Source: an optimization exercise on an open RTL-to-GDS flow (aim: small area, a short achievable clock period and few clock cycles per item). Production flows keep margins and buffers that such runs may drop.
At most, simulation tests tie the RTL to the original design; equivalence was not proved.
The series may have gaps, and a smaller design here may also do less where the tests do not look.
For runs 2 to 4, only the layout was checked, not whether the RTL still works.

[design/flow/flow/run.sh]
#!/bin/bash
set -euo pipefail
margin=$(cat flow/margin.txt)
bash standard.sh SETUP_SLACK_MARGIN="$margin" finish > standard_flow.log 2>&1
[design/flow/flow/margin.txt]
6.6
[design/flow/standard.sh]
#!/bin/bash
# synth_recipe.tcl (not shown) runs the flow's synth.tcl, then flattens the netlist and writes it again
# the make line also repeats each setting of config.mk as NAME=value (left out here)
make -C /OpenROAD-flow-scripts/flow DESIGN_CONFIG=/design/flow/config.mk WORK_HOME=/design/flow/orfs CLKGATE_MAP_FILE= SYNTH_SCRIPT=/design/flow/synth_recipe.tcl "${@:-finish}"
[design/flow/config.mk]
export PLATFORM = sky130hd
export DESIGN_NAME = systolic_matrix_mult
export DESIGN_NICKNAME = systolic_matrix_mult
export VERILOG_FILES = /design/flow/design.v
export SDC_FILE = /design/flow/constraint.sdc
export NUM_CORES = 4
export LEC_CHECK = 0
export CAP_MARGIN = 20
export CORE_MARGIN = 2
export CORE_UTILIZATION = 30
export SLEW_MARGIN = 20
[design/flow/constraint.sdc]
create_clock -name core_clock -period 10.0 [get_ports {clk}]
set_input_delay 2.0000 -clock core_clock [delete_from_list [all_inputs] [get_ports {clk}]]
set_output_delay 2.0000 -clock core_clock [all_outputs]
set_load 0.01 [all_outputs]
[design/flow/design.v]
`timescale 1ns / 1ps
module systolic_matrix_mult #(
    parameter DATA_WIDTH = 16,
    parameter FRAC_WIDTH = 8,
    parameter M = 4,
    parameter N = 4,
    parameter K = 4
)(
    input wire clk,
    input wire rst_n,
    input wire start,
    input wire signed [DATA_WIDTH-1:0] a_data,
    input wire [$clog2(M)-1:0] a_row,
    input wire [$clog2(K)-1:0] a_col,
    input wire a_valid,
    input wire signed [DATA_WIDTH-1:0] b_data,
    input wire [$clog2(K)-1:0] b_row,
    input wire [$clog2(N)-1:0] b_col,
    input wire b_valid,
    output reg signed [DATA_WIDTH-1:0] c_data,
    output reg [$clog2(M)-1:0] c_row,
    output reg [$clog2(N)-1:0] c_col,
    output reg c_valid,
    output reg done
);
    reg [15:0] mat_a [0:15];
    reg [15:0] mat_b [0:15];
    always @(posedge clk) begin
        if (a_valid) mat_a[{a_row, a_col}] <= a_data;
        if (b_valid) mat_b[{b_row, b_col}] <= b_data;
    end
    reg [2:0] a_cnt [0:3];
    reg [2:0] b_cnt [0:3];
    reg [15:0] issued;
    reg [3:0] a_full, b_full;
    reg [15:0] cand;
    reg [3:0] row_ok;
    reg [3:0] row_cand;
    reg pick_v;
    reg [1:0] pick_i, pick_j;
    reg [15:0] pick;
    integer x, y;
    always @(*) begin
        for (x = 0; x < 4; x = x + 1) a_full[x] = a_cnt[x][2];
        for (y = 0; y < 4; y = y + 1) b_full[y] = b_cnt[y][2];
        for (x = 0; x < 4; x = x + 1)
            for (y = 0; y < 4; y = y + 1)
                cand[x*4+y] = a_full[x] & b_full[y] & ~issued[x*4+y];
        for (x = 0; x < 4; x = x + 1) row_ok[x] = |cand[x*4 +: 4];
        pick_v = |row_ok;
        pick_i = row_ok[0] ? 2'd0 : row_ok[1] ? 2'd1 : row_ok[2] ? 2'd2 : 2'd3;
        row_cand = cand[pick_i*4 +: 4];
        pick_j = row_cand[0] ? 2'd0 : row_cand[1] ? 2'd1 : row_cand[2] ? 2'd2 : 2'd3;
        pick = pick_v ? (16'd1 << {pick_i, pick_j}) : 16'd0;
    end
    reg [3:0] n_issued;      
    wire pick_last = pick_v && (n_issued == 4'd15);
    always @(posedge clk or negedge rst_n) begin
        if (!rst_n) begin
            for (x = 0; x < 4; x = x + 1) a_cnt[x] <= 3'd0;
            for (y = 0; y < 4; y = y + 1) b_cnt[y] <= 3'd0;
            issued <= 16'd0;
            n_issued <= 4'd0;
        end else if (start) begin
            for (x = 0; x < 4; x = x + 1) a_cnt[x] <= 3'd0;
            for (y = 0; y < 4; y = y + 1) b_cnt[y] <= 3'd0;
            issued <= 16'd0;
            n_issued <= 4'd0;
        end else begin
            for (x = 0; x < 4; x = x + 1)
                if (a_valid && a_row == x) a_cnt[x] <= a_cnt[x] + 1'b1;
            for (y = 0; y < 4; y = y + 1)
                if (b_valid && b_col == y) b_cnt[y] <= b_cnt[y] + 1'b1;
            issued <= issued | pick;
            if (pick_v) n_issued <= n_issued + 1'b1;
        end
    end
    wire [15:0] a0 = mat_a[{pick_i, 2'd0}];
    wire [15:0] b0 = mat_b[{2'd0, pick_j}];
    wire [15:0] a1 = mat_a[{pick_i, 2'd1}];
    wire [15:0] b1 = mat_b[{2'd1, pick_j}];
    wire [15:0] a2 = mat_a[{pick_i, 2'd2}];
    wire [15:0] b2 = mat_b[{2'd2, pick_j}];
    wire [15:0] a3 = mat_a[{pick_i, 2'd3}];
    wire [15:0] b3 = mat_b[{2'd3, pick_j}];
    wire bo0_0_c = b0[0] ^ 1'b0;
    wire bt0_0_c = (b0[1] & ~b0[0] & ~1'b0) | (~b0[1] & b0[0] & 1'b0);
    wire bn0_0_c = b0[1];
    reg bo0_0, bt0_0, bn0_0;
    always @(posedge clk) begin bo0_0 <= bo0_0_c; bt0_0 <= bt0_0_c; bn0_0 <= bn0_0_c; end
    wire bo0_1_c = b0[2] ^ b0[1];
    wire bt0_1_c = (b0[3] & ~b0[2] & ~b0[1]) | (~b0[3] & b0[2] & b0[1]);
    wire bn0_1_c = b0[3];
    reg bo0_1, bt0_1, bn0_1;
    always @(posedge clk) begin bo0_1 <= bo0_1_c; bt0_1 <= bt0_1_c; bn0_1 <= bn0_1_c; end
    wire bo0_2_c = b0[4] ^ b0[3];
    wire bt0_2_c = (b0[5] & ~b0[4] & ~b0[3]) | (~b0[5] & b0[4] & b0[3]);
    wire bn0_2_c = b0[5];
    reg bo0_2, bt0_2, bn0_2;
    always @(posedge clk) begin bo0_2 <= bo0_2_c; bt0_2 <= bt0_2_c; bn0_2 <= bn0_2_c; end
    wire bo0_3_c = b0[6] ^ b0[5];
    wire bt0_3_c = (b0[7] & ~b0[6] & ~b0[5]) | (~b0[7] & b0[6] & b0[5]);
    wire bn0_3_c = b0[7];
    reg bo0_3, bt0_3, bn0_3;
    always @(posedge clk) begin bo0_3 <= bo0_3_c; bt0_3 <= bt0_3_c; bn0_3 <= bn0_3_c; end
    wire bo0_4_c = b0[8] ^ b0[7];
    wire bt0_4_c = (b0[9] & ~b0[8] & ~b0[7]) | (~b0[9] & b0[8] & b0[7]);
    wire bn0_4_c = b0[9];
    reg bo0_4, bt0_4, bn0_4;
    always @(posedge clk) begin bo0_4 <= bo0_4_c; bt0_4 <= bt0_4_c; bn0_4 <= bn0_4_c; end
    wire bo0_5_c = b0[10] ^ b0[9];
    wire bt0_5_c = (b0[11] & ~b0[10] & ~b0[9]) | (~b0[11] & b0[10] & b0[9]);
    wire bn0_5_c = b0[11];
    reg bo0_5, bt0_5, bn0_5;
    always @(posedge clk) begin bo0_5 <= bo0_5_c; bt0_5 <= bt0_5_c; bn0_5 <= bn0_5_c; end
    wire bo0_6_c = b0[12] ^ b0[11];
    wire bt0_6_c = (b0[13] & ~b0[12] & ~b0[11]) | (~b0[13] & b0[12] & b0[11]);
    wire bn0_6_c = b0[13];
    reg bo0_6, bt0_6, bn0_6;
    always @(posedge clk) begin bo0_6 <= bo0_6_c; bt0_6 <= bt0_6_c; bn0_6 <= bn0_6_c; end
    wire bo0_7_c = b0[14] ^ b0[13];
    wire bt0_7_c = (b0[15] & ~b0[14] & ~b0[13]) | (~b0[15] & b0[14] & b0[13]);
    wire bn0_7_c = b0[15];
    reg bo0_7, bt0_7, bn0_7;
    always @(posedge clk) begin bo0_7 <= bo0_7_c; bt0_7 <= bt0_7_c; bn0_7 <= bn0_7_c; end
    wire bo1_0_c = b1[0] ^ 1'b0;
    wire bt1_0_c = (b1[1] & ~b1[0] & ~1'b0) | (~b1[1] & b1[0] & 1'b0);
    wire bn1_0_c = b1[1];
    reg bo1_0, bt1_0, bn1_0;
    always @(posedge clk) begin bo1_0 <= bo1_0_c; bt1_0 <= bt1_0_c; bn1_0 <= bn1_0_c; end
    wire bo1_1_c = b1[2] ^ b1[1];
    wire bt1_1_c = (b1[3] & ~b1[2] & ~b1[1]) | (~b1[3] & b1[2] & b1[1]);
    wire bn1_1_c = b1[3];
    reg bo1_1, bt1_1, bn1_1;
    always @(posedge clk) begin bo1_1 <= bo1_1_c; bt1_1 <= bt1_1_c; bn1_1 <= bn1_1_c; end
    wire bo1_2_c = b1[4] ^ b1[3];
    wire bt1_2_c = (b1[5] & ~b1[4] & ~b1[3]) | (~b1[5] & b1[4] & b1[3]);
    wire bn1_2_c = b1[5];
    reg bo1_2, bt1_2, bn1_2;
    always @(posedge clk) begin bo1_2 <= bo1_2_c; bt1_2 <= bt1_2_c; bn1_2 <= bn1_2_c; end
    wire bo1_3_c = b1[6] ^ b1[5];
    wire bt1_3_c = (b1[7] & ~b1[6] & ~b1[5]) | (~b1[7] & b1[6] & b1[5]);
    wire bn1_3_c = b1[7];
    reg bo1_3, bt1_3, bn1_3;
    always @(posedge clk) begin bo1_3 <= bo1_3_c; bt1_3 <= bt1_3_c; bn1_3 <= bn1_3_c; end
    wire bo1_4_c = b1[8] ^ b1[7];
    wire bt1_4_c = (b1[9] & ~b1[8] & ~b1[7]) | (~b1[9] & b1[8] & b1[7]);
    wire bn1_4_c = b1[9];
    reg bo1_4, bt1_4, bn1_4;
    always @(posedge clk) begin bo1_4 <= bo1_4_c; bt1_4 <= bt1_4_c; bn1_4 <= bn1_4_c; end
    wire bo1_5_c = b1[10] ^ b1[9];
    wire bt1_5_c = (b1[11] & ~b1[10] & ~b1[9]) | (~b1[11] & b1[10] & b1[9]);
    wire bn1_5_c = b1[11];
    reg bo1_5, bt1_5, bn1_5;
    always @(posedge clk) begin bo1_5 <= bo1_5_c; bt1_5 <= bt1_5_c; bn1_5 <= bn1_5_c; end
    wire bo1_6_c = b1[12] ^ b1[11];
    wire bt1_6_c = (b1[13] & ~b1[12] & ~b1[11]) | (~b1[13] & b1[12] & b1[11]);
    wire bn1_6_c = b1[13];
    reg bo1_6, bt1_6, bn1_6;
    always @(posedge clk) begin bo1_6 <= bo1_6_c; bt1_6 <= bt1_6_c; bn1_6 <= bn1_6_c; end
    wire bo1_7_c = b1[14] ^ b1[13];
    wire bt1_7_c = (b1[15] & ~b1[14] & ~b1[13]) | (~b1[15] & b1[14] & b1[13]);
    wire bn1_7_c = b1[15];
    reg bo1_7, bt1_7, bn1_7;
    always @(posedge clk) begin bo1_7 <= bo1_7_c; bt1_7 <= bt1_7_c; bn1_7 <= bn1_7_c; end
    wire bo2_0_c = b2[0] ^ 1'b0;
    wire bt2_0_c = (b2[1] & ~b2[0] & ~1'b0) | (~b2[1] & b2[0] & 1'b0);
    wire bn2_0_c = b2[1];
    reg bo2_0, bt2_0, bn2_0;
    always @(posedge clk) begin bo2_0 <= bo2_0_c; bt2_0 <= bt2_0_c; bn2_0 <= bn2_0_c; end
    wire bo2_1_c = b2[2] ^ b2[1];
    wire bt2_1_c = (b2[3] & ~b2[2] & ~b2[1]) | (~b2[3] & b2[2] & b2[1]);
    wire bn2_1_c = b2[3];
    reg bo2_1, bt2_1, bn2_1;
    always @(posedge clk) begin bo2_1 <= bo2_1_c; bt2_1 <= bt2_1_c; bn2_1 <= bn2_1_c; end
    wire bo2_2_c = b2[4] ^ b2[3];
    wire bt2_2_c = (b2[5] & ~b2[4] & ~b2[3]) | (~b2[5] & b2[4] & b2[3]);
    wire bn2_2_c = b2[5];
    reg bo2_2, bt2_2, bn2_2;
    always @(posedge clk) begin bo2_2 <= bo2_2_c; bt2_2 <= bt2_2_c; bn2_2 <= bn2_2_c; end
    wire bo2_3_c = b2[6] ^ b2[5];
    wire bt2_3_c = (b2[7] & ~b2[6] & ~b2[5]) | (~b2[7] & b2[6] & b2[5]);
    wire bn2_3_c = b2[7];
    reg bo2_3, bt2_3, bn2_3;
    always @(posedge clk) begin bo2_3 <= bo2_3_c; bt2_3 <= bt2_3_c; bn2_3 <= bn2_3_c; end
    wire bo2_4_c = b2[8] ^ b2[7];
    wire bt2_4_c = (b2[9] & ~b2[8] & ~b2[7]) | (~b2[9] & b2[8] & b2[7]);
    wire bn2_4_c = b2[9];
    reg bo2_4, bt2_4, bn2_4;
    always @(posedge clk) begin bo2_4 <= bo2_4_c; bt2_4 <= bt2_4_c; bn2_4 <= bn2_4_c; end
    wire bo2_5_c = b2[10] ^ b2[9];
    wire bt2_5_c = (b2[11] & ~b2[10] & ~b2[9]) | (~b2[11] & b2[10] & b2[9]);
    wire bn2_5_c = b2[11];
    reg bo2_5, bt2_5, bn2_5;
    always @(posedge clk) begin bo2_5 <= bo2_5_c; bt2_5 <= bt2_5_c; bn2_5 <= bn2_5_c; end
    wire bo2_6_c = b2[12] ^ b2[11];
    wire bt2_6_c = (b2[13] & ~b2[12] & ~b2[11]) | (~b2[13] & b2[12] & b2[11]);
    wire bn2_6_c = b2[13];
    reg bo2_6, bt2_6, bn2_6;
    always @(posedge clk) begin bo2_6 <= bo2_6_c; bt2_6 <= bt2_6_c; bn2_6 <= bn2_6_c; end
    wire bo2_7_c = b2[14] ^ b2[13];
    wire bt2_7_c = (b2[15] & ~b2[14] & ~b2[13]) | (~b2[15] & b2[14] & b2[13]);
    wire bn2_7_c = b2[15];
    reg bo2_7, bt2_7, bn2_7;
    always @(posedge clk) begin bo2_7 <= bo2_7_c; bt2_7 <= bt2_7_c; bn2_7 <= bn2_7_c; end
    wire bo3_0_c = b3[0] ^ 1'b0;
    wire bt3_0_c = (b3[1] & ~b3[0] & ~1'b0) | (~b3[1] & b3[0] & 1'b0);
    wire bn3_0_c = b3[1];
    reg bo3_0, bt3_0, bn3_0;
    always @(posedge clk) begin bo3_0 <= bo3_0_c; bt3_0 <= bt3_0_c; bn3_0 <= bn3_0_c; end
    wire bo3_1_c = b3[2] ^ b3[1];
    wire bt3_1_c = (b3[3] & ~b3[2] & ~b3[1]) | (~b3[3] & b3[2] & b3[1]);
    wire bn3_1_c = b3[3];
    reg bo3_1, bt3_1, bn3_1;
    always @(posedge clk) begin bo3_1 <= bo3_1_c; bt3_1 <= bt3_1_c; bn3_1 <= bn3_1_c; end
    wire bo3_2_c = b3[4] ^ b3[3];
    wire bt3_2_c = (b3[5] & ~b3[4] & ~b3[3]) | (~b3[5] & b3[4] & b3[3]);
    wire bn3_2_c = b3[5];
    reg bo3_2, bt3_2, bn3_2;
    always @(posedge clk) begin bo3_2 <= bo3_2_c; bt3_2 <= bt3_2_c; bn3_2 <= bn3_2_c; end
    wire bo3_3_c = b3[6] ^ b3[5];
    wire bt3_3_c = (b3[7] & ~b3[6] & ~b3[5]) | (~b3[7] & b3[6] & b3[5]);
    wire bn3_3_c = b3[7];
    reg bo3_3, bt3_3, bn3_3;
    always @(posedge clk) begin bo3_3 <= bo3_3_c; bt3_3 <= bt3_3_c; bn3_3 <= bn3_3_c; end
    wire bo3_4_c = b3[8] ^ b3[7];
    wire bt3_4_c = (b3[9] & ~b3[8] & ~b3[7]) | (~b3[9] & b3[8] & b3[7]);
    wire bn3_4_c = b3[9];
    reg bo3_4, bt3_4, bn3_4;
    always @(posedge clk) begin bo3_4 <= bo3_4_c; bt3_4 <= bt3_4_c; bn3_4 <= bn3_4_c; end
    wire bo3_5_c = b3[10] ^ b3[9];
    wire bt3_5_c = (b3[11] & ~b3[10] & ~b3[9]) | (~b3[11] & b3[10] & b3[9]);
    wire bn3_5_c = b3[11];
    reg bo3_5, bt3_5, bn3_5;
    always @(posedge clk) begin bo3_5 <= bo3_5_c; bt3_5 <= bt3_5_c; bn3_5 <= bn3_5_c; end
    wire bo3_6_c = b3[12] ^ b3[11];
    wire bt3_6_c = (b3[13] & ~b3[12] & ~b3[11]) | (~b3[13] & b3[12] & b3[11]);
    wire bn3_6_c = b3[13];
    reg bo3_6, bt3_6, bn3_6;
    always @(posedge clk) begin bo3_6 <= bo3_6_c; bt3_6 <= bt3_6_c; bn3_6 <= bn3_6_c; end
    wire bo3_7_c = b3[14] ^ b3[13];
    wire bt3_7_c = (b3[15] & ~b3[14] & ~b3[13]) | (~b3[15] & b3[14] & b3[13]);
    wire bn3_7_c = b3[15];
    reg bo3_7, bt3_7, bn3_7;
    always @(posedge clk) begin bo3_7 <= bo3_7_c; bt3_7 <= bt3_7_c; bn3_7 <= bn3_7_c; end
    reg [15:0] ra0;
    always @(posedge clk) ra0 <= a0;
    reg [15:0] ra1;
    always @(posedge clk) ra1 <= a1;
    reg [15:0] ra2;
    always @(posedge clk) ra2 <= a2;
    reg [15:0] ra3;
    always @(posedge clk) ra3 <= a3;
    wire pp0_0_0 = (bo0_0 & ra0[0]) ^ bn0_0;
    wire pp0_0_1 = ((bo0_0 & ra0[1]) | (bt0_0 & ra0[0])) ^ bn0_0;
    wire pp0_0_2 = ((bo0_0 & ra0[2]) | (bt0_0 & ra0[1])) ^ bn0_0;
    wire pp0_0_3 = ((bo0_0 & ra0[3]) | (bt0_0 & ra0[2])) ^ bn0_0;
    wire pp0_0_4 = ((bo0_0 & ra0[4]) | (bt0_0 & ra0[3])) ^ bn0_0;
    wire pp0_0_5 = ((bo0_0 & ra0[5]) | (bt0_0 & ra0[4])) ^ bn0_0;
    wire pp0_0_6 = ((bo0_0 & ra0[6]) | (bt0_0 & ra0[5])) ^ bn0_0;
    wire pp0_0_7 = ((bo0_0 & ra0[7]) | (bt0_0 & ra0[6])) ^ bn0_0;
    wire pp0_0_8 = ((bo0_0 & ra0[8]) | (bt0_0 & ra0[7])) ^ bn0_0;
    wire pp0_0_9 = ((bo0_0 & ra0[9]) | (bt0_0 & ra0[8])) ^ bn0_0;
    wire pp0_0_10 = ((bo0_0 & ra0[10]) | (bt0_0 & ra0[9])) ^ bn0_0;
    wire pp0_0_11 = ((bo0_0 & ra0[11]) | (bt0_0 & ra0[10])) ^ bn0_0;
    wire pp0_0_12 = ((bo0_0 & ra0[12]) | (bt0_0 & ra0[11])) ^ bn0_0;
    wire pp0_0_13 = ((bo0_0 & ra0[13]) | (bt0_0 & ra0[12])) ^ bn0_0;
    wire pp0_0_14 = ((bo0_0 & ra0[14]) | (bt0_0 & ra0[13])) ^ bn0_0;
    wire pp0_0_15 = ((bo0_0 & ra0[15]) | (bt0_0 & ra0[14])) ^ bn0_0;
    wire pp0_0_16 = ~(((bo0_0 & ra0[15]) | (bt0_0 & ra0[15])) ^ bn0_0);
    wire pp0_1_0 = (bo0_1 & ra0[0]) ^ bn0_1;
    wire pp0_1_1 = ((bo0_1 & ra0[1]) | (bt0_1 & ra0[0])) ^ bn0_1;
    wire pp0_1_2 = ((bo0_1 & ra0[2]) | (bt0_1 & ra0[1])) ^ bn0_1;
    wire pp0_1_3 = ((bo0_1 & ra0[3]) | (bt0_1 & ra0[2])) ^ bn0_1;
    wire pp0_1_4 = ((bo0_1 & ra0[4]) | (bt0_1 & ra0[3])) ^ bn0_1;
    wire pp0_1_5 = ((bo0_1 & ra0[5]) | (bt0_1 & ra0[4])) ^ bn0_1;
    wire pp0_1_6 = ((bo0_1 & ra0[6]) | (bt0_1 & ra0[5])) ^ bn0_1;
    wire pp0_1_7 = ((bo0_1 & ra0[7]) | (bt0_1 & ra0[6])) ^ bn0_1;
    wire pp0_1_8 = ((bo0_1 & ra0[8]) | (bt0_1 & ra0[7])) ^ bn0_1;
    wire pp0_1_9 = ((bo0_1 & ra0[9]) | (bt0_1 & ra0[8])) ^ bn0_1;
    wire pp0_1_10 = ((bo0_1 & ra0[10]) | (bt0_1 & ra0[9])) ^ bn0_1;
    wire pp0_1_11 = ((bo0_1 & ra0[11]) | (bt0_1 & ra0[10])) ^ bn0_1;
    wire pp0_1_12 = ((bo0_1 & ra0[12]) | (bt0_1 & ra0[11])) ^ bn0_1;
    wire pp0_1_13 = ((bo0_1 & ra0[13]) | (bt0_1 & ra0[12])) ^ bn0_1;
    wire pp0_1_14 = ((bo0_1 & ra0[14]) | (bt0_1 & ra0[13])) ^ bn0_1;
    wire pp0_1_15 = ((bo0_1 & ra0[15]) | (bt0_1 & ra0[14])) ^ bn0_1;
    wire pp0_1_16 = ~(((bo0_1 & ra0[15]) | (bt0_1 & ra0[15])) ^ bn0_1);
    wire pp0_2_0 = (bo0_2 & ra0[0]) ^ bn0_2;
    wire pp0_2_1 = ((bo0_2 & ra0[1]) | (bt0_2 & ra0[0])) ^ bn0_2;
    wire pp0_2_2 = ((bo0_2 & ra0[2]) | (bt0_2 & ra0[1])) ^ bn0_2;
    wire pp0_2_3 = ((bo0_2 & ra0[3]) | (bt0_2 & ra0[2])) ^ bn0_2;
    wire pp0_2_4 = ((bo0_2 & ra0[4]) | (bt0_2 & ra0[3])) ^ bn0_2;
    wire pp0_2_5 = ((bo0_2 & ra0[5]) | (bt0_2 & ra0[4])) ^ bn0_2;
    wire pp0_2_6 = ((bo0_2 & ra0[6]) | (bt0_2 & ra0[5])) ^ bn0_2;
    wire pp0_2_7 = ((bo0_2 & ra0[7]) | (bt0_2 & ra0[6])) ^ bn0_2;
    wire pp0_2_8 = ((bo0_2 & ra0[8]) | (bt0_2 & ra0[7])) ^ bn0_2;
    wire pp0_2_9 = ((bo0_2 & ra0[9]) | (bt0_2 & ra0[8])) ^ bn0_2;
    wire pp0_2_10 = ((bo0_2 & ra0[10]) | (bt0_2 & ra0[9])) ^ bn0_2;
    wire pp0_2_11 = ((bo0_2 & ra0[11]) | (bt0_2 & ra0[10])) ^ bn0_2;
    wire pp0_2_12 = ((bo0_2 & ra0[12]) | (bt0_2 & ra0[11])) ^ bn0_2;
    wire pp0_2_13 = ((bo0_2 & ra0[13]) | (bt0_2 & ra0[12])) ^ bn0_2;
    wire pp0_2_14 = ((bo0_2 & ra0[14]) | (bt0_2 & ra0[13])) ^ bn0_2;
    wire pp0_2_15 = ((bo0_2 & ra0[15]) | (bt0_2 & ra0[14])) ^ bn0_2;
    wire pp0_2_16 = ~(((bo0_2 & ra0[15]) | (bt0_2 & ra0[15])) ^ bn0_2);
    wire pp0_3_0 = (bo0_3 & ra0[0]) ^ bn0_3;
    wire pp0_3_1 = ((bo0_3 & ra0[1]) | (bt0_3 & ra0[0])) ^ bn0_3;
    wire pp0_3_2 = ((bo0_3 & ra0[2]) | (bt0_3 & ra0[1])) ^ bn0_3;
    wire pp0_3_3 = ((bo0_3 & ra0[3]) | (bt0_3 & ra0[2])) ^ bn0_3;
    wire pp0_3_4 = ((bo0_3 & ra0[4]) | (bt0_3 & ra0[3])) ^ bn0_3;
    wire pp0_3_5 = ((bo0_3 & ra0[5]) | (bt0_3 & ra0[4])) ^ bn0_3;
    wire pp0_3_6 = ((bo0_3 & ra0[6]) | (bt0_3 & ra0[5])) ^ bn0_3;
    wire pp0_3_7 = ((bo0_3 & ra0[7]) | (bt0_3 & ra0[6])) ^ bn0_3;
    wire pp0_3_8 = ((bo0_3 & ra0[8]) | (bt0_3 & ra0[7])) ^ bn0_3;
    wire pp0_3_9 = ((bo0_3 & ra0[9]) | (bt0_3 & ra0[8])) ^ bn0_3;
    wire pp0_3_10 = ((bo0_3 & ra0[10]) | (bt0_3 & ra0[9])) ^ bn0_3;
    wire pp0_3_11 = ((bo0_3 & ra0[11]) | (bt0_3 & ra0[10])) ^ bn0_3;
    wire pp0_3_12 = ((bo0_3 & ra0[12]) | (bt0_3 & ra0[11])) ^ bn0_3;
    wire pp0_3_13 = ((bo0_3 & ra0[13]) | (bt0_3 & ra0[12])) ^ bn0_3;
    wire pp0_3_14 = ((bo0_3 & ra0[14]) | (bt0_3 & ra0[13])) ^ bn0_3;
    wire pp0_3_15 = ((bo0_3 & ra0[15]) | (bt0_3 & ra0[14])) ^ bn0_3;
    wire pp0_3_16 = ~(((bo0_3 & ra0[15]) | (bt0_3 & ra0[15])) ^ bn0_3);
    wire pp0_4_0 = (bo0_4 & ra0[0]) ^ bn0_4;
    wire pp0_4_1 = ((bo0_4 & ra0[1]) | (bt0_4 & ra0[0])) ^ bn0_4;
    wire pp0_4_2 = ((bo0_4 & ra0[2]) | (bt0_4 & ra0[1])) ^ bn0_4;
    wire pp0_4_3 = ((bo0_4 & ra0[3]) | (bt0_4 & ra0[2])) ^ bn0_4;
    wire pp0_4_4 = ((bo0_4 & ra0[4]) | (bt0_4 & ra0[3])) ^ bn0_4;
    wire pp0_4_5 = ((bo0_4 & ra0[5]) | (bt0_4 & ra0[4])) ^ bn0_4;
    wire pp0_4_6 = ((bo0_4 & ra0[6]) | (bt0_4 & ra0[5])) ^ bn0_4;
    wire pp0_4_7 = ((bo0_4 & ra0[7]) | (bt0_4 & ra0[6])) ^ bn0_4;
    wire pp0_4_8 = ((bo0_4 & ra0[8]) | (bt0_4 & ra0[7])) ^ bn0_4;
    wire pp0_4_9 = ((bo0_4 & ra0[9]) | (bt0_4 & ra0[8])) ^ bn0_4;
    wire pp0_4_10 = ((bo0_4 & ra0[10]) | (bt0_4 & ra0[9])) ^ bn0_4;
    wire pp0_4_11 = ((bo0_4 & ra0[11]) | (bt0_4 & ra0[10])) ^ bn0_4;
    wire pp0_4_12 = ((bo0_4 & ra0[12]) | (bt0_4 & ra0[11])) ^ bn0_4;
    wire pp0_4_13 = ((bo0_4 & ra0[13]) | (bt0_4 & ra0[12])) ^ bn0_4;
    wire pp0_4_14 = ((bo0_4 & ra0[14]) | (bt0_4 & ra0[13])) ^ bn0_4;
    wire pp0_4_15 = ((bo0_4 & ra0[15]) | (bt0_4 & ra0[14])) ^ bn0_4;
    wire pp0_5_0 = (bo0_5 & ra0[0]) ^ bn0_5;
    wire pp0_5_1 = ((bo0_5 & ra0[1]) | (bt0_5 & ra0[0])) ^ bn0_5;
    wire pp0_5_2 = ((bo0_5 & ra0[2]) | (bt0_5 & ra0[1])) ^ bn0_5;
    wire pp0_5_3 = ((bo0_5 & ra0[3]) | (bt0_5 & ra0[2])) ^ bn0_5;
    wire pp0_5_4 = ((bo0_5 & ra0[4]) | (bt0_5 & ra0[3])) ^ bn0_5;
    wire pp0_5_5 = ((bo0_5 & ra0[5]) | (bt0_5 & ra0[4])) ^ bn0_5;
    wire pp0_5_6 = ((bo0_5 & ra0[6]) | (bt0_5 & ra0[5])) ^ bn0_5;
    wire pp0_5_7 = ((bo0_5 & ra0[7]) | (bt0_5 & ra0[6])) ^ bn0_5;
    wire pp0_5_8 = ((bo0_5 & ra0[8]) | (bt0_5 & ra0[7])) ^ bn0_5;
    wire pp0_5_9 = ((bo0_5 & ra0[9]) | (bt0_5 & ra0[8])) ^ bn0_5;
    wire pp0_5_10 = ((bo0_5 & ra0[10]) | (bt0_5 & ra0[9])) ^ bn0_5;
    wire pp0_5_11 = ((bo0_5 & ra0[11]) | (bt0_5 & ra0[10])) ^ bn0_5;
    wire pp0_5_12 = ((bo0_5 & ra0[12]) | (bt0_5 & ra0[11])) ^ bn0_5;
    wire pp0_5_13 = ((bo0_5 & ra0[13]) | (bt0_5 & ra0[12])) ^ bn0_5;
    wire pp0_6_0 = (bo0_6 & ra0[0]) ^ bn0_6;
    wire pp0_6_1 = ((bo0_6 & ra0[1]) | (bt0_6 & ra0[0])) ^ bn0_6;
    wire pp0_6_2 = ((bo0_6 & ra0[2]) | (bt0_6 & ra0[1])) ^ bn0_6;
    wire pp0_6_3 = ((bo0_6 & ra0[3]) | (bt0_6 & ra0[2])) ^ bn0_6;
    wire pp0_6_4 = ((bo0_6 & ra0[4]) | (bt0_6 & ra0[3])) ^ bn0_6;
    wire pp0_6_5 = ((bo0_6 & ra0[5]) | (bt0_6 & ra0[4])) ^ bn0_6;
    wire pp0_6_6 = ((bo0_6 & ra0[6]) | (bt0_6 & ra0[5])) ^ bn0_6;
    wire pp0_6_7 = ((bo0_6 & ra0[7]) | (bt0_6 & ra0[6])) ^ bn0_6;
    wire pp0_6_8 = ((bo0_6 & ra0[8]) | (bt0_6 & ra0[7])) ^ bn0_6;
    wire pp0_6_9 = ((bo0_6 & ra0[9]) | (bt0_6 & ra0[8])) ^ bn0_6;
    wire pp0_6_10 = ((bo0_6 & ra0[10]) | (bt0_6 & ra0[9])) ^ bn0_6;
    wire pp0_6_11 = ((bo0_6 & ra0[11]) | (bt0_6 & ra0[10])) ^ bn0_6;
    wire pp0_7_0 = (bo0_7 & ra0[0]) ^ bn0_7;
    wire pp0_7_1 = ((bo0_7 & ra0[1]) | (bt0_7 & ra0[0])) ^ bn0_7;
    wire pp0_7_2 = ((bo0_7 & ra0[2]) | (bt0_7 & ra0[1])) ^ bn0_7;
    wire pp0_7_3 = ((bo0_7 & ra0[3]) | (bt0_7 & ra0[2])) ^ bn0_7;
    wire pp0_7_4 = ((bo0_7 & ra0[4]) | (bt0_7 & ra0[3])) ^ bn0_7;
    wire pp0_7_5 = ((bo0_7 & ra0[5]) | (bt0_7 & ra0[4])) ^ bn0_7;
    wire pp0_7_6 = ((bo0_7 & ra0[6]) | (bt0_7 & ra0[5])) ^ bn0_7;
    wire pp0_7_7 = ((bo0_7 & ra0[7]) | (bt0_7 & ra0[6])) ^ bn0_7;
    wire pp0_7_8 = ((bo0_7 & ra0[8]) | (bt0_7 & ra0[7])) ^ bn0_7;
    wire pp0_7_9 = ((bo0_7 & ra0[9]) | (bt0_7 & ra0[8])) ^ bn0_7;
    wire pp1_0_0 = (bo1_0 & ra1[0]) ^ bn1_0;
    wire pp1_0_1 = ((bo1_0 & ra1[1]) | (bt1_0 & ra1[0])) ^ bn1_0;
    wire pp1_0_2 = ((bo1_0 & ra1[2]) | (bt1_0 & ra1[1])) ^ bn1_0;
    wire pp1_0_3 = ((bo1_0 & ra1[3]) | (bt1_0 & ra1[2])) ^ bn1_0;
    wire pp1_0_4 = ((bo1_0 & ra1[4]) | (bt1_0 & ra1[3])) ^ bn1_0;
    wire pp1_0_5 = ((bo1_0 & ra1[5]) | (bt1_0 & ra1[4])) ^ bn1_0;
    wire pp1_0_6 = ((bo1_0 & ra1[6]) | (bt1_0 & ra1[5])) ^ bn1_0;
    wire pp1_0_7 = ((bo1_0 & ra1[7]) | (bt1_0 & ra1[6])) ^ bn1_0;
    wire pp1_0_8 = ((bo1_0 & ra1[8]) | (bt1_0 & ra1[7])) ^ bn1_0;
    wire pp1_0_9 = ((bo1_0 & ra1[9]) | (bt1_0 & ra1[8])) ^ bn1_0;
    wire pp1_0_10 = ((bo1_0 & ra1[10]) | (bt1_0 & ra1[9])) ^ bn1_0;
    wire pp1_0_11 = ((bo1_0 & ra1[11]) | (bt1_0 & ra1[10])) ^ bn1_0;
    wire pp1_0_12 = ((bo1_0 & ra1[12]) | (bt1_0 & ra1[11])) ^ bn1_0;
    wire pp1_0_13 = ((bo1_0 & ra1[13]) | (bt1_0 & ra1[12])) ^ bn1_0;
    wire pp1_0_14 = ((bo1_0 & ra1[14]) | (bt1_0 & ra1[13])) ^ bn1_0;
    wire pp1_0_15 = ((bo1_0 & ra1[15]) | (bt1_0 & ra1[14])) ^ bn1_0;
    wire pp1_0_16 = ~(((bo1_0 & ra1[15]) | (bt1_0 & ra1[15])) ^ bn1_0);
    wire pp1_1_0 = (bo1_1 & ra1[0]) ^ bn1_1;
    wire pp1_1_1 = ((bo1_1 & ra1[1]) | (bt1_1 & ra1[0])) ^ bn1_1;
    wire pp1_1_2 = ((bo1_1 & ra1[2]) | (bt1_1 & ra1[1])) ^ bn1_1;
    wire pp1_1_3 = ((bo1_1 & ra1[3]) | (bt1_1 & ra1[2])) ^ bn1_1;
    wire pp1_1_4 = ((bo1_1 & ra1[4]) | (bt1_1 & ra1[3])) ^ bn1_1;
    wire pp1_1_5 = ((bo1_1 & ra1[5]) | (bt1_1 & ra1[4])) ^ bn1_1;
    wire pp1_1_6 = ((bo1_1 & ra1[6]) | (bt1_1 & ra1[5])) ^ bn1_1;
    wire pp1_1_7 = ((bo1_1 & ra1[7]) | (bt1_1 & ra1[6])) ^ bn1_1;
    wire pp1_1_8 = ((bo1_1 & ra1[8]) | (bt1_1 & ra1[7])) ^ bn1_1;
    wire pp1_1_9 = ((bo1_1 & ra1[9]) | (bt1_1 & ra1[8])) ^ bn1_1;
    wire pp1_1_10 = ((bo1_1 & ra1[10]) | (bt1_1 & ra1[9])) ^ bn1_1;
    wire pp1_1_11 = ((bo1_1 & ra1[11]) | (bt1_1 & ra1[10])) ^ bn1_1;
    wire pp1_1_12 = ((bo1_1 & ra1[12]) | (bt1_1 & ra1[11])) ^ bn1_1;
    wire pp1_1_13 = ((bo1_1 & ra1[13]) | (bt1_1 & ra1[12])) ^ bn1_1;
    wire pp1_1_14 = ((bo1_1 & ra1[14]) | (bt1_1 & ra1[13])) ^ bn1_1;
    wire pp1_1_15 = ((bo1_1 & ra1[15]) | (bt1_1 & ra1[14])) ^ bn1_1;
    wire pp1_1_16 = ~(((bo1_1 & ra1[15]) | (bt1_1 & ra1[15])) ^ bn1_1);
    wire pp1_2_0 = (bo1_2 & ra1[0]) ^ bn1_2;
    wire pp1_2_1 = ((bo1_2 & ra1[1]) | (bt1_2 & ra1[0])) ^ bn1_2;
    wire pp1_2_2 = ((bo1_2 & ra1[2]) | (bt1_2 & ra1[1])) ^ bn1_2;
    wire pp1_2_3 = ((bo1_2 & ra1[3]) | (bt1_2 & ra1[2])) ^ bn1_2;
    wire pp1_2_4 = ((bo1_2 & ra1[4]) | (bt1_2 & ra1[3])) ^ bn1_2;
    wire pp1_2_5 = ((bo1_2 & ra1[5]) | (bt1_2 & ra1[4])) ^ bn1_2;
    wire pp1_2_6 = ((bo1_2 & ra1[6]) | (bt1_2 & ra1[5])) ^ bn1_2;
    wire pp1_2_7 = ((bo1_2 & ra1[7]) | (bt1_2 & ra1[6])) ^ bn1_2;
    wire pp1_2_8 = ((bo1_2 & ra1[8]) | (bt1_2 & ra1[7])) ^ bn1_2;
    wire pp1_2_9 = ((bo1_2 & ra1[9]) | (bt1_2 & ra1[8])) ^ bn1_2;
    wire pp1_2_10 = ((bo1_2 & ra1[10]) | (bt1_2 & ra1[9])) ^ bn1_2;
    wire pp1_2_11 = ((bo1_2 & ra1[11]) | (bt1_2 & ra1[10])) ^ bn1_2;
    wire pp1_2_12 = ((bo1_2 & ra1[12]) | (bt1_2 & ra1[11])) ^ bn1_2;
    wire pp1_2_13 = ((bo1_2 & ra1[13]) | (bt1_2 & ra1[12])) ^ bn1_2;
    wire pp1_2_14 = ((bo1_2 & ra1[14]) | (bt1_2 & ra1[13])) ^ bn1_2;
    wire pp1_2_15 = ((bo1_2 & ra1[15]) | (bt1_2 & ra1[14])) ^ bn1_2;
    wire pp1_2_16 = ~(((bo1_2 & ra1[15]) | (bt1_2 & ra1[15])) ^ bn1_2);
    wire pp1_3_0 = (bo1_3 & ra1[0]) ^ bn1_3;
    wire pp1_3_1 = ((bo1_3 & ra1[1]) | (bt1_3 & ra1[0])) ^ bn1_3;
    wire pp1_3_2 = ((bo1_3 & ra1[2]) | (bt1_3 & ra1[1])) ^ bn1_3;
    wire pp1_3_3 = ((bo1_3 & ra1[3]) | (bt1_3 & ra1[2])) ^ bn1_3;
    wire pp1_3_4 = ((bo1_3 & ra1[4]) | (bt1_3 & ra1[3])) ^ bn1_3;
    wire pp1_3_5 = ((bo1_3 & ra1[5]) | (bt1_3 & ra1[4])) ^ bn1_3;
    wire pp1_3_6 = ((bo1_3 & ra1[6]) | (bt1_3 & ra1[5])) ^ bn1_3;
    wire pp1_3_7 = ((bo1_3 & ra1[7]) | (bt1_3 & ra1[6])) ^ bn1_3;
    wire pp1_3_8 = ((bo1_3 & ra1[8]) | (bt1_3 & ra1[7])) ^ bn1_3;
    wire pp1_3_9 = ((bo1_3 & ra1[9]) | (bt1_3 & ra1[8])) ^ bn1_3;
    wire pp1_3_10 = ((bo1_3 & ra1[10]) | (bt1_3 & ra1[9])) ^ bn1_3;
    wire pp1_3_11 = ((bo1_3 & ra1[11]) | (bt1_3 & ra1[10])) ^ bn1_3;
    wire pp1_3_12 = ((bo1_3 & ra1[12]) | (bt1_3 & ra1[11])) ^ bn1_3;
    wire pp1_3_13 = ((bo1_3 & ra1[13]) | (bt1_3 & ra1[12])) ^ bn1_3;
    wire pp1_3_14 = ((bo1_3 & ra1[14]) | (bt1_3 & ra1[13])) ^ bn1_3;
    wire pp1_3_15 = ((bo1_3 & ra1[15]) | (bt1_3 & ra1[14])) ^ bn1_3;
    wire pp1_3_16 = ~(((bo1_3 & ra1[15]) | (bt1_3 & ra1[15])) ^ bn1_3);
    wire pp1_4_0 = (bo1_4 & ra1[0]) ^ bn1_4;
    wire pp1_4_1 = ((bo1_4 & ra1[1]) | (bt1_4 & ra1[0])) ^ bn1_4;
    wire pp1_4_2 = ((bo1_4 & ra1[2]) | (bt1_4 & ra1[1])) ^ bn1_4;
    wire pp1_4_3 = ((bo1_4 & ra1[3]) | (bt1_4 & ra1[2])) ^ bn1_4;
    wire pp1_4_4 = ((bo1_4 & ra1[4]) | (bt1_4 & ra1[3])) ^ bn1_4;
    wire pp1_4_5 = ((bo1_4 & ra1[5]) | (bt1_4 & ra1[4])) ^ bn1_4;
    wire pp1_4_6 = ((bo1_4 & ra1[6]) | (bt1_4 & ra1[5])) ^ bn1_4;
    wire pp1_4_7 = ((bo1_4 & ra1[7]) | (bt1_4 & ra1[6])) ^ bn1_4;
    wire pp1_4_8 = ((bo1_4 & ra1[8]) | (bt1_4 & ra1[7])) ^ bn1_4;
    wire pp1_4_9 = ((bo1_4 & ra1[9]) | (bt1_4 & ra1[8])) ^ bn1_4;
    wire pp1_4_10 = ((bo1_4 & ra1[10]) | (bt1_4 & ra1[9])) ^ bn1_4;
    wire pp1_4_11 = ((bo1_4 & ra1[11]) | (bt1_4 & ra1[10])) ^ bn1_4;
    wire pp1_4_12 = ((bo1_4 & ra1[12]) | (bt1_4 & ra1[11])) ^ bn1_4;
    wire pp1_4_13 = ((bo1_4 & ra1[13]) | (bt1_4 & ra1[12])) ^ bn1_4;
    wire pp1_4_14 = ((bo1_4 & ra1[14]) | (bt1_4 & ra1[13])) ^ bn1_4;
    wire pp1_4_15 = ((bo1_4 & ra1[15]) | (bt1_4 & ra1[14])) ^ bn1_4;
    wire pp1_5_0 = (bo1_5 & ra1[0]) ^ bn1_5;
    wire pp1_5_1 = ((bo1_5 & ra1[1]) | (bt1_5 & ra1[0])) ^ bn1_5;
    wire pp1_5_2 = ((bo1_5 & ra1[2]) | (bt1_5 & ra1[1])) ^ bn1_5;
    wire pp1_5_3 = ((bo1_5 & ra1[3]) | (bt1_5 & ra1[2])) ^ bn1_5;
    wire pp1_5_4 = ((bo1_5 & ra1[4]) | (bt1_5 & ra1[3])) ^ bn1_5;
    wire pp1_5_5 = ((bo1_5 & ra1[5]) | (bt1_5 & ra1[4])) ^ bn1_5;
    wire pp1_5_6 = ((bo1_5 & ra1[6]) | (bt1_5 & ra1[5])) ^ bn1_5;
    wire pp1_5_7 = ((bo1_5 & ra1[7]) | (bt1_5 & ra1[6])) ^ bn1_5;
    wire pp1_5_8 = ((bo1_5 & ra1[8]) | (bt1_5 & ra1[7])) ^ bn1_5;
    wire pp1_5_9 = ((bo1_5 & ra1[9]) | (bt1_5 & ra1[8])) ^ bn1_5;
    wire pp1_5_10 = ((bo1_5 & ra1[10]) | (bt1_5 & ra1[9])) ^ bn1_5;
    wire pp1_5_11 = ((bo1_5 & ra1[11]) | (bt1_5 & ra1[10])) ^ bn1_5;
    wire pp1_5_12 = ((bo1_5 & ra1[12]) | (bt1_5 & ra1[11])) ^ bn1_5;
    wire pp1_5_13 = ((bo1_5 & ra1[13]) | (bt1_5 & ra1[12])) ^ bn1_5;
    wire pp1_6_0 = (bo1_6 & ra1[0]) ^ bn1_6;
    wire pp1_6_1 = ((bo1_6 & ra1[1]) | (bt1_6 & ra1[0])) ^ bn1_6;
    wire pp1_6_2 = ((bo1_6 & ra1[2]) | (bt1_6 & ra1[1])) ^ bn1_6;
    wire pp1_6_3 = ((bo1_6 & ra1[3]) | (bt1_6 & ra1[2])) ^ bn1_6;
    wire pp1_6_4 = ((bo1_6 & ra1[4]) | (bt1_6 & ra1[3])) ^ bn1_6;
    wire pp1_6_5 = ((bo1_6 & ra1[5]) | (bt1_6 & ra1[4])) ^ bn1_6;
    wire pp1_6_6 = ((bo1_6 & ra1[6]) | (bt1_6 & ra1[5])) ^ bn1_6;
    wire pp1_6_7 = ((bo1_6 & ra1[7]) | (bt1_6 & ra1[6])) ^ bn1_6;
    wire pp1_6_8 = ((bo1_6 & ra1[8]) | (bt1_6 & ra1[7])) ^ bn1_6;
    wire pp1_6_9 = ((bo1_6 & ra1[9]) | (bt1_6 & ra1[8])) ^ bn1_6;
    wire pp1_6_10 = ((bo1_6 & ra1[10]) | (bt1_6 & ra1[9])) ^ bn1_6;
    wire pp1_6_11 = ((bo1_6 & ra1[11]) | (bt1_6 & ra1[10])) ^ bn1_6;
    wire pp1_7_0 = (bo1_7 & ra1[0]) ^ bn1_7;
    wire pp1_7_1 = ((bo1_7 & ra1[1]) | (bt1_7 & ra1[0])) ^ bn1_7;
    wire pp1_7_2 = ((bo1_7 & ra1[2]) | (bt1_7 & ra1[1])) ^ bn1_7;
    wire pp1_7_3 = ((bo1_7 & ra1[3]) | (bt1_7 & ra1[2])) ^ bn1_7;
    wire pp1_7_4 = ((bo1_7 & ra1[4]) | (bt1_7 & ra1[3])) ^ bn1_7;
    wire pp1_7_5 = ((bo1_7 & ra1[5]) | (bt1_7 & ra1[4])) ^ bn1_7;
    wire pp1_7_6 = ((bo1_7 & ra1[6]) | (bt1_7 & ra1[5])) ^ bn1_7;
    wire pp1_7_7 = ((bo1_7 & ra1[7]) | (bt1_7 & ra1[6])) ^ bn1_7;
    wire pp1_7_8 = ((bo1_7 & ra1[8]) | (bt1_7 & ra1[7])) ^ bn1_7;
    wire pp1_7_9 = ((bo1_7 & ra1[9]) | (bt1_7 & ra1[8])) ^ bn1_7;
    wire pp2_0_0 = (bo2_0 & ra2[0]) ^ bn2_0;
    wire pp2_0_1 = ((bo2_0 & ra2[1]) | (bt2_0 & ra2[0])) ^ bn2_0;
    wire pp2_0_2 = ((bo2_0 & ra2[2]) | (bt2_0 & ra2[1])) ^ bn2_0;
    wire pp2_0_3 = ((bo2_0 & ra2[3]) | (bt2_0 & ra2[2])) ^ bn2_0;
    wire pp2_0_4 = ((bo2_0 & ra2[4]) | (bt2_0 & ra2[3])) ^ bn2_0;
    wire pp2_0_5 = ((bo2_0 & ra2[5]) | (bt2_0 & ra2[4])) ^ bn2_0;
    wire pp2_0_6 = ((bo2_0 & ra2[6]) | (bt2_0 & ra2[5])) ^ bn2_0;
    wire pp2_0_7 = ((bo2_0 & ra2[7]) | (bt2_0 & ra2[6])) ^ bn2_0;
    wire pp2_0_8 = ((bo2_0 & ra2[8]) | (bt2_0 & ra2[7])) ^ bn2_0;
    wire pp2_0_9 = ((bo2_0 & ra2[9]) | (bt2_0 & ra2[8])) ^ bn2_0;
    wire pp2_0_10 = ((bo2_0 & ra2[10]) | (bt2_0 & ra2[9])) ^ bn2_0;
    wire pp2_0_11 = ((bo2_0 & ra2[11]) | (bt2_0 & ra2[10])) ^ bn2_0;
    wire pp2_0_12 = ((bo2_0 & ra2[12]) | (bt2_0 & ra2[11])) ^ bn2_0;
    wire pp2_0_13 = ((bo2_0 & ra2[13]) | (bt2_0 & ra2[12])) ^ bn2_0;
    wire pp2_0_14 = ((bo2_0 & ra2[14]) | (bt2_0 & ra2[13])) ^ bn2_0;
    wire pp2_0_15 = ((bo2_0 & ra2[15]) | (bt2_0 & ra2[14])) ^ bn2_0;
    wire pp2_0_16 = ~(((bo2_0 & ra2[15]) | (bt2_0 & ra2[15])) ^ bn2_0);
    wire pp2_1_0 = (bo2_1 & ra2[0]) ^ bn2_1;
    wire pp2_1_1 = ((bo2_1 & ra2[1]) | (bt2_1 & ra2[0])) ^ bn2_1;
    wire pp2_1_2 = ((bo2_1 & ra2[2]) | (bt2_1 & ra2[1])) ^ bn2_1;
    wire pp2_1_3 = ((bo2_1 & ra2[3]) | (bt2_1 & ra2[2])) ^ bn2_1;
    wire pp2_1_4 = ((bo2_1 & ra2[4]) | (bt2_1 & ra2[3])) ^ bn2_1;
    wire pp2_1_5 = ((bo2_1 & ra2[5]) | (bt2_1 & ra2[4])) ^ bn2_1;
    wire pp2_1_6 = ((bo2_1 & ra2[6]) | (bt2_1 & ra2[5])) ^ bn2_1;
    wire pp2_1_7 = ((bo2_1 & ra2[7]) | (bt2_1 & ra2[6])) ^ bn2_1;
    wire pp2_1_8 = ((bo2_1 & ra2[8]) | (bt2_1 & ra2[7])) ^ bn2_1;
    wire pp2_1_9 = ((bo2_1 & ra2[9]) | (bt2_1 & ra2[8])) ^ bn2_1;
    wire pp2_1_10 = ((bo2_1 & ra2[10]) | (bt2_1 & ra2[9])) ^ bn2_1;
    wire pp2_1_11 = ((bo2_1 & ra2[11]) | (bt2_1 & ra2[10])) ^ bn2_1;
    wire pp2_1_12 = ((bo2_1 & ra2[12]) | (bt2_1 & ra2[11])) ^ bn2_1;
    wire pp2_1_13 = ((bo2_1 & ra2[13]) | (bt2_1 & ra2[12])) ^ bn2_1;
    wire pp2_1_14 = ((bo2_1 & ra2[14]) | (bt2_1 & ra2[13])) ^ bn2_1;
    wire pp2_1_15 = ((bo2_1 & ra2[15]) | (bt2_1 & ra2[14])) ^ bn2_1;
    wire pp2_1_16 = ~(((bo2_1 & ra2[15]) | (bt2_1 & ra2[15])) ^ bn2_1);
    wire pp2_2_0 = (bo2_2 & ra2[0]) ^ bn2_2;
    wire pp2_2_1 = ((bo2_2 & ra2[1]) | (bt2_2 & ra2[0])) ^ bn2_2;
    wire pp2_2_2 = ((bo2_2 & ra2[2]) | (bt2_2 & ra2[1])) ^ bn2_2;
    wire pp2_2_3 = ((bo2_2 & ra2[3]) | (bt2_2 & ra2[2])) ^ bn2_2;
    wire pp2_2_4 = ((bo2_2 & ra2[4]) | (bt2_2 & ra2[3])) ^ bn2_2;
    wire pp2_2_5 = ((bo2_2 & ra2[5]) | (bt2_2 & ra2[4])) ^ bn2_2;
    wire pp2_2_6 = ((bo2_2 & ra2[6]) | (bt2_2 & ra2[5])) ^ bn2_2;
    wire pp2_2_7 = ((bo2_2 & ra2[7]) | (bt2_2 & ra2[6])) ^ bn2_2;
    wire pp2_2_8 = ((bo2_2 & ra2[8]) | (bt2_2 & ra2[7])) ^ bn2_2;
    wire pp2_2_9 = ((bo2_2 & ra2[9]) | (bt2_2 & ra2[8])) ^ bn2_2;
    wire pp2_2_10 = ((bo2_2 & ra2[10]) | (bt2_2 & ra2[9])) ^ bn2_2;
    wire pp2_2_11 = ((bo2_2 & ra2[11]) | (bt2_2 & ra2[10])) ^ bn2_2;
    wire pp2_2_12 = ((bo2_2 & ra2[12]) | (bt2_2 & ra2[11])) ^ bn2_2;
    wire pp2_2_13 = ((bo2_2 & ra2[13]) | (bt2_2 & ra2[12])) ^ bn2_2;
    wire pp2_2_14 = ((bo2_2 & ra2[14]) | (bt2_2 & ra2[13])) ^ bn2_2;
    wire pp2_2_15 = ((bo2_2 & ra2[15]) | (bt2_2 & ra2[14])) ^ bn2_2;
    wire pp2_2_16 = ~(((bo2_2 & ra2[15]) | (bt2_2 & ra2[15])) ^ bn2_2);
    wire pp2_3_0 = (bo2_3 & ra2[0]) ^ bn2_3;
    wire pp2_3_1 = ((bo2_3 & ra2[1]) | (bt2_3 & ra2[0])) ^ bn2_3;
    wire pp2_3_2 = ((bo2_3 & ra2[2]) | (bt2_3 & ra2[1])) ^ bn2_3;
    wire pp2_3_3 = ((bo2_3 & ra2[3]) | (bt2_3 & ra2[2])) ^ bn2_3;
    wire pp2_3_4 = ((bo2_3 & ra2[4]) | (bt2_3 & ra2[3])) ^ bn2_3;
    wire pp2_3_5 = ((bo2_3 & ra2[5]) | (bt2_3 & ra2[4])) ^ bn2_3;
    wire pp2_3_6 = ((bo2_3 & ra2[6]) | (bt2_3 & ra2[5])) ^ bn2_3;
    wire pp2_3_7 = ((bo2_3 & ra2[7]) | (bt2_3 & ra2[6])) ^ bn2_3;
    wire pp2_3_8 = ((bo2_3 & ra2[8]) | (bt2_3 & ra2[7])) ^ bn2_3;
    wire pp2_3_9 = ((bo2_3 & ra2[9]) | (bt2_3 & ra2[8])) ^ bn2_3;
    wire pp2_3_10 = ((bo2_3 & ra2[10]) | (bt2_3 & ra2[9])) ^ bn2_3;
    wire pp2_3_11 = ((bo2_3 & ra2[11]) | (bt2_3 & ra2[10])) ^ bn2_3;
    wire pp2_3_12 = ((bo2_3 & ra2[12]) | (bt2_3 & ra2[11])) ^ bn2_3;
    wire pp2_3_13 = ((bo2_3 & ra2[13]) | (bt2_3 & ra2[12])) ^ bn2_3;
    wire pp2_3_14 = ((bo2_3 & ra2[14]) | (bt2_3 & ra2[13])) ^ bn2_3;
    wire pp2_3_15 = ((bo2_3 & ra2[15]) | (bt2_3 & ra2[14])) ^ bn2_3;
    wire pp2_3_16 = ~(((bo2_3 & ra2[15]) | (bt2_3 & ra2[15])) ^ bn2_3);
    wire pp2_4_0 = (bo2_4 & ra2[0]) ^ bn2_4;
    wire pp2_4_1 = ((bo2_4 & ra2[1]) | (bt2_4 & ra2[0])) ^ bn2_4;
    wire pp2_4_2 = ((bo2_4 & ra2[2]) | (bt2_4 & ra2[1])) ^ bn2_4;
    wire pp2_4_3 = ((bo2_4 & ra2[3]) | (bt2_4 & ra2[2])) ^ bn2_4;
    wire pp2_4_4 = ((bo2_4 & ra2[4]) | (bt2_4 & ra2[3])) ^ bn2_4;
    wire pp2_4_5 = ((bo2_4 & ra2[5]) | (bt2_4 & ra2[4])) ^ bn2_4;
    wire pp2_4_6 = ((bo2_4 & ra2[6]) | (bt2_4 & ra2[5])) ^ bn2_4;
    wire pp2_4_7 = ((bo2_4 & ra2[7]) | (bt2_4 & ra2[6])) ^ bn2_4;
    wire pp2_4_8 = ((bo2_4 & ra2[8]) | (bt2_4 & ra2[7])) ^ bn2_4;
    wire pp2_4_9 = ((bo2_4 & ra2[9]) | (bt2_4 & ra2[8])) ^ bn2_4;
    wire pp2_4_10 = ((bo2_4 & ra2[10]) | (bt2_4 & ra2[9])) ^ bn2_4;
    wire pp2_4_11 = ((bo2_4 & ra2[11]) | (bt2_4 & ra2[10])) ^ bn2_4;
    wire pp2_4_12 = ((bo2_4 & ra2[12]) | (bt2_4 & ra2[11])) ^ bn2_4;
    wire pp2_4_13 = ((bo2_4 & ra2[13]) | (bt2_4 & ra2[12])) ^ bn2_4;
    wire pp2_4_14 = ((bo2_4 & ra2[14]) | (bt2_4 & ra2[13])) ^ bn2_4;
    wire pp2_4_15 = ((bo2_4 & ra2[15]) | (bt2_4 & ra2[14])) ^ bn2_4;
    wire pp2_5_0 = (bo2_5 & ra2[0]) ^ bn2_5;
    wire pp2_5_1 = ((bo2_5 & ra2[1]) | (bt2_5 & ra2[0])) ^ bn2_5;
    wire pp2_5_2 = ((bo2_5 & ra2[2]) | (bt2_5 & ra2[1])) ^ bn2_5;
    wire pp2_5_3 = ((bo2_5 & ra2[3]) | (bt2_5 & ra2[2])) ^ bn2_5;
    wire pp2_5_4 = ((bo2_5 & ra2[4]) | (bt2_5 & ra2[3])) ^ bn2_5;
    wire pp2_5_5 = ((bo2_5 & ra2[5]) | (bt2_5 & ra2[4])) ^ bn2_5;
    wire pp2_5_6 = ((bo2_5 & ra2[6]) | (bt2_5 & ra2[5])) ^ bn2_5;
    wire pp2_5_7 = ((bo2_5 & ra2[7]) | (bt2_5 & ra2[6])) ^ bn2_5;
    wire pp2_5_8 = ((bo2_5 & ra2[8]) | (bt2_5 & ra2[7])) ^ bn2_5;
    wire pp2_5_9 = ((bo2_5 & ra2[9]) | (bt2_5 & ra2[8])) ^ bn2_5;
    wire pp2_5_10 = ((bo2_5 & ra2[10]) | (bt2_5 & ra2[9])) ^ bn2_5;
    wire pp2_5_11 = ((bo2_5 & ra2[11]) | (bt2_5 & ra2[10])) ^ bn2_5;
    wire pp2_5_12 = ((bo2_5 & ra2[12]) | (bt2_5 & ra2[11])) ^ bn2_5;
    wire pp2_5_13 = ((bo2_5 & ra2[13]) | (bt2_5 & ra2[12])) ^ bn2_5;
    wire pp2_6_0 = (bo2_6 & ra2[0]) ^ bn2_6;
    wire pp2_6_1 = ((bo2_6 & ra2[1]) | (bt2_6 & ra2[0])) ^ bn2_6;
    wire pp2_6_2 = ((bo2_6 & ra2[2]) | (bt2_6 & ra2[1])) ^ bn2_6;
    wire pp2_6_3 = ((bo2_6 & ra2[3]) | (bt2_6 & ra2[2])) ^ bn2_6;
    wire pp2_6_4 = ((bo2_6 & ra2[4]) | (bt2_6 & ra2[3])) ^ bn2_6;
    wire pp2_6_5 = ((bo2_6 & ra2[5]) | (bt2_6 & ra2[4])) ^ bn2_6;
    wire pp2_6_6 = ((bo2_6 & ra2[6]) | (bt2_6 & ra2[5])) ^ bn2_6;
    wire pp2_6_7 = ((bo2_6 & ra2[7]) | (bt2_6 & ra2[6])) ^ bn2_6;
    wire pp2_6_8 = ((bo2_6 & ra2[8]) | (bt2_6 & ra2[7])) ^ bn2_6;
    wire pp2_6_9 = ((bo2_6 & ra2[9]) | (bt2_6 & ra2[8])) ^ bn2_6;
    wire pp2_6_10 = ((bo2_6 & ra2[10]) | (bt2_6 & ra2[9])) ^ bn2_6;
    wire pp2_6_11 = ((bo2_6 & ra2[11]) | (bt2_6 & ra2[10])) ^ bn2_6;
    wire pp2_7_0 = (bo2_7 & ra2[0]) ^ bn2_7;
    wire pp2_7_1 = ((bo2_7 & ra2[1]) | (bt2_7 & ra2[0])) ^ bn2_7;
    wire pp2_7_2 = ((bo2_7 & ra2[2]) | (bt2_7 & ra2[1])) ^ bn2_7;
    wire pp2_7_3 = ((bo2_7 & ra2[3]) | (bt2_7 & ra2[2])) ^ bn2_7;
    wire pp2_7_4 = ((bo2_7 & ra2[4]) | (bt2_7 & ra2[3])) ^ bn2_7;
    wire pp2_7_5 = ((bo2_7 & ra2[5]) | (bt2_7 & ra2[4])) ^ bn2_7;
    wire pp2_7_6 = ((bo2_7 & ra2[6]) | (bt2_7 & ra2[5])) ^ bn2_7;
    wire pp2_7_7 = ((bo2_7 & ra2[7]) | (bt2_7 & ra2[6])) ^ bn2_7;
    wire pp2_7_8 = ((bo2_7 & ra2[8]) | (bt2_7 & ra2[7])) ^ bn2_7;
    wire pp2_7_9 = ((bo2_7 & ra2[9]) | (bt2_7 & ra2[8])) ^ bn2_7;
    wire pp3_0_0 = (bo3_0 & ra3[0]) ^ bn3_0;
    wire pp3_0_1 = ((bo3_0 & ra3[1]) | (bt3_0 & ra3[0])) ^ bn3_0;
    wire pp3_0_2 = ((bo3_0 & ra3[2]) | (bt3_0 & ra3[1])) ^ bn3_0;
    wire pp3_0_3 = ((bo3_0 & ra3[3]) | (bt3_0 & ra3[2])) ^ bn3_0;
    wire pp3_0_4 = ((bo3_0 & ra3[4]) | (bt3_0 & ra3[3])) ^ bn3_0;
    wire pp3_0_5 = ((bo3_0 & ra3[5]) | (bt3_0 & ra3[4])) ^ bn3_0;
    wire pp3_0_6 = ((bo3_0 & ra3[6]) | (bt3_0 & ra3[5])) ^ bn3_0;
    wire pp3_0_7 = ((bo3_0 & ra3[7]) | (bt3_0 & ra3[6])) ^ bn3_0;
    wire pp3_0_8 = ((bo3_0 & ra3[8]) | (bt3_0 & ra3[7])) ^ bn3_0;
    wire pp3_0_9 = ((bo3_0 & ra3[9]) | (bt3_0 & ra3[8])) ^ bn3_0;
    wire pp3_0_10 = ((bo3_0 & ra3[10]) | (bt3_0 & ra3[9])) ^ bn3_0;
    wire pp3_0_11 = ((bo3_0 & ra3[11]) | (bt3_0 & ra3[10])) ^ bn3_0;
    wire pp3_0_12 = ((bo3_0 & ra3[12]) | (bt3_0 & ra3[11])) ^ bn3_0;
    wire pp3_0_13 = ((bo3_0 & ra3[13]) | (bt3_0 & ra3[12])) ^ bn3_0;
    wire pp3_0_14 = ((bo3_0 & ra3[14]) | (bt3_0 & ra3[13])) ^ bn3_0;
    wire pp3_0_15 = ((bo3_0 & ra3[15]) | (bt3_0 & ra3[14])) ^ bn3_0;
    wire pp3_0_16 = ~(((bo3_0 & ra3[15]) | (bt3_0 & ra3[15])) ^ bn3_0);
    wire pp3_1_0 = (bo3_1 & ra3[0]) ^ bn3_1;
    wire pp3_1_1 = ((bo3_1 & ra3[1]) | (bt3_1 & ra3[0])) ^ bn3_1;
    wire pp3_1_2 = ((bo3_1 & ra3[2]) | (bt3_1 & ra3[1])) ^ bn3_1;
    wire pp3_1_3 = ((bo3_1 & ra3[3]) | (bt3_1 & ra3[2])) ^ bn3_1;
    wire pp3_1_4 = ((bo3_1 & ra3[4]) | (bt3_1 & ra3[3])) ^ bn3_1;
    wire pp3_1_5 = ((bo3_1 & ra3[5]) | (bt3_1 & ra3[4])) ^ bn3_1;
    wire pp3_1_6 = ((bo3_1 & ra3[6]) | (bt3_1 & ra3[5])) ^ bn3_1;
    wire pp3_1_7 = ((bo3_1 & ra3[7]) | (bt3_1 & ra3[6])) ^ bn3_1;
    wire pp3_1_8 = ((bo3_1 & ra3[8]) | (bt3_1 & ra3[7])) ^ bn3_1;
    wire pp3_1_9 = ((bo3_1 & ra3[9]) | (bt3_1 & ra3[8])) ^ bn3_1;
    wire pp3_1_10 = ((bo3_1 & ra3[10]) | (bt3_1 & ra3[9])) ^ bn3_1;
    wire pp3_1_11 = ((bo3_1 & ra3[11]) | (bt3_1 & ra3[10])) ^ bn3_1;
    wire pp3_1_12 = ((bo3_1 & ra3[12]) | (bt3_1 & ra3[11])) ^ bn3_1;
    wire pp3_1_13 = ((bo3_1 & ra3[13]) | (bt3_1 & ra3[12])) ^ bn3_1;
    wire pp3_1_14 = ((bo3_1 & ra3[14]) | (bt3_1 & ra3[13])) ^ bn3_1;
    wire pp3_1_15 = ((bo3_1 & ra3[15]) | (bt3_1 & ra3[14])) ^ bn3_1;
    wire pp3_1_16 = ~(((bo3_1 & ra3[15]) | (bt3_1 & ra3[15])) ^ bn3_1);
    wire pp3_2_0 = (bo3_2 & ra3[0]) ^ bn3_2;
    wire pp3_2_1 = ((bo3_2 & ra3[1]) | (bt3_2 & ra3[0])) ^ bn3_2;
    wire pp3_2_2 = ((bo3_2 & ra3[2]) | (bt3_2 & ra3[1])) ^ bn3_2;
    wire pp3_2_3 = ((bo3_2 & ra3[3]) | (bt3_2 & ra3[2])) ^ bn3_2;
    wire pp3_2_4 = ((bo3_2 & ra3[4]) | (bt3_2 & ra3[3])) ^ bn3_2;
    wire pp3_2_5 = ((bo3_2 & ra3[5]) | (bt3_2 & ra3[4])) ^ bn3_2;
    wire pp3_2_6 = ((bo3_2 & ra3[6]) | (bt3_2 & ra3[5])) ^ bn3_2;
    wire pp3_2_7 = ((bo3_2 & ra3[7]) | (bt3_2 & ra3[6])) ^ bn3_2;
    wire pp3_2_8 = ((bo3_2 & ra3[8]) | (bt3_2 & ra3[7])) ^ bn3_2;
    wire pp3_2_9 = ((bo3_2 & ra3[9]) | (bt3_2 & ra3[8])) ^ bn3_2;
    wire pp3_2_10 = ((bo3_2 & ra3[10]) | (bt3_2 & ra3[9])) ^ bn3_2;
    wire pp3_2_11 = ((bo3_2 & ra3[11]) | (bt3_2 & ra3[10])) ^ bn3_2;
    wire pp3_2_12 = ((bo3_2 & ra3[12]) | (bt3_2 & ra3[11])) ^ bn3_2;
    wire pp3_2_13 = ((bo3_2 & ra3[13]) | (bt3_2 & ra3[12])) ^ bn3_2;
    wire pp3_2_14 = ((bo3_2 & ra3[14]) | (bt3_2 & ra3[13])) ^ bn3_2;
    wire pp3_2_15 = ((bo3_2 & ra3[15]) | (bt3_2 & ra3[14])) ^ bn3_2;
    wire pp3_2_16 = ~(((bo3_2 & ra3[15]) | (bt3_2 & ra3[15])) ^ bn3_2);
    wire pp3_3_0 = (bo3_3 & ra3[0]) ^ bn3_3;
    wire pp3_3_1 = ((bo3_3 & ra3[1]) | (bt3_3 & ra3[0])) ^ bn3_3;
    wire pp3_3_2 = ((bo3_3 & ra3[2]) | (bt3_3 & ra3[1])) ^ bn3_3;
    wire pp3_3_3 = ((bo3_3 & ra3[3]) | (bt3_3 & ra3[2])) ^ bn3_3;
    wire pp3_3_4 = ((bo3_3 & ra3[4]) | (bt3_3 & ra3[3])) ^ bn3_3;
    wire pp3_3_5 = ((bo3_3 & ra3[5]) | (bt3_3 & ra3[4])) ^ bn3_3;
    wire pp3_3_6 = ((bo3_3 & ra3[6]) | (bt3_3 & ra3[5])) ^ bn3_3;
    wire pp3_3_7 = ((bo3_3 & ra3[7]) | (bt3_3 & ra3[6])) ^ bn3_3;
    wire pp3_3_8 = ((bo3_3 & ra3[8]) | (bt3_3 & ra3[7])) ^ bn3_3;
    wire pp3_3_9 = ((bo3_3 & ra3[9]) | (bt3_3 & ra3[8])) ^ bn3_3;
    wire pp3_3_10 = ((bo3_3 & ra3[10]) | (bt3_3 & ra3[9])) ^ bn3_3;
    wire pp3_3_11 = ((bo3_3 & ra3[11]) | (bt3_3 & ra3[10])) ^ bn3_3;
    wire pp3_3_12 = ((bo3_3 & ra3[12]) | (bt3_3 & ra3[11])) ^ bn3_3;
    wire pp3_3_13 = ((bo3_3 & ra3[13]) | (bt3_3 & ra3[12])) ^ bn3_3;
    wire pp3_3_14 = ((bo3_3 & ra3[14]) | (bt3_3 & ra3[13])) ^ bn3_3;
    wire pp3_3_15 = ((bo3_3 & ra3[15]) | (bt3_3 & ra3[14])) ^ bn3_3;
    wire pp3_3_16 = ~(((bo3_3 & ra3[15]) | (bt3_3 & ra3[15])) ^ bn3_3);
    wire pp3_4_0 = (bo3_4 & ra3[0]) ^ bn3_4;
    wire pp3_4_1 = ((bo3_4 & ra3[1]) | (bt3_4 & ra3[0])) ^ bn3_4;
    wire pp3_4_2 = ((bo3_4 & ra3[2]) | (bt3_4 & ra3[1])) ^ bn3_4;
    wire pp3_4_3 = ((bo3_4 & ra3[3]) | (bt3_4 & ra3[2])) ^ bn3_4;
    wire pp3_4_4 = ((bo3_4 & ra3[4]) | (bt3_4 & ra3[3])) ^ bn3_4;
    wire pp3_4_5 = ((bo3_4 & ra3[5]) | (bt3_4 & ra3[4])) ^ bn3_4;
    wire pp3_4_6 = ((bo3_4 & ra3[6]) | (bt3_4 & ra3[5])) ^ bn3_4;
    wire pp3_4_7 = ((bo3_4 & ra3[7]) | (bt3_4 & ra3[6])) ^ bn3_4;
    wire pp3_4_8 = ((bo3_4 & ra3[8]) | (bt3_4 & ra3[7])) ^ bn3_4;
    wire pp3_4_9 = ((bo3_4 & ra3[9]) | (bt3_4 & ra3[8])) ^ bn3_4;
    wire pp3_4_10 = ((bo3_4 & ra3[10]) | (bt3_4 & ra3[9])) ^ bn3_4;
    wire pp3_4_11 = ((bo3_4 & ra3[11]) | (bt3_4 & ra3[10])) ^ bn3_4;
    wire pp3_4_12 = ((bo3_4 & ra3[12]) | (bt3_4 & ra3[11])) ^ bn3_4;
    wire pp3_4_13 = ((bo3_4 & ra3[13]) | (bt3_4 & ra3[12])) ^ bn3_4;
    wire pp3_4_14 = ((bo3_4 & ra3[14]) | (bt3_4 & ra3[13])) ^ bn3_4;
    wire pp3_4_15 = ((bo3_4 & ra3[15]) | (bt3_4 & ra3[14])) ^ bn3_4;
    wire pp3_5_0 = (bo3_5 & ra3[0]) ^ bn3_5;
    wire pp3_5_1 = ((bo3_5 & ra3[1]) | (bt3_5 & ra3[0])) ^ bn3_5;
    wire pp3_5_2 = ((bo3_5 & ra3[2]) | (bt3_5 & ra3[1])) ^ bn3_5;
    wire pp3_5_3 = ((bo3_5 & ra3[3]) | (bt3_5 & ra3[2])) ^ bn3_5;
    wire pp3_5_4 = ((bo3_5 & ra3[4]) | (bt3_5 & ra3[3])) ^ bn3_5;
    wire pp3_5_5 = ((bo3_5 & ra3[5]) | (bt3_5 & ra3[4])) ^ bn3_5;
    wire pp3_5_6 = ((bo3_5 & ra3[6]) | (bt3_5 & ra3[5])) ^ bn3_5;
    wire pp3_5_7 = ((bo3_5 & ra3[7]) | (bt3_5 & ra3[6])) ^ bn3_5;
    wire pp3_5_8 = ((bo3_5 & ra3[8]) | (bt3_5 & ra3[7])) ^ bn3_5;
    wire pp3_5_9 = ((bo3_5 & ra3[9]) | (bt3_5 & ra3[8])) ^ bn3_5;
    wire pp3_5_10 = ((bo3_5 & ra3[10]) | (bt3_5 & ra3[9])) ^ bn3_5;
    wire pp3_5_11 = ((bo3_5 & ra3[11]) | (bt3_5 & ra3[10])) ^ bn3_5;
    wire pp3_5_12 = ((bo3_5 & ra3[12]) | (bt3_5 & ra3[11])) ^ bn3_5;
    wire pp3_5_13 = ((bo3_5 & ra3[13]) | (bt3_5 & ra3[12])) ^ bn3_5;
    wire pp3_6_0 = (bo3_6 & ra3[0]) ^ bn3_6;
    wire pp3_6_1 = ((bo3_6 & ra3[1]) | (bt3_6 & ra3[0])) ^ bn3_6;
    wire pp3_6_2 = ((bo3_6 & ra3[2]) | (bt3_6 & ra3[1])) ^ bn3_6;
    wire pp3_6_3 = ((bo3_6 & ra3[3]) | (bt3_6 & ra3[2])) ^ bn3_6;
    wire pp3_6_4 = ((bo3_6 & ra3[4]) | (bt3_6 & ra3[3])) ^ bn3_6;
    wire pp3_6_5 = ((bo3_6 & ra3[5]) | (bt3_6 & ra3[4])) ^ bn3_6;
    wire pp3_6_6 = ((bo3_6 & ra3[6]) | (bt3_6 & ra3[5])) ^ bn3_6;
    wire pp3_6_7 = ((bo3_6 & ra3[7]) | (bt3_6 & ra3[6])) ^ bn3_6;
    wire pp3_6_8 = ((bo3_6 & ra3[8]) | (bt3_6 & ra3[7])) ^ bn3_6;
    wire pp3_6_9 = ((bo3_6 & ra3[9]) | (bt3_6 & ra3[8])) ^ bn3_6;
    wire pp3_6_10 = ((bo3_6 & ra3[10]) | (bt3_6 & ra3[9])) ^ bn3_6;
    wire pp3_6_11 = ((bo3_6 & ra3[11]) | (bt3_6 & ra3[10])) ^ bn3_6;
    wire pp3_7_0 = (bo3_7 & ra3[0]) ^ bn3_7;
    wire pp3_7_1 = ((bo3_7 & ra3[1]) | (bt3_7 & ra3[0])) ^ bn3_7;
    wire pp3_7_2 = ((bo3_7 & ra3[2]) | (bt3_7 & ra3[1])) ^ bn3_7;
    wire pp3_7_3 = ((bo3_7 & ra3[3]) | (bt3_7 & ra3[2])) ^ bn3_7;
    wire pp3_7_4 = ((bo3_7 & ra3[4]) | (bt3_7 & ra3[3])) ^ bn3_7;
    wire pp3_7_5 = ((bo3_7 & ra3[5]) | (bt3_7 & ra3[4])) ^ bn3_7;
    wire pp3_7_6 = ((bo3_7 & ra3[6]) | (bt3_7 & ra3[5])) ^ bn3_7;
    wire pp3_7_7 = ((bo3_7 & ra3[7]) | (bt3_7 & ra3[6])) ^ bn3_7;
    wire pp3_7_8 = ((bo3_7 & ra3[8]) | (bt3_7 & ra3[7])) ^ bn3_7;
    wire pp3_7_9 = ((bo3_7 & ra3[9]) | (bt3_7 & ra3[8])) ^ bn3_7;
    wire t3 = pp0_0_12 ^ pp0_1_10;
    wire s1 = t3 ^ pp0_2_8;
    wire c2 = (pp0_0_12 & pp0_1_10) | (t3 & pp0_2_8);
    wire t6 = pp0_3_6 ^ pp0_4_4;
    wire s4 = t6 ^ pp0_5_2;
    wire c5 = (pp0_3_6 & pp0_4_4) | (t6 & pp0_5_2);
    wire t9 = pp0_0_13 ^ pp0_1_11;
    wire s7 = t9 ^ pp0_2_9;
    wire c8 = (pp0_0_13 & pp0_1_11) | (t9 & pp0_2_9);
    wire t12 = pp0_0_14 ^ pp0_1_12;
    wire s10 = t12 ^ pp0_2_10;
    wire c11 = (pp0_0_14 & pp0_1_12) | (t12 & pp0_2_10);
    wire t15 = pp0_3_8 ^ pp0_4_6;
    wire s13 = t15 ^ pp0_5_4;
    wire c14 = (pp0_3_8 & pp0_4_6) | (t15 & pp0_5_4);
    wire t18 = pp0_6_2 ^ pp0_7_0;
    wire s16 = t18 ^ bn0_7;
    wire c17 = (pp0_6_2 & pp0_7_0) | (t18 & bn0_7);
    wire t21 = pp1_0_14 ^ pp1_1_12;
    wire s19 = t21 ^ pp1_2_10;
    wire c20 = (pp1_0_14 & pp1_1_12) | (t21 & pp1_2_10);
    wire s22 = pp1_3_8 ^ pp1_4_6;
    wire c23 = pp1_3_8 & pp1_4_6;
    wire t26 = pp0_0_15 ^ pp0_1_13;
    wire s24 = t26 ^ pp0_2_11;
    wire c25 = (pp0_0_15 & pp0_1_13) | (t26 & pp0_2_11);
    wire t29 = pp0_3_9 ^ pp0_4_7;
    wire s27 = t29 ^ pp0_5_5;
    wire c28 = (pp0_3_9 & pp0_4_7) | (t29 & pp0_5_5);
    wire t32 = pp0_6_3 ^ pp0_7_1;
    wire s30 = t32 ^ pp1_0_15;
    wire c31 = (pp0_6_3 & pp0_7_1) | (t32 & pp1_0_15);
    wire t35 = pp1_1_13 ^ pp1_2_11;
    wire s33 = t35 ^ pp1_3_9;
    wire c34 = (pp1_1_13 & pp1_2_11) | (t35 & pp1_3_9);
    wire s36 = pp1_4_7 ^ pp1_5_5;
    wire c37 = pp1_4_7 & pp1_5_5;
    wire t40 = pp0_0_16 ^ pp0_1_14;
    wire s38 = t40 ^ pp0_2_12;
    wire c39 = (pp0_0_16 & pp0_1_14) | (t40 & pp0_2_12);
    wire t43 = pp0_3_10 ^ pp0_4_8;
    wire s41 = t43 ^ pp0_5_6;
    wire c42 = (pp0_3_10 & pp0_4_8) | (t43 & pp0_5_6);
    wire t46 = pp0_6_4 ^ pp0_7_2;
    wire s44 = t46 ^ pp1_0_16;
    wire c45 = (pp0_6_4 & pp0_7_2) | (t46 & pp1_0_16);
    wire t49 = pp1_1_14 ^ pp1_2_12;
    wire s47 = t49 ^ pp1_3_10;
    wire c48 = (pp1_1_14 & pp1_2_12) | (t49 & pp1_3_10);
    wire s50 = pp1_4_8 ^ pp1_5_6;
    wire c51 = pp1_4_8 & pp1_5_6;
    wire t54 = pp0_1_15 ^ pp0_2_13;
    wire s52 = t54 ^ pp0_3_11;
    wire c53 = (pp0_1_15 & pp0_2_13) | (t54 & pp0_3_11);
    wire t57 = pp0_4_9 ^ pp0_5_7;
    wire s55 = t57 ^ pp0_6_5;
    wire c56 = (pp0_4_9 & pp0_5_7) | (t57 & pp0_6_5);
    wire s58 = pp0_7_3 ^ pp1_1_15;
    wire c59 = pp0_7_3 & pp1_1_15;
    wire t62 = pp0_1_16 ^ pp0_2_14;
    wire s60 = t62 ^ pp0_3_12;
    wire c61 = (pp0_1_16 & pp0_2_14) | (t62 & pp0_3_12);
    wire t65 = pp0_4_10 ^ pp0_5_8;
    wire s63 = t65 ^ pp0_6_6;
    wire c64 = (pp0_4_10 & pp0_5_8) | (t65 & pp0_6_6);
    wire s66 = pp0_0_6 ^ pp0_1_4;
    wire c67 = pp0_0_6 & pp0_1_4;
    wire t70 = pp0_0_8 ^ pp0_1_6;
    wire s68 = t70 ^ pp0_2_4;
    wire c69 = (pp0_0_8 & pp0_1_6) | (t70 & pp0_2_4);
    wire t73 = pp0_3_2 ^ pp0_4_0;
    wire s71 = t73 ^ bn0_4;
    wire c72 = (pp0_3_2 & pp0_4_0) | (t73 & bn0_4);
    wire s74 = pp1_0_8 ^ pp1_1_6;
    wire c75 = pp1_0_8 & pp1_1_6;
    wire t78 = pp0_0_9 ^ pp0_1_7;
    wire s76 = t78 ^ pp0_2_5;
    wire c77 = (pp0_0_9 & pp0_1_7) | (t78 & pp0_2_5);
    wire t81 = pp0_3_3 ^ pp0_4_1;
    wire s79 = t81 ^ pp1_0_9;
    wire c80 = (pp0_3_3 & pp0_4_1) | (t81 & pp1_0_9);
    wire t84 = pp0_0_10 ^ pp0_1_8;
    wire s82 = t84 ^ pp0_2_6;
    wire c83 = (pp0_0_10 & pp0_1_8) | (t84 & pp0_2_6);
    wire t87 = pp0_3_4 ^ pp0_4_2;
    wire s85 = t87 ^ pp0_5_0;
    wire c86 = (pp0_3_4 & pp0_4_2) | (t87 & pp0_5_0);
    wire t90 = bn0_5 ^ pp1_0_10;
    wire s88 = t90 ^ pp1_1_8;
    wire c89 = (bn0_5 & pp1_0_10) | (t90 & pp1_1_8);
    wire t93 = pp1_2_6 ^ pp1_3_4;
    wire s91 = t93 ^ pp1_4_2;
    wire c92 = (pp1_2_6 & pp1_3_4) | (t93 & pp1_4_2);
    wire t96 = pp1_5_0 ^ bn1_5;
    wire s94 = t96 ^ pp2_0_10;
    wire c95 = (pp1_5_0 & bn1_5) | (t96 & pp2_0_10);
    wire s97 = pp2_1_8 ^ pp2_2_6;
    wire c98 = pp2_1_8 & pp2_2_6;
    wire t101 = pp0_0_11 ^ pp0_1_9;
    wire s99 = t101 ^ pp0_2_7;
    wire c100 = (pp0_0_11 & pp0_1_9) | (t101 & pp0_2_7);
    wire t104 = pp0_3_5 ^ pp0_4_3;
    wire s102 = t104 ^ pp0_5_1;
    wire c103 = (pp0_3_5 & pp0_4_3) | (t104 & pp0_5_1);
    wire t107 = pp1_0_11 ^ pp1_1_9;
    wire s105 = t107 ^ pp1_2_7;
    wire c106 = (pp1_0_11 & pp1_1_9) | (t107 & pp1_2_7);
    wire t110 = pp1_3_5 ^ pp1_4_3;
    wire s108 = t110 ^ pp1_5_1;
    wire c109 = (pp1_3_5 & pp1_4_3) | (t110 & pp1_5_1);
    wire t113 = pp2_0_11 ^ pp2_1_9;
    wire s111 = t113 ^ pp2_2_7;
    wire c112 = (pp2_0_11 & pp2_1_9) | (t113 & pp2_2_7);
    wire s114 = pp2_3_5 ^ pp2_4_3;
    wire c115 = pp2_3_5 & pp2_4_3;
    wire t118 = pp0_6_0 ^ bn0_6;
    wire s116 = t118 ^ pp1_0_12;
    wire c117 = (pp0_6_0 & bn0_6) | (t118 & pp1_0_12);
    wire t121 = pp1_1_10 ^ pp1_2_8;
    wire s119 = t121 ^ pp1_3_6;
    wire c120 = (pp1_1_10 & pp1_2_8) | (t121 & pp1_3_6);
    wire t124 = pp1_4_4 ^ pp1_5_2;
    wire s122 = t124 ^ pp1_6_0;
    wire c123 = (pp1_4_4 & pp1_5_2) | (t124 & pp1_6_0);
    wire t127 = bn1_6 ^ pp2_0_12;
    wire s125 = t127 ^ pp2_1_10;
    wire c126 = (bn1_6 & pp2_0_12) | (t127 & pp2_1_10);
    wire t130 = pp2_2_8 ^ pp2_3_6;
    wire s128 = t130 ^ pp2_4_4;
    wire c129 = (pp2_2_8 & pp2_3_6) | (t130 & pp2_4_4);
    wire t133 = pp2_5_2 ^ pp2_6_0;
    wire s131 = t133 ^ bn2_6;
    wire c132 = (pp2_5_2 & pp2_6_0) | (t133 & bn2_6);
    wire t136 = pp3_0_12 ^ pp3_1_10;
    wire s134 = t136 ^ pp3_2_8;
    wire c135 = (pp3_0_12 & pp3_1_10) | (t136 & pp3_2_8);
    wire s137 = pp3_3_6 ^ pp3_4_4;
    wire c138 = pp3_3_6 & pp3_4_4;
    wire t141 = pp0_3_7 ^ pp0_4_5;
    wire s139 = t141 ^ pp0_5_3;
    wire c140 = (pp0_3_7 & pp0_4_5) | (t141 & pp0_5_3);
    wire t144 = pp0_6_1 ^ pp1_0_13;
    wire s142 = t144 ^ pp1_1_11;
    wire c143 = (pp0_6_1 & pp1_0_13) | (t144 & pp1_1_11);
    wire t147 = pp1_2_9 ^ pp1_3_7;
    wire s145 = t147 ^ pp1_4_5;
    wire c146 = (pp1_2_9 & pp1_3_7) | (t147 & pp1_4_5);
    wire t150 = pp1_5_3 ^ pp1_6_1;
    wire s148 = t150 ^ pp2_0_13;
    wire c149 = (pp1_5_3 & pp1_6_1) | (t150 & pp2_0_13);
    wire t153 = pp2_1_11 ^ pp2_2_9;
    wire s151 = t153 ^ pp2_3_7;
    wire c152 = (pp2_1_11 & pp2_2_9) | (t153 & pp2_3_7);
    wire t156 = pp2_4_5 ^ pp2_5_3;
    wire s154 = t156 ^ pp2_6_1;
    wire c155 = (pp2_4_5 & pp2_5_3) | (t156 & pp2_6_1);
    wire t159 = pp3_0_13 ^ pp3_1_11;
    wire s157 = t159 ^ pp3_2_9;
    wire c158 = (pp3_0_13 & pp3_1_11) | (t159 & pp3_2_9);
    wire t162 = pp3_3_7 ^ pp3_4_5;
    wire s160 = t162 ^ pp3_5_3;
    wire c161 = (pp3_3_7 & pp3_4_5) | (t162 & pp3_5_3);
    wire s163 = pp3_6_1 ^ c2;
    wire c164 = pp3_6_1 & c2;
    wire t167 = pp1_5_4 ^ pp1_6_2;
    wire s165 = t167 ^ pp1_7_0;
    wire c166 = (pp1_5_4 & pp1_6_2) | (t167 & pp1_7_0);
    wire t170 = bn1_7 ^ pp2_0_14;
    wire s168 = t170 ^ pp2_1_12;
    wire c169 = (bn1_7 & pp2_0_14) | (t170 & pp2_1_12);
    wire t173 = pp2_2_10 ^ pp2_3_8;
    wire s171 = t173 ^ pp2_4_6;
    wire c172 = (pp2_2_10 & pp2_3_8) | (t173 & pp2_4_6);
    wire t176 = pp2_5_4 ^ pp2_6_2;
    wire s174 = t176 ^ pp2_7_0;
    wire c175 = (pp2_5_4 & pp2_6_2) | (t176 & pp2_7_0);
    wire t179 = bn2_7 ^ pp3_0_14;
    wire s177 = t179 ^ pp3_1_12;
    wire c178 = (bn2_7 & pp3_0_14) | (t179 & pp3_1_12);
    wire t182 = pp3_2_10 ^ pp3_3_8;
    wire s180 = t182 ^ pp3_4_6;
    wire c181 = (pp3_2_10 & pp3_3_8) | (t182 & pp3_4_6);
    wire t185 = pp3_5_4 ^ pp3_6_2;
    wire s183 = t185 ^ pp3_7_0;
    wire c184 = (pp3_5_4 & pp3_6_2) | (t185 & pp3_7_0);
    wire t188 = bn3_7 ^ c8;
    wire s186 = t188 ^ s10;
    wire c187 = (bn3_7 & c8) | (t188 & s10);
    wire t191 = s13 ^ s16;
    wire s189 = t191 ^ s19;
    wire c190 = (s13 & s16) | (t191 & s19);
    wire t194 = pp1_6_3 ^ pp1_7_1;
    wire s192 = t194 ^ pp2_0_15;
    wire c193 = (pp1_6_3 & pp1_7_1) | (t194 & pp2_0_15);
    wire t197 = pp2_1_13 ^ pp2_2_11;
    wire s195 = t197 ^ pp2_3_9;
    wire c196 = (pp2_1_13 & pp2_2_11) | (t197 & pp2_3_9);
    wire t200 = pp2_4_7 ^ pp2_5_5;
    wire s198 = t200 ^ pp2_6_3;
    wire c199 = (pp2_4_7 & pp2_5_5) | (t200 & pp2_6_3);
    wire t203 = pp2_7_1 ^ pp3_0_15;
    wire s201 = t203 ^ pp3_1_13;
    wire c202 = (pp2_7_1 & pp3_0_15) | (t203 & pp3_1_13);
    wire t206 = pp3_2_11 ^ pp3_3_9;
    wire s204 = t206 ^ pp3_4_7;
    wire c205 = (pp3_2_11 & pp3_3_9) | (t206 & pp3_4_7);
    wire t209 = pp3_5_5 ^ pp3_6_3;
    wire s207 = t209 ^ pp3_7_1;
    wire c208 = (pp3_5_5 & pp3_6_3) | (t209 & pp3_7_1);
    wire t212 = c11 ^ c14;
    wire s210 = t212 ^ c17;
    wire c211 = (c11 & c14) | (t212 & c17);
    wire t215 = c20 ^ c23;
    wire s213 = t215 ^ s24;
    wire c214 = (c20 & c23) | (t215 & s24);
    wire t218 = s27 ^ s30;
    wire s216 = t218 ^ s33;
    wire c217 = (s27 & s30) | (t218 & s33);
    wire t221 = pp1_6_4 ^ pp1_7_2;
    wire s219 = t221 ^ pp2_0_16;
    wire c220 = (pp1_6_4 & pp1_7_2) | (t221 & pp2_0_16);
    wire t224 = pp2_1_14 ^ pp2_2_12;
    wire s222 = t224 ^ pp2_3_10;
    wire c223 = (pp2_1_14 & pp2_2_12) | (t224 & pp2_3_10);
    wire t227 = pp2_4_8 ^ pp2_5_6;
    wire s225 = t227 ^ pp2_6_4;
    wire c226 = (pp2_4_8 & pp2_5_6) | (t227 & pp2_6_4);
    wire t230 = pp2_7_2 ^ pp3_0_16;
    wire s228 = t230 ^ pp3_1_14;
    wire c229 = (pp2_7_2 & pp3_0_16) | (t230 & pp3_1_14);
    wire t233 = pp3_2_12 ^ pp3_3_10;
    wire s231 = t233 ^ pp3_4_8;
    wire c232 = (pp3_2_12 & pp3_3_10) | (t233 & pp3_4_8);
    wire t236 = pp3_5_6 ^ pp3_6_4;
    wire s234 = t236 ^ pp3_7_2;
    wire c235 = (pp3_5_6 & pp3_6_4) | (t236 & pp3_7_2);
    wire t239 = c25 ^ c28;
    wire s237 = t239 ^ c31;
    wire c238 = (c25 & c28) | (t239 & c31);
    wire t242 = c34 ^ c37;
    wire s240 = t242 ^ s38;
    wire c241 = (c34 & c37) | (t242 & s38);
    wire t245 = s41 ^ s44;
    wire s243 = t245 ^ s47;
    wire c244 = (s41 & s44) | (t245 & s47);
    wire t248 = pp1_2_13 ^ pp1_3_11;
    wire s246 = t248 ^ pp1_4_9;
    wire c247 = (pp1_2_13 & pp1_3_11) | (t248 & pp1_4_9);
    wire t251 = pp1_5_7 ^ pp1_6_5;
    wire s249 = t251 ^ pp1_7_3;
    wire c250 = (pp1_5_7 & pp1_6_5) | (t251 & pp1_7_3);
    wire t254 = pp2_1_15 ^ pp2_2_13;
    wire s252 = t254 ^ pp2_3_11;
    wire c253 = (pp2_1_15 & pp2_2_13) | (t254 & pp2_3_11);
    wire t257 = pp2_4_9 ^ pp2_5_7;
    wire s255 = t257 ^ pp2_6_5;
    wire c256 = (pp2_4_9 & pp2_5_7) | (t257 & pp2_6_5);
    wire t260 = pp2_7_3 ^ pp3_1_15;
    wire s258 = t260 ^ pp3_2_13;
    wire c259 = (pp2_7_3 & pp3_1_15) | (t260 & pp3_2_13);
    wire t263 = pp3_3_11 ^ pp3_4_9;
    wire s261 = t263 ^ pp3_5_7;
    wire c262 = (pp3_3_11 & pp3_4_9) | (t263 & pp3_5_7);
    wire t266 = pp3_6_5 ^ pp3_7_3;
    wire s264 = t266 ^ c39;
    wire c265 = (pp3_6_5 & pp3_7_3) | (t266 & c39);
    wire t269 = c42 ^ c45;
    wire s267 = t269 ^ c48;
    wire c268 = (c42 & c45) | (t269 & c48);
    wire t272 = c51 ^ s52;
    wire s270 = t272 ^ s55;
    wire c271 = (c51 & s52) | (t272 & s55);
    wire t275 = pp0_7_4 ^ pp1_1_16;
    wire s273 = t275 ^ pp1_2_14;
    wire c274 = (pp0_7_4 & pp1_1_16) | (t275 & pp1_2_14);
    wire t278 = pp1_3_12 ^ pp1_4_10;
    wire s276 = t278 ^ pp1_5_8;
    wire c277 = (pp1_3_12 & pp1_4_10) | (t278 & pp1_5_8);
    wire t281 = pp1_6_6 ^ pp1_7_4;
    wire s279 = t281 ^ pp2_1_16;
    wire c280 = (pp1_6_6 & pp1_7_4) | (t281 & pp2_1_16);
    wire t284 = pp2_2_14 ^ pp2_3_12;
    wire s282 = t284 ^ pp2_4_10;
    wire c283 = (pp2_2_14 & pp2_3_12) | (t284 & pp2_4_10);
    wire t287 = pp2_5_8 ^ pp2_6_6;
    wire s285 = t287 ^ pp2_7_4;
    wire c286 = (pp2_5_8 & pp2_6_6) | (t287 & pp2_7_4);
    wire t290 = pp3_1_16 ^ pp3_2_14;
    wire s288 = t290 ^ pp3_3_12;
    wire c289 = (pp3_1_16 & pp3_2_14) | (t290 & pp3_3_12);
    wire t293 = pp3_4_10 ^ pp3_5_8;
    wire s291 = t293 ^ pp3_6_6;
    wire c292 = (pp3_4_10 & pp3_5_8) | (t293 & pp3_6_6);
    wire t296 = pp3_7_4 ^ 1'b1;
    wire s294 = t296 ^ c53;
    wire c295 = (pp3_7_4 & 1'b1) | (t296 & c53);
    wire t299 = c56 ^ c59;
    wire s297 = t299 ^ s60;
    wire c298 = (c56 & c59) | (t299 & s60);
    wire t302 = pp0_2_15 ^ pp0_3_13;
    wire s300 = t302 ^ pp0_4_11;
    wire c301 = (pp0_2_15 & pp0_3_13) | (t302 & pp0_4_11);
    wire t305 = pp0_5_9 ^ pp0_6_7;
    wire s303 = t305 ^ pp0_7_5;
    wire c304 = (pp0_5_9 & pp0_6_7) | (t305 & pp0_7_5);
    wire t308 = pp1_2_15 ^ pp1_3_13;
    wire s306 = t308 ^ pp1_4_11;
    wire c307 = (pp1_2_15 & pp1_3_13) | (t308 & pp1_4_11);
    wire t311 = pp1_5_9 ^ pp1_6_7;
    wire s309 = t311 ^ pp1_7_5;
    wire c310 = (pp1_5_9 & pp1_6_7) | (t311 & pp1_7_5);
    wire t314 = pp2_2_15 ^ pp2_3_13;
    wire s312 = t314 ^ pp2_4_11;
    wire c313 = (pp2_2_15 & pp2_3_13) | (t314 & pp2_4_11);
    wire t317 = pp2_5_9 ^ pp2_6_7;
    wire s315 = t317 ^ pp2_7_5;
    wire c316 = (pp2_5_9 & pp2_6_7) | (t317 & pp2_7_5);
    wire t320 = pp3_2_15 ^ pp3_3_13;
    wire s318 = t320 ^ pp3_4_11;
    wire c319 = (pp3_2_15 & pp3_3_13) | (t320 & pp3_4_11);
    wire t323 = pp3_5_9 ^ pp3_6_7;
    wire s321 = t323 ^ pp3_7_5;
    wire c322 = (pp3_5_9 & pp3_6_7) | (t323 & pp3_7_5);
    wire s324 = 1'b1 ^ c61;
    wire c325 = 1'b1 & c61;
    wire t328 = pp0_2_16 ^ pp0_3_14;
    wire s326 = t328 ^ pp0_4_12;
    wire c327 = (pp0_2_16 & pp0_3_14) | (t328 & pp0_4_12);
    wire t331 = pp0_5_10 ^ pp0_6_8;
    wire s329 = t331 ^ pp0_7_6;
    wire c330 = (pp0_5_10 & pp0_6_8) | (t331 & pp0_7_6);
    wire t334 = pp1_2_16 ^ pp1_3_14;
    wire s332 = t334 ^ pp1_4_12;
    wire c333 = (pp1_2_16 & pp1_3_14) | (t334 & pp1_4_12);
    wire t337 = pp1_5_10 ^ pp1_6_8;
    wire s335 = t337 ^ pp1_7_6;
    wire c336 = (pp1_5_10 & pp1_6_8) | (t337 & pp1_7_6);
    wire t340 = pp2_2_16 ^ pp2_3_14;
    wire s338 = t340 ^ pp2_4_12;
    wire c339 = (pp2_2_16 & pp2_3_14) | (t340 & pp2_4_12);
    wire t343 = pp2_5_10 ^ pp2_6_8;
    wire s341 = t343 ^ pp2_7_6;
    wire c342 = (pp2_5_10 & pp2_6_8) | (t343 & pp2_7_6);
    wire t346 = pp3_2_16 ^ pp3_3_14;
    wire s344 = t346 ^ pp3_4_12;
    wire c345 = (pp3_2_16 & pp3_3_14) | (t346 & pp3_4_12);
    wire t349 = pp0_3_15 ^ pp0_4_13;
    wire s347 = t349 ^ pp0_5_11;
    wire c348 = (pp0_3_15 & pp0_4_13) | (t349 & pp0_5_11);
    wire t352 = pp0_6_9 ^ pp0_7_7;
    wire s350 = t352 ^ pp1_3_15;
    wire c351 = (pp0_6_9 & pp0_7_7) | (t352 & pp1_3_15);
    wire t355 = pp1_4_13 ^ pp1_5_11;
    wire s353 = t355 ^ pp1_6_9;
    wire c354 = (pp1_4_13 & pp1_5_11) | (t355 & pp1_6_9);
    wire t358 = pp1_7_7 ^ pp2_3_15;
    wire s356 = t358 ^ pp2_4_13;
    wire c357 = (pp1_7_7 & pp2_3_15) | (t358 & pp2_4_13);
    wire s359 = pp2_5_11 ^ pp2_6_9;
    wire c360 = pp2_5_11 & pp2_6_9;
    wire t363 = pp0_3_16 ^ pp0_4_14;
    wire s361 = t363 ^ pp0_5_12;
    wire c362 = (pp0_3_16 & pp0_4_14) | (t363 & pp0_5_12);
    wire t366 = pp0_6_10 ^ pp0_7_8;
    wire s364 = t366 ^ pp1_3_16;
    wire c365 = (pp0_6_10 & pp0_7_8) | (t366 & pp1_3_16);
    wire t369 = pp1_4_14 ^ pp1_5_12;
    wire s367 = t369 ^ pp1_6_10;
    wire c368 = (pp1_4_14 & pp1_5_12) | (t369 & pp1_6_10);
    wire s370 = pp0_4_15 ^ pp0_5_13;
    wire t374 = pp0_0_4 ^ pp0_1_2;
    wire s372 = t374 ^ pp0_2_0;
    wire c373 = (pp0_0_4 & pp0_1_2) | (t374 & pp0_2_0);
    wire s375 = bn0_2 ^ pp1_0_4;
    wire c376 = bn0_2 & pp1_0_4;
    wire s377 = pp0_0_5 ^ pp0_1_3;
    wire c378 = pp0_0_5 & pp0_1_3;
    wire t381 = pp0_2_2 ^ pp0_3_0;
    wire s379 = t381 ^ bn0_3;
    wire c380 = (pp0_2_2 & pp0_3_0) | (t381 & bn0_3);
    wire t384 = pp1_0_6 ^ pp1_1_4;
    wire s382 = t384 ^ pp1_2_2;
    wire c383 = (pp1_0_6 & pp1_1_4) | (t384 & pp1_2_2);
    wire t387 = pp1_3_0 ^ bn1_3;
    wire s385 = t387 ^ pp2_0_6;
    wire c386 = (pp1_3_0 & bn1_3) | (t387 & pp2_0_6);
    wire s388 = pp2_1_4 ^ pp2_2_2;
    wire c389 = pp2_1_4 & pp2_2_2;
    wire t392 = pp0_0_7 ^ pp0_1_5;
    wire s390 = t392 ^ pp0_2_3;
    wire c391 = (pp0_0_7 & pp0_1_5) | (t392 & pp0_2_3);
    wire t395 = pp0_3_1 ^ pp1_0_7;
    wire s393 = t395 ^ pp1_1_5;
    wire c394 = (pp0_3_1 & pp1_0_7) | (t395 & pp1_1_5);
    wire t398 = pp1_2_3 ^ pp1_3_1;
    wire s396 = t398 ^ pp2_0_7;
    wire c397 = (pp1_2_3 & pp1_3_1) | (t398 & pp2_0_7);
    wire t401 = pp2_1_5 ^ pp2_2_3;
    wire s399 = t401 ^ pp2_3_1;
    wire c400 = (pp2_1_5 & pp2_2_3) | (t401 & pp2_3_1);
    wire t404 = pp1_2_4 ^ pp1_3_2;
    wire s402 = t404 ^ pp1_4_0;
    wire c403 = (pp1_2_4 & pp1_3_2) | (t404 & pp1_4_0);
    wire t407 = bn1_4 ^ pp2_0_8;
    wire s405 = t407 ^ pp2_1_6;
    wire c406 = (bn1_4 & pp2_0_8) | (t407 & pp2_1_6);
    wire t410 = pp2_2_4 ^ pp2_3_2;
    wire s408 = t410 ^ pp2_4_0;
    wire c409 = (pp2_2_4 & pp2_3_2) | (t410 & pp2_4_0);
    wire t413 = bn2_4 ^ pp3_0_8;
    wire s411 = t413 ^ pp3_1_6;
    wire c412 = (bn2_4 & pp3_0_8) | (t413 & pp3_1_6);
    wire t416 = pp3_2_4 ^ pp3_3_2;
    wire s414 = t416 ^ pp3_4_0;
    wire c415 = (pp3_2_4 & pp3_3_2) | (t416 & pp3_4_0);
    wire t419 = pp1_1_7 ^ pp1_2_5;
    wire s417 = t419 ^ pp1_3_3;
    wire c418 = (pp1_1_7 & pp1_2_5) | (t419 & pp1_3_3);
    wire t422 = pp1_4_1 ^ pp2_0_9;
    wire s420 = t422 ^ pp2_1_7;
    wire c421 = (pp1_4_1 & pp2_0_9) | (t422 & pp2_1_7);
    wire t425 = pp2_2_5 ^ pp2_3_3;
    wire s423 = t425 ^ pp2_4_1;
    wire c424 = (pp2_2_5 & pp2_3_3) | (t425 & pp2_4_1);
    wire t428 = pp3_0_9 ^ pp3_1_7;
    wire s426 = t428 ^ pp3_2_5;
    wire c427 = (pp3_0_9 & pp3_1_7) | (t428 & pp3_2_5);
    wire t431 = pp3_3_3 ^ pp3_4_1;
    wire s429 = t431 ^ c69;
    wire c430 = (pp3_3_3 & pp3_4_1) | (t431 & c69);
    wire s432 = c72 ^ c75;
    wire c433 = c72 & c75;
    wire t436 = pp2_3_4 ^ pp2_4_2;
    wire s434 = t436 ^ pp2_5_0;
    wire c435 = (pp2_3_4 & pp2_4_2) | (t436 & pp2_5_0);
    wire t439 = bn2_5 ^ pp3_0_10;
    wire s437 = t439 ^ pp3_1_8;
    wire c438 = (bn2_5 & pp3_0_10) | (t439 & pp3_1_8);
    wire t442 = pp3_2_6 ^ pp3_3_4;
    wire s440 = t442 ^ pp3_4_2;
    wire c441 = (pp3_2_6 & pp3_3_4) | (t442 & pp3_4_2);
    wire t445 = pp3_5_0 ^ bn3_5;
    wire s443 = t445 ^ c77;
    wire c444 = (pp3_5_0 & bn3_5) | (t445 & c77);
    wire t448 = c80 ^ s82;
    wire s446 = t448 ^ s85;
    wire c447 = (c80 & s82) | (t448 & s85);
    wire t451 = s88 ^ s91;
    wire s449 = t451 ^ s94;
    wire c450 = (s88 & s91) | (t451 & s94);
    wire t454 = pp2_5_1 ^ pp3_0_11;
    wire s452 = t454 ^ pp3_1_9;
    wire c453 = (pp2_5_1 & pp3_0_11) | (t454 & pp3_1_9);
    wire t457 = pp3_2_7 ^ pp3_3_5;
    wire s455 = t457 ^ pp3_4_3;
    wire c456 = (pp3_2_7 & pp3_3_5) | (t457 & pp3_4_3);
    wire t460 = pp3_5_1 ^ c83;
    wire s458 = t460 ^ c86;
    wire c459 = (pp3_5_1 & c83) | (t460 & c86);
    wire t463 = c89 ^ c92;
    wire s461 = t463 ^ c95;
    wire c462 = (c89 & c92) | (t463 & c95);
    wire t466 = c98 ^ s99;
    wire s464 = t466 ^ s102;
    wire c465 = (c98 & s99) | (t466 & s102);
    wire t469 = s105 ^ s108;
    wire s467 = t469 ^ s111;
    wire c468 = (s105 & s108) | (t469 & s111);
    wire t472 = pp3_5_2 ^ pp3_6_0;
    wire s470 = t472 ^ bn3_6;
    wire c471 = (pp3_5_2 & pp3_6_0) | (t472 & bn3_6);
    wire t475 = s1 ^ s4;
    wire s473 = t475 ^ c100;
    wire c474 = (s1 & s4) | (t475 & c100);
    wire t478 = c103 ^ c106;
    wire s476 = t478 ^ c109;
    wire c477 = (c103 & c106) | (t478 & c109);
    wire t481 = c112 ^ c115;
    wire s479 = t481 ^ s116;
    wire c480 = (c112 & c115) | (t481 & s116);
    wire t484 = s119 ^ s122;
    wire s482 = t484 ^ s125;
    wire c483 = (s119 & s122) | (t484 & s125);
    wire t487 = s128 ^ s131;
    wire s485 = t487 ^ s134;
    wire c486 = (s128 & s131) | (t487 & s134);
    wire t490 = c5 ^ s7;
    wire s488 = t490 ^ c117;
    wire c489 = (c5 & s7) | (t490 & c117);
    wire t493 = c120 ^ c123;
    wire s491 = t493 ^ c126;
    wire c492 = (c120 & c123) | (t493 & c126);
    wire t496 = c129 ^ c132;
    wire s494 = t496 ^ c135;
    wire c495 = (c129 & c132) | (t496 & c135);
    wire t499 = c138 ^ s139;
    wire s497 = t499 ^ s142;
    wire c498 = (c138 & s139) | (t499 & s142);
    wire t502 = s145 ^ s148;
    wire s500 = t502 ^ s151;
    wire c501 = (s145 & s148) | (t502 & s151);
    wire t505 = s154 ^ s157;
    wire s503 = t505 ^ s160;
    wire c504 = (s154 & s157) | (t505 & s160);
    wire t508 = s22 ^ c140;
    wire s506 = t508 ^ c143;
    wire c507 = (s22 & c140) | (t508 & c143);
    wire t511 = c146 ^ c149;
    wire s509 = t511 ^ c152;
    wire c510 = (c146 & c149) | (t511 & c152);
    wire t514 = c155 ^ c158;
    wire s512 = t514 ^ c161;
    wire c513 = (c155 & c158) | (t514 & c161);
    wire t517 = c164 ^ s165;
    wire s515 = t517 ^ s168;
    wire c516 = (c164 & s165) | (t517 & s168);
    wire t520 = s171 ^ s174;
    wire s518 = t520 ^ s177;
    wire c519 = (s171 & s174) | (t520 & s177);
    wire t523 = s180 ^ s183;
    wire s521 = t523 ^ s186;
    wire c522 = (s180 & s183) | (t523 & s186);
    wire t526 = s36 ^ c166;
    wire s524 = t526 ^ c169;
    wire c525 = (s36 & c166) | (t526 & c169);
    wire t529 = c172 ^ c175;
    wire s527 = t529 ^ c178;
    wire c528 = (c172 & c175) | (t529 & c178);
    wire t532 = c181 ^ c184;
    wire s530 = t532 ^ c187;
    wire c531 = (c181 & c184) | (t532 & c187);
    wire t535 = c190 ^ s192;
    wire s533 = t535 ^ s195;
    wire c534 = (c190 & s192) | (t535 & s195);
    wire t538 = s198 ^ s201;
    wire s536 = t538 ^ s204;
    wire c537 = (s198 & s201) | (t538 & s204);
    wire t541 = s207 ^ s210;
    wire s539 = t541 ^ s213;
    wire c540 = (s207 & s210) | (t541 & s213);
    wire t544 = s50 ^ c193;
    wire s542 = t544 ^ c196;
    wire c543 = (s50 & c193) | (t544 & c196);
    wire t547 = c199 ^ c202;
    wire s545 = t547 ^ c205;
    wire c546 = (c199 & c202) | (t547 & c205);
    wire t550 = c208 ^ c211;
    wire s548 = t550 ^ c214;
    wire c549 = (c208 & c211) | (t550 & c214);
    wire t553 = c217 ^ s219;
    wire s551 = t553 ^ s222;
    wire c552 = (c217 & s219) | (t553 & s222);
    wire t556 = s225 ^ s228;
    wire s554 = t556 ^ s231;
    wire c555 = (s225 & s228) | (t556 & s231);
    wire t559 = s234 ^ s237;
    wire s557 = t559 ^ s240;
    wire c558 = (s234 & s237) | (t559 & s240);
    wire t562 = s58 ^ c220;
    wire s560 = t562 ^ c223;
    wire c561 = (s58 & c220) | (t562 & c223);
    wire t565 = c226 ^ c229;
    wire s563 = t565 ^ c232;
    wire c564 = (c226 & c229) | (t565 & c232);
    wire t568 = c235 ^ c238;
    wire s566 = t568 ^ c241;
    wire c567 = (c235 & c238) | (t568 & c241);
    wire t571 = c244 ^ s246;
    wire s569 = t571 ^ s249;
    wire c570 = (c244 & s246) | (t571 & s249);
    wire t574 = s252 ^ s255;
    wire s572 = t574 ^ s258;
    wire c573 = (s252 & s255) | (t574 & s258);
    wire t577 = s261 ^ s264;
    wire s575 = t577 ^ s267;
    wire c576 = (s261 & s264) | (t577 & s267);
    wire t580 = s63 ^ c247;
    wire s578 = t580 ^ c250;
    wire c579 = (s63 & c247) | (t580 & c250);
    wire t583 = c253 ^ c256;
    wire s581 = t583 ^ c259;
    wire c582 = (c253 & c256) | (t583 & c259);
    wire t586 = c262 ^ c265;
    wire s584 = t586 ^ c268;
    wire c585 = (c262 & c265) | (t586 & c268);
    wire t589 = c271 ^ s273;
    wire s587 = t589 ^ s276;
    wire c588 = (c271 & s273) | (t589 & s276);
    wire t592 = s279 ^ s282;
    wire s590 = t592 ^ s285;
    wire c591 = (s279 & s282) | (t592 & s285);
    wire t595 = s288 ^ s291;
    wire s593 = t595 ^ s294;
    wire c594 = (s288 & s291) | (t595 & s294);
    wire t598 = c64 ^ c274;
    wire s596 = t598 ^ c277;
    wire c597 = (c64 & c274) | (t598 & c277);
    wire t601 = c280 ^ c283;
    wire s599 = t601 ^ c286;
    wire c600 = (c280 & c283) | (t601 & c286);
    wire t604 = c289 ^ c292;
    wire s602 = t604 ^ c295;
    wire c603 = (c289 & c292) | (t604 & c295);
    wire t607 = c298 ^ s300;
    wire s605 = t607 ^ s303;
    wire c606 = (c298 & s300) | (t607 & s303);
    wire t610 = s306 ^ s309;
    wire s608 = t610 ^ s312;
    wire c609 = (s306 & s309) | (t610 & s312);
    wire t613 = s315 ^ s318;
    wire s611 = t613 ^ s321;
    wire c612 = (s315 & s318) | (t613 & s321);
    wire t616 = pp3_5_10 ^ pp3_6_8;
    wire s614 = t616 ^ pp3_7_6;
    wire c615 = (pp3_5_10 & pp3_6_8) | (t616 & pp3_7_6);
    wire t619 = c301 ^ c304;
    wire s617 = t619 ^ c307;
    wire c618 = (c301 & c304) | (t619 & c307);
    wire t622 = c310 ^ c313;
    wire s620 = t622 ^ c316;
    wire c621 = (c310 & c313) | (t622 & c316);
    wire t625 = c319 ^ c322;
    wire s623 = t625 ^ c325;
    wire c624 = (c319 & c322) | (t625 & c325);
    wire t628 = s326 ^ s329;
    wire s626 = t628 ^ s332;
    wire c627 = (s326 & s329) | (t628 & s332);
    wire t631 = s335 ^ s338;
    wire s629 = t631 ^ s341;
    wire c630 = (s335 & s338) | (t631 & s341);
    wire t634 = pp2_7_7 ^ pp3_3_15;
    wire s632 = t634 ^ pp3_4_13;
    wire c633 = (pp2_7_7 & pp3_3_15) | (t634 & pp3_4_13);
    wire t637 = pp3_5_11 ^ pp3_6_9;
    wire s635 = t637 ^ pp3_7_7;
    wire c636 = (pp3_5_11 & pp3_6_9) | (t637 & pp3_7_7);
    wire t640 = 1'b1 ^ c327;
    wire s638 = t640 ^ c330;
    wire c639 = (1'b1 & c327) | (t640 & c330);
    wire t643 = c333 ^ c336;
    wire s641 = t643 ^ c339;
    wire c642 = (c333 & c336) | (t643 & c339);
    wire t646 = c342 ^ c345;
    wire s644 = t646 ^ s347;
    wire c645 = (c342 & c345) | (t646 & s347);
    wire t649 = s350 ^ s353;
    wire s647 = t649 ^ s356;
    wire c648 = (s350 & s353) | (t649 & s356);
    wire t652 = pp1_7_8 ^ pp2_3_16;
    wire s650 = t652 ^ pp2_4_14;
    wire c651 = (pp1_7_8 & pp2_3_16) | (t652 & pp2_4_14);
    wire t655 = pp2_5_12 ^ pp2_6_10;
    wire s653 = t655 ^ pp2_7_8;
    wire c654 = (pp2_5_12 & pp2_6_10) | (t655 & pp2_7_8);
    wire t658 = pp3_3_16 ^ pp3_4_14;
    wire s656 = t658 ^ pp3_5_12;
    wire c657 = (pp3_3_16 & pp3_4_14) | (t658 & pp3_5_12);
    wire t661 = pp3_6_10 ^ pp3_7_8;
    wire s659 = t661 ^ c348;
    wire c660 = (pp3_6_10 & pp3_7_8) | (t661 & c348);
    wire t664 = c351 ^ c354;
    wire s662 = t664 ^ c357;
    wire c663 = (c351 & c354) | (t664 & c357);
    wire t667 = c360 ^ s361;
    wire s665 = t667 ^ s364;
    wire c666 = (c360 & s361) | (t667 & s364);
    wire t670 = pp0_6_11 ^ pp0_7_9;
    wire s668 = t670 ^ pp1_4_15;
    wire t673 = pp1_5_13 ^ pp1_6_11;
    wire s671 = t673 ^ pp1_7_9;
    wire t676 = pp2_4_15 ^ pp2_5_13;
    wire s674 = t676 ^ pp2_6_11;
    wire t679 = pp2_7_9 ^ pp3_4_15;
    wire s677 = t679 ^ pp3_5_13;
    wire t682 = pp3_6_11 ^ pp3_7_9;
    wire s680 = t682 ^ 1'b1;
    wire t685 = c362 ^ c365;
    wire s683 = t685 ^ c368;
    wire t688 = pp0_0_2 ^ pp0_1_0;
    wire s686 = t688 ^ bn0_1;
    wire c687 = (pp0_0_2 & pp0_1_0) | (t688 & bn0_1);
    wire s689 = pp1_0_2 ^ pp1_1_0;
    wire c690 = pp1_0_2 & pp1_1_0;
    wire s691 = pp0_0_3 ^ pp0_1_1;
    wire c692 = pp0_0_3 & pp0_1_1;
    wire t695 = pp1_1_2 ^ pp1_2_0;
    wire s693 = t695 ^ bn1_2;
    wire c694 = (pp1_1_2 & pp1_2_0) | (t695 & bn1_2);
    wire t698 = pp2_0_4 ^ pp2_1_2;
    wire s696 = t698 ^ pp2_2_0;
    wire c697 = (pp2_0_4 & pp2_1_2) | (t698 & pp2_2_0);
    wire s699 = bn2_2 ^ pp3_0_4;
    wire c700 = bn2_2 & pp3_0_4;
    wire t703 = pp0_2_1 ^ pp1_0_5;
    wire s701 = t703 ^ pp1_1_3;
    wire c702 = (pp0_2_1 & pp1_0_5) | (t703 & pp1_1_3);
    wire t706 = pp1_2_1 ^ pp2_0_5;
    wire s704 = t706 ^ pp2_1_3;
    wire c705 = (pp1_2_1 & pp2_0_5) | (t706 & pp2_1_3);
    wire t709 = pp2_2_1 ^ pp3_0_5;
    wire s707 = t709 ^ pp3_1_3;
    wire c708 = (pp2_2_1 & pp3_0_5) | (t709 & pp3_1_3);
    wire s710 = pp3_2_1 ^ c373;
    wire c711 = pp3_2_1 & c373;
    wire t714 = pp2_3_0 ^ bn2_3;
    wire s712 = t714 ^ pp3_0_6;
    wire c713 = (pp2_3_0 & bn2_3) | (t714 & pp3_0_6);
    wire t717 = pp3_1_4 ^ pp3_2_2;
    wire s715 = t717 ^ pp3_3_0;
    wire c716 = (pp3_1_4 & pp3_2_2) | (t717 & pp3_3_0);
    wire t720 = bn3_3 ^ s66;
    wire s718 = t720 ^ c378;
    wire c719 = (bn3_3 & s66) | (t720 & c378);
    wire t723 = s379 ^ s382;
    wire s721 = t723 ^ s385;
    wire c722 = (s379 & s382) | (t723 & s385);
    wire t726 = pp3_0_7 ^ pp3_1_5;
    wire s724 = t726 ^ pp3_2_3;
    wire c725 = (pp3_0_7 & pp3_1_5) | (t726 & pp3_2_3);
    wire t729 = pp3_3_1 ^ c67;
    wire s727 = t729 ^ c380;
    wire c728 = (pp3_3_1 & c67) | (t729 & c380);
    wire t732 = c383 ^ c386;
    wire s730 = t732 ^ c389;
    wire c731 = (c383 & c386) | (t732 & c389);
    wire t735 = s390 ^ s393;
    wire s733 = t735 ^ s396;
    wire c734 = (s390 & s393) | (t735 & s396);
    wire t738 = bn3_4 ^ s68;
    wire s736 = t738 ^ s71;
    wire c737 = (bn3_4 & s68) | (t738 & s71);
    wire t741 = s74 ^ c391;
    wire s739 = t741 ^ c394;
    wire c740 = (s74 & c391) | (t741 & c394);
    wire t744 = c397 ^ c400;
    wire s742 = t744 ^ s402;
    wire c743 = (c397 & c400) | (t744 & s402);
    wire t747 = s405 ^ s408;
    wire s745 = t747 ^ s411;
    wire c746 = (s405 & s408) | (t747 & s411);
    wire t750 = s76 ^ s79;
    wire s748 = t750 ^ c403;
    wire c749 = (s76 & s79) | (t750 & c403);
    wire t753 = c406 ^ c409;
    wire s751 = t753 ^ c412;
    wire c752 = (c406 & c409) | (t753 & c412);
    wire t756 = c415 ^ s417;
    wire s754 = t756 ^ s420;
    wire c755 = (c415 & s417) | (t756 & s420);
    wire t759 = s423 ^ s426;
    wire s757 = t759 ^ s429;
    wire c758 = (s423 & s426) | (t759 & s429);
    wire t762 = s97 ^ c418;
    wire s760 = t762 ^ c421;
    wire c761 = (s97 & c418) | (t762 & c421);
    wire t765 = c424 ^ c427;
    wire s763 = t765 ^ c430;
    wire c764 = (c424 & c427) | (t765 & c430);
    wire t768 = c433 ^ s434;
    wire s766 = t768 ^ s437;
    wire c767 = (c433 & s434) | (t768 & s437);
    wire t771 = s440 ^ s443;
    wire s769 = t771 ^ s446;
    wire c770 = (s440 & s443) | (t771 & s446);
    wire t774 = s114 ^ c435;
    wire s772 = t774 ^ c438;
    wire c773 = (s114 & c435) | (t774 & c438);
    wire t777 = c441 ^ c444;
    wire s775 = t777 ^ c447;
    wire c776 = (c441 & c444) | (t777 & c447);
    wire t780 = c450 ^ s452;
    wire s778 = t780 ^ s455;
    wire c779 = (c450 & s452) | (t780 & s455);
    wire t783 = s458 ^ s461;
    wire s781 = t783 ^ s464;
    wire c782 = (s458 & s461) | (t783 & s464);
    wire t786 = s137 ^ c453;
    wire s784 = t786 ^ c456;
    wire c785 = (s137 & c453) | (t786 & c456);
    wire t789 = c459 ^ c462;
    wire s787 = t789 ^ c465;
    wire c788 = (c459 & c462) | (t789 & c465);
    wire t792 = c468 ^ s470;
    wire s790 = t792 ^ s473;
    wire c791 = (c468 & s470) | (t792 & s473);
    wire t795 = s476 ^ s479;
    wire s793 = t795 ^ s482;
    wire c794 = (s476 & s479) | (t795 & s482);
    wire t798 = s163 ^ c471;
    wire s796 = t798 ^ c474;
    wire c797 = (s163 & c471) | (t798 & c474);
    wire t801 = c477 ^ c480;
    wire s799 = t801 ^ c483;
    wire c800 = (c477 & c480) | (t801 & c483);
    wire t804 = c486 ^ s488;
    wire s802 = t804 ^ s491;
    wire c803 = (c486 & s488) | (t804 & s491);
    wire t807 = s494 ^ s497;
    wire s805 = t807 ^ s500;
    wire c806 = (s494 & s497) | (t807 & s500);
    wire t810 = s189 ^ c489;
    wire s808 = t810 ^ c492;
    wire c809 = (s189 & c489) | (t810 & c492);
    wire t813 = c495 ^ c498;
    wire s811 = t813 ^ c501;
    wire c812 = (c495 & c498) | (t813 & c501);
    wire t816 = c504 ^ s506;
    wire s814 = t816 ^ s509;
    wire c815 = (c504 & s506) | (t816 & s509);
    wire t819 = s512 ^ s515;
    wire s817 = t819 ^ s518;
    wire c818 = (s512 & s515) | (t819 & s518);
    wire t822 = s216 ^ c507;
    wire s820 = t822 ^ c510;
    wire c821 = (s216 & c507) | (t822 & c510);
    wire t825 = c513 ^ c516;
    wire s823 = t825 ^ c519;
    wire c824 = (c513 & c516) | (t825 & c519);
    wire t828 = c522 ^ s524;
    wire s826 = t828 ^ s527;
    wire c827 = (c522 & s524) | (t828 & s527);
    wire t831 = s530 ^ s533;
    wire s829 = t831 ^ s536;
    wire c830 = (s530 & s533) | (t831 & s536);
    wire t834 = s243 ^ c525;
    wire s832 = t834 ^ c528;
    wire c833 = (s243 & c525) | (t834 & c528);
    wire t837 = c531 ^ c534;
    wire s835 = t837 ^ c537;
    wire c836 = (c531 & c534) | (t837 & c537);
    wire t840 = c540 ^ s542;
    wire s838 = t840 ^ s545;
    wire c839 = (c540 & s542) | (t840 & s545);
    wire t843 = s548 ^ s551;
    wire s841 = t843 ^ s554;
    wire c842 = (s548 & s551) | (t843 & s554);
    wire t846 = s270 ^ c543;
    wire s844 = t846 ^ c546;
    wire c845 = (s270 & c543) | (t846 & c546);
    wire t849 = c549 ^ c552;
    wire s847 = t849 ^ c555;
    wire c848 = (c549 & c552) | (t849 & c555);
    wire t852 = c558 ^ s560;
    wire s850 = t852 ^ s563;
    wire c851 = (c558 & s560) | (t852 & s563);
    wire t855 = s566 ^ s569;
    wire s853 = t855 ^ s572;
    wire c854 = (s566 & s569) | (t855 & s572);
    wire t858 = s297 ^ c561;
    wire s856 = t858 ^ c564;
    wire c857 = (s297 & c561) | (t858 & c564);
    wire t861 = c567 ^ c570;
    wire s859 = t861 ^ c573;
    wire c860 = (c567 & c570) | (t861 & c573);
    wire t864 = c576 ^ s578;
    wire s862 = t864 ^ s581;
    wire c863 = (c576 & s578) | (t864 & s581);
    wire t867 = s584 ^ s587;
    wire s865 = t867 ^ s590;
    wire c866 = (s584 & s587) | (t867 & s590);
    wire t870 = s324 ^ c579;
    wire s868 = t870 ^ c582;
    wire c869 = (s324 & c579) | (t870 & c582);
    wire t873 = c585 ^ c588;
    wire s871 = t873 ^ c591;
    wire c872 = (c585 & c588) | (t873 & c591);
    wire t876 = c594 ^ s596;
    wire s874 = t876 ^ s599;
    wire c875 = (c594 & s596) | (t876 & s599);
    wire t879 = s602 ^ s605;
    wire s877 = t879 ^ s608;
    wire c878 = (s602 & s605) | (t879 & s608);
    wire t882 = s344 ^ c597;
    wire s880 = t882 ^ c600;
    wire c881 = (s344 & c597) | (t882 & c600);
    wire t885 = c603 ^ c606;
    wire s883 = t885 ^ c609;
    wire c884 = (c603 & c606) | (t885 & c609);
    wire t888 = c612 ^ s614;
    wire s886 = t888 ^ s617;
    wire c887 = (c612 & s614) | (t888 & s617);
    wire t891 = s620 ^ s623;
    wire s889 = t891 ^ s626;
    wire c890 = (s620 & s623) | (t891 & s626);
    wire t894 = s359 ^ c615;
    wire s892 = t894 ^ c618;
    wire c893 = (s359 & c615) | (t894 & c618);
    wire t897 = c621 ^ c624;
    wire s895 = t897 ^ c627;
    wire c896 = (c621 & c624) | (t897 & c627);
    wire t900 = c630 ^ s632;
    wire s898 = t900 ^ s635;
    wire c899 = (c630 & s632) | (t900 & s635);
    wire t903 = s638 ^ s641;
    wire s901 = t903 ^ s644;
    wire c902 = (s638 & s641) | (t903 & s644);
    wire t906 = s367 ^ c633;
    wire s904 = t906 ^ c636;
    wire c905 = (s367 & c633) | (t906 & c636);
    wire t909 = c639 ^ c642;
    wire s907 = t909 ^ c645;
    wire c908 = (c639 & c642) | (t909 & c645);
    wire t912 = c648 ^ s650;
    wire s910 = t912 ^ s653;
    wire c911 = (c648 & s650) | (t912 & s653);
    wire t915 = s656 ^ s659;
    wire s913 = t915 ^ s662;
    wire c914 = (s656 & s659) | (t915 & s662);
    wire t918 = s370 ^ c651;
    wire s916 = t918 ^ c654;
    wire t921 = c657 ^ c660;
    wire s919 = t921 ^ c663;
    wire t924 = c666 ^ s668;
    wire s922 = t924 ^ s671;
    wire t927 = s674 ^ s677;
    wire s925 = t927 ^ s680;
    wire t930 = pp0_0_0 ^ bn0_0;
    wire s928 = t930 ^ pp1_0_0;
    wire c929 = (pp0_0_0 & bn0_0) | (t930 & pp1_0_0);
    wire t933 = bn1_1 ^ pp2_0_2;
    wire s931 = t933 ^ pp2_1_0;
    wire c932 = (bn1_1 & pp2_0_2) | (t933 & pp2_1_0);
    wire s934 = bn2_1 ^ pp3_0_2;
    wire c935 = bn2_1 & pp3_0_2;
    wire t938 = pp1_0_3 ^ pp1_1_1;
    wire s936 = t938 ^ pp2_0_3;
    wire c937 = (pp1_0_3 & pp1_1_1) | (t938 & pp2_0_3);
    wire t941 = pp2_1_1 ^ pp3_0_3;
    wire s939 = t941 ^ pp3_1_1;
    wire c940 = (pp2_1_1 & pp3_0_3) | (t941 & pp3_1_1);
    wire s942 = c687 ^ c690;
    wire c943 = c687 & c690;
    wire t946 = pp3_1_2 ^ pp3_2_0;
    wire s944 = t946 ^ bn3_2;
    wire c945 = (pp3_1_2 & pp3_2_0) | (t946 & bn3_2);
    wire t949 = s372 ^ s375;
    wire s947 = t949 ^ c692;
    wire c948 = (s372 & s375) | (t949 & c692);
    wire t952 = s693 ^ s696;
    wire s950 = t952 ^ s699;
    wire c951 = (s693 & s696) | (t952 & s699);
    wire t955 = c376 ^ s377;
    wire s953 = t955 ^ c694;
    wire c954 = (c376 & s377) | (t955 & c694);
    wire t958 = c697 ^ c700;
    wire s956 = t958 ^ s701;
    wire c957 = (c697 & c700) | (t958 & s701);
    wire t961 = s704 ^ s707;
    wire s959 = t961 ^ s710;
    wire c960 = (s704 & s707) | (t961 & s710);
    wire t964 = s388 ^ c702;
    wire s962 = t964 ^ c705;
    wire c963 = (s388 & c702) | (t964 & c705);
    wire t967 = c708 ^ c711;
    wire s965 = t967 ^ s712;
    wire c966 = (c708 & c711) | (t967 & s712);
    wire t970 = s715 ^ s718;
    wire s968 = t970 ^ s721;
    wire c969 = (s715 & s718) | (t970 & s721);
    wire t973 = s399 ^ c713;
    wire s971 = t973 ^ c716;
    wire c972 = (s399 & c713) | (t973 & c716);
    wire t976 = c719 ^ c722;
    wire s974 = t976 ^ s724;
    wire c975 = (c719 & c722) | (t976 & s724);
    wire t979 = s727 ^ s730;
    wire s977 = t979 ^ s733;
    wire c978 = (s727 & s730) | (t979 & s733);
    wire t982 = s414 ^ c725;
    wire s980 = t982 ^ c728;
    wire c981 = (s414 & c725) | (t982 & c728);
    wire t985 = c731 ^ c734;
    wire s983 = t985 ^ s736;
    wire c984 = (c731 & c734) | (t985 & s736);
    wire t988 = s739 ^ s742;
    wire s986 = t988 ^ s745;
    wire c987 = (s739 & s742) | (t988 & s745);
    wire t991 = s432 ^ c737;
    wire s989 = t991 ^ c740;
    wire c990 = (s432 & c737) | (t991 & c740);
    wire t994 = c743 ^ c746;
    wire s992 = t994 ^ s748;
    wire c993 = (c743 & c746) | (t994 & s748);
    wire t997 = s751 ^ s754;
    wire s995 = t997 ^ s757;
    wire c996 = (s751 & s754) | (t997 & s757);
    wire t1000 = s449 ^ c749;
    wire s998 = t1000 ^ c752;
    wire c999 = (s449 & c749) | (t1000 & c752);
    wire t1003 = c755 ^ c758;
    wire s1001 = t1003 ^ s760;
    wire c1002 = (c755 & c758) | (t1003 & s760);
    wire t1006 = s763 ^ s766;
    wire s1004 = t1006 ^ s769;
    wire c1005 = (s763 & s766) | (t1006 & s769);
    wire t1009 = s467 ^ c761;
    wire s1007 = t1009 ^ c764;
    wire c1008 = (s467 & c761) | (t1009 & c764);
    wire t1012 = c767 ^ c770;
    wire s1010 = t1012 ^ s772;
    wire c1011 = (c767 & c770) | (t1012 & s772);
    wire t1015 = s775 ^ s778;
    wire s1013 = t1015 ^ s781;
    wire c1014 = (s775 & s778) | (t1015 & s781);
    wire t1018 = s485 ^ c773;
    wire s1016 = t1018 ^ c776;
    wire c1017 = (s485 & c773) | (t1018 & c776);
    wire t1021 = c779 ^ c782;
    wire s1019 = t1021 ^ s784;
    wire c1020 = (c779 & c782) | (t1021 & s784);
    wire t1024 = s787 ^ s790;
    wire s1022 = t1024 ^ s793;
    wire c1023 = (s787 & s790) | (t1024 & s793);
    wire t1027 = s503 ^ c785;
    wire s1025 = t1027 ^ c788;
    wire c1026 = (s503 & c785) | (t1027 & c788);
    wire t1030 = c791 ^ c794;
    wire s1028 = t1030 ^ s796;
    wire c1029 = (c791 & c794) | (t1030 & s796);
    wire t1033 = s799 ^ s802;
    wire s1031 = t1033 ^ s805;
    wire c1032 = (s799 & s802) | (t1033 & s805);
    wire t1036 = s521 ^ c797;
    wire s1034 = t1036 ^ c800;
    wire c1035 = (s521 & c797) | (t1036 & c800);
    wire t1039 = c803 ^ c806;
    wire s1037 = t1039 ^ s808;
    wire c1038 = (c803 & c806) | (t1039 & s808);
    wire t1042 = s811 ^ s814;
    wire s1040 = t1042 ^ s817;
    wire c1041 = (s811 & s814) | (t1042 & s817);
    wire t1045 = s539 ^ c809;
    wire s1043 = t1045 ^ c812;
    wire c1044 = (s539 & c809) | (t1045 & c812);
    wire t1048 = c815 ^ c818;
    wire s1046 = t1048 ^ s820;
    wire c1047 = (c815 & c818) | (t1048 & s820);
    wire t1051 = s823 ^ s826;
    wire s1049 = t1051 ^ s829;
    wire c1050 = (s823 & s826) | (t1051 & s829);
    wire t1054 = s557 ^ c821;
    wire s1052 = t1054 ^ c824;
    wire c1053 = (s557 & c821) | (t1054 & c824);
    wire t1057 = c827 ^ c830;
    wire s1055 = t1057 ^ s832;
    wire c1056 = (c827 & c830) | (t1057 & s832);
    wire t1060 = s835 ^ s838;
    wire s1058 = t1060 ^ s841;
    wire c1059 = (s835 & s838) | (t1060 & s841);
    wire t1063 = s575 ^ c833;
    wire s1061 = t1063 ^ c836;
    wire c1062 = (s575 & c833) | (t1063 & c836);
    wire t1066 = c839 ^ c842;
    wire s1064 = t1066 ^ s844;
    wire c1065 = (c839 & c842) | (t1066 & s844);
    wire t1069 = s847 ^ s850;
    wire s1067 = t1069 ^ s853;
    wire c1068 = (s847 & s850) | (t1069 & s853);
    wire t1072 = s593 ^ c845;
    wire s1070 = t1072 ^ c848;
    wire c1071 = (s593 & c845) | (t1072 & c848);
    wire t1075 = c851 ^ c854;
    wire s1073 = t1075 ^ s856;
    wire c1074 = (c851 & c854) | (t1075 & s856);
    wire t1078 = s859 ^ s862;
    wire s1076 = t1078 ^ s865;
    wire c1077 = (s859 & s862) | (t1078 & s865);
    wire t1081 = s611 ^ c857;
    wire s1079 = t1081 ^ c860;
    wire c1080 = (s611 & c857) | (t1081 & c860);
    wire t1084 = c863 ^ c866;
    wire s1082 = t1084 ^ s868;
    wire c1083 = (c863 & c866) | (t1084 & s868);
    wire t1087 = s871 ^ s874;
    wire s1085 = t1087 ^ s877;
    wire c1086 = (s871 & s874) | (t1087 & s877);
    wire t1090 = s629 ^ c869;
    wire s1088 = t1090 ^ c872;
    wire c1089 = (s629 & c869) | (t1090 & c872);
    wire t1093 = c875 ^ c878;
    wire s1091 = t1093 ^ s880;
    wire c1092 = (c875 & c878) | (t1093 & s880);
    wire t1096 = s883 ^ s886;
    wire s1094 = t1096 ^ s889;
    wire c1095 = (s883 & s886) | (t1096 & s889);
    wire t1099 = s647 ^ c881;
    wire s1097 = t1099 ^ c884;
    wire c1098 = (s647 & c881) | (t1099 & c884);
    wire t1102 = c887 ^ c890;
    wire s1100 = t1102 ^ s892;
    wire c1101 = (c887 & c890) | (t1102 & s892);
    wire t1105 = s895 ^ s898;
    wire s1103 = t1105 ^ s901;
    wire c1104 = (s895 & s898) | (t1105 & s901);
    wire t1108 = s665 ^ c893;
    wire s1106 = t1108 ^ c896;
    wire c1107 = (s665 & c893) | (t1108 & c896);
    wire t1111 = c899 ^ c902;
    wire s1109 = t1111 ^ s904;
    wire c1110 = (c899 & c902) | (t1111 & s904);
    wire t1114 = s907 ^ s910;
    wire s1112 = t1114 ^ s913;
    wire c1113 = (s907 & s910) | (t1114 & s913);
    wire t1117 = s683 ^ c905;
    wire s1115 = t1117 ^ c908;
    wire t1120 = c911 ^ c914;
    wire s1118 = t1120 ^ s916;
    wire t1123 = s919 ^ s922;
    wire s1121 = t1123 ^ s925;
    reg q2_bn1_0;
    always @(posedge clk) q2_bn1_0 <= bn1_0;
    reg q2_pp2_0_0;
    always @(posedge clk) q2_pp2_0_0 <= pp2_0_0;
    reg q2_bn2_0;
    always @(posedge clk) q2_bn2_0 <= bn2_0;
    reg q2_pp3_0_0;
    always @(posedge clk) q2_pp3_0_0 <= pp3_0_0;
    reg q2_bn3_0;
    always @(posedge clk) q2_bn3_0 <= bn3_0;
    reg q2_s928;
    always @(posedge clk) q2_s928 <= s928;
    reg q2_pp0_0_1;
    always @(posedge clk) q2_pp0_0_1 <= pp0_0_1;
    reg q2_pp1_0_1;
    always @(posedge clk) q2_pp1_0_1 <= pp1_0_1;
    reg q2_pp2_0_1;
    always @(posedge clk) q2_pp2_0_1 <= pp2_0_1;
    reg q2_pp3_0_1;
    always @(posedge clk) q2_pp3_0_1 <= pp3_0_1;
    reg q2_c929;
    always @(posedge clk) q2_c929 <= c929;
    reg q2_pp3_1_0;
    always @(posedge clk) q2_pp3_1_0 <= pp3_1_0;
    reg q2_bn3_1;
    always @(posedge clk) q2_bn3_1 <= bn3_1;
    reg q2_s686;
    always @(posedge clk) q2_s686 <= s686;
    reg q2_s689;
    always @(posedge clk) q2_s689 <= s689;
    reg q2_s931;
    always @(posedge clk) q2_s931 <= s931;
    reg q2_s934;
    always @(posedge clk) q2_s934 <= s934;
    reg q2_s691;
    always @(posedge clk) q2_s691 <= s691;
    reg q2_c932;
    always @(posedge clk) q2_c932 <= c932;
    reg q2_c935;
    always @(posedge clk) q2_c935 <= c935;
    reg q2_s936;
    always @(posedge clk) q2_s936 <= s936;
    reg q2_s939;
    always @(posedge clk) q2_s939 <= s939;
    reg q2_s942;
    always @(posedge clk) q2_s942 <= s942;
    reg q2_c937;
    always @(posedge clk) q2_c937 <= c937;
    reg q2_c940;
    always @(posedge clk) q2_c940 <= c940;
    reg q2_c943;
    always @(posedge clk) q2_c943 <= c943;
    reg q2_s944;
    always @(posedge clk) q2_s944 <= s944;
    reg q2_s947;
    always @(posedge clk) q2_s947 <= s947;
    reg q2_s950;
    always @(posedge clk) q2_s950 <= s950;
    reg q2_c945;
    always @(posedge clk) q2_c945 <= c945;
    reg q2_c948;
    always @(posedge clk) q2_c948 <= c948;
    reg q2_c951;
    always @(posedge clk) q2_c951 <= c951;
    reg q2_s953;
    always @(posedge clk) q2_s953 <= s953;
    reg q2_s956;
    always @(posedge clk) q2_s956 <= s956;
    reg q2_s959;
    always @(posedge clk) q2_s959 <= s959;
    reg q2_c954;
    always @(posedge clk) q2_c954 <= c954;
    reg q2_c957;
    always @(posedge clk) q2_c957 <= c957;
    reg q2_c960;
    always @(posedge clk) q2_c960 <= c960;
    reg q2_s962;
    always @(posedge clk) q2_s962 <= s962;
    reg q2_s965;
    always @(posedge clk) q2_s965 <= s965;
    reg q2_s968;
    always @(posedge clk) q2_s968 <= s968;
    reg q2_c963;
    always @(posedge clk) q2_c963 <= c963;
    reg q2_c966;
    always @(posedge clk) q2_c966 <= c966;
    reg q2_c969;
    always @(posedge clk) q2_c969 <= c969;
    reg q2_s971;
    always @(posedge clk) q2_s971 <= s971;
    reg q2_s974;
    always @(posedge clk) q2_s974 <= s974;
    reg q2_s977;
    always @(posedge clk) q2_s977 <= s977;
    reg q2_c972;
    always @(posedge clk) q2_c972 <= c972;
    reg q2_c975;
    always @(posedge clk) q2_c975 <= c975;
    reg q2_c978;
    always @(posedge clk) q2_c978 <= c978;
    reg q2_s980;
    always @(posedge clk) q2_s980 <= s980;
    reg q2_s983;
    always @(posedge clk) q2_s983 <= s983;
    reg q2_s986;
    always @(posedge clk) q2_s986 <= s986;
    reg q2_c981;
    always @(posedge clk) q2_c981 <= c981;
    reg q2_c984;
    always @(posedge clk) q2_c984 <= c984;
    reg q2_c987;
    always @(posedge clk) q2_c987 <= c987;
    reg q2_s989;
    always @(posedge clk) q2_s989 <= s989;
    reg q2_s992;
    always @(posedge clk) q2_s992 <= s992;
    reg q2_s995;
    always @(posedge clk) q2_s995 <= s995;
    reg q2_c990;
    always @(posedge clk) q2_c990 <= c990;
    reg q2_c993;
    always @(posedge clk) q2_c993 <= c993;
    reg q2_c996;
    always @(posedge clk) q2_c996 <= c996;
    reg q2_s998;
    always @(posedge clk) q2_s998 <= s998;
    reg q2_s1001;
    always @(posedge clk) q2_s1001 <= s1001;
    reg q2_s1004;
    always @(posedge clk) q2_s1004 <= s1004;
    reg q2_c999;
    always @(posedge clk) q2_c999 <= c999;
    reg q2_c1002;
    always @(posedge clk) q2_c1002 <= c1002;
    reg q2_c1005;
    always @(posedge clk) q2_c1005 <= c1005;
    reg q2_s1007;
    always @(posedge clk) q2_s1007 <= s1007;
    reg q2_s1010;
    always @(posedge clk) q2_s1010 <= s1010;
    reg q2_s1013;
    always @(posedge clk) q2_s1013 <= s1013;
    reg q2_c1008;
    always @(posedge clk) q2_c1008 <= c1008;
    reg q2_c1011;
    always @(posedge clk) q2_c1011 <= c1011;
    reg q2_c1014;
    always @(posedge clk) q2_c1014 <= c1014;
    reg q2_s1016;
    always @(posedge clk) q2_s1016 <= s1016;
    reg q2_s1019;
    always @(posedge clk) q2_s1019 <= s1019;
    reg q2_s1022;
    always @(posedge clk) q2_s1022 <= s1022;
    reg q2_c1017;
    always @(posedge clk) q2_c1017 <= c1017;
    reg q2_c1020;
    always @(posedge clk) q2_c1020 <= c1020;
    reg q2_c1023;
    always @(posedge clk) q2_c1023 <= c1023;
    reg q2_s1025;
    always @(posedge clk) q2_s1025 <= s1025;
    reg q2_s1028;
    always @(posedge clk) q2_s1028 <= s1028;
    reg q2_s1031;
    always @(posedge clk) q2_s1031 <= s1031;
    reg q2_c1026;
    always @(posedge clk) q2_c1026 <= c1026;
    reg q2_c1029;
    always @(posedge clk) q2_c1029 <= c1029;
    reg q2_c1032;
    always @(posedge clk) q2_c1032 <= c1032;
    reg q2_s1034;
    always @(posedge clk) q2_s1034 <= s1034;
    reg q2_s1037;
    always @(posedge clk) q2_s1037 <= s1037;
    reg q2_s1040;
    always @(posedge clk) q2_s1040 <= s1040;
    reg q2_c1035;
    always @(posedge clk) q2_c1035 <= c1035;
    reg q2_c1038;
    always @(posedge clk) q2_c1038 <= c1038;
    reg q2_c1041;
    always @(posedge clk) q2_c1041 <= c1041;
    reg q2_s1043;
    always @(posedge clk) q2_s1043 <= s1043;
    reg q2_s1046;
    always @(posedge clk) q2_s1046 <= s1046;
    reg q2_s1049;
    always @(posedge clk) q2_s1049 <= s1049;
    reg q2_c1044;
    always @(posedge clk) q2_c1044 <= c1044;
    reg q2_c1047;
    always @(posedge clk) q2_c1047 <= c1047;
    reg q2_c1050;
    always @(posedge clk) q2_c1050 <= c1050;
    reg q2_s1052;
    always @(posedge clk) q2_s1052 <= s1052;
    reg q2_s1055;
    always @(posedge clk) q2_s1055 <= s1055;
    reg q2_s1058;
    always @(posedge clk) q2_s1058 <= s1058;
    reg q2_c1053;
    always @(posedge clk) q2_c1053 <= c1053;
    reg q2_c1056;
    always @(posedge clk) q2_c1056 <= c1056;
    reg q2_c1059;
    always @(posedge clk) q2_c1059 <= c1059;
    reg q2_s1061;
    always @(posedge clk) q2_s1061 <= s1061;
    reg q2_s1064;
    always @(posedge clk) q2_s1064 <= s1064;
    reg q2_s1067;
    always @(posedge clk) q2_s1067 <= s1067;
    reg q2_c1062;
    always @(posedge clk) q2_c1062 <= c1062;
    reg q2_c1065;
    always @(posedge clk) q2_c1065 <= c1065;
    reg q2_c1068;
    always @(posedge clk) q2_c1068 <= c1068;
    reg q2_s1070;
    always @(posedge clk) q2_s1070 <= s1070;
    reg q2_s1073;
    always @(posedge clk) q2_s1073 <= s1073;
    reg q2_s1076;
    always @(posedge clk) q2_s1076 <= s1076;
    reg q2_c1071;
    always @(posedge clk) q2_c1071 <= c1071;
    reg q2_c1074;
    always @(posedge clk) q2_c1074 <= c1074;
    reg q2_c1077;
    always @(posedge clk) q2_c1077 <= c1077;
    reg q2_s1079;
    always @(posedge clk) q2_s1079 <= s1079;
    reg q2_s1082;
    always @(posedge clk) q2_s1082 <= s1082;
    reg q2_s1085;
    always @(posedge clk) q2_s1085 <= s1085;
    reg q2_c1080;
    always @(posedge clk) q2_c1080 <= c1080;
    reg q2_c1083;
    always @(posedge clk) q2_c1083 <= c1083;
    reg q2_c1086;
    always @(posedge clk) q2_c1086 <= c1086;
    reg q2_s1088;
    always @(posedge clk) q2_s1088 <= s1088;
    reg q2_s1091;
    always @(posedge clk) q2_s1091 <= s1091;
    reg q2_s1094;
    always @(posedge clk) q2_s1094 <= s1094;
    reg q2_c1089;
    always @(posedge clk) q2_c1089 <= c1089;
    reg q2_c1092;
    always @(posedge clk) q2_c1092 <= c1092;
    reg q2_c1095;
    always @(posedge clk) q2_c1095 <= c1095;
    reg q2_s1097;
    always @(posedge clk) q2_s1097 <= s1097;
    reg q2_s1100;
    always @(posedge clk) q2_s1100 <= s1100;
    reg q2_s1103;
    always @(posedge clk) q2_s1103 <= s1103;
    reg q2_c1098;
    always @(posedge clk) q2_c1098 <= c1098;
    reg q2_c1101;
    always @(posedge clk) q2_c1101 <= c1101;
    reg q2_c1104;
    always @(posedge clk) q2_c1104 <= c1104;
    reg q2_s1106;
    always @(posedge clk) q2_s1106 <= s1106;
    reg q2_s1109;
    always @(posedge clk) q2_s1109 <= s1109;
    reg q2_s1112;
    always @(posedge clk) q2_s1112 <= s1112;
    reg q2_c1107;
    always @(posedge clk) q2_c1107 <= c1107;
    reg q2_c1110;
    always @(posedge clk) q2_c1110 <= c1110;
    reg q2_c1113;
    always @(posedge clk) q2_c1113 <= c1113;
    reg q2_s1115;
    always @(posedge clk) q2_s1115 <= s1115;
    reg q2_s1118;
    always @(posedge clk) q2_s1118 <= s1118;
    reg q2_s1121;
    always @(posedge clk) q2_s1121 <= s1121;
    wire t1126 = q2_bn1_0 ^ q2_pp2_0_0;
    wire s1124 = t1126 ^ q2_bn2_0;
    wire c1125 = (q2_bn1_0 & q2_pp2_0_0) | (t1126 & q2_bn2_0);
    wire t1129 = q2_pp0_0_1 ^ q2_pp1_0_1;
    wire s1127 = t1129 ^ q2_pp2_0_1;
    wire c1128 = (q2_pp0_0_1 & q2_pp1_0_1) | (t1129 & q2_pp2_0_1);
    wire t1132 = q2_pp3_1_0 ^ q2_bn3_1;
    wire s1130 = t1132 ^ q2_s686;
    wire c1131 = (q2_pp3_1_0 & q2_bn3_1) | (t1132 & q2_s686);
    wire s1133 = q2_s689 ^ q2_s931;
    wire c1134 = q2_s689 & q2_s931;
    wire t1137 = q2_s691 ^ q2_c932;
    wire s1135 = t1137 ^ q2_c935;
    wire c1136 = (q2_s691 & q2_c932) | (t1137 & q2_c935);
    wire t1140 = q2_s936 ^ q2_s939;
    wire s1138 = t1140 ^ q2_s942;
    wire c1139 = (q2_s936 & q2_s939) | (t1140 & q2_s942);
    wire t1143 = q2_c937 ^ q2_c940;
    wire s1141 = t1143 ^ q2_c943;
    wire c1142 = (q2_c937 & q2_c940) | (t1143 & q2_c943);
    wire t1146 = q2_s944 ^ q2_s947;
    wire s1144 = t1146 ^ q2_s950;
    wire c1145 = (q2_s944 & q2_s947) | (t1146 & q2_s950);
    wire t1149 = q2_c945 ^ q2_c948;
    wire s1147 = t1149 ^ q2_c951;
    wire c1148 = (q2_c945 & q2_c948) | (t1149 & q2_c951);
    wire t1152 = q2_s953 ^ q2_s956;
    wire s1150 = t1152 ^ q2_s959;
    wire c1151 = (q2_s953 & q2_s956) | (t1152 & q2_s959);
    wire t1155 = q2_c954 ^ q2_c957;
    wire s1153 = t1155 ^ q2_c960;
    wire c1154 = (q2_c954 & q2_c957) | (t1155 & q2_c960);
    wire t1158 = q2_s962 ^ q2_s965;
    wire s1156 = t1158 ^ q2_s968;
    wire c1157 = (q2_s962 & q2_s965) | (t1158 & q2_s968);
    wire t1161 = q2_c963 ^ q2_c966;
    wire s1159 = t1161 ^ q2_c969;
    wire c1160 = (q2_c963 & q2_c966) | (t1161 & q2_c969);
    wire t1164 = q2_s971 ^ q2_s974;
    wire s1162 = t1164 ^ q2_s977;
    wire c1163 = (q2_s971 & q2_s974) | (t1164 & q2_s977);
    wire t1167 = q2_c972 ^ q2_c975;
    wire s1165 = t1167 ^ q2_c978;
    wire c1166 = (q2_c972 & q2_c975) | (t1167 & q2_c978);
    wire t1170 = q2_s980 ^ q2_s983;
    wire s1168 = t1170 ^ q2_s986;
    wire c1169 = (q2_s980 & q2_s983) | (t1170 & q2_s986);
    wire t1173 = q2_c981 ^ q2_c984;
    wire s1171 = t1173 ^ q2_c987;
    wire c1172 = (q2_c981 & q2_c984) | (t1173 & q2_c987);
    wire t1176 = q2_s989 ^ q2_s992;
    wire s1174 = t1176 ^ q2_s995;
    wire c1175 = (q2_s989 & q2_s992) | (t1176 & q2_s995);
    wire t1179 = q2_c990 ^ q2_c993;
    wire s1177 = t1179 ^ q2_c996;
    wire c1178 = (q2_c990 & q2_c993) | (t1179 & q2_c996);
    wire t1182 = q2_s998 ^ q2_s1001;
    wire s1180 = t1182 ^ q2_s1004;
    wire c1181 = (q2_s998 & q2_s1001) | (t1182 & q2_s1004);
    wire t1185 = q2_c999 ^ q2_c1002;
    wire s1183 = t1185 ^ q2_c1005;
    wire c1184 = (q2_c999 & q2_c1002) | (t1185 & q2_c1005);
    wire t1188 = q2_s1007 ^ q2_s1010;
    wire s1186 = t1188 ^ q2_s1013;
    wire c1187 = (q2_s1007 & q2_s1010) | (t1188 & q2_s1013);
    wire t1191 = q2_c1008 ^ q2_c1011;
    wire s1189 = t1191 ^ q2_c1014;
    wire c1190 = (q2_c1008 & q2_c1011) | (t1191 & q2_c1014);
    wire t1194 = q2_s1016 ^ q2_s1019;
    wire s1192 = t1194 ^ q2_s1022;
    wire c1193 = (q2_s1016 & q2_s1019) | (t1194 & q2_s1022);
    wire t1197 = q2_c1017 ^ q2_c1020;
    wire s1195 = t1197 ^ q2_c1023;
    wire c1196 = (q2_c1017 & q2_c1020) | (t1197 & q2_c1023);
    wire t1200 = q2_s1025 ^ q2_s1028;
    wire s1198 = t1200 ^ q2_s1031;
    wire c1199 = (q2_s1025 & q2_s1028) | (t1200 & q2_s1031);
    wire t1203 = q2_c1026 ^ q2_c1029;
    wire s1201 = t1203 ^ q2_c1032;
    wire c1202 = (q2_c1026 & q2_c1029) | (t1203 & q2_c1032);
    wire t1206 = q2_s1034 ^ q2_s1037;
    wire s1204 = t1206 ^ q2_s1040;
    wire c1205 = (q2_s1034 & q2_s1037) | (t1206 & q2_s1040);
    wire t1209 = q2_c1035 ^ q2_c1038;
    wire s1207 = t1209 ^ q2_c1041;
    wire c1208 = (q2_c1035 & q2_c1038) | (t1209 & q2_c1041);
    wire t1212 = q2_s1043 ^ q2_s1046;
    wire s1210 = t1212 ^ q2_s1049;
    wire c1211 = (q2_s1043 & q2_s1046) | (t1212 & q2_s1049);
    wire t1215 = q2_c1044 ^ q2_c1047;
    wire s1213 = t1215 ^ q2_c1050;
    wire c1214 = (q2_c1044 & q2_c1047) | (t1215 & q2_c1050);
    wire t1218 = q2_s1052 ^ q2_s1055;
    wire s1216 = t1218 ^ q2_s1058;
    wire c1217 = (q2_s1052 & q2_s1055) | (t1218 & q2_s1058);
    wire t1221 = q2_c1053 ^ q2_c1056;
    wire s1219 = t1221 ^ q2_c1059;
    wire c1220 = (q2_c1053 & q2_c1056) | (t1221 & q2_c1059);
    wire t1224 = q2_s1061 ^ q2_s1064;
    wire s1222 = t1224 ^ q2_s1067;
    wire c1223 = (q2_s1061 & q2_s1064) | (t1224 & q2_s1067);
    wire t1227 = q2_c1062 ^ q2_c1065;
    wire s1225 = t1227 ^ q2_c1068;
    wire c1226 = (q2_c1062 & q2_c1065) | (t1227 & q2_c1068);
    wire t1230 = q2_s1070 ^ q2_s1073;
    wire s1228 = t1230 ^ q2_s1076;
    wire c1229 = (q2_s1070 & q2_s1073) | (t1230 & q2_s1076);
    wire t1233 = q2_c1071 ^ q2_c1074;
    wire s1231 = t1233 ^ q2_c1077;
    wire c1232 = (q2_c1071 & q2_c1074) | (t1233 & q2_c1077);
    wire t1236 = q2_s1079 ^ q2_s1082;
    wire s1234 = t1236 ^ q2_s1085;
    wire c1235 = (q2_s1079 & q2_s1082) | (t1236 & q2_s1085);
    wire t1239 = q2_c1080 ^ q2_c1083;
    wire s1237 = t1239 ^ q2_c1086;
    wire c1238 = (q2_c1080 & q2_c1083) | (t1239 & q2_c1086);
    wire t1242 = q2_s1088 ^ q2_s1091;
    wire s1240 = t1242 ^ q2_s1094;
    wire c1241 = (q2_s1088 & q2_s1091) | (t1242 & q2_s1094);
    wire t1245 = q2_c1089 ^ q2_c1092;
    wire s1243 = t1245 ^ q2_c1095;
    wire c1244 = (q2_c1089 & q2_c1092) | (t1245 & q2_c1095);
    wire t1248 = q2_s1097 ^ q2_s1100;
    wire s1246 = t1248 ^ q2_s1103;
    wire c1247 = (q2_s1097 & q2_s1100) | (t1248 & q2_s1103);
    wire t1251 = q2_c1098 ^ q2_c1101;
    wire s1249 = t1251 ^ q2_c1104;
    wire c1250 = (q2_c1098 & q2_c1101) | (t1251 & q2_c1104);
    wire t1254 = q2_s1106 ^ q2_s1109;
    wire s1252 = t1254 ^ q2_s1112;
    wire c1253 = (q2_s1106 & q2_s1109) | (t1254 & q2_s1112);
    wire t1257 = q2_c1107 ^ q2_c1110;
    wire s1255 = t1257 ^ q2_c1113;
    wire t1260 = q2_s1115 ^ q2_s1118;
    wire s1258 = t1260 ^ q2_s1121;
    wire s1261 = q2_pp3_0_0 ^ q2_bn3_0;
    wire c1262 = q2_pp3_0_0 & q2_bn3_0;
    wire t1265 = q2_pp3_0_1 ^ q2_c929;
    wire s1263 = t1265 ^ c1125;
    wire c1264 = (q2_pp3_0_1 & q2_c929) | (t1265 & c1125);
    wire t1268 = q2_s934 ^ c1128;
    wire s1266 = t1268 ^ s1130;
    wire c1267 = (q2_s934 & c1128) | (t1268 & s1130);
    wire t1271 = c1131 ^ c1134;
    wire s1269 = t1271 ^ s1135;
    wire c1270 = (c1131 & c1134) | (t1271 & s1135);
    wire t1274 = c1136 ^ c1139;
    wire s1272 = t1274 ^ s1141;
    wire c1273 = (c1136 & c1139) | (t1274 & s1141);
    wire t1277 = c1142 ^ c1145;
    wire s1275 = t1277 ^ s1147;
    wire c1276 = (c1142 & c1145) | (t1277 & s1147);
    wire t1280 = c1148 ^ c1151;
    wire s1278 = t1280 ^ s1153;
    wire c1279 = (c1148 & c1151) | (t1280 & s1153);
    wire t1283 = c1154 ^ c1157;
    wire s1281 = t1283 ^ s1159;
    wire c1282 = (c1154 & c1157) | (t1283 & s1159);
    wire t1286 = c1160 ^ c1163;
    wire s1284 = t1286 ^ s1165;
    wire c1285 = (c1160 & c1163) | (t1286 & s1165);
    wire t1289 = c1166 ^ c1169;
    wire s1287 = t1289 ^ s1171;
    wire c1288 = (c1166 & c1169) | (t1289 & s1171);
    wire t1292 = c1172 ^ c1175;
    wire s1290 = t1292 ^ s1177;
    wire c1291 = (c1172 & c1175) | (t1292 & s1177);
    wire t1295 = c1178 ^ c1181;
    wire s1293 = t1295 ^ s1183;
    wire c1294 = (c1178 & c1181) | (t1295 & s1183);
    wire t1298 = c1184 ^ c1187;
    wire s1296 = t1298 ^ s1189;
    wire c1297 = (c1184 & c1187) | (t1298 & s1189);
    wire t1301 = c1190 ^ c1193;
    wire s1299 = t1301 ^ s1195;
    wire c1300 = (c1190 & c1193) | (t1301 & s1195);
    wire t1304 = c1196 ^ c1199;
    wire s1302 = t1304 ^ s1201;
    wire c1303 = (c1196 & c1199) | (t1304 & s1201);
    wire t1307 = c1202 ^ c1205;
    wire s1305 = t1307 ^ s1207;
    wire c1306 = (c1202 & c1205) | (t1307 & s1207);
    wire t1310 = c1208 ^ c1211;
    wire s1308 = t1310 ^ s1213;
    wire c1309 = (c1208 & c1211) | (t1310 & s1213);
    wire t1313 = c1214 ^ c1217;
    wire s1311 = t1313 ^ s1219;
    wire c1312 = (c1214 & c1217) | (t1313 & s1219);
    wire t1316 = c1220 ^ c1223;
    wire s1314 = t1316 ^ s1225;
    wire c1315 = (c1220 & c1223) | (t1316 & s1225);
    wire t1319 = c1226 ^ c1229;
    wire s1317 = t1319 ^ s1231;
    wire c1318 = (c1226 & c1229) | (t1319 & s1231);
    wire t1322 = c1232 ^ c1235;
    wire s1320 = t1322 ^ s1237;
    wire c1321 = (c1232 & c1235) | (t1322 & s1237);
    wire t1325 = c1238 ^ c1241;
    wire s1323 = t1325 ^ s1243;
    wire c1324 = (c1238 & c1241) | (t1325 & s1243);
    wire t1328 = c1244 ^ c1247;
    wire s1326 = t1328 ^ s1249;
    wire c1327 = (c1244 & c1247) | (t1328 & s1249);
    wire t1331 = c1250 ^ c1253;
    wire s1329 = t1331 ^ s1255;
    reg q3_q2_s928;
    always @(posedge clk) q3_q2_s928 <= q2_s928;
    reg q3_s1124;
    always @(posedge clk) q3_s1124 <= s1124;
    reg q3_s1261;
    always @(posedge clk) q3_s1261 <= s1261;
    reg q3_s1127;
    always @(posedge clk) q3_s1127 <= s1127;
    reg q3_c1262;
    always @(posedge clk) q3_c1262 <= c1262;
    reg q3_s1263;
    always @(posedge clk) q3_s1263 <= s1263;
    reg q3_s1133;
    always @(posedge clk) q3_s1133 <= s1133;
    reg q3_c1264;
    always @(posedge clk) q3_c1264 <= c1264;
    reg q3_s1266;
    always @(posedge clk) q3_s1266 <= s1266;
    reg q3_s1138;
    always @(posedge clk) q3_s1138 <= s1138;
    reg q3_c1267;
    always @(posedge clk) q3_c1267 <= c1267;
    reg q3_s1269;
    always @(posedge clk) q3_s1269 <= s1269;
    reg q3_s1144;
    always @(posedge clk) q3_s1144 <= s1144;
    reg q3_c1270;
    always @(posedge clk) q3_c1270 <= c1270;
    reg q3_s1272;
    always @(posedge clk) q3_s1272 <= s1272;
    reg q3_s1150;
    always @(posedge clk) q3_s1150 <= s1150;
    reg q3_c1273;
    always @(posedge clk) q3_c1273 <= c1273;
    reg q3_s1275;
    always @(posedge clk) q3_s1275 <= s1275;
    reg q3_s1156;
    always @(posedge clk) q3_s1156 <= s1156;
    reg q3_c1276;
    always @(posedge clk) q3_c1276 <= c1276;
    reg q3_s1278;
    always @(posedge clk) q3_s1278 <= s1278;
    reg q3_s1162;
    always @(posedge clk) q3_s1162 <= s1162;
    reg q3_c1279;
    always @(posedge clk) q3_c1279 <= c1279;
    reg q3_s1281;
    always @(posedge clk) q3_s1281 <= s1281;
    reg q3_s1168;
    always @(posedge clk) q3_s1168 <= s1168;
    reg q3_c1282;
    always @(posedge clk) q3_c1282 <= c1282;
    reg q3_s1284;
    always @(posedge clk) q3_s1284 <= s1284;
    reg q3_s1174;
    always @(posedge clk) q3_s1174 <= s1174;
    reg q3_c1285;
    always @(posedge clk) q3_c1285 <= c1285;
    reg q3_s1287;
    always @(posedge clk) q3_s1287 <= s1287;
    reg q3_s1180;
    always @(posedge clk) q3_s1180 <= s1180;
    reg q3_c1288;
    always @(posedge clk) q3_c1288 <= c1288;
    reg q3_s1290;
    always @(posedge clk) q3_s1290 <= s1290;
    reg q3_s1186;
    always @(posedge clk) q3_s1186 <= s1186;
    reg q3_c1291;
    always @(posedge clk) q3_c1291 <= c1291;
    reg q3_s1293;
    always @(posedge clk) q3_s1293 <= s1293;
    reg q3_s1192;
    always @(posedge clk) q3_s1192 <= s1192;
    reg q3_c1294;
    always @(posedge clk) q3_c1294 <= c1294;
    reg q3_s1296;
    always @(posedge clk) q3_s1296 <= s1296;
    reg q3_s1198;
    always @(posedge clk) q3_s1198 <= s1198;
    reg q3_c1297;
    always @(posedge clk) q3_c1297 <= c1297;
    reg q3_s1299;
    always @(posedge clk) q3_s1299 <= s1299;
    reg q3_s1204;
    always @(posedge clk) q3_s1204 <= s1204;
    reg q3_c1300;
    always @(posedge clk) q3_c1300 <= c1300;
    reg q3_s1302;
    always @(posedge clk) q3_s1302 <= s1302;
    reg q3_s1210;
    always @(posedge clk) q3_s1210 <= s1210;
    reg q3_c1303;
    always @(posedge clk) q3_c1303 <= c1303;
    reg q3_s1305;
    always @(posedge clk) q3_s1305 <= s1305;
    reg q3_s1216;
    always @(posedge clk) q3_s1216 <= s1216;
    reg q3_c1306;
    always @(posedge clk) q3_c1306 <= c1306;
    reg q3_s1308;
    always @(posedge clk) q3_s1308 <= s1308;
    reg q3_s1222;
    always @(posedge clk) q3_s1222 <= s1222;
    reg q3_c1309;
    always @(posedge clk) q3_c1309 <= c1309;
    reg q3_s1311;
    always @(posedge clk) q3_s1311 <= s1311;
    reg q3_s1228;
    always @(posedge clk) q3_s1228 <= s1228;
    reg q3_c1312;
    always @(posedge clk) q3_c1312 <= c1312;
    reg q3_s1314;
    always @(posedge clk) q3_s1314 <= s1314;
    reg q3_s1234;
    always @(posedge clk) q3_s1234 <= s1234;
    reg q3_c1315;
    always @(posedge clk) q3_c1315 <= c1315;
    reg q3_s1317;
    always @(posedge clk) q3_s1317 <= s1317;
    reg q3_s1240;
    always @(posedge clk) q3_s1240 <= s1240;
    reg q3_c1318;
    always @(posedge clk) q3_c1318 <= c1318;
    reg q3_s1320;
    always @(posedge clk) q3_s1320 <= s1320;
    reg q3_s1246;
    always @(posedge clk) q3_s1246 <= s1246;
    reg q3_c1321;
    always @(posedge clk) q3_c1321 <= c1321;
    reg q3_s1323;
    always @(posedge clk) q3_s1323 <= s1323;
    reg q3_s1252;
    always @(posedge clk) q3_s1252 <= s1252;
    reg q3_c1324;
    always @(posedge clk) q3_c1324 <= c1324;
    reg q3_s1326;
    always @(posedge clk) q3_s1326 <= s1326;
    reg q3_s1258;
    always @(posedge clk) q3_s1258 <= s1258;
    reg q3_c1327;
    always @(posedge clk) q3_c1327 <= c1327;
    reg q3_s1329;
    always @(posedge clk) q3_s1329 <= s1329;
    wire s1332 = q3_q2_s928 ^ q3_s1124;
    wire c1333 = q3_q2_s928 & q3_s1124;
    wire t1336 = q3_s1127 ^ q3_c1262;
    wire s1334 = t1336 ^ q3_s1263;
    wire c1335 = (q3_s1127 & q3_c1262) | (t1336 & q3_s1263);
    wire t1339 = q3_s1133 ^ q3_c1264;
    wire s1337 = t1339 ^ q3_s1266;
    wire c1338 = (q3_s1133 & q3_c1264) | (t1339 & q3_s1266);
    wire t1342 = q3_s1138 ^ q3_c1267;
    wire s1340 = t1342 ^ q3_s1269;
    wire c1341 = (q3_s1138 & q3_c1267) | (t1342 & q3_s1269);
    wire t1345 = q3_s1144 ^ q3_c1270;
    wire s1343 = t1345 ^ q3_s1272;
    wire c1344 = (q3_s1144 & q3_c1270) | (t1345 & q3_s1272);
    wire t1348 = q3_s1150 ^ q3_c1273;
    wire s1346 = t1348 ^ q3_s1275;
    wire c1347 = (q3_s1150 & q3_c1273) | (t1348 & q3_s1275);
    wire t1351 = q3_s1156 ^ q3_c1276;
    wire s1349 = t1351 ^ q3_s1278;
    wire c1350 = (q3_s1156 & q3_c1276) | (t1351 & q3_s1278);
    wire t1354 = q3_s1162 ^ q3_c1279;
    wire s1352 = t1354 ^ q3_s1281;
    wire c1353 = (q3_s1162 & q3_c1279) | (t1354 & q3_s1281);
    wire t1357 = q3_s1168 ^ q3_c1282;
    wire s1355 = t1357 ^ q3_s1284;
    wire c1356 = (q3_s1168 & q3_c1282) | (t1357 & q3_s1284);
    wire t1360 = q3_s1174 ^ q3_c1285;
    wire s1358 = t1360 ^ q3_s1287;
    wire c1359 = (q3_s1174 & q3_c1285) | (t1360 & q3_s1287);
    wire t1363 = q3_s1180 ^ q3_c1288;
    wire s1361 = t1363 ^ q3_s1290;
    wire c1362 = (q3_s1180 & q3_c1288) | (t1363 & q3_s1290);
    wire t1366 = q3_s1186 ^ q3_c1291;
    wire s1364 = t1366 ^ q3_s1293;
    wire c1365 = (q3_s1186 & q3_c1291) | (t1366 & q3_s1293);
    wire t1369 = q3_s1192 ^ q3_c1294;
    wire s1367 = t1369 ^ q3_s1296;
    wire c1368 = (q3_s1192 & q3_c1294) | (t1369 & q3_s1296);
    wire t1372 = q3_s1198 ^ q3_c1297;
    wire s1370 = t1372 ^ q3_s1299;
    wire c1371 = (q3_s1198 & q3_c1297) | (t1372 & q3_s1299);
    wire t1375 = q3_s1204 ^ q3_c1300;
    wire s1373 = t1375 ^ q3_s1302;
    wire c1374 = (q3_s1204 & q3_c1300) | (t1375 & q3_s1302);
    wire t1378 = q3_s1210 ^ q3_c1303;
    wire s1376 = t1378 ^ q3_s1305;
    wire c1377 = (q3_s1210 & q3_c1303) | (t1378 & q3_s1305);
    wire t1381 = q3_s1216 ^ q3_c1306;
    wire s1379 = t1381 ^ q3_s1308;
    wire c1380 = (q3_s1216 & q3_c1306) | (t1381 & q3_s1308);
    wire t1384 = q3_s1222 ^ q3_c1309;
    wire s1382 = t1384 ^ q3_s1311;
    wire c1383 = (q3_s1222 & q3_c1309) | (t1384 & q3_s1311);
    wire t1387 = q3_s1228 ^ q3_c1312;
    wire s1385 = t1387 ^ q3_s1314;
    wire c1386 = (q3_s1228 & q3_c1312) | (t1387 & q3_s1314);
    wire t1390 = q3_s1234 ^ q3_c1315;
    wire s1388 = t1390 ^ q3_s1317;
    wire c1389 = (q3_s1234 & q3_c1315) | (t1390 & q3_s1317);
    wire t1393 = q3_s1240 ^ q3_c1318;
    wire s1391 = t1393 ^ q3_s1320;
    wire c1392 = (q3_s1240 & q3_c1318) | (t1393 & q3_s1320);
    wire t1396 = q3_s1246 ^ q3_c1321;
    wire s1394 = t1396 ^ q3_s1323;
    wire c1395 = (q3_s1246 & q3_c1321) | (t1396 & q3_s1323);
    wire t1399 = q3_s1252 ^ q3_c1324;
    wire s1397 = t1399 ^ q3_s1326;
    wire c1398 = (q3_s1252 & q3_c1324) | (t1399 & q3_s1326);
    wire t1402 = q3_s1258 ^ q3_c1327;
    wire s1400 = t1402 ^ q3_s1329;
    wire [23:0] sum_a = {c1398, c1395, c1392, c1389, c1386, c1383, c1380, c1377, c1374, c1371, c1368, c1365, c1362, c1359, c1356, c1353, c1350, c1347, c1344, c1341, c1338, c1335, c1333, q3_s1261};
    wire [23:0] sum_b = {s1400, s1397, s1394, s1391, s1388, s1385, s1382, s1379, s1376, s1373, s1370, s1367, s1364, s1361, s1358, s1355, s1352, s1349, s1346, s1343, s1340, s1337, s1334, s1332};
    wire [23:0] dot = sum_a + sum_b;
    reg p1_v, p1_last;
    reg [1:0] p1_i, p1_j;
    always @(posedge clk or negedge rst_n) begin
        if (!rst_n) begin p1_v <= 1'b0; p1_last <= 1'b0; end
        else begin p1_v <= pick_v; p1_last <= pick_last; end
    end
    always @(posedge clk) begin
        p1_i <= pick_i; p1_j <= pick_j;
    end
    reg p2_v, p2_last;
    reg [1:0] p2_i, p2_j;
    always @(posedge clk or negedge rst_n) begin
        if (!rst_n) begin p2_v <= 1'b0; p2_last <= 1'b0; end
        else begin p2_v <= p1_v; p2_last <= p1_last; end
    end
    always @(posedge clk) begin
        p2_i <= p1_i; p2_j <= p1_j;
    end
    reg p3_v, p3_last;
    reg [1:0] p3_i, p3_j;
    always @(posedge clk or negedge rst_n) begin
        if (!rst_n) begin p3_v <= 1'b0; p3_last <= 1'b0; end
        else begin p3_v <= p2_v; p3_last <= p2_last; end
    end
    always @(posedge clk) begin
        p3_i <= p2_i; p3_j <= p2_j;
    end
    always @(posedge clk or negedge rst_n) begin
        if (!rst_n) begin
            c_valid <= 1'b0;
            done <= 1'b0;
        end else begin
            c_valid <= p3_v;
            done <= p3_last;
        end
    end
    always @(posedge clk) begin
        c_data <= dot[DATA_WIDTH+FRAC_WIDTH-1:FRAC_WIDTH];
        c_row <= p3_i;
        c_col <= p3_j;
    end
endmodule
==> results.cfg, run 1 <==
[run_status]
status = complete, no violations

[place]
placed_area_um2 = 54070
dp_cells = 6312
place_ws_ps = 5325
post-dp-hpwl_mm = 102.1
gp_congestion = 0.9150
portBuffers = 66

[worst_setup_path]
crit_type = register to register
crit_path_cell_trace = buf_6, a22oi_2, xor2_1, fa_1, inv_2, fa_1, inv_2, fa_2, inv_2, fa_1, fa_2
r2r_end = q2_s1049$_DFF_P_
cp_top_family = adder cells
cpPeakStageDelay_ps = 590
crit_end = q2_s1049$_DFF_P_
crit_start = ra0[9]$_DFF_P_
path_buf_inv = 4
crit_path_end_kind = register
cp-start-kind = register
worst_ep_required_time_ps = 10670
rr_startpoint = ra0[9]$_DFF_P_
path_depth = 11
r2r_cells = 11
reg2reg_slack_ps = 6550
cp_data_arrival_time_ps = 4120
critical_path.max_fanout = 5

[floorplanning]
die-area_um2 = 173500
core_area_um2 = 169300
die_w_um = 416.5
die_h_um = 416.5
tapCellCount = 2218
start_util_pct = 30.15
ios = 67

[final_layout]
layout.nets = 4799
clkbuf_count = 157
nFlopsAndLatches = 971
nonClkBufAreaFrac_pct = 4.107
final_core_util_pct = 34.93
reg.largest.list = mat_a x256, mat_b x256
layout.cells.non_filler = 6587
largest_cell_class = registers
layout_commonest_cell = edfxtp_1
multi_input_cells = 2511
multiInputGateArea_um2 = 23740
n_fill_cell = 16580
regArea_um2 = 25060
mostFrequentLayoutCells = edfxtp_1 (512), inv_1 (441), xor2_1 (396)
clock_area_share_pct = 5.800
nNonClkBuffers = 247
seq-cell-share_pct = 42.39
antenna_cells = 0
drive_gt1_share_pct = 14.24
fin_area_um2 = 59130
area.growth.synth_to_final_pct = 15.85
nonClockInverterCount = 447
multi_input_area_share_pct = 40.15

[drt]
wl_per_cell_um = 22.53
routed_via_density = 4.992
drtIter0Drc = 3443
met3WireLength_mm = 12.90
finalWirelength_mm = 148.4
antenna_left = 0
dr_wl_met2_mm = 66.98
drc = 0
firstDrtPassIters = 6
wl_met1_mm = 60.32
top_layer = met4

[sta]
period_share_pct = 34.47
fin_ws_ps = 6553
hold_slack_ps = 324.4
finalSetupViolCount = 0
slew_headroom_pct = 32.69
worstMarginPinSlew_ps = 1007
max_freq_mhz = 290.1
rsz0062_at_grt = yes
slew_violations = 0
period_minus_slack_ps = 3447
finalHoldViolations = 0
tns_ps = 0
skew_ps = 62.65

[yosys]
synth.area.mux_share_pct = 1.723
yosysSeqAreaShare_pct = 48.63
yosysMostFrequentCell = edfxtp_1
synth_xor_area_share_pct = 9.626
synth_top_area_cell = edfxtp_1
synth-simple-area-share_pct = 5.592
synthTopCellsByCount = edfxtp_1 (512), inv_1 (446), a22oi_1 (434), fa_1 (417), dfxtp_1 (407)
ys_warn_count = 3
synth_top_area_share_pct = 30.12
syn_area_per_cell_um2 = 11.95
ys_top_cells_by_area = edfxtp_1 (30%), fa_1 (16%), dfxtp_1 (16%)
synth_edf_count = 512
ys_ff_latch = 971
synthesis.area_um2 = 51040
synth_cell_types = 64
synthArstFlopShare_pct = 5.355
synth_compound_area_share_pct = 10.69
syn-num-nets = 4790
yosys.area_share.adder_pct = 17.75
syn_inst = 4271

[grt]
grt.total_usage_pct = 16.92
gr-usage-met3_pct = 3.617
grt_pass1_wl_mm = 220.5
first_global_vias = 33850
overflow = 0
top_usage_layer = met2
grt_antenna_before_repair = 2
grt_use_met1_pct = 21.99
grt_max_degree = 115

[clocking]
cts_tree = done
cts_root_buf = clkbuf_16
cts.htree.levels = 3
cts_hold_buf = 0
clk_latency_ps = 750
numCtsBuffers = 102
post-cts-setup-buffers = 60
clk_pin_slew_worst_paths_ps = 60
max-clock-path-buffers = 3
cts-resized-gates = 268
cts.sinks = 971

[run]
drv_cap = 0

[min_path]
min_path_type = register to register
whs_endpoint = c_col[0]$_DFF_P_
whs_path_depth = 0
worstHoldStart = p3_j[0]$_DFF_P_
Testbench counts for the RTL of run 1, summed over its fixed seeds: cycles 51,521, items 1,600.
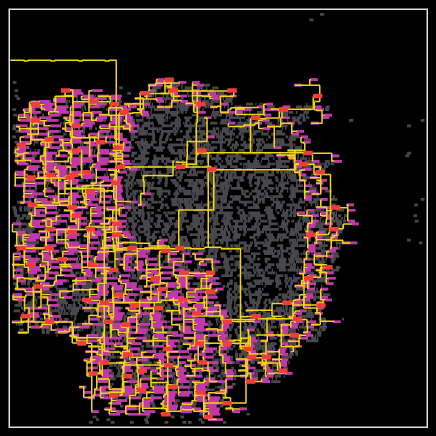
Figure 1: run 1, clock distribution.
(1 px per um)
yellow -> clock wires  # length 12000 um
magenta -> flip-flops  # count 971
red -> cells driving clock nets  # count 102
flops lie = widely spread

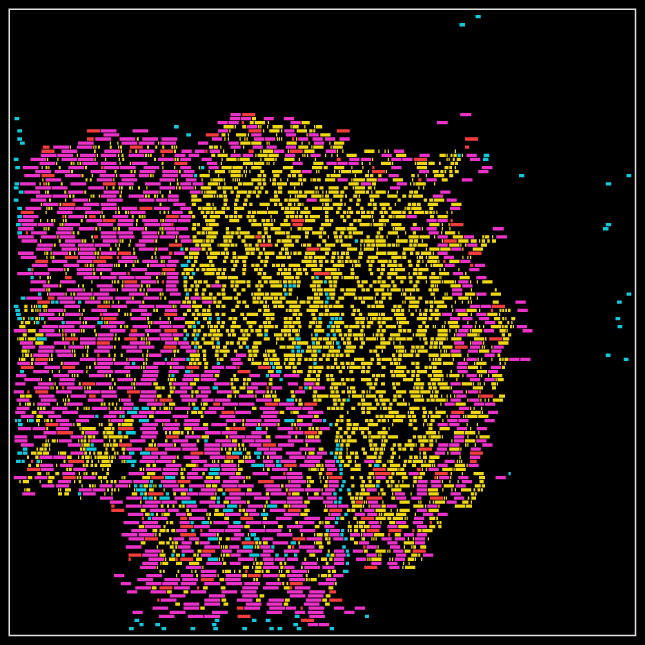
Figure 2: run 1, cells colored by class.
(1.5 px per um)
cyan -> other buffers and delay cells  # cells 247, share of their area 4.3%
yellow -> all other logic  # cells 2958, share of their area 45%
magenta -> flops  # cells 971, share of their area 44%
red -> clock drivers and dummy loads  # cells 193, share of their area 6.1%

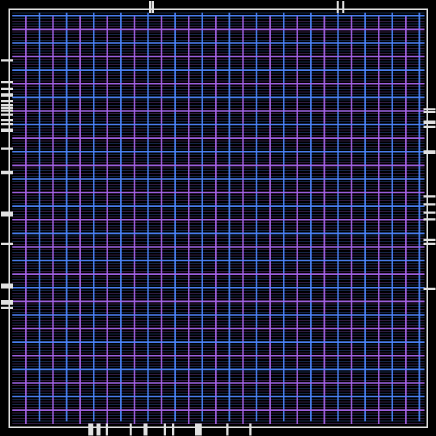
Figure 3: run 1, PDN straps and rails.
(1 px per um) Pins as bars on the die edge.
purple -> VSS
blue -> VDD
signal pins = 67
rows = 151
met1 rails = 152
met5 straps = 30

Figure 4. Path with the least slack (run 1).
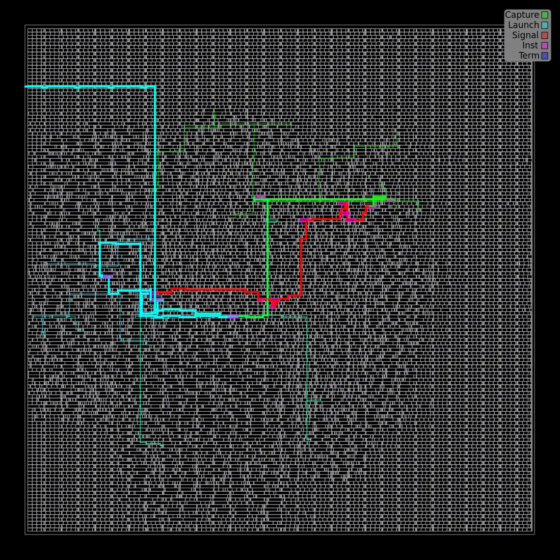

## Run 2: large edit since run 1, in outline
design/flow/design.v: 2592 -> 2408 lines; modules unchanged: 0
  systolic_matrix_mult: edited, 2591 -> 2407 lines
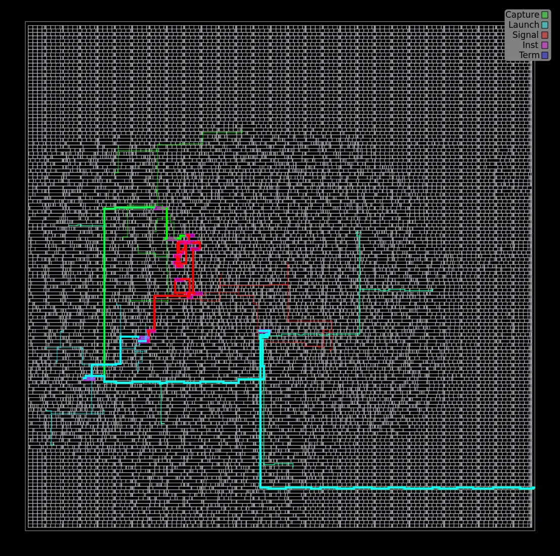
Figure 5: run 2, path with the least slack.
Util after Layout: 38.02%
Final Instance Count excl. Fillers: 6414
Fin Setup TNS: 0 ps
min cycle time layout: 3704 ps

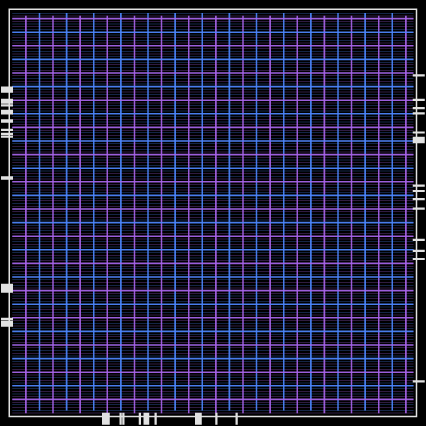
Figure 6: run 2, PDN straps and rails.
(1 px per um) Pins as bars on the die edge.
purple -> VSS
blue -> VDD
met5 straps = 29
signal pins = 67
rows = 147
met4 straps = 29
met1 rails = 148

==> run 2 against run 1 <==
Effect of this change:
- maximum frequency decreased by 6.9%
- non-clock buffer count increased by 203
- still clean on timing, DRC and antenna
- setup slack lost 260 ps
- die area shrank 5.1%
- synthesized area down 5.1%
- sequential share of layout area down 3.9 points
- synthesized cell count decreased by 7.0%
- critical path type unchanged
- hold slack hardly changed
==> results.cfg, run 2 <==
[sta]
finalSetupViolCount = 0
hold_slack_ps = 323.9
slew_violations = 0
skew_ps = 51.62
max_freq_mhz = 270.0
rsz0062_at_grt = yes
fin_ws_ps = 6296
worstMarginPinSlew_ps = 1162
period_share_pct = 37.04
finalHoldViolations = 0
slew_headroom_pct = 22.31

[place]
dp_cells = 5924
post-dp-hpwl_mm = 98.82
portBuffers = 66
place_ws_ps = 5446
gp_congestion = 0.9500
placed_area_um2 = 51650

[final_layout]
multi_input_area_share_pct = 41.57
multiInputGateArea_um2 = 25350
antenna_cells = 1
reg.largest.list = mat_a x256, mat_b x256
area.growth.synth_to_final_pct = 25.95
largest_cell_class = multi-input combinational cells
drive_gt1_share_pct = 29.96
nFlopsAndLatches = 882
regArea_um2 = 23460
seq-cell-share_pct = 38.47
n_fill_cell = 15210
nonClockInverterCount = 283
layout.nets = 4675
nonClkBufAreaFrac_pct = 8.644
nNonClkBuffers = 450
multi_input_cells = 2470
layout_commonest_cell = edfxtp_1
fin_area_um2 = 60980
clkbuf_count = 114
mostFrequentLayoutCells = edfxtp_1 (512), xor2_1 (400), nand2_1 (285)
clock_area_share_pct = 5.144

[yosys]
synthesis.area_um2 = 48420
yosys.area_share.adder_pct = 18.05
synth_cell_types = 71
synth.area.mux_share_pct = 1.535
ys_ff_latch = 882
synth-simple-area-share_pct = 4.698
synth_top_area_cell = edfxtp_1
ys_top_cells_by_area = edfxtp_1 (32%), fa_1 (17%), dfxtp_1 (13%)
synth_edf_count = 512
synthTopCellsByCount = edfxtp_1 (512), a22oi_1 (445), xor2_1 (436), fa_1 (411), dfxtp_1 (318)
syn-num-nets = 4467
synth_xor_area_share_pct = 10.17
ys_warn_count = 3
synth_compound_area_share_pct = 12.94
synth_top_area_share_pct = 31.76
syn_inst = 3970
ys_dominant_reg_cell = edfxtp_1
yosysMostFrequentCell = edfxtp_1
yosysSeqAreaShare_pct = 47.59
synthArstFlopShare_pct = 5.896
syn_area_per_cell_um2 = 12.20

[drt]
drtIter0Drc = 3823
firstDrtPassIters = 9
top_layer = met5
dr_wl_met2_mm = 69.78
antenna_left = 0
wl_met1_mm = 64.26
drc = 0
routed_via_density = 5.203
wl_per_cell_um = 25.32
met3WireLength_mm = 17.28
finalWirelength_mm = 162.4

[worst_setup_path]
worst_ep_required_time_ps = 10620
crit_end = q2_s1249$_DFF_P_
r2r_cells = 13
crit_start = ra1[5]$_DFF_P_
cpPeakStageDelay_ps = 520
cp_top_family = adder cells
cp_data_arrival_time_ps = 4330
rr_startpoint = ra1[5]$_DFF_P_
cp_common_cell = xnor2_2
crit_type = register to register
path_buf_inv = 2
crit_path_end_kind = register
cp-start-kind = register
r2r_end = q2_s1249$_DFF_P_
crit_path_cell_trace = buf_12, a22oi_2, xor2_1, fa_1, fa_2, fa_1, inv_1, fa_2, xnor2_2, xnor2_2, xnor2_2, xnor2_2, xnor2_1
reg2reg_slack_ps = 6300
path_depth = 13
critical_path.max_fanout = 7

[floorplanning]
die-area_um2 = 164600
core_area_um2 = 160400
die_w_um = 405.7
tapCellCount = 2160
start_util_pct = 30.19
die_h_um = 405.7
fp-row-count = 147
ios = 67

[min_path]
whs_path_depth = 0
min_path_type = register to register
worstHoldStart = p2_j[0]$_DFF_P_
whs_endpoint = p3_j[0]$_DFF_P_

[grt]
top_usage_layer = met2
grt_max_degree = 103
overflow = 0
grt.total_usage_pct = 19.25
grt_antenna_before_repair = 5
gr-usage-met3_pct = 4.978
grt_use_met1_pct = 25.46
first_global_vias = 33620
grt_pass1_wl_mm = 231.4

[clocking]
clk_latency_ps = 710
clk_pin_slew_worst_paths_ps = 60
numCtsBuffers = 91
cts_root_buf = clkbuf_16
max-clock-path-buffers = 3
cts.htree.levels = 3
post-cts-setup-buffers = 242
cts.sinks = 882
cts_hold_buf = 0
cts-resized-gates = 656
cts_tree = done

[run]
drv_cap = 0

[run_status]
status = complete, no violations
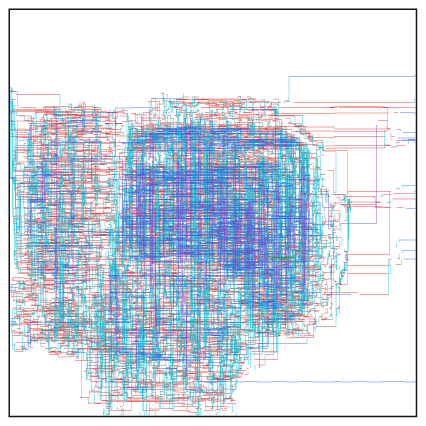
Figure 7: run 2, metal layers overlaid.
(1 px per um)
blue -> met3  # wire length 17300 um
green -> met5  # wire length 20.2 um
purple -> met4  # wire length 11100 um
cyan -> met2  # wire length 69.8 mm
red -> met1  # wire length 64.3 mm

Figure 8. Clock distribution (run 2).
(1 px per um)
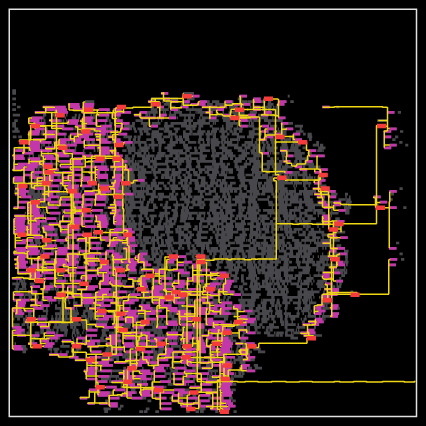

==> inputs of run 3 (changes only) <==
==> design/flow/flow/margin.txt (replaced) <==
6.8
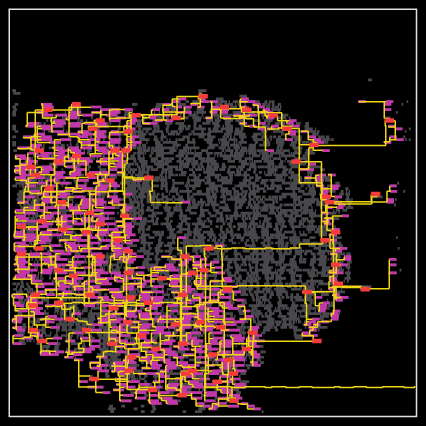
Figure 9: run 3, clock distribution.
(1 px per um)
yellow -> clock wires  # length 11200 um
red -> cells driving clock nets  # count 92
magenta -> flip-flops  # count 882
routed clock nets = 93

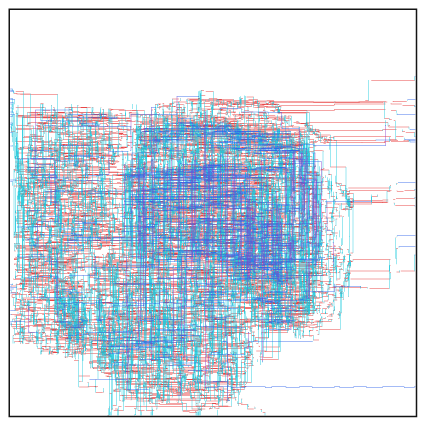
Figure 10: run 3, metal layers overlaid.
(1 px per um)
red -> met1  # wire length 64.2 mm
cyan -> met2  # wire length 70.9 mm
blue -> met3  # wire length 15400 um
purple -> met4  # wire length 8790 um

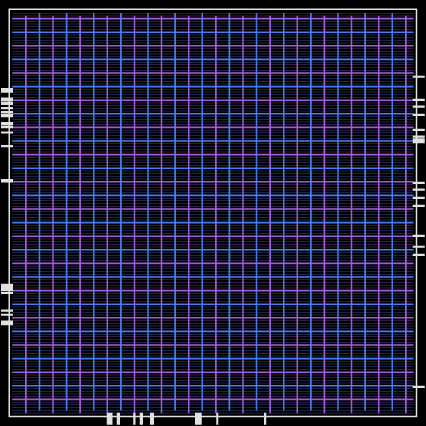
Figure 11: run 3, PDN straps and rails.
(1 px per um) Pins as bars on the die edge.
purple -> VSS
blue -> VDD
rows = 147
met4 straps = 29

==> run 3 against run 2 <==
Effect of this change:
- largest cell class unchanged
- maximum frequency shrank 0.40%
- sequential share of layout area grew 0.77 points
- first-iteration DRC count shrank 2.3%
- still clean on timing, DRC and antenna
==> results.cfg, run 3 <==
[run_status]
status = complete, no violations

[grt]
grt_pass1_wl_mm = 222.5
grt_use_met1_pct = 24.75
first_global_vias = 32500
grt_antenna_before_repair = 4
grt.total_usage_pct = 18.29
gr-usage-met3_pct = 3.612

[drt]
routed_via_density = 5.182
wl_per_cell_um = 25.05
met3WireLength_mm = 15.37
top_layer = met4
firstDrtPassIters = 6
wl_met1_mm = 64.19
drtIter0Drc = 3734
drc = 0
dr_wl_met2_mm = 70.88
finalWirelength_mm = 159.2

[floorplanning]
die_w_um = 405.7
start_util_pct = 30.19
ios = 67
die-area_um2 = 164600
die_h_um = 405.7

[yosys]
synth_xor_area_share_pct = 10.17
yosys.area_share.adder_pct = 18.05
synth_cell_types = 71
syn_inst = 3970
synth.area.mux_share_pct = 1.535
ys_top_cells_by_area = edfxtp_1 (32%), fa_1 (17%), dfxtp_1 (13%)
ys_warn_count = 3
ys_ff_latch = 882
synth_top_area_share_pct = 31.76
synthesis.area_um2 = 48420
ys_dominant_reg_cell = edfxtp_1

[final_layout]
drive_gt1_share_pct = 26.25
clkbuf_count = 138
nFlopsAndLatches = 882
multi_input_cells = 2470
fin_area_um2 = 59810
nonClkBufAreaFrac_pct = 7.479
area.growth.synth_to_final_pct = 23.52
multi_input_area_share_pct = 41.67
n_fill_cell = 15290
nNonClkBuffers = 387
multiInputGateArea_um2 = 24920
layout_commonest_cell = edfxtp_1
seq-cell-share_pct = 39.24
layout.cells.non_filler = 6357
regArea_um2 = 23470
antenna_cells = 2
clock_area_share_pct = 5.316

[worst_setup_path]
cp_common_cell = xnor2_1
crit_start = bo1_3$_DFF_P_
r2r_cells = 13
worst_ep_required_time_ps = 10630
reg2reg_slack_ps = 6280
crit_path_end_kind = register
path_buf_inv = 2
cpPeakStageDelay_ps = 510
crit_end = q2_s1249$_DFF_P_
cp-start-kind = register
r2r_end = q2_s1249$_DFF_P_
crit_path_cell_trace = buf_12, a22oi_2, xor2_1, fa_1, fa_2, fa_1, inv_1, fa_2, xnor2_2, xnor2_1, xnor2_1, xnor2_1, xnor2_1

[sta]
slew_violations = 0
tns_ps = 0
slew_headroom_pct = 25.99
finalSetupViolCount = 0
fin_ws_ps = 6281
max_freq_mhz = 268.9
hold_slack_ps = 325.9
rsz0062_at_grt = yes

[clocking]
cts-resized-gates = 480
cts_hold_buf = 0
cts_root_buf = clkbuf_16
clk_latency_ps = 740
post-cts-setup-buffers = 126
numCtsBuffers = 92
cts.sinks = 882

[place]
portBuffers = 66
post-dp-hpwl_mm = 98.64
dp_cells = 5919
placed_area_um2 = 51640

[run]
drv_cap = 0

[min_path]
worstHoldStart = p3_j[0]$_DFF_P_
Figure 12. Path with the least slack (run 3).
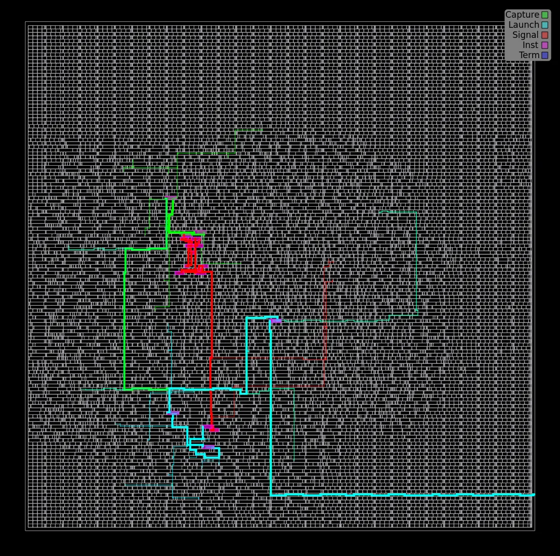

==> run 4: too many edits to list; what changed since run 3 <==
design/flow/design.v: 2408 -> 2412 lines; modules unchanged: 0
  systolic_matrix_mult: edited, 2407 -> 2411 lines
==> design/flow/flow/margin.txt (replaced) <==
6.6
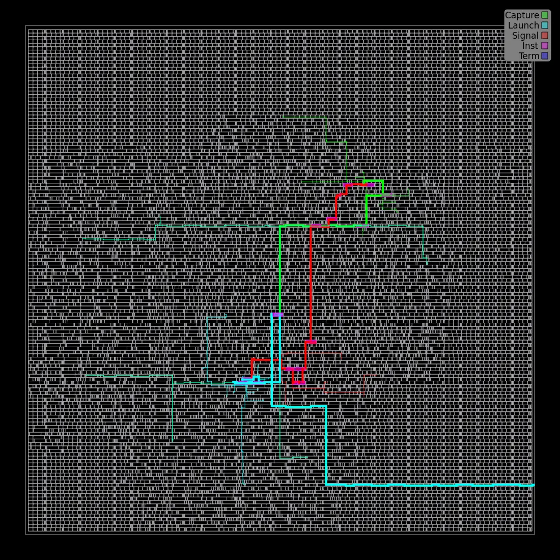
Figure 13: run 4, path with the least slack.
Util after Layout: 37.18%
min cycle time layout: 3660 ps

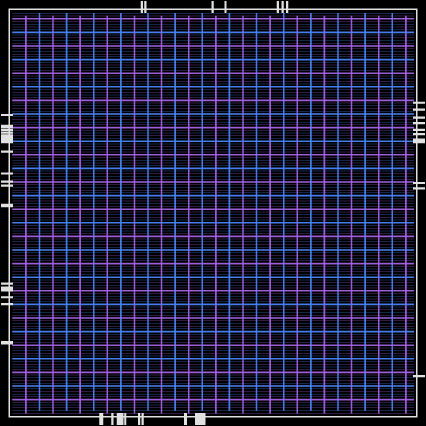
Figure 14: run 4, PDN straps and rails.
(1 px per um) Pins as bars on the die edge.
blue -> VDD
purple -> VSS
met4 straps = 29
rows = 147
signal pins = 67
met5 straps = 29

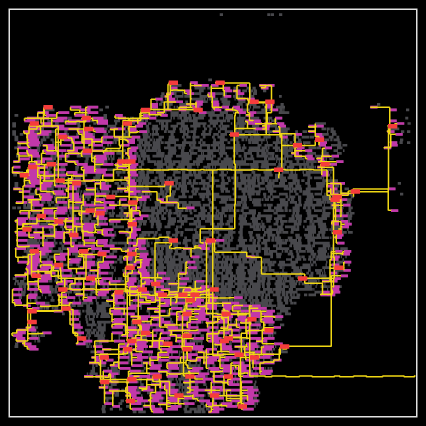
Figure 15: run 4, clock distribution.
(1 px per um)
red -> cells driving clock nets  # count 91
magenta -> flip-flops  # count 884
yellow -> clock wires  # length 11100 um
routed clock nets = 92

==> run 4 against run 3 <==
Effect of this change:
- sequential share of layout area is 0.25 points higher
- register-to-register slack better by 60 ps
- synthesized area hardly changed
- non-clock buffer count is 12 higher
- synthesized cell count is 0.45% higher
- cell area is 0.19% lower
- critical endpoint is now q2_s1196$_DFF_P_
- highest routed layer is now met5
==> results.cfg, run 4 <==
[drt]
met3WireLength_mm = 11.72
firstDrtPassIters = 6
routed_via_density = 5.111
top_layer = met5
dr_wl_met2_mm = 69.01
wl_per_cell_um = 23.18
dr_total_vias = 32570
drc = 0
finalWirelength_mm = 147.7
drtIter0Drc = 3430
wl_met1_mm = 57.83

[worst_setup_path]
crit_start = bo0_1$_DFF_P_
path_buf_inv = 2
cp-start-kind = register
r2r_cells = 9
reg2reg_slack_ps = 6340
crit_path_cell_trace = buf_12, a22oi_2, xor2_2, fa_2, fa_2, fa_1, fa_2, inv_1, fa_1
critical_path.max_fanout = 6
cp_top_family = adder cells
rr_startpoint = bo0_1$_DFF_P_
cp_common_cell = fa_2
worst_ep_required_time_ps = 10540
crit_type = register to register
crit_end = q2_s1196$_DFF_P_
cp_data_arrival_time_ps = 4200
crit_path_end_kind = register
path_depth = 9
r2r_end = q2_s1196$_DFF_P_
cpPeakStageDelay_ps = 620
slowest_stage = fa_2

[floorplanning]
die_w_um = 405.9
core_area_um2 = 160600
die_h_um = 405.9
ios = 67
tapCellCount = 2160
die-area_um2 = 164800
start_util_pct = 30.18

[grt]
grt_pass1_wl_mm = 216.0
grt_use_met2_pct = 28.48
grt_antenna_before_repair = 3
grt.total_usage_pct = 17.55
gr-usage-met3_pct = 2.967
top_usage_layer = met2
overflow = 0
first_global_vias = 33270
grt_use_met1_pct = 22.56

[run]
drv_cap = 0

[sta]
fin_ws_ps = 6340
hold_slack_ps = 304.4
finalSetupViolCount = 0
slew_violations = 0
skew_ps = 48.04
rsz0062_at_grt = yes
max_freq_mhz = 273.2
worstMarginPinSlew_ps = 1026
finalHoldViolations = 0
tns_ps = 0
slew_headroom_pct = 31.39
period_share_pct = 36.60

[clocking]
clk_pin_slew_worst_paths_ps = 60
max-clock-path-buffers = 3
cts-resized-gates = 592
clk_latency_ps = 710
cts_tree = done
cts.sinks = 884
cts_hold_buf = 0
numCtsBuffers = 91
post-cts-setup-buffers = 192
cts.htree.levels = 3
cts_root_buf = clkbuf_16

[final_layout]
clkbuf_count = 127
mostFrequentLayoutCells = edfxtp_1 (512), xor2_1 (431), nand2_1 (285)
multi_input_cells = 2508
nonClkBufAreaFrac_pct = 7.267
drive_gt1_share_pct = 26.90
layout.cells.non_filler = 6373
nNonClkBuffers = 399
area.growth.synth_to_final_pct = 23.19
fin_area_um2 = 59690
nFlopsAndLatches = 884
regArea_um2 = 23570
largest_cell_class = multi-input combinational cells
multi_input_area_share_pct = 42.02
nonClockInverterCount = 250
layout.nets = 4631
antenna_cells = 1
layout_commonest_cell = edfxtp_1
seq-cell-share_pct = 39.49
multiInputGateArea_um2 = 25080
n_fill_cell = 15280
clock_area_share_pct = 5.125

[place]
placed_area_um2 = 51460
place_ws_ps = 5481
portBuffers = 66
dp_cells = 5911
post-dp-hpwl_mm = 97.50
gp_congestion = 0.9155

[yosys]
yosys.area_share.adder_pct = 18.04
syn-num-nets = 4485
synthesis.area_um2 = 48460
synth.area.mux_share_pct = 1.779
yosysMostFrequentCell = edfxtp_1
synth_top_area_share_pct = 31.73
ys_ff_latch = 884
ys_dominant_reg_cell = edfxtp_1
synth-simple-area-share_pct = 4.503
ys_warn_count = 3
yosysSeqAreaShare_pct = 47.63
synthTopCellsByCount = edfxtp_1 (512), xor2_1 (460), a22oi_1 (432), fa_1 (411), dfxtp_1 (320)
synthArstFlopShare_pct = 5.882
synth_cell_types = 65
synth_top_family_by_area = adder cells
synth_xor_area_share_pct = 10.27
ys_top_cells_by_area = edfxtp_1 (32%), fa_1 (17%), dfxtp_1 (13%)
synth_edf_count = 512
syn_inst = 3988
syn_area_per_cell_um2 = 12.15

[min_path]
whs_path_depth = 0
min_path_type = register to register
whs_endpoint = q3_q2_s475$_DFF_P_
worstHoldStart = q2_s475$_DFF_P_

[run_status]
status = complete, no violations

re-timing with driven ports:
Ports are ideal in the flow. The routed layouts listed here were re-timed in OpenROAD. Step 1 (the two cells are an assumption about what drives the block):
set clk [get_ports {clk}]
set_driving_cell -lib_cell sky130_fd_sc_hd__clkbuf_16 $clk
set_driving_cell -lib_cell sky130_fd_sc_hd__buf_2 [delete_from_list [all_inputs] $clk]
Step 2 moves the port delays by t, midway between the first and last clock arrival at a register: inputs arrive t later, outputs are due t later. That takes back most of the time a late clock gives input paths. a / b / c = ideal / step 1 / step 2; a / b = the first two.
run | t (ns) | setup WS [ns] | worst setup path at the end
run 1 | 0.785 | 6.553 / 6.553 / 5.905 | input to register
run 2 | 0.764 | 6.296 / 6.296 / 5.862 | input to register
run 3 | 0.777 | 6.281 / 6.281 / 6.062 | input to register
run 4 | 0.758 | 6.340 / 6.340 / 5.958 | input to register
After both steps every run listed still meets setup and hold. The setup slack of run 1, which loses most, moves by 0.000 ns with the drivers and by -0.648 ns with both steps.
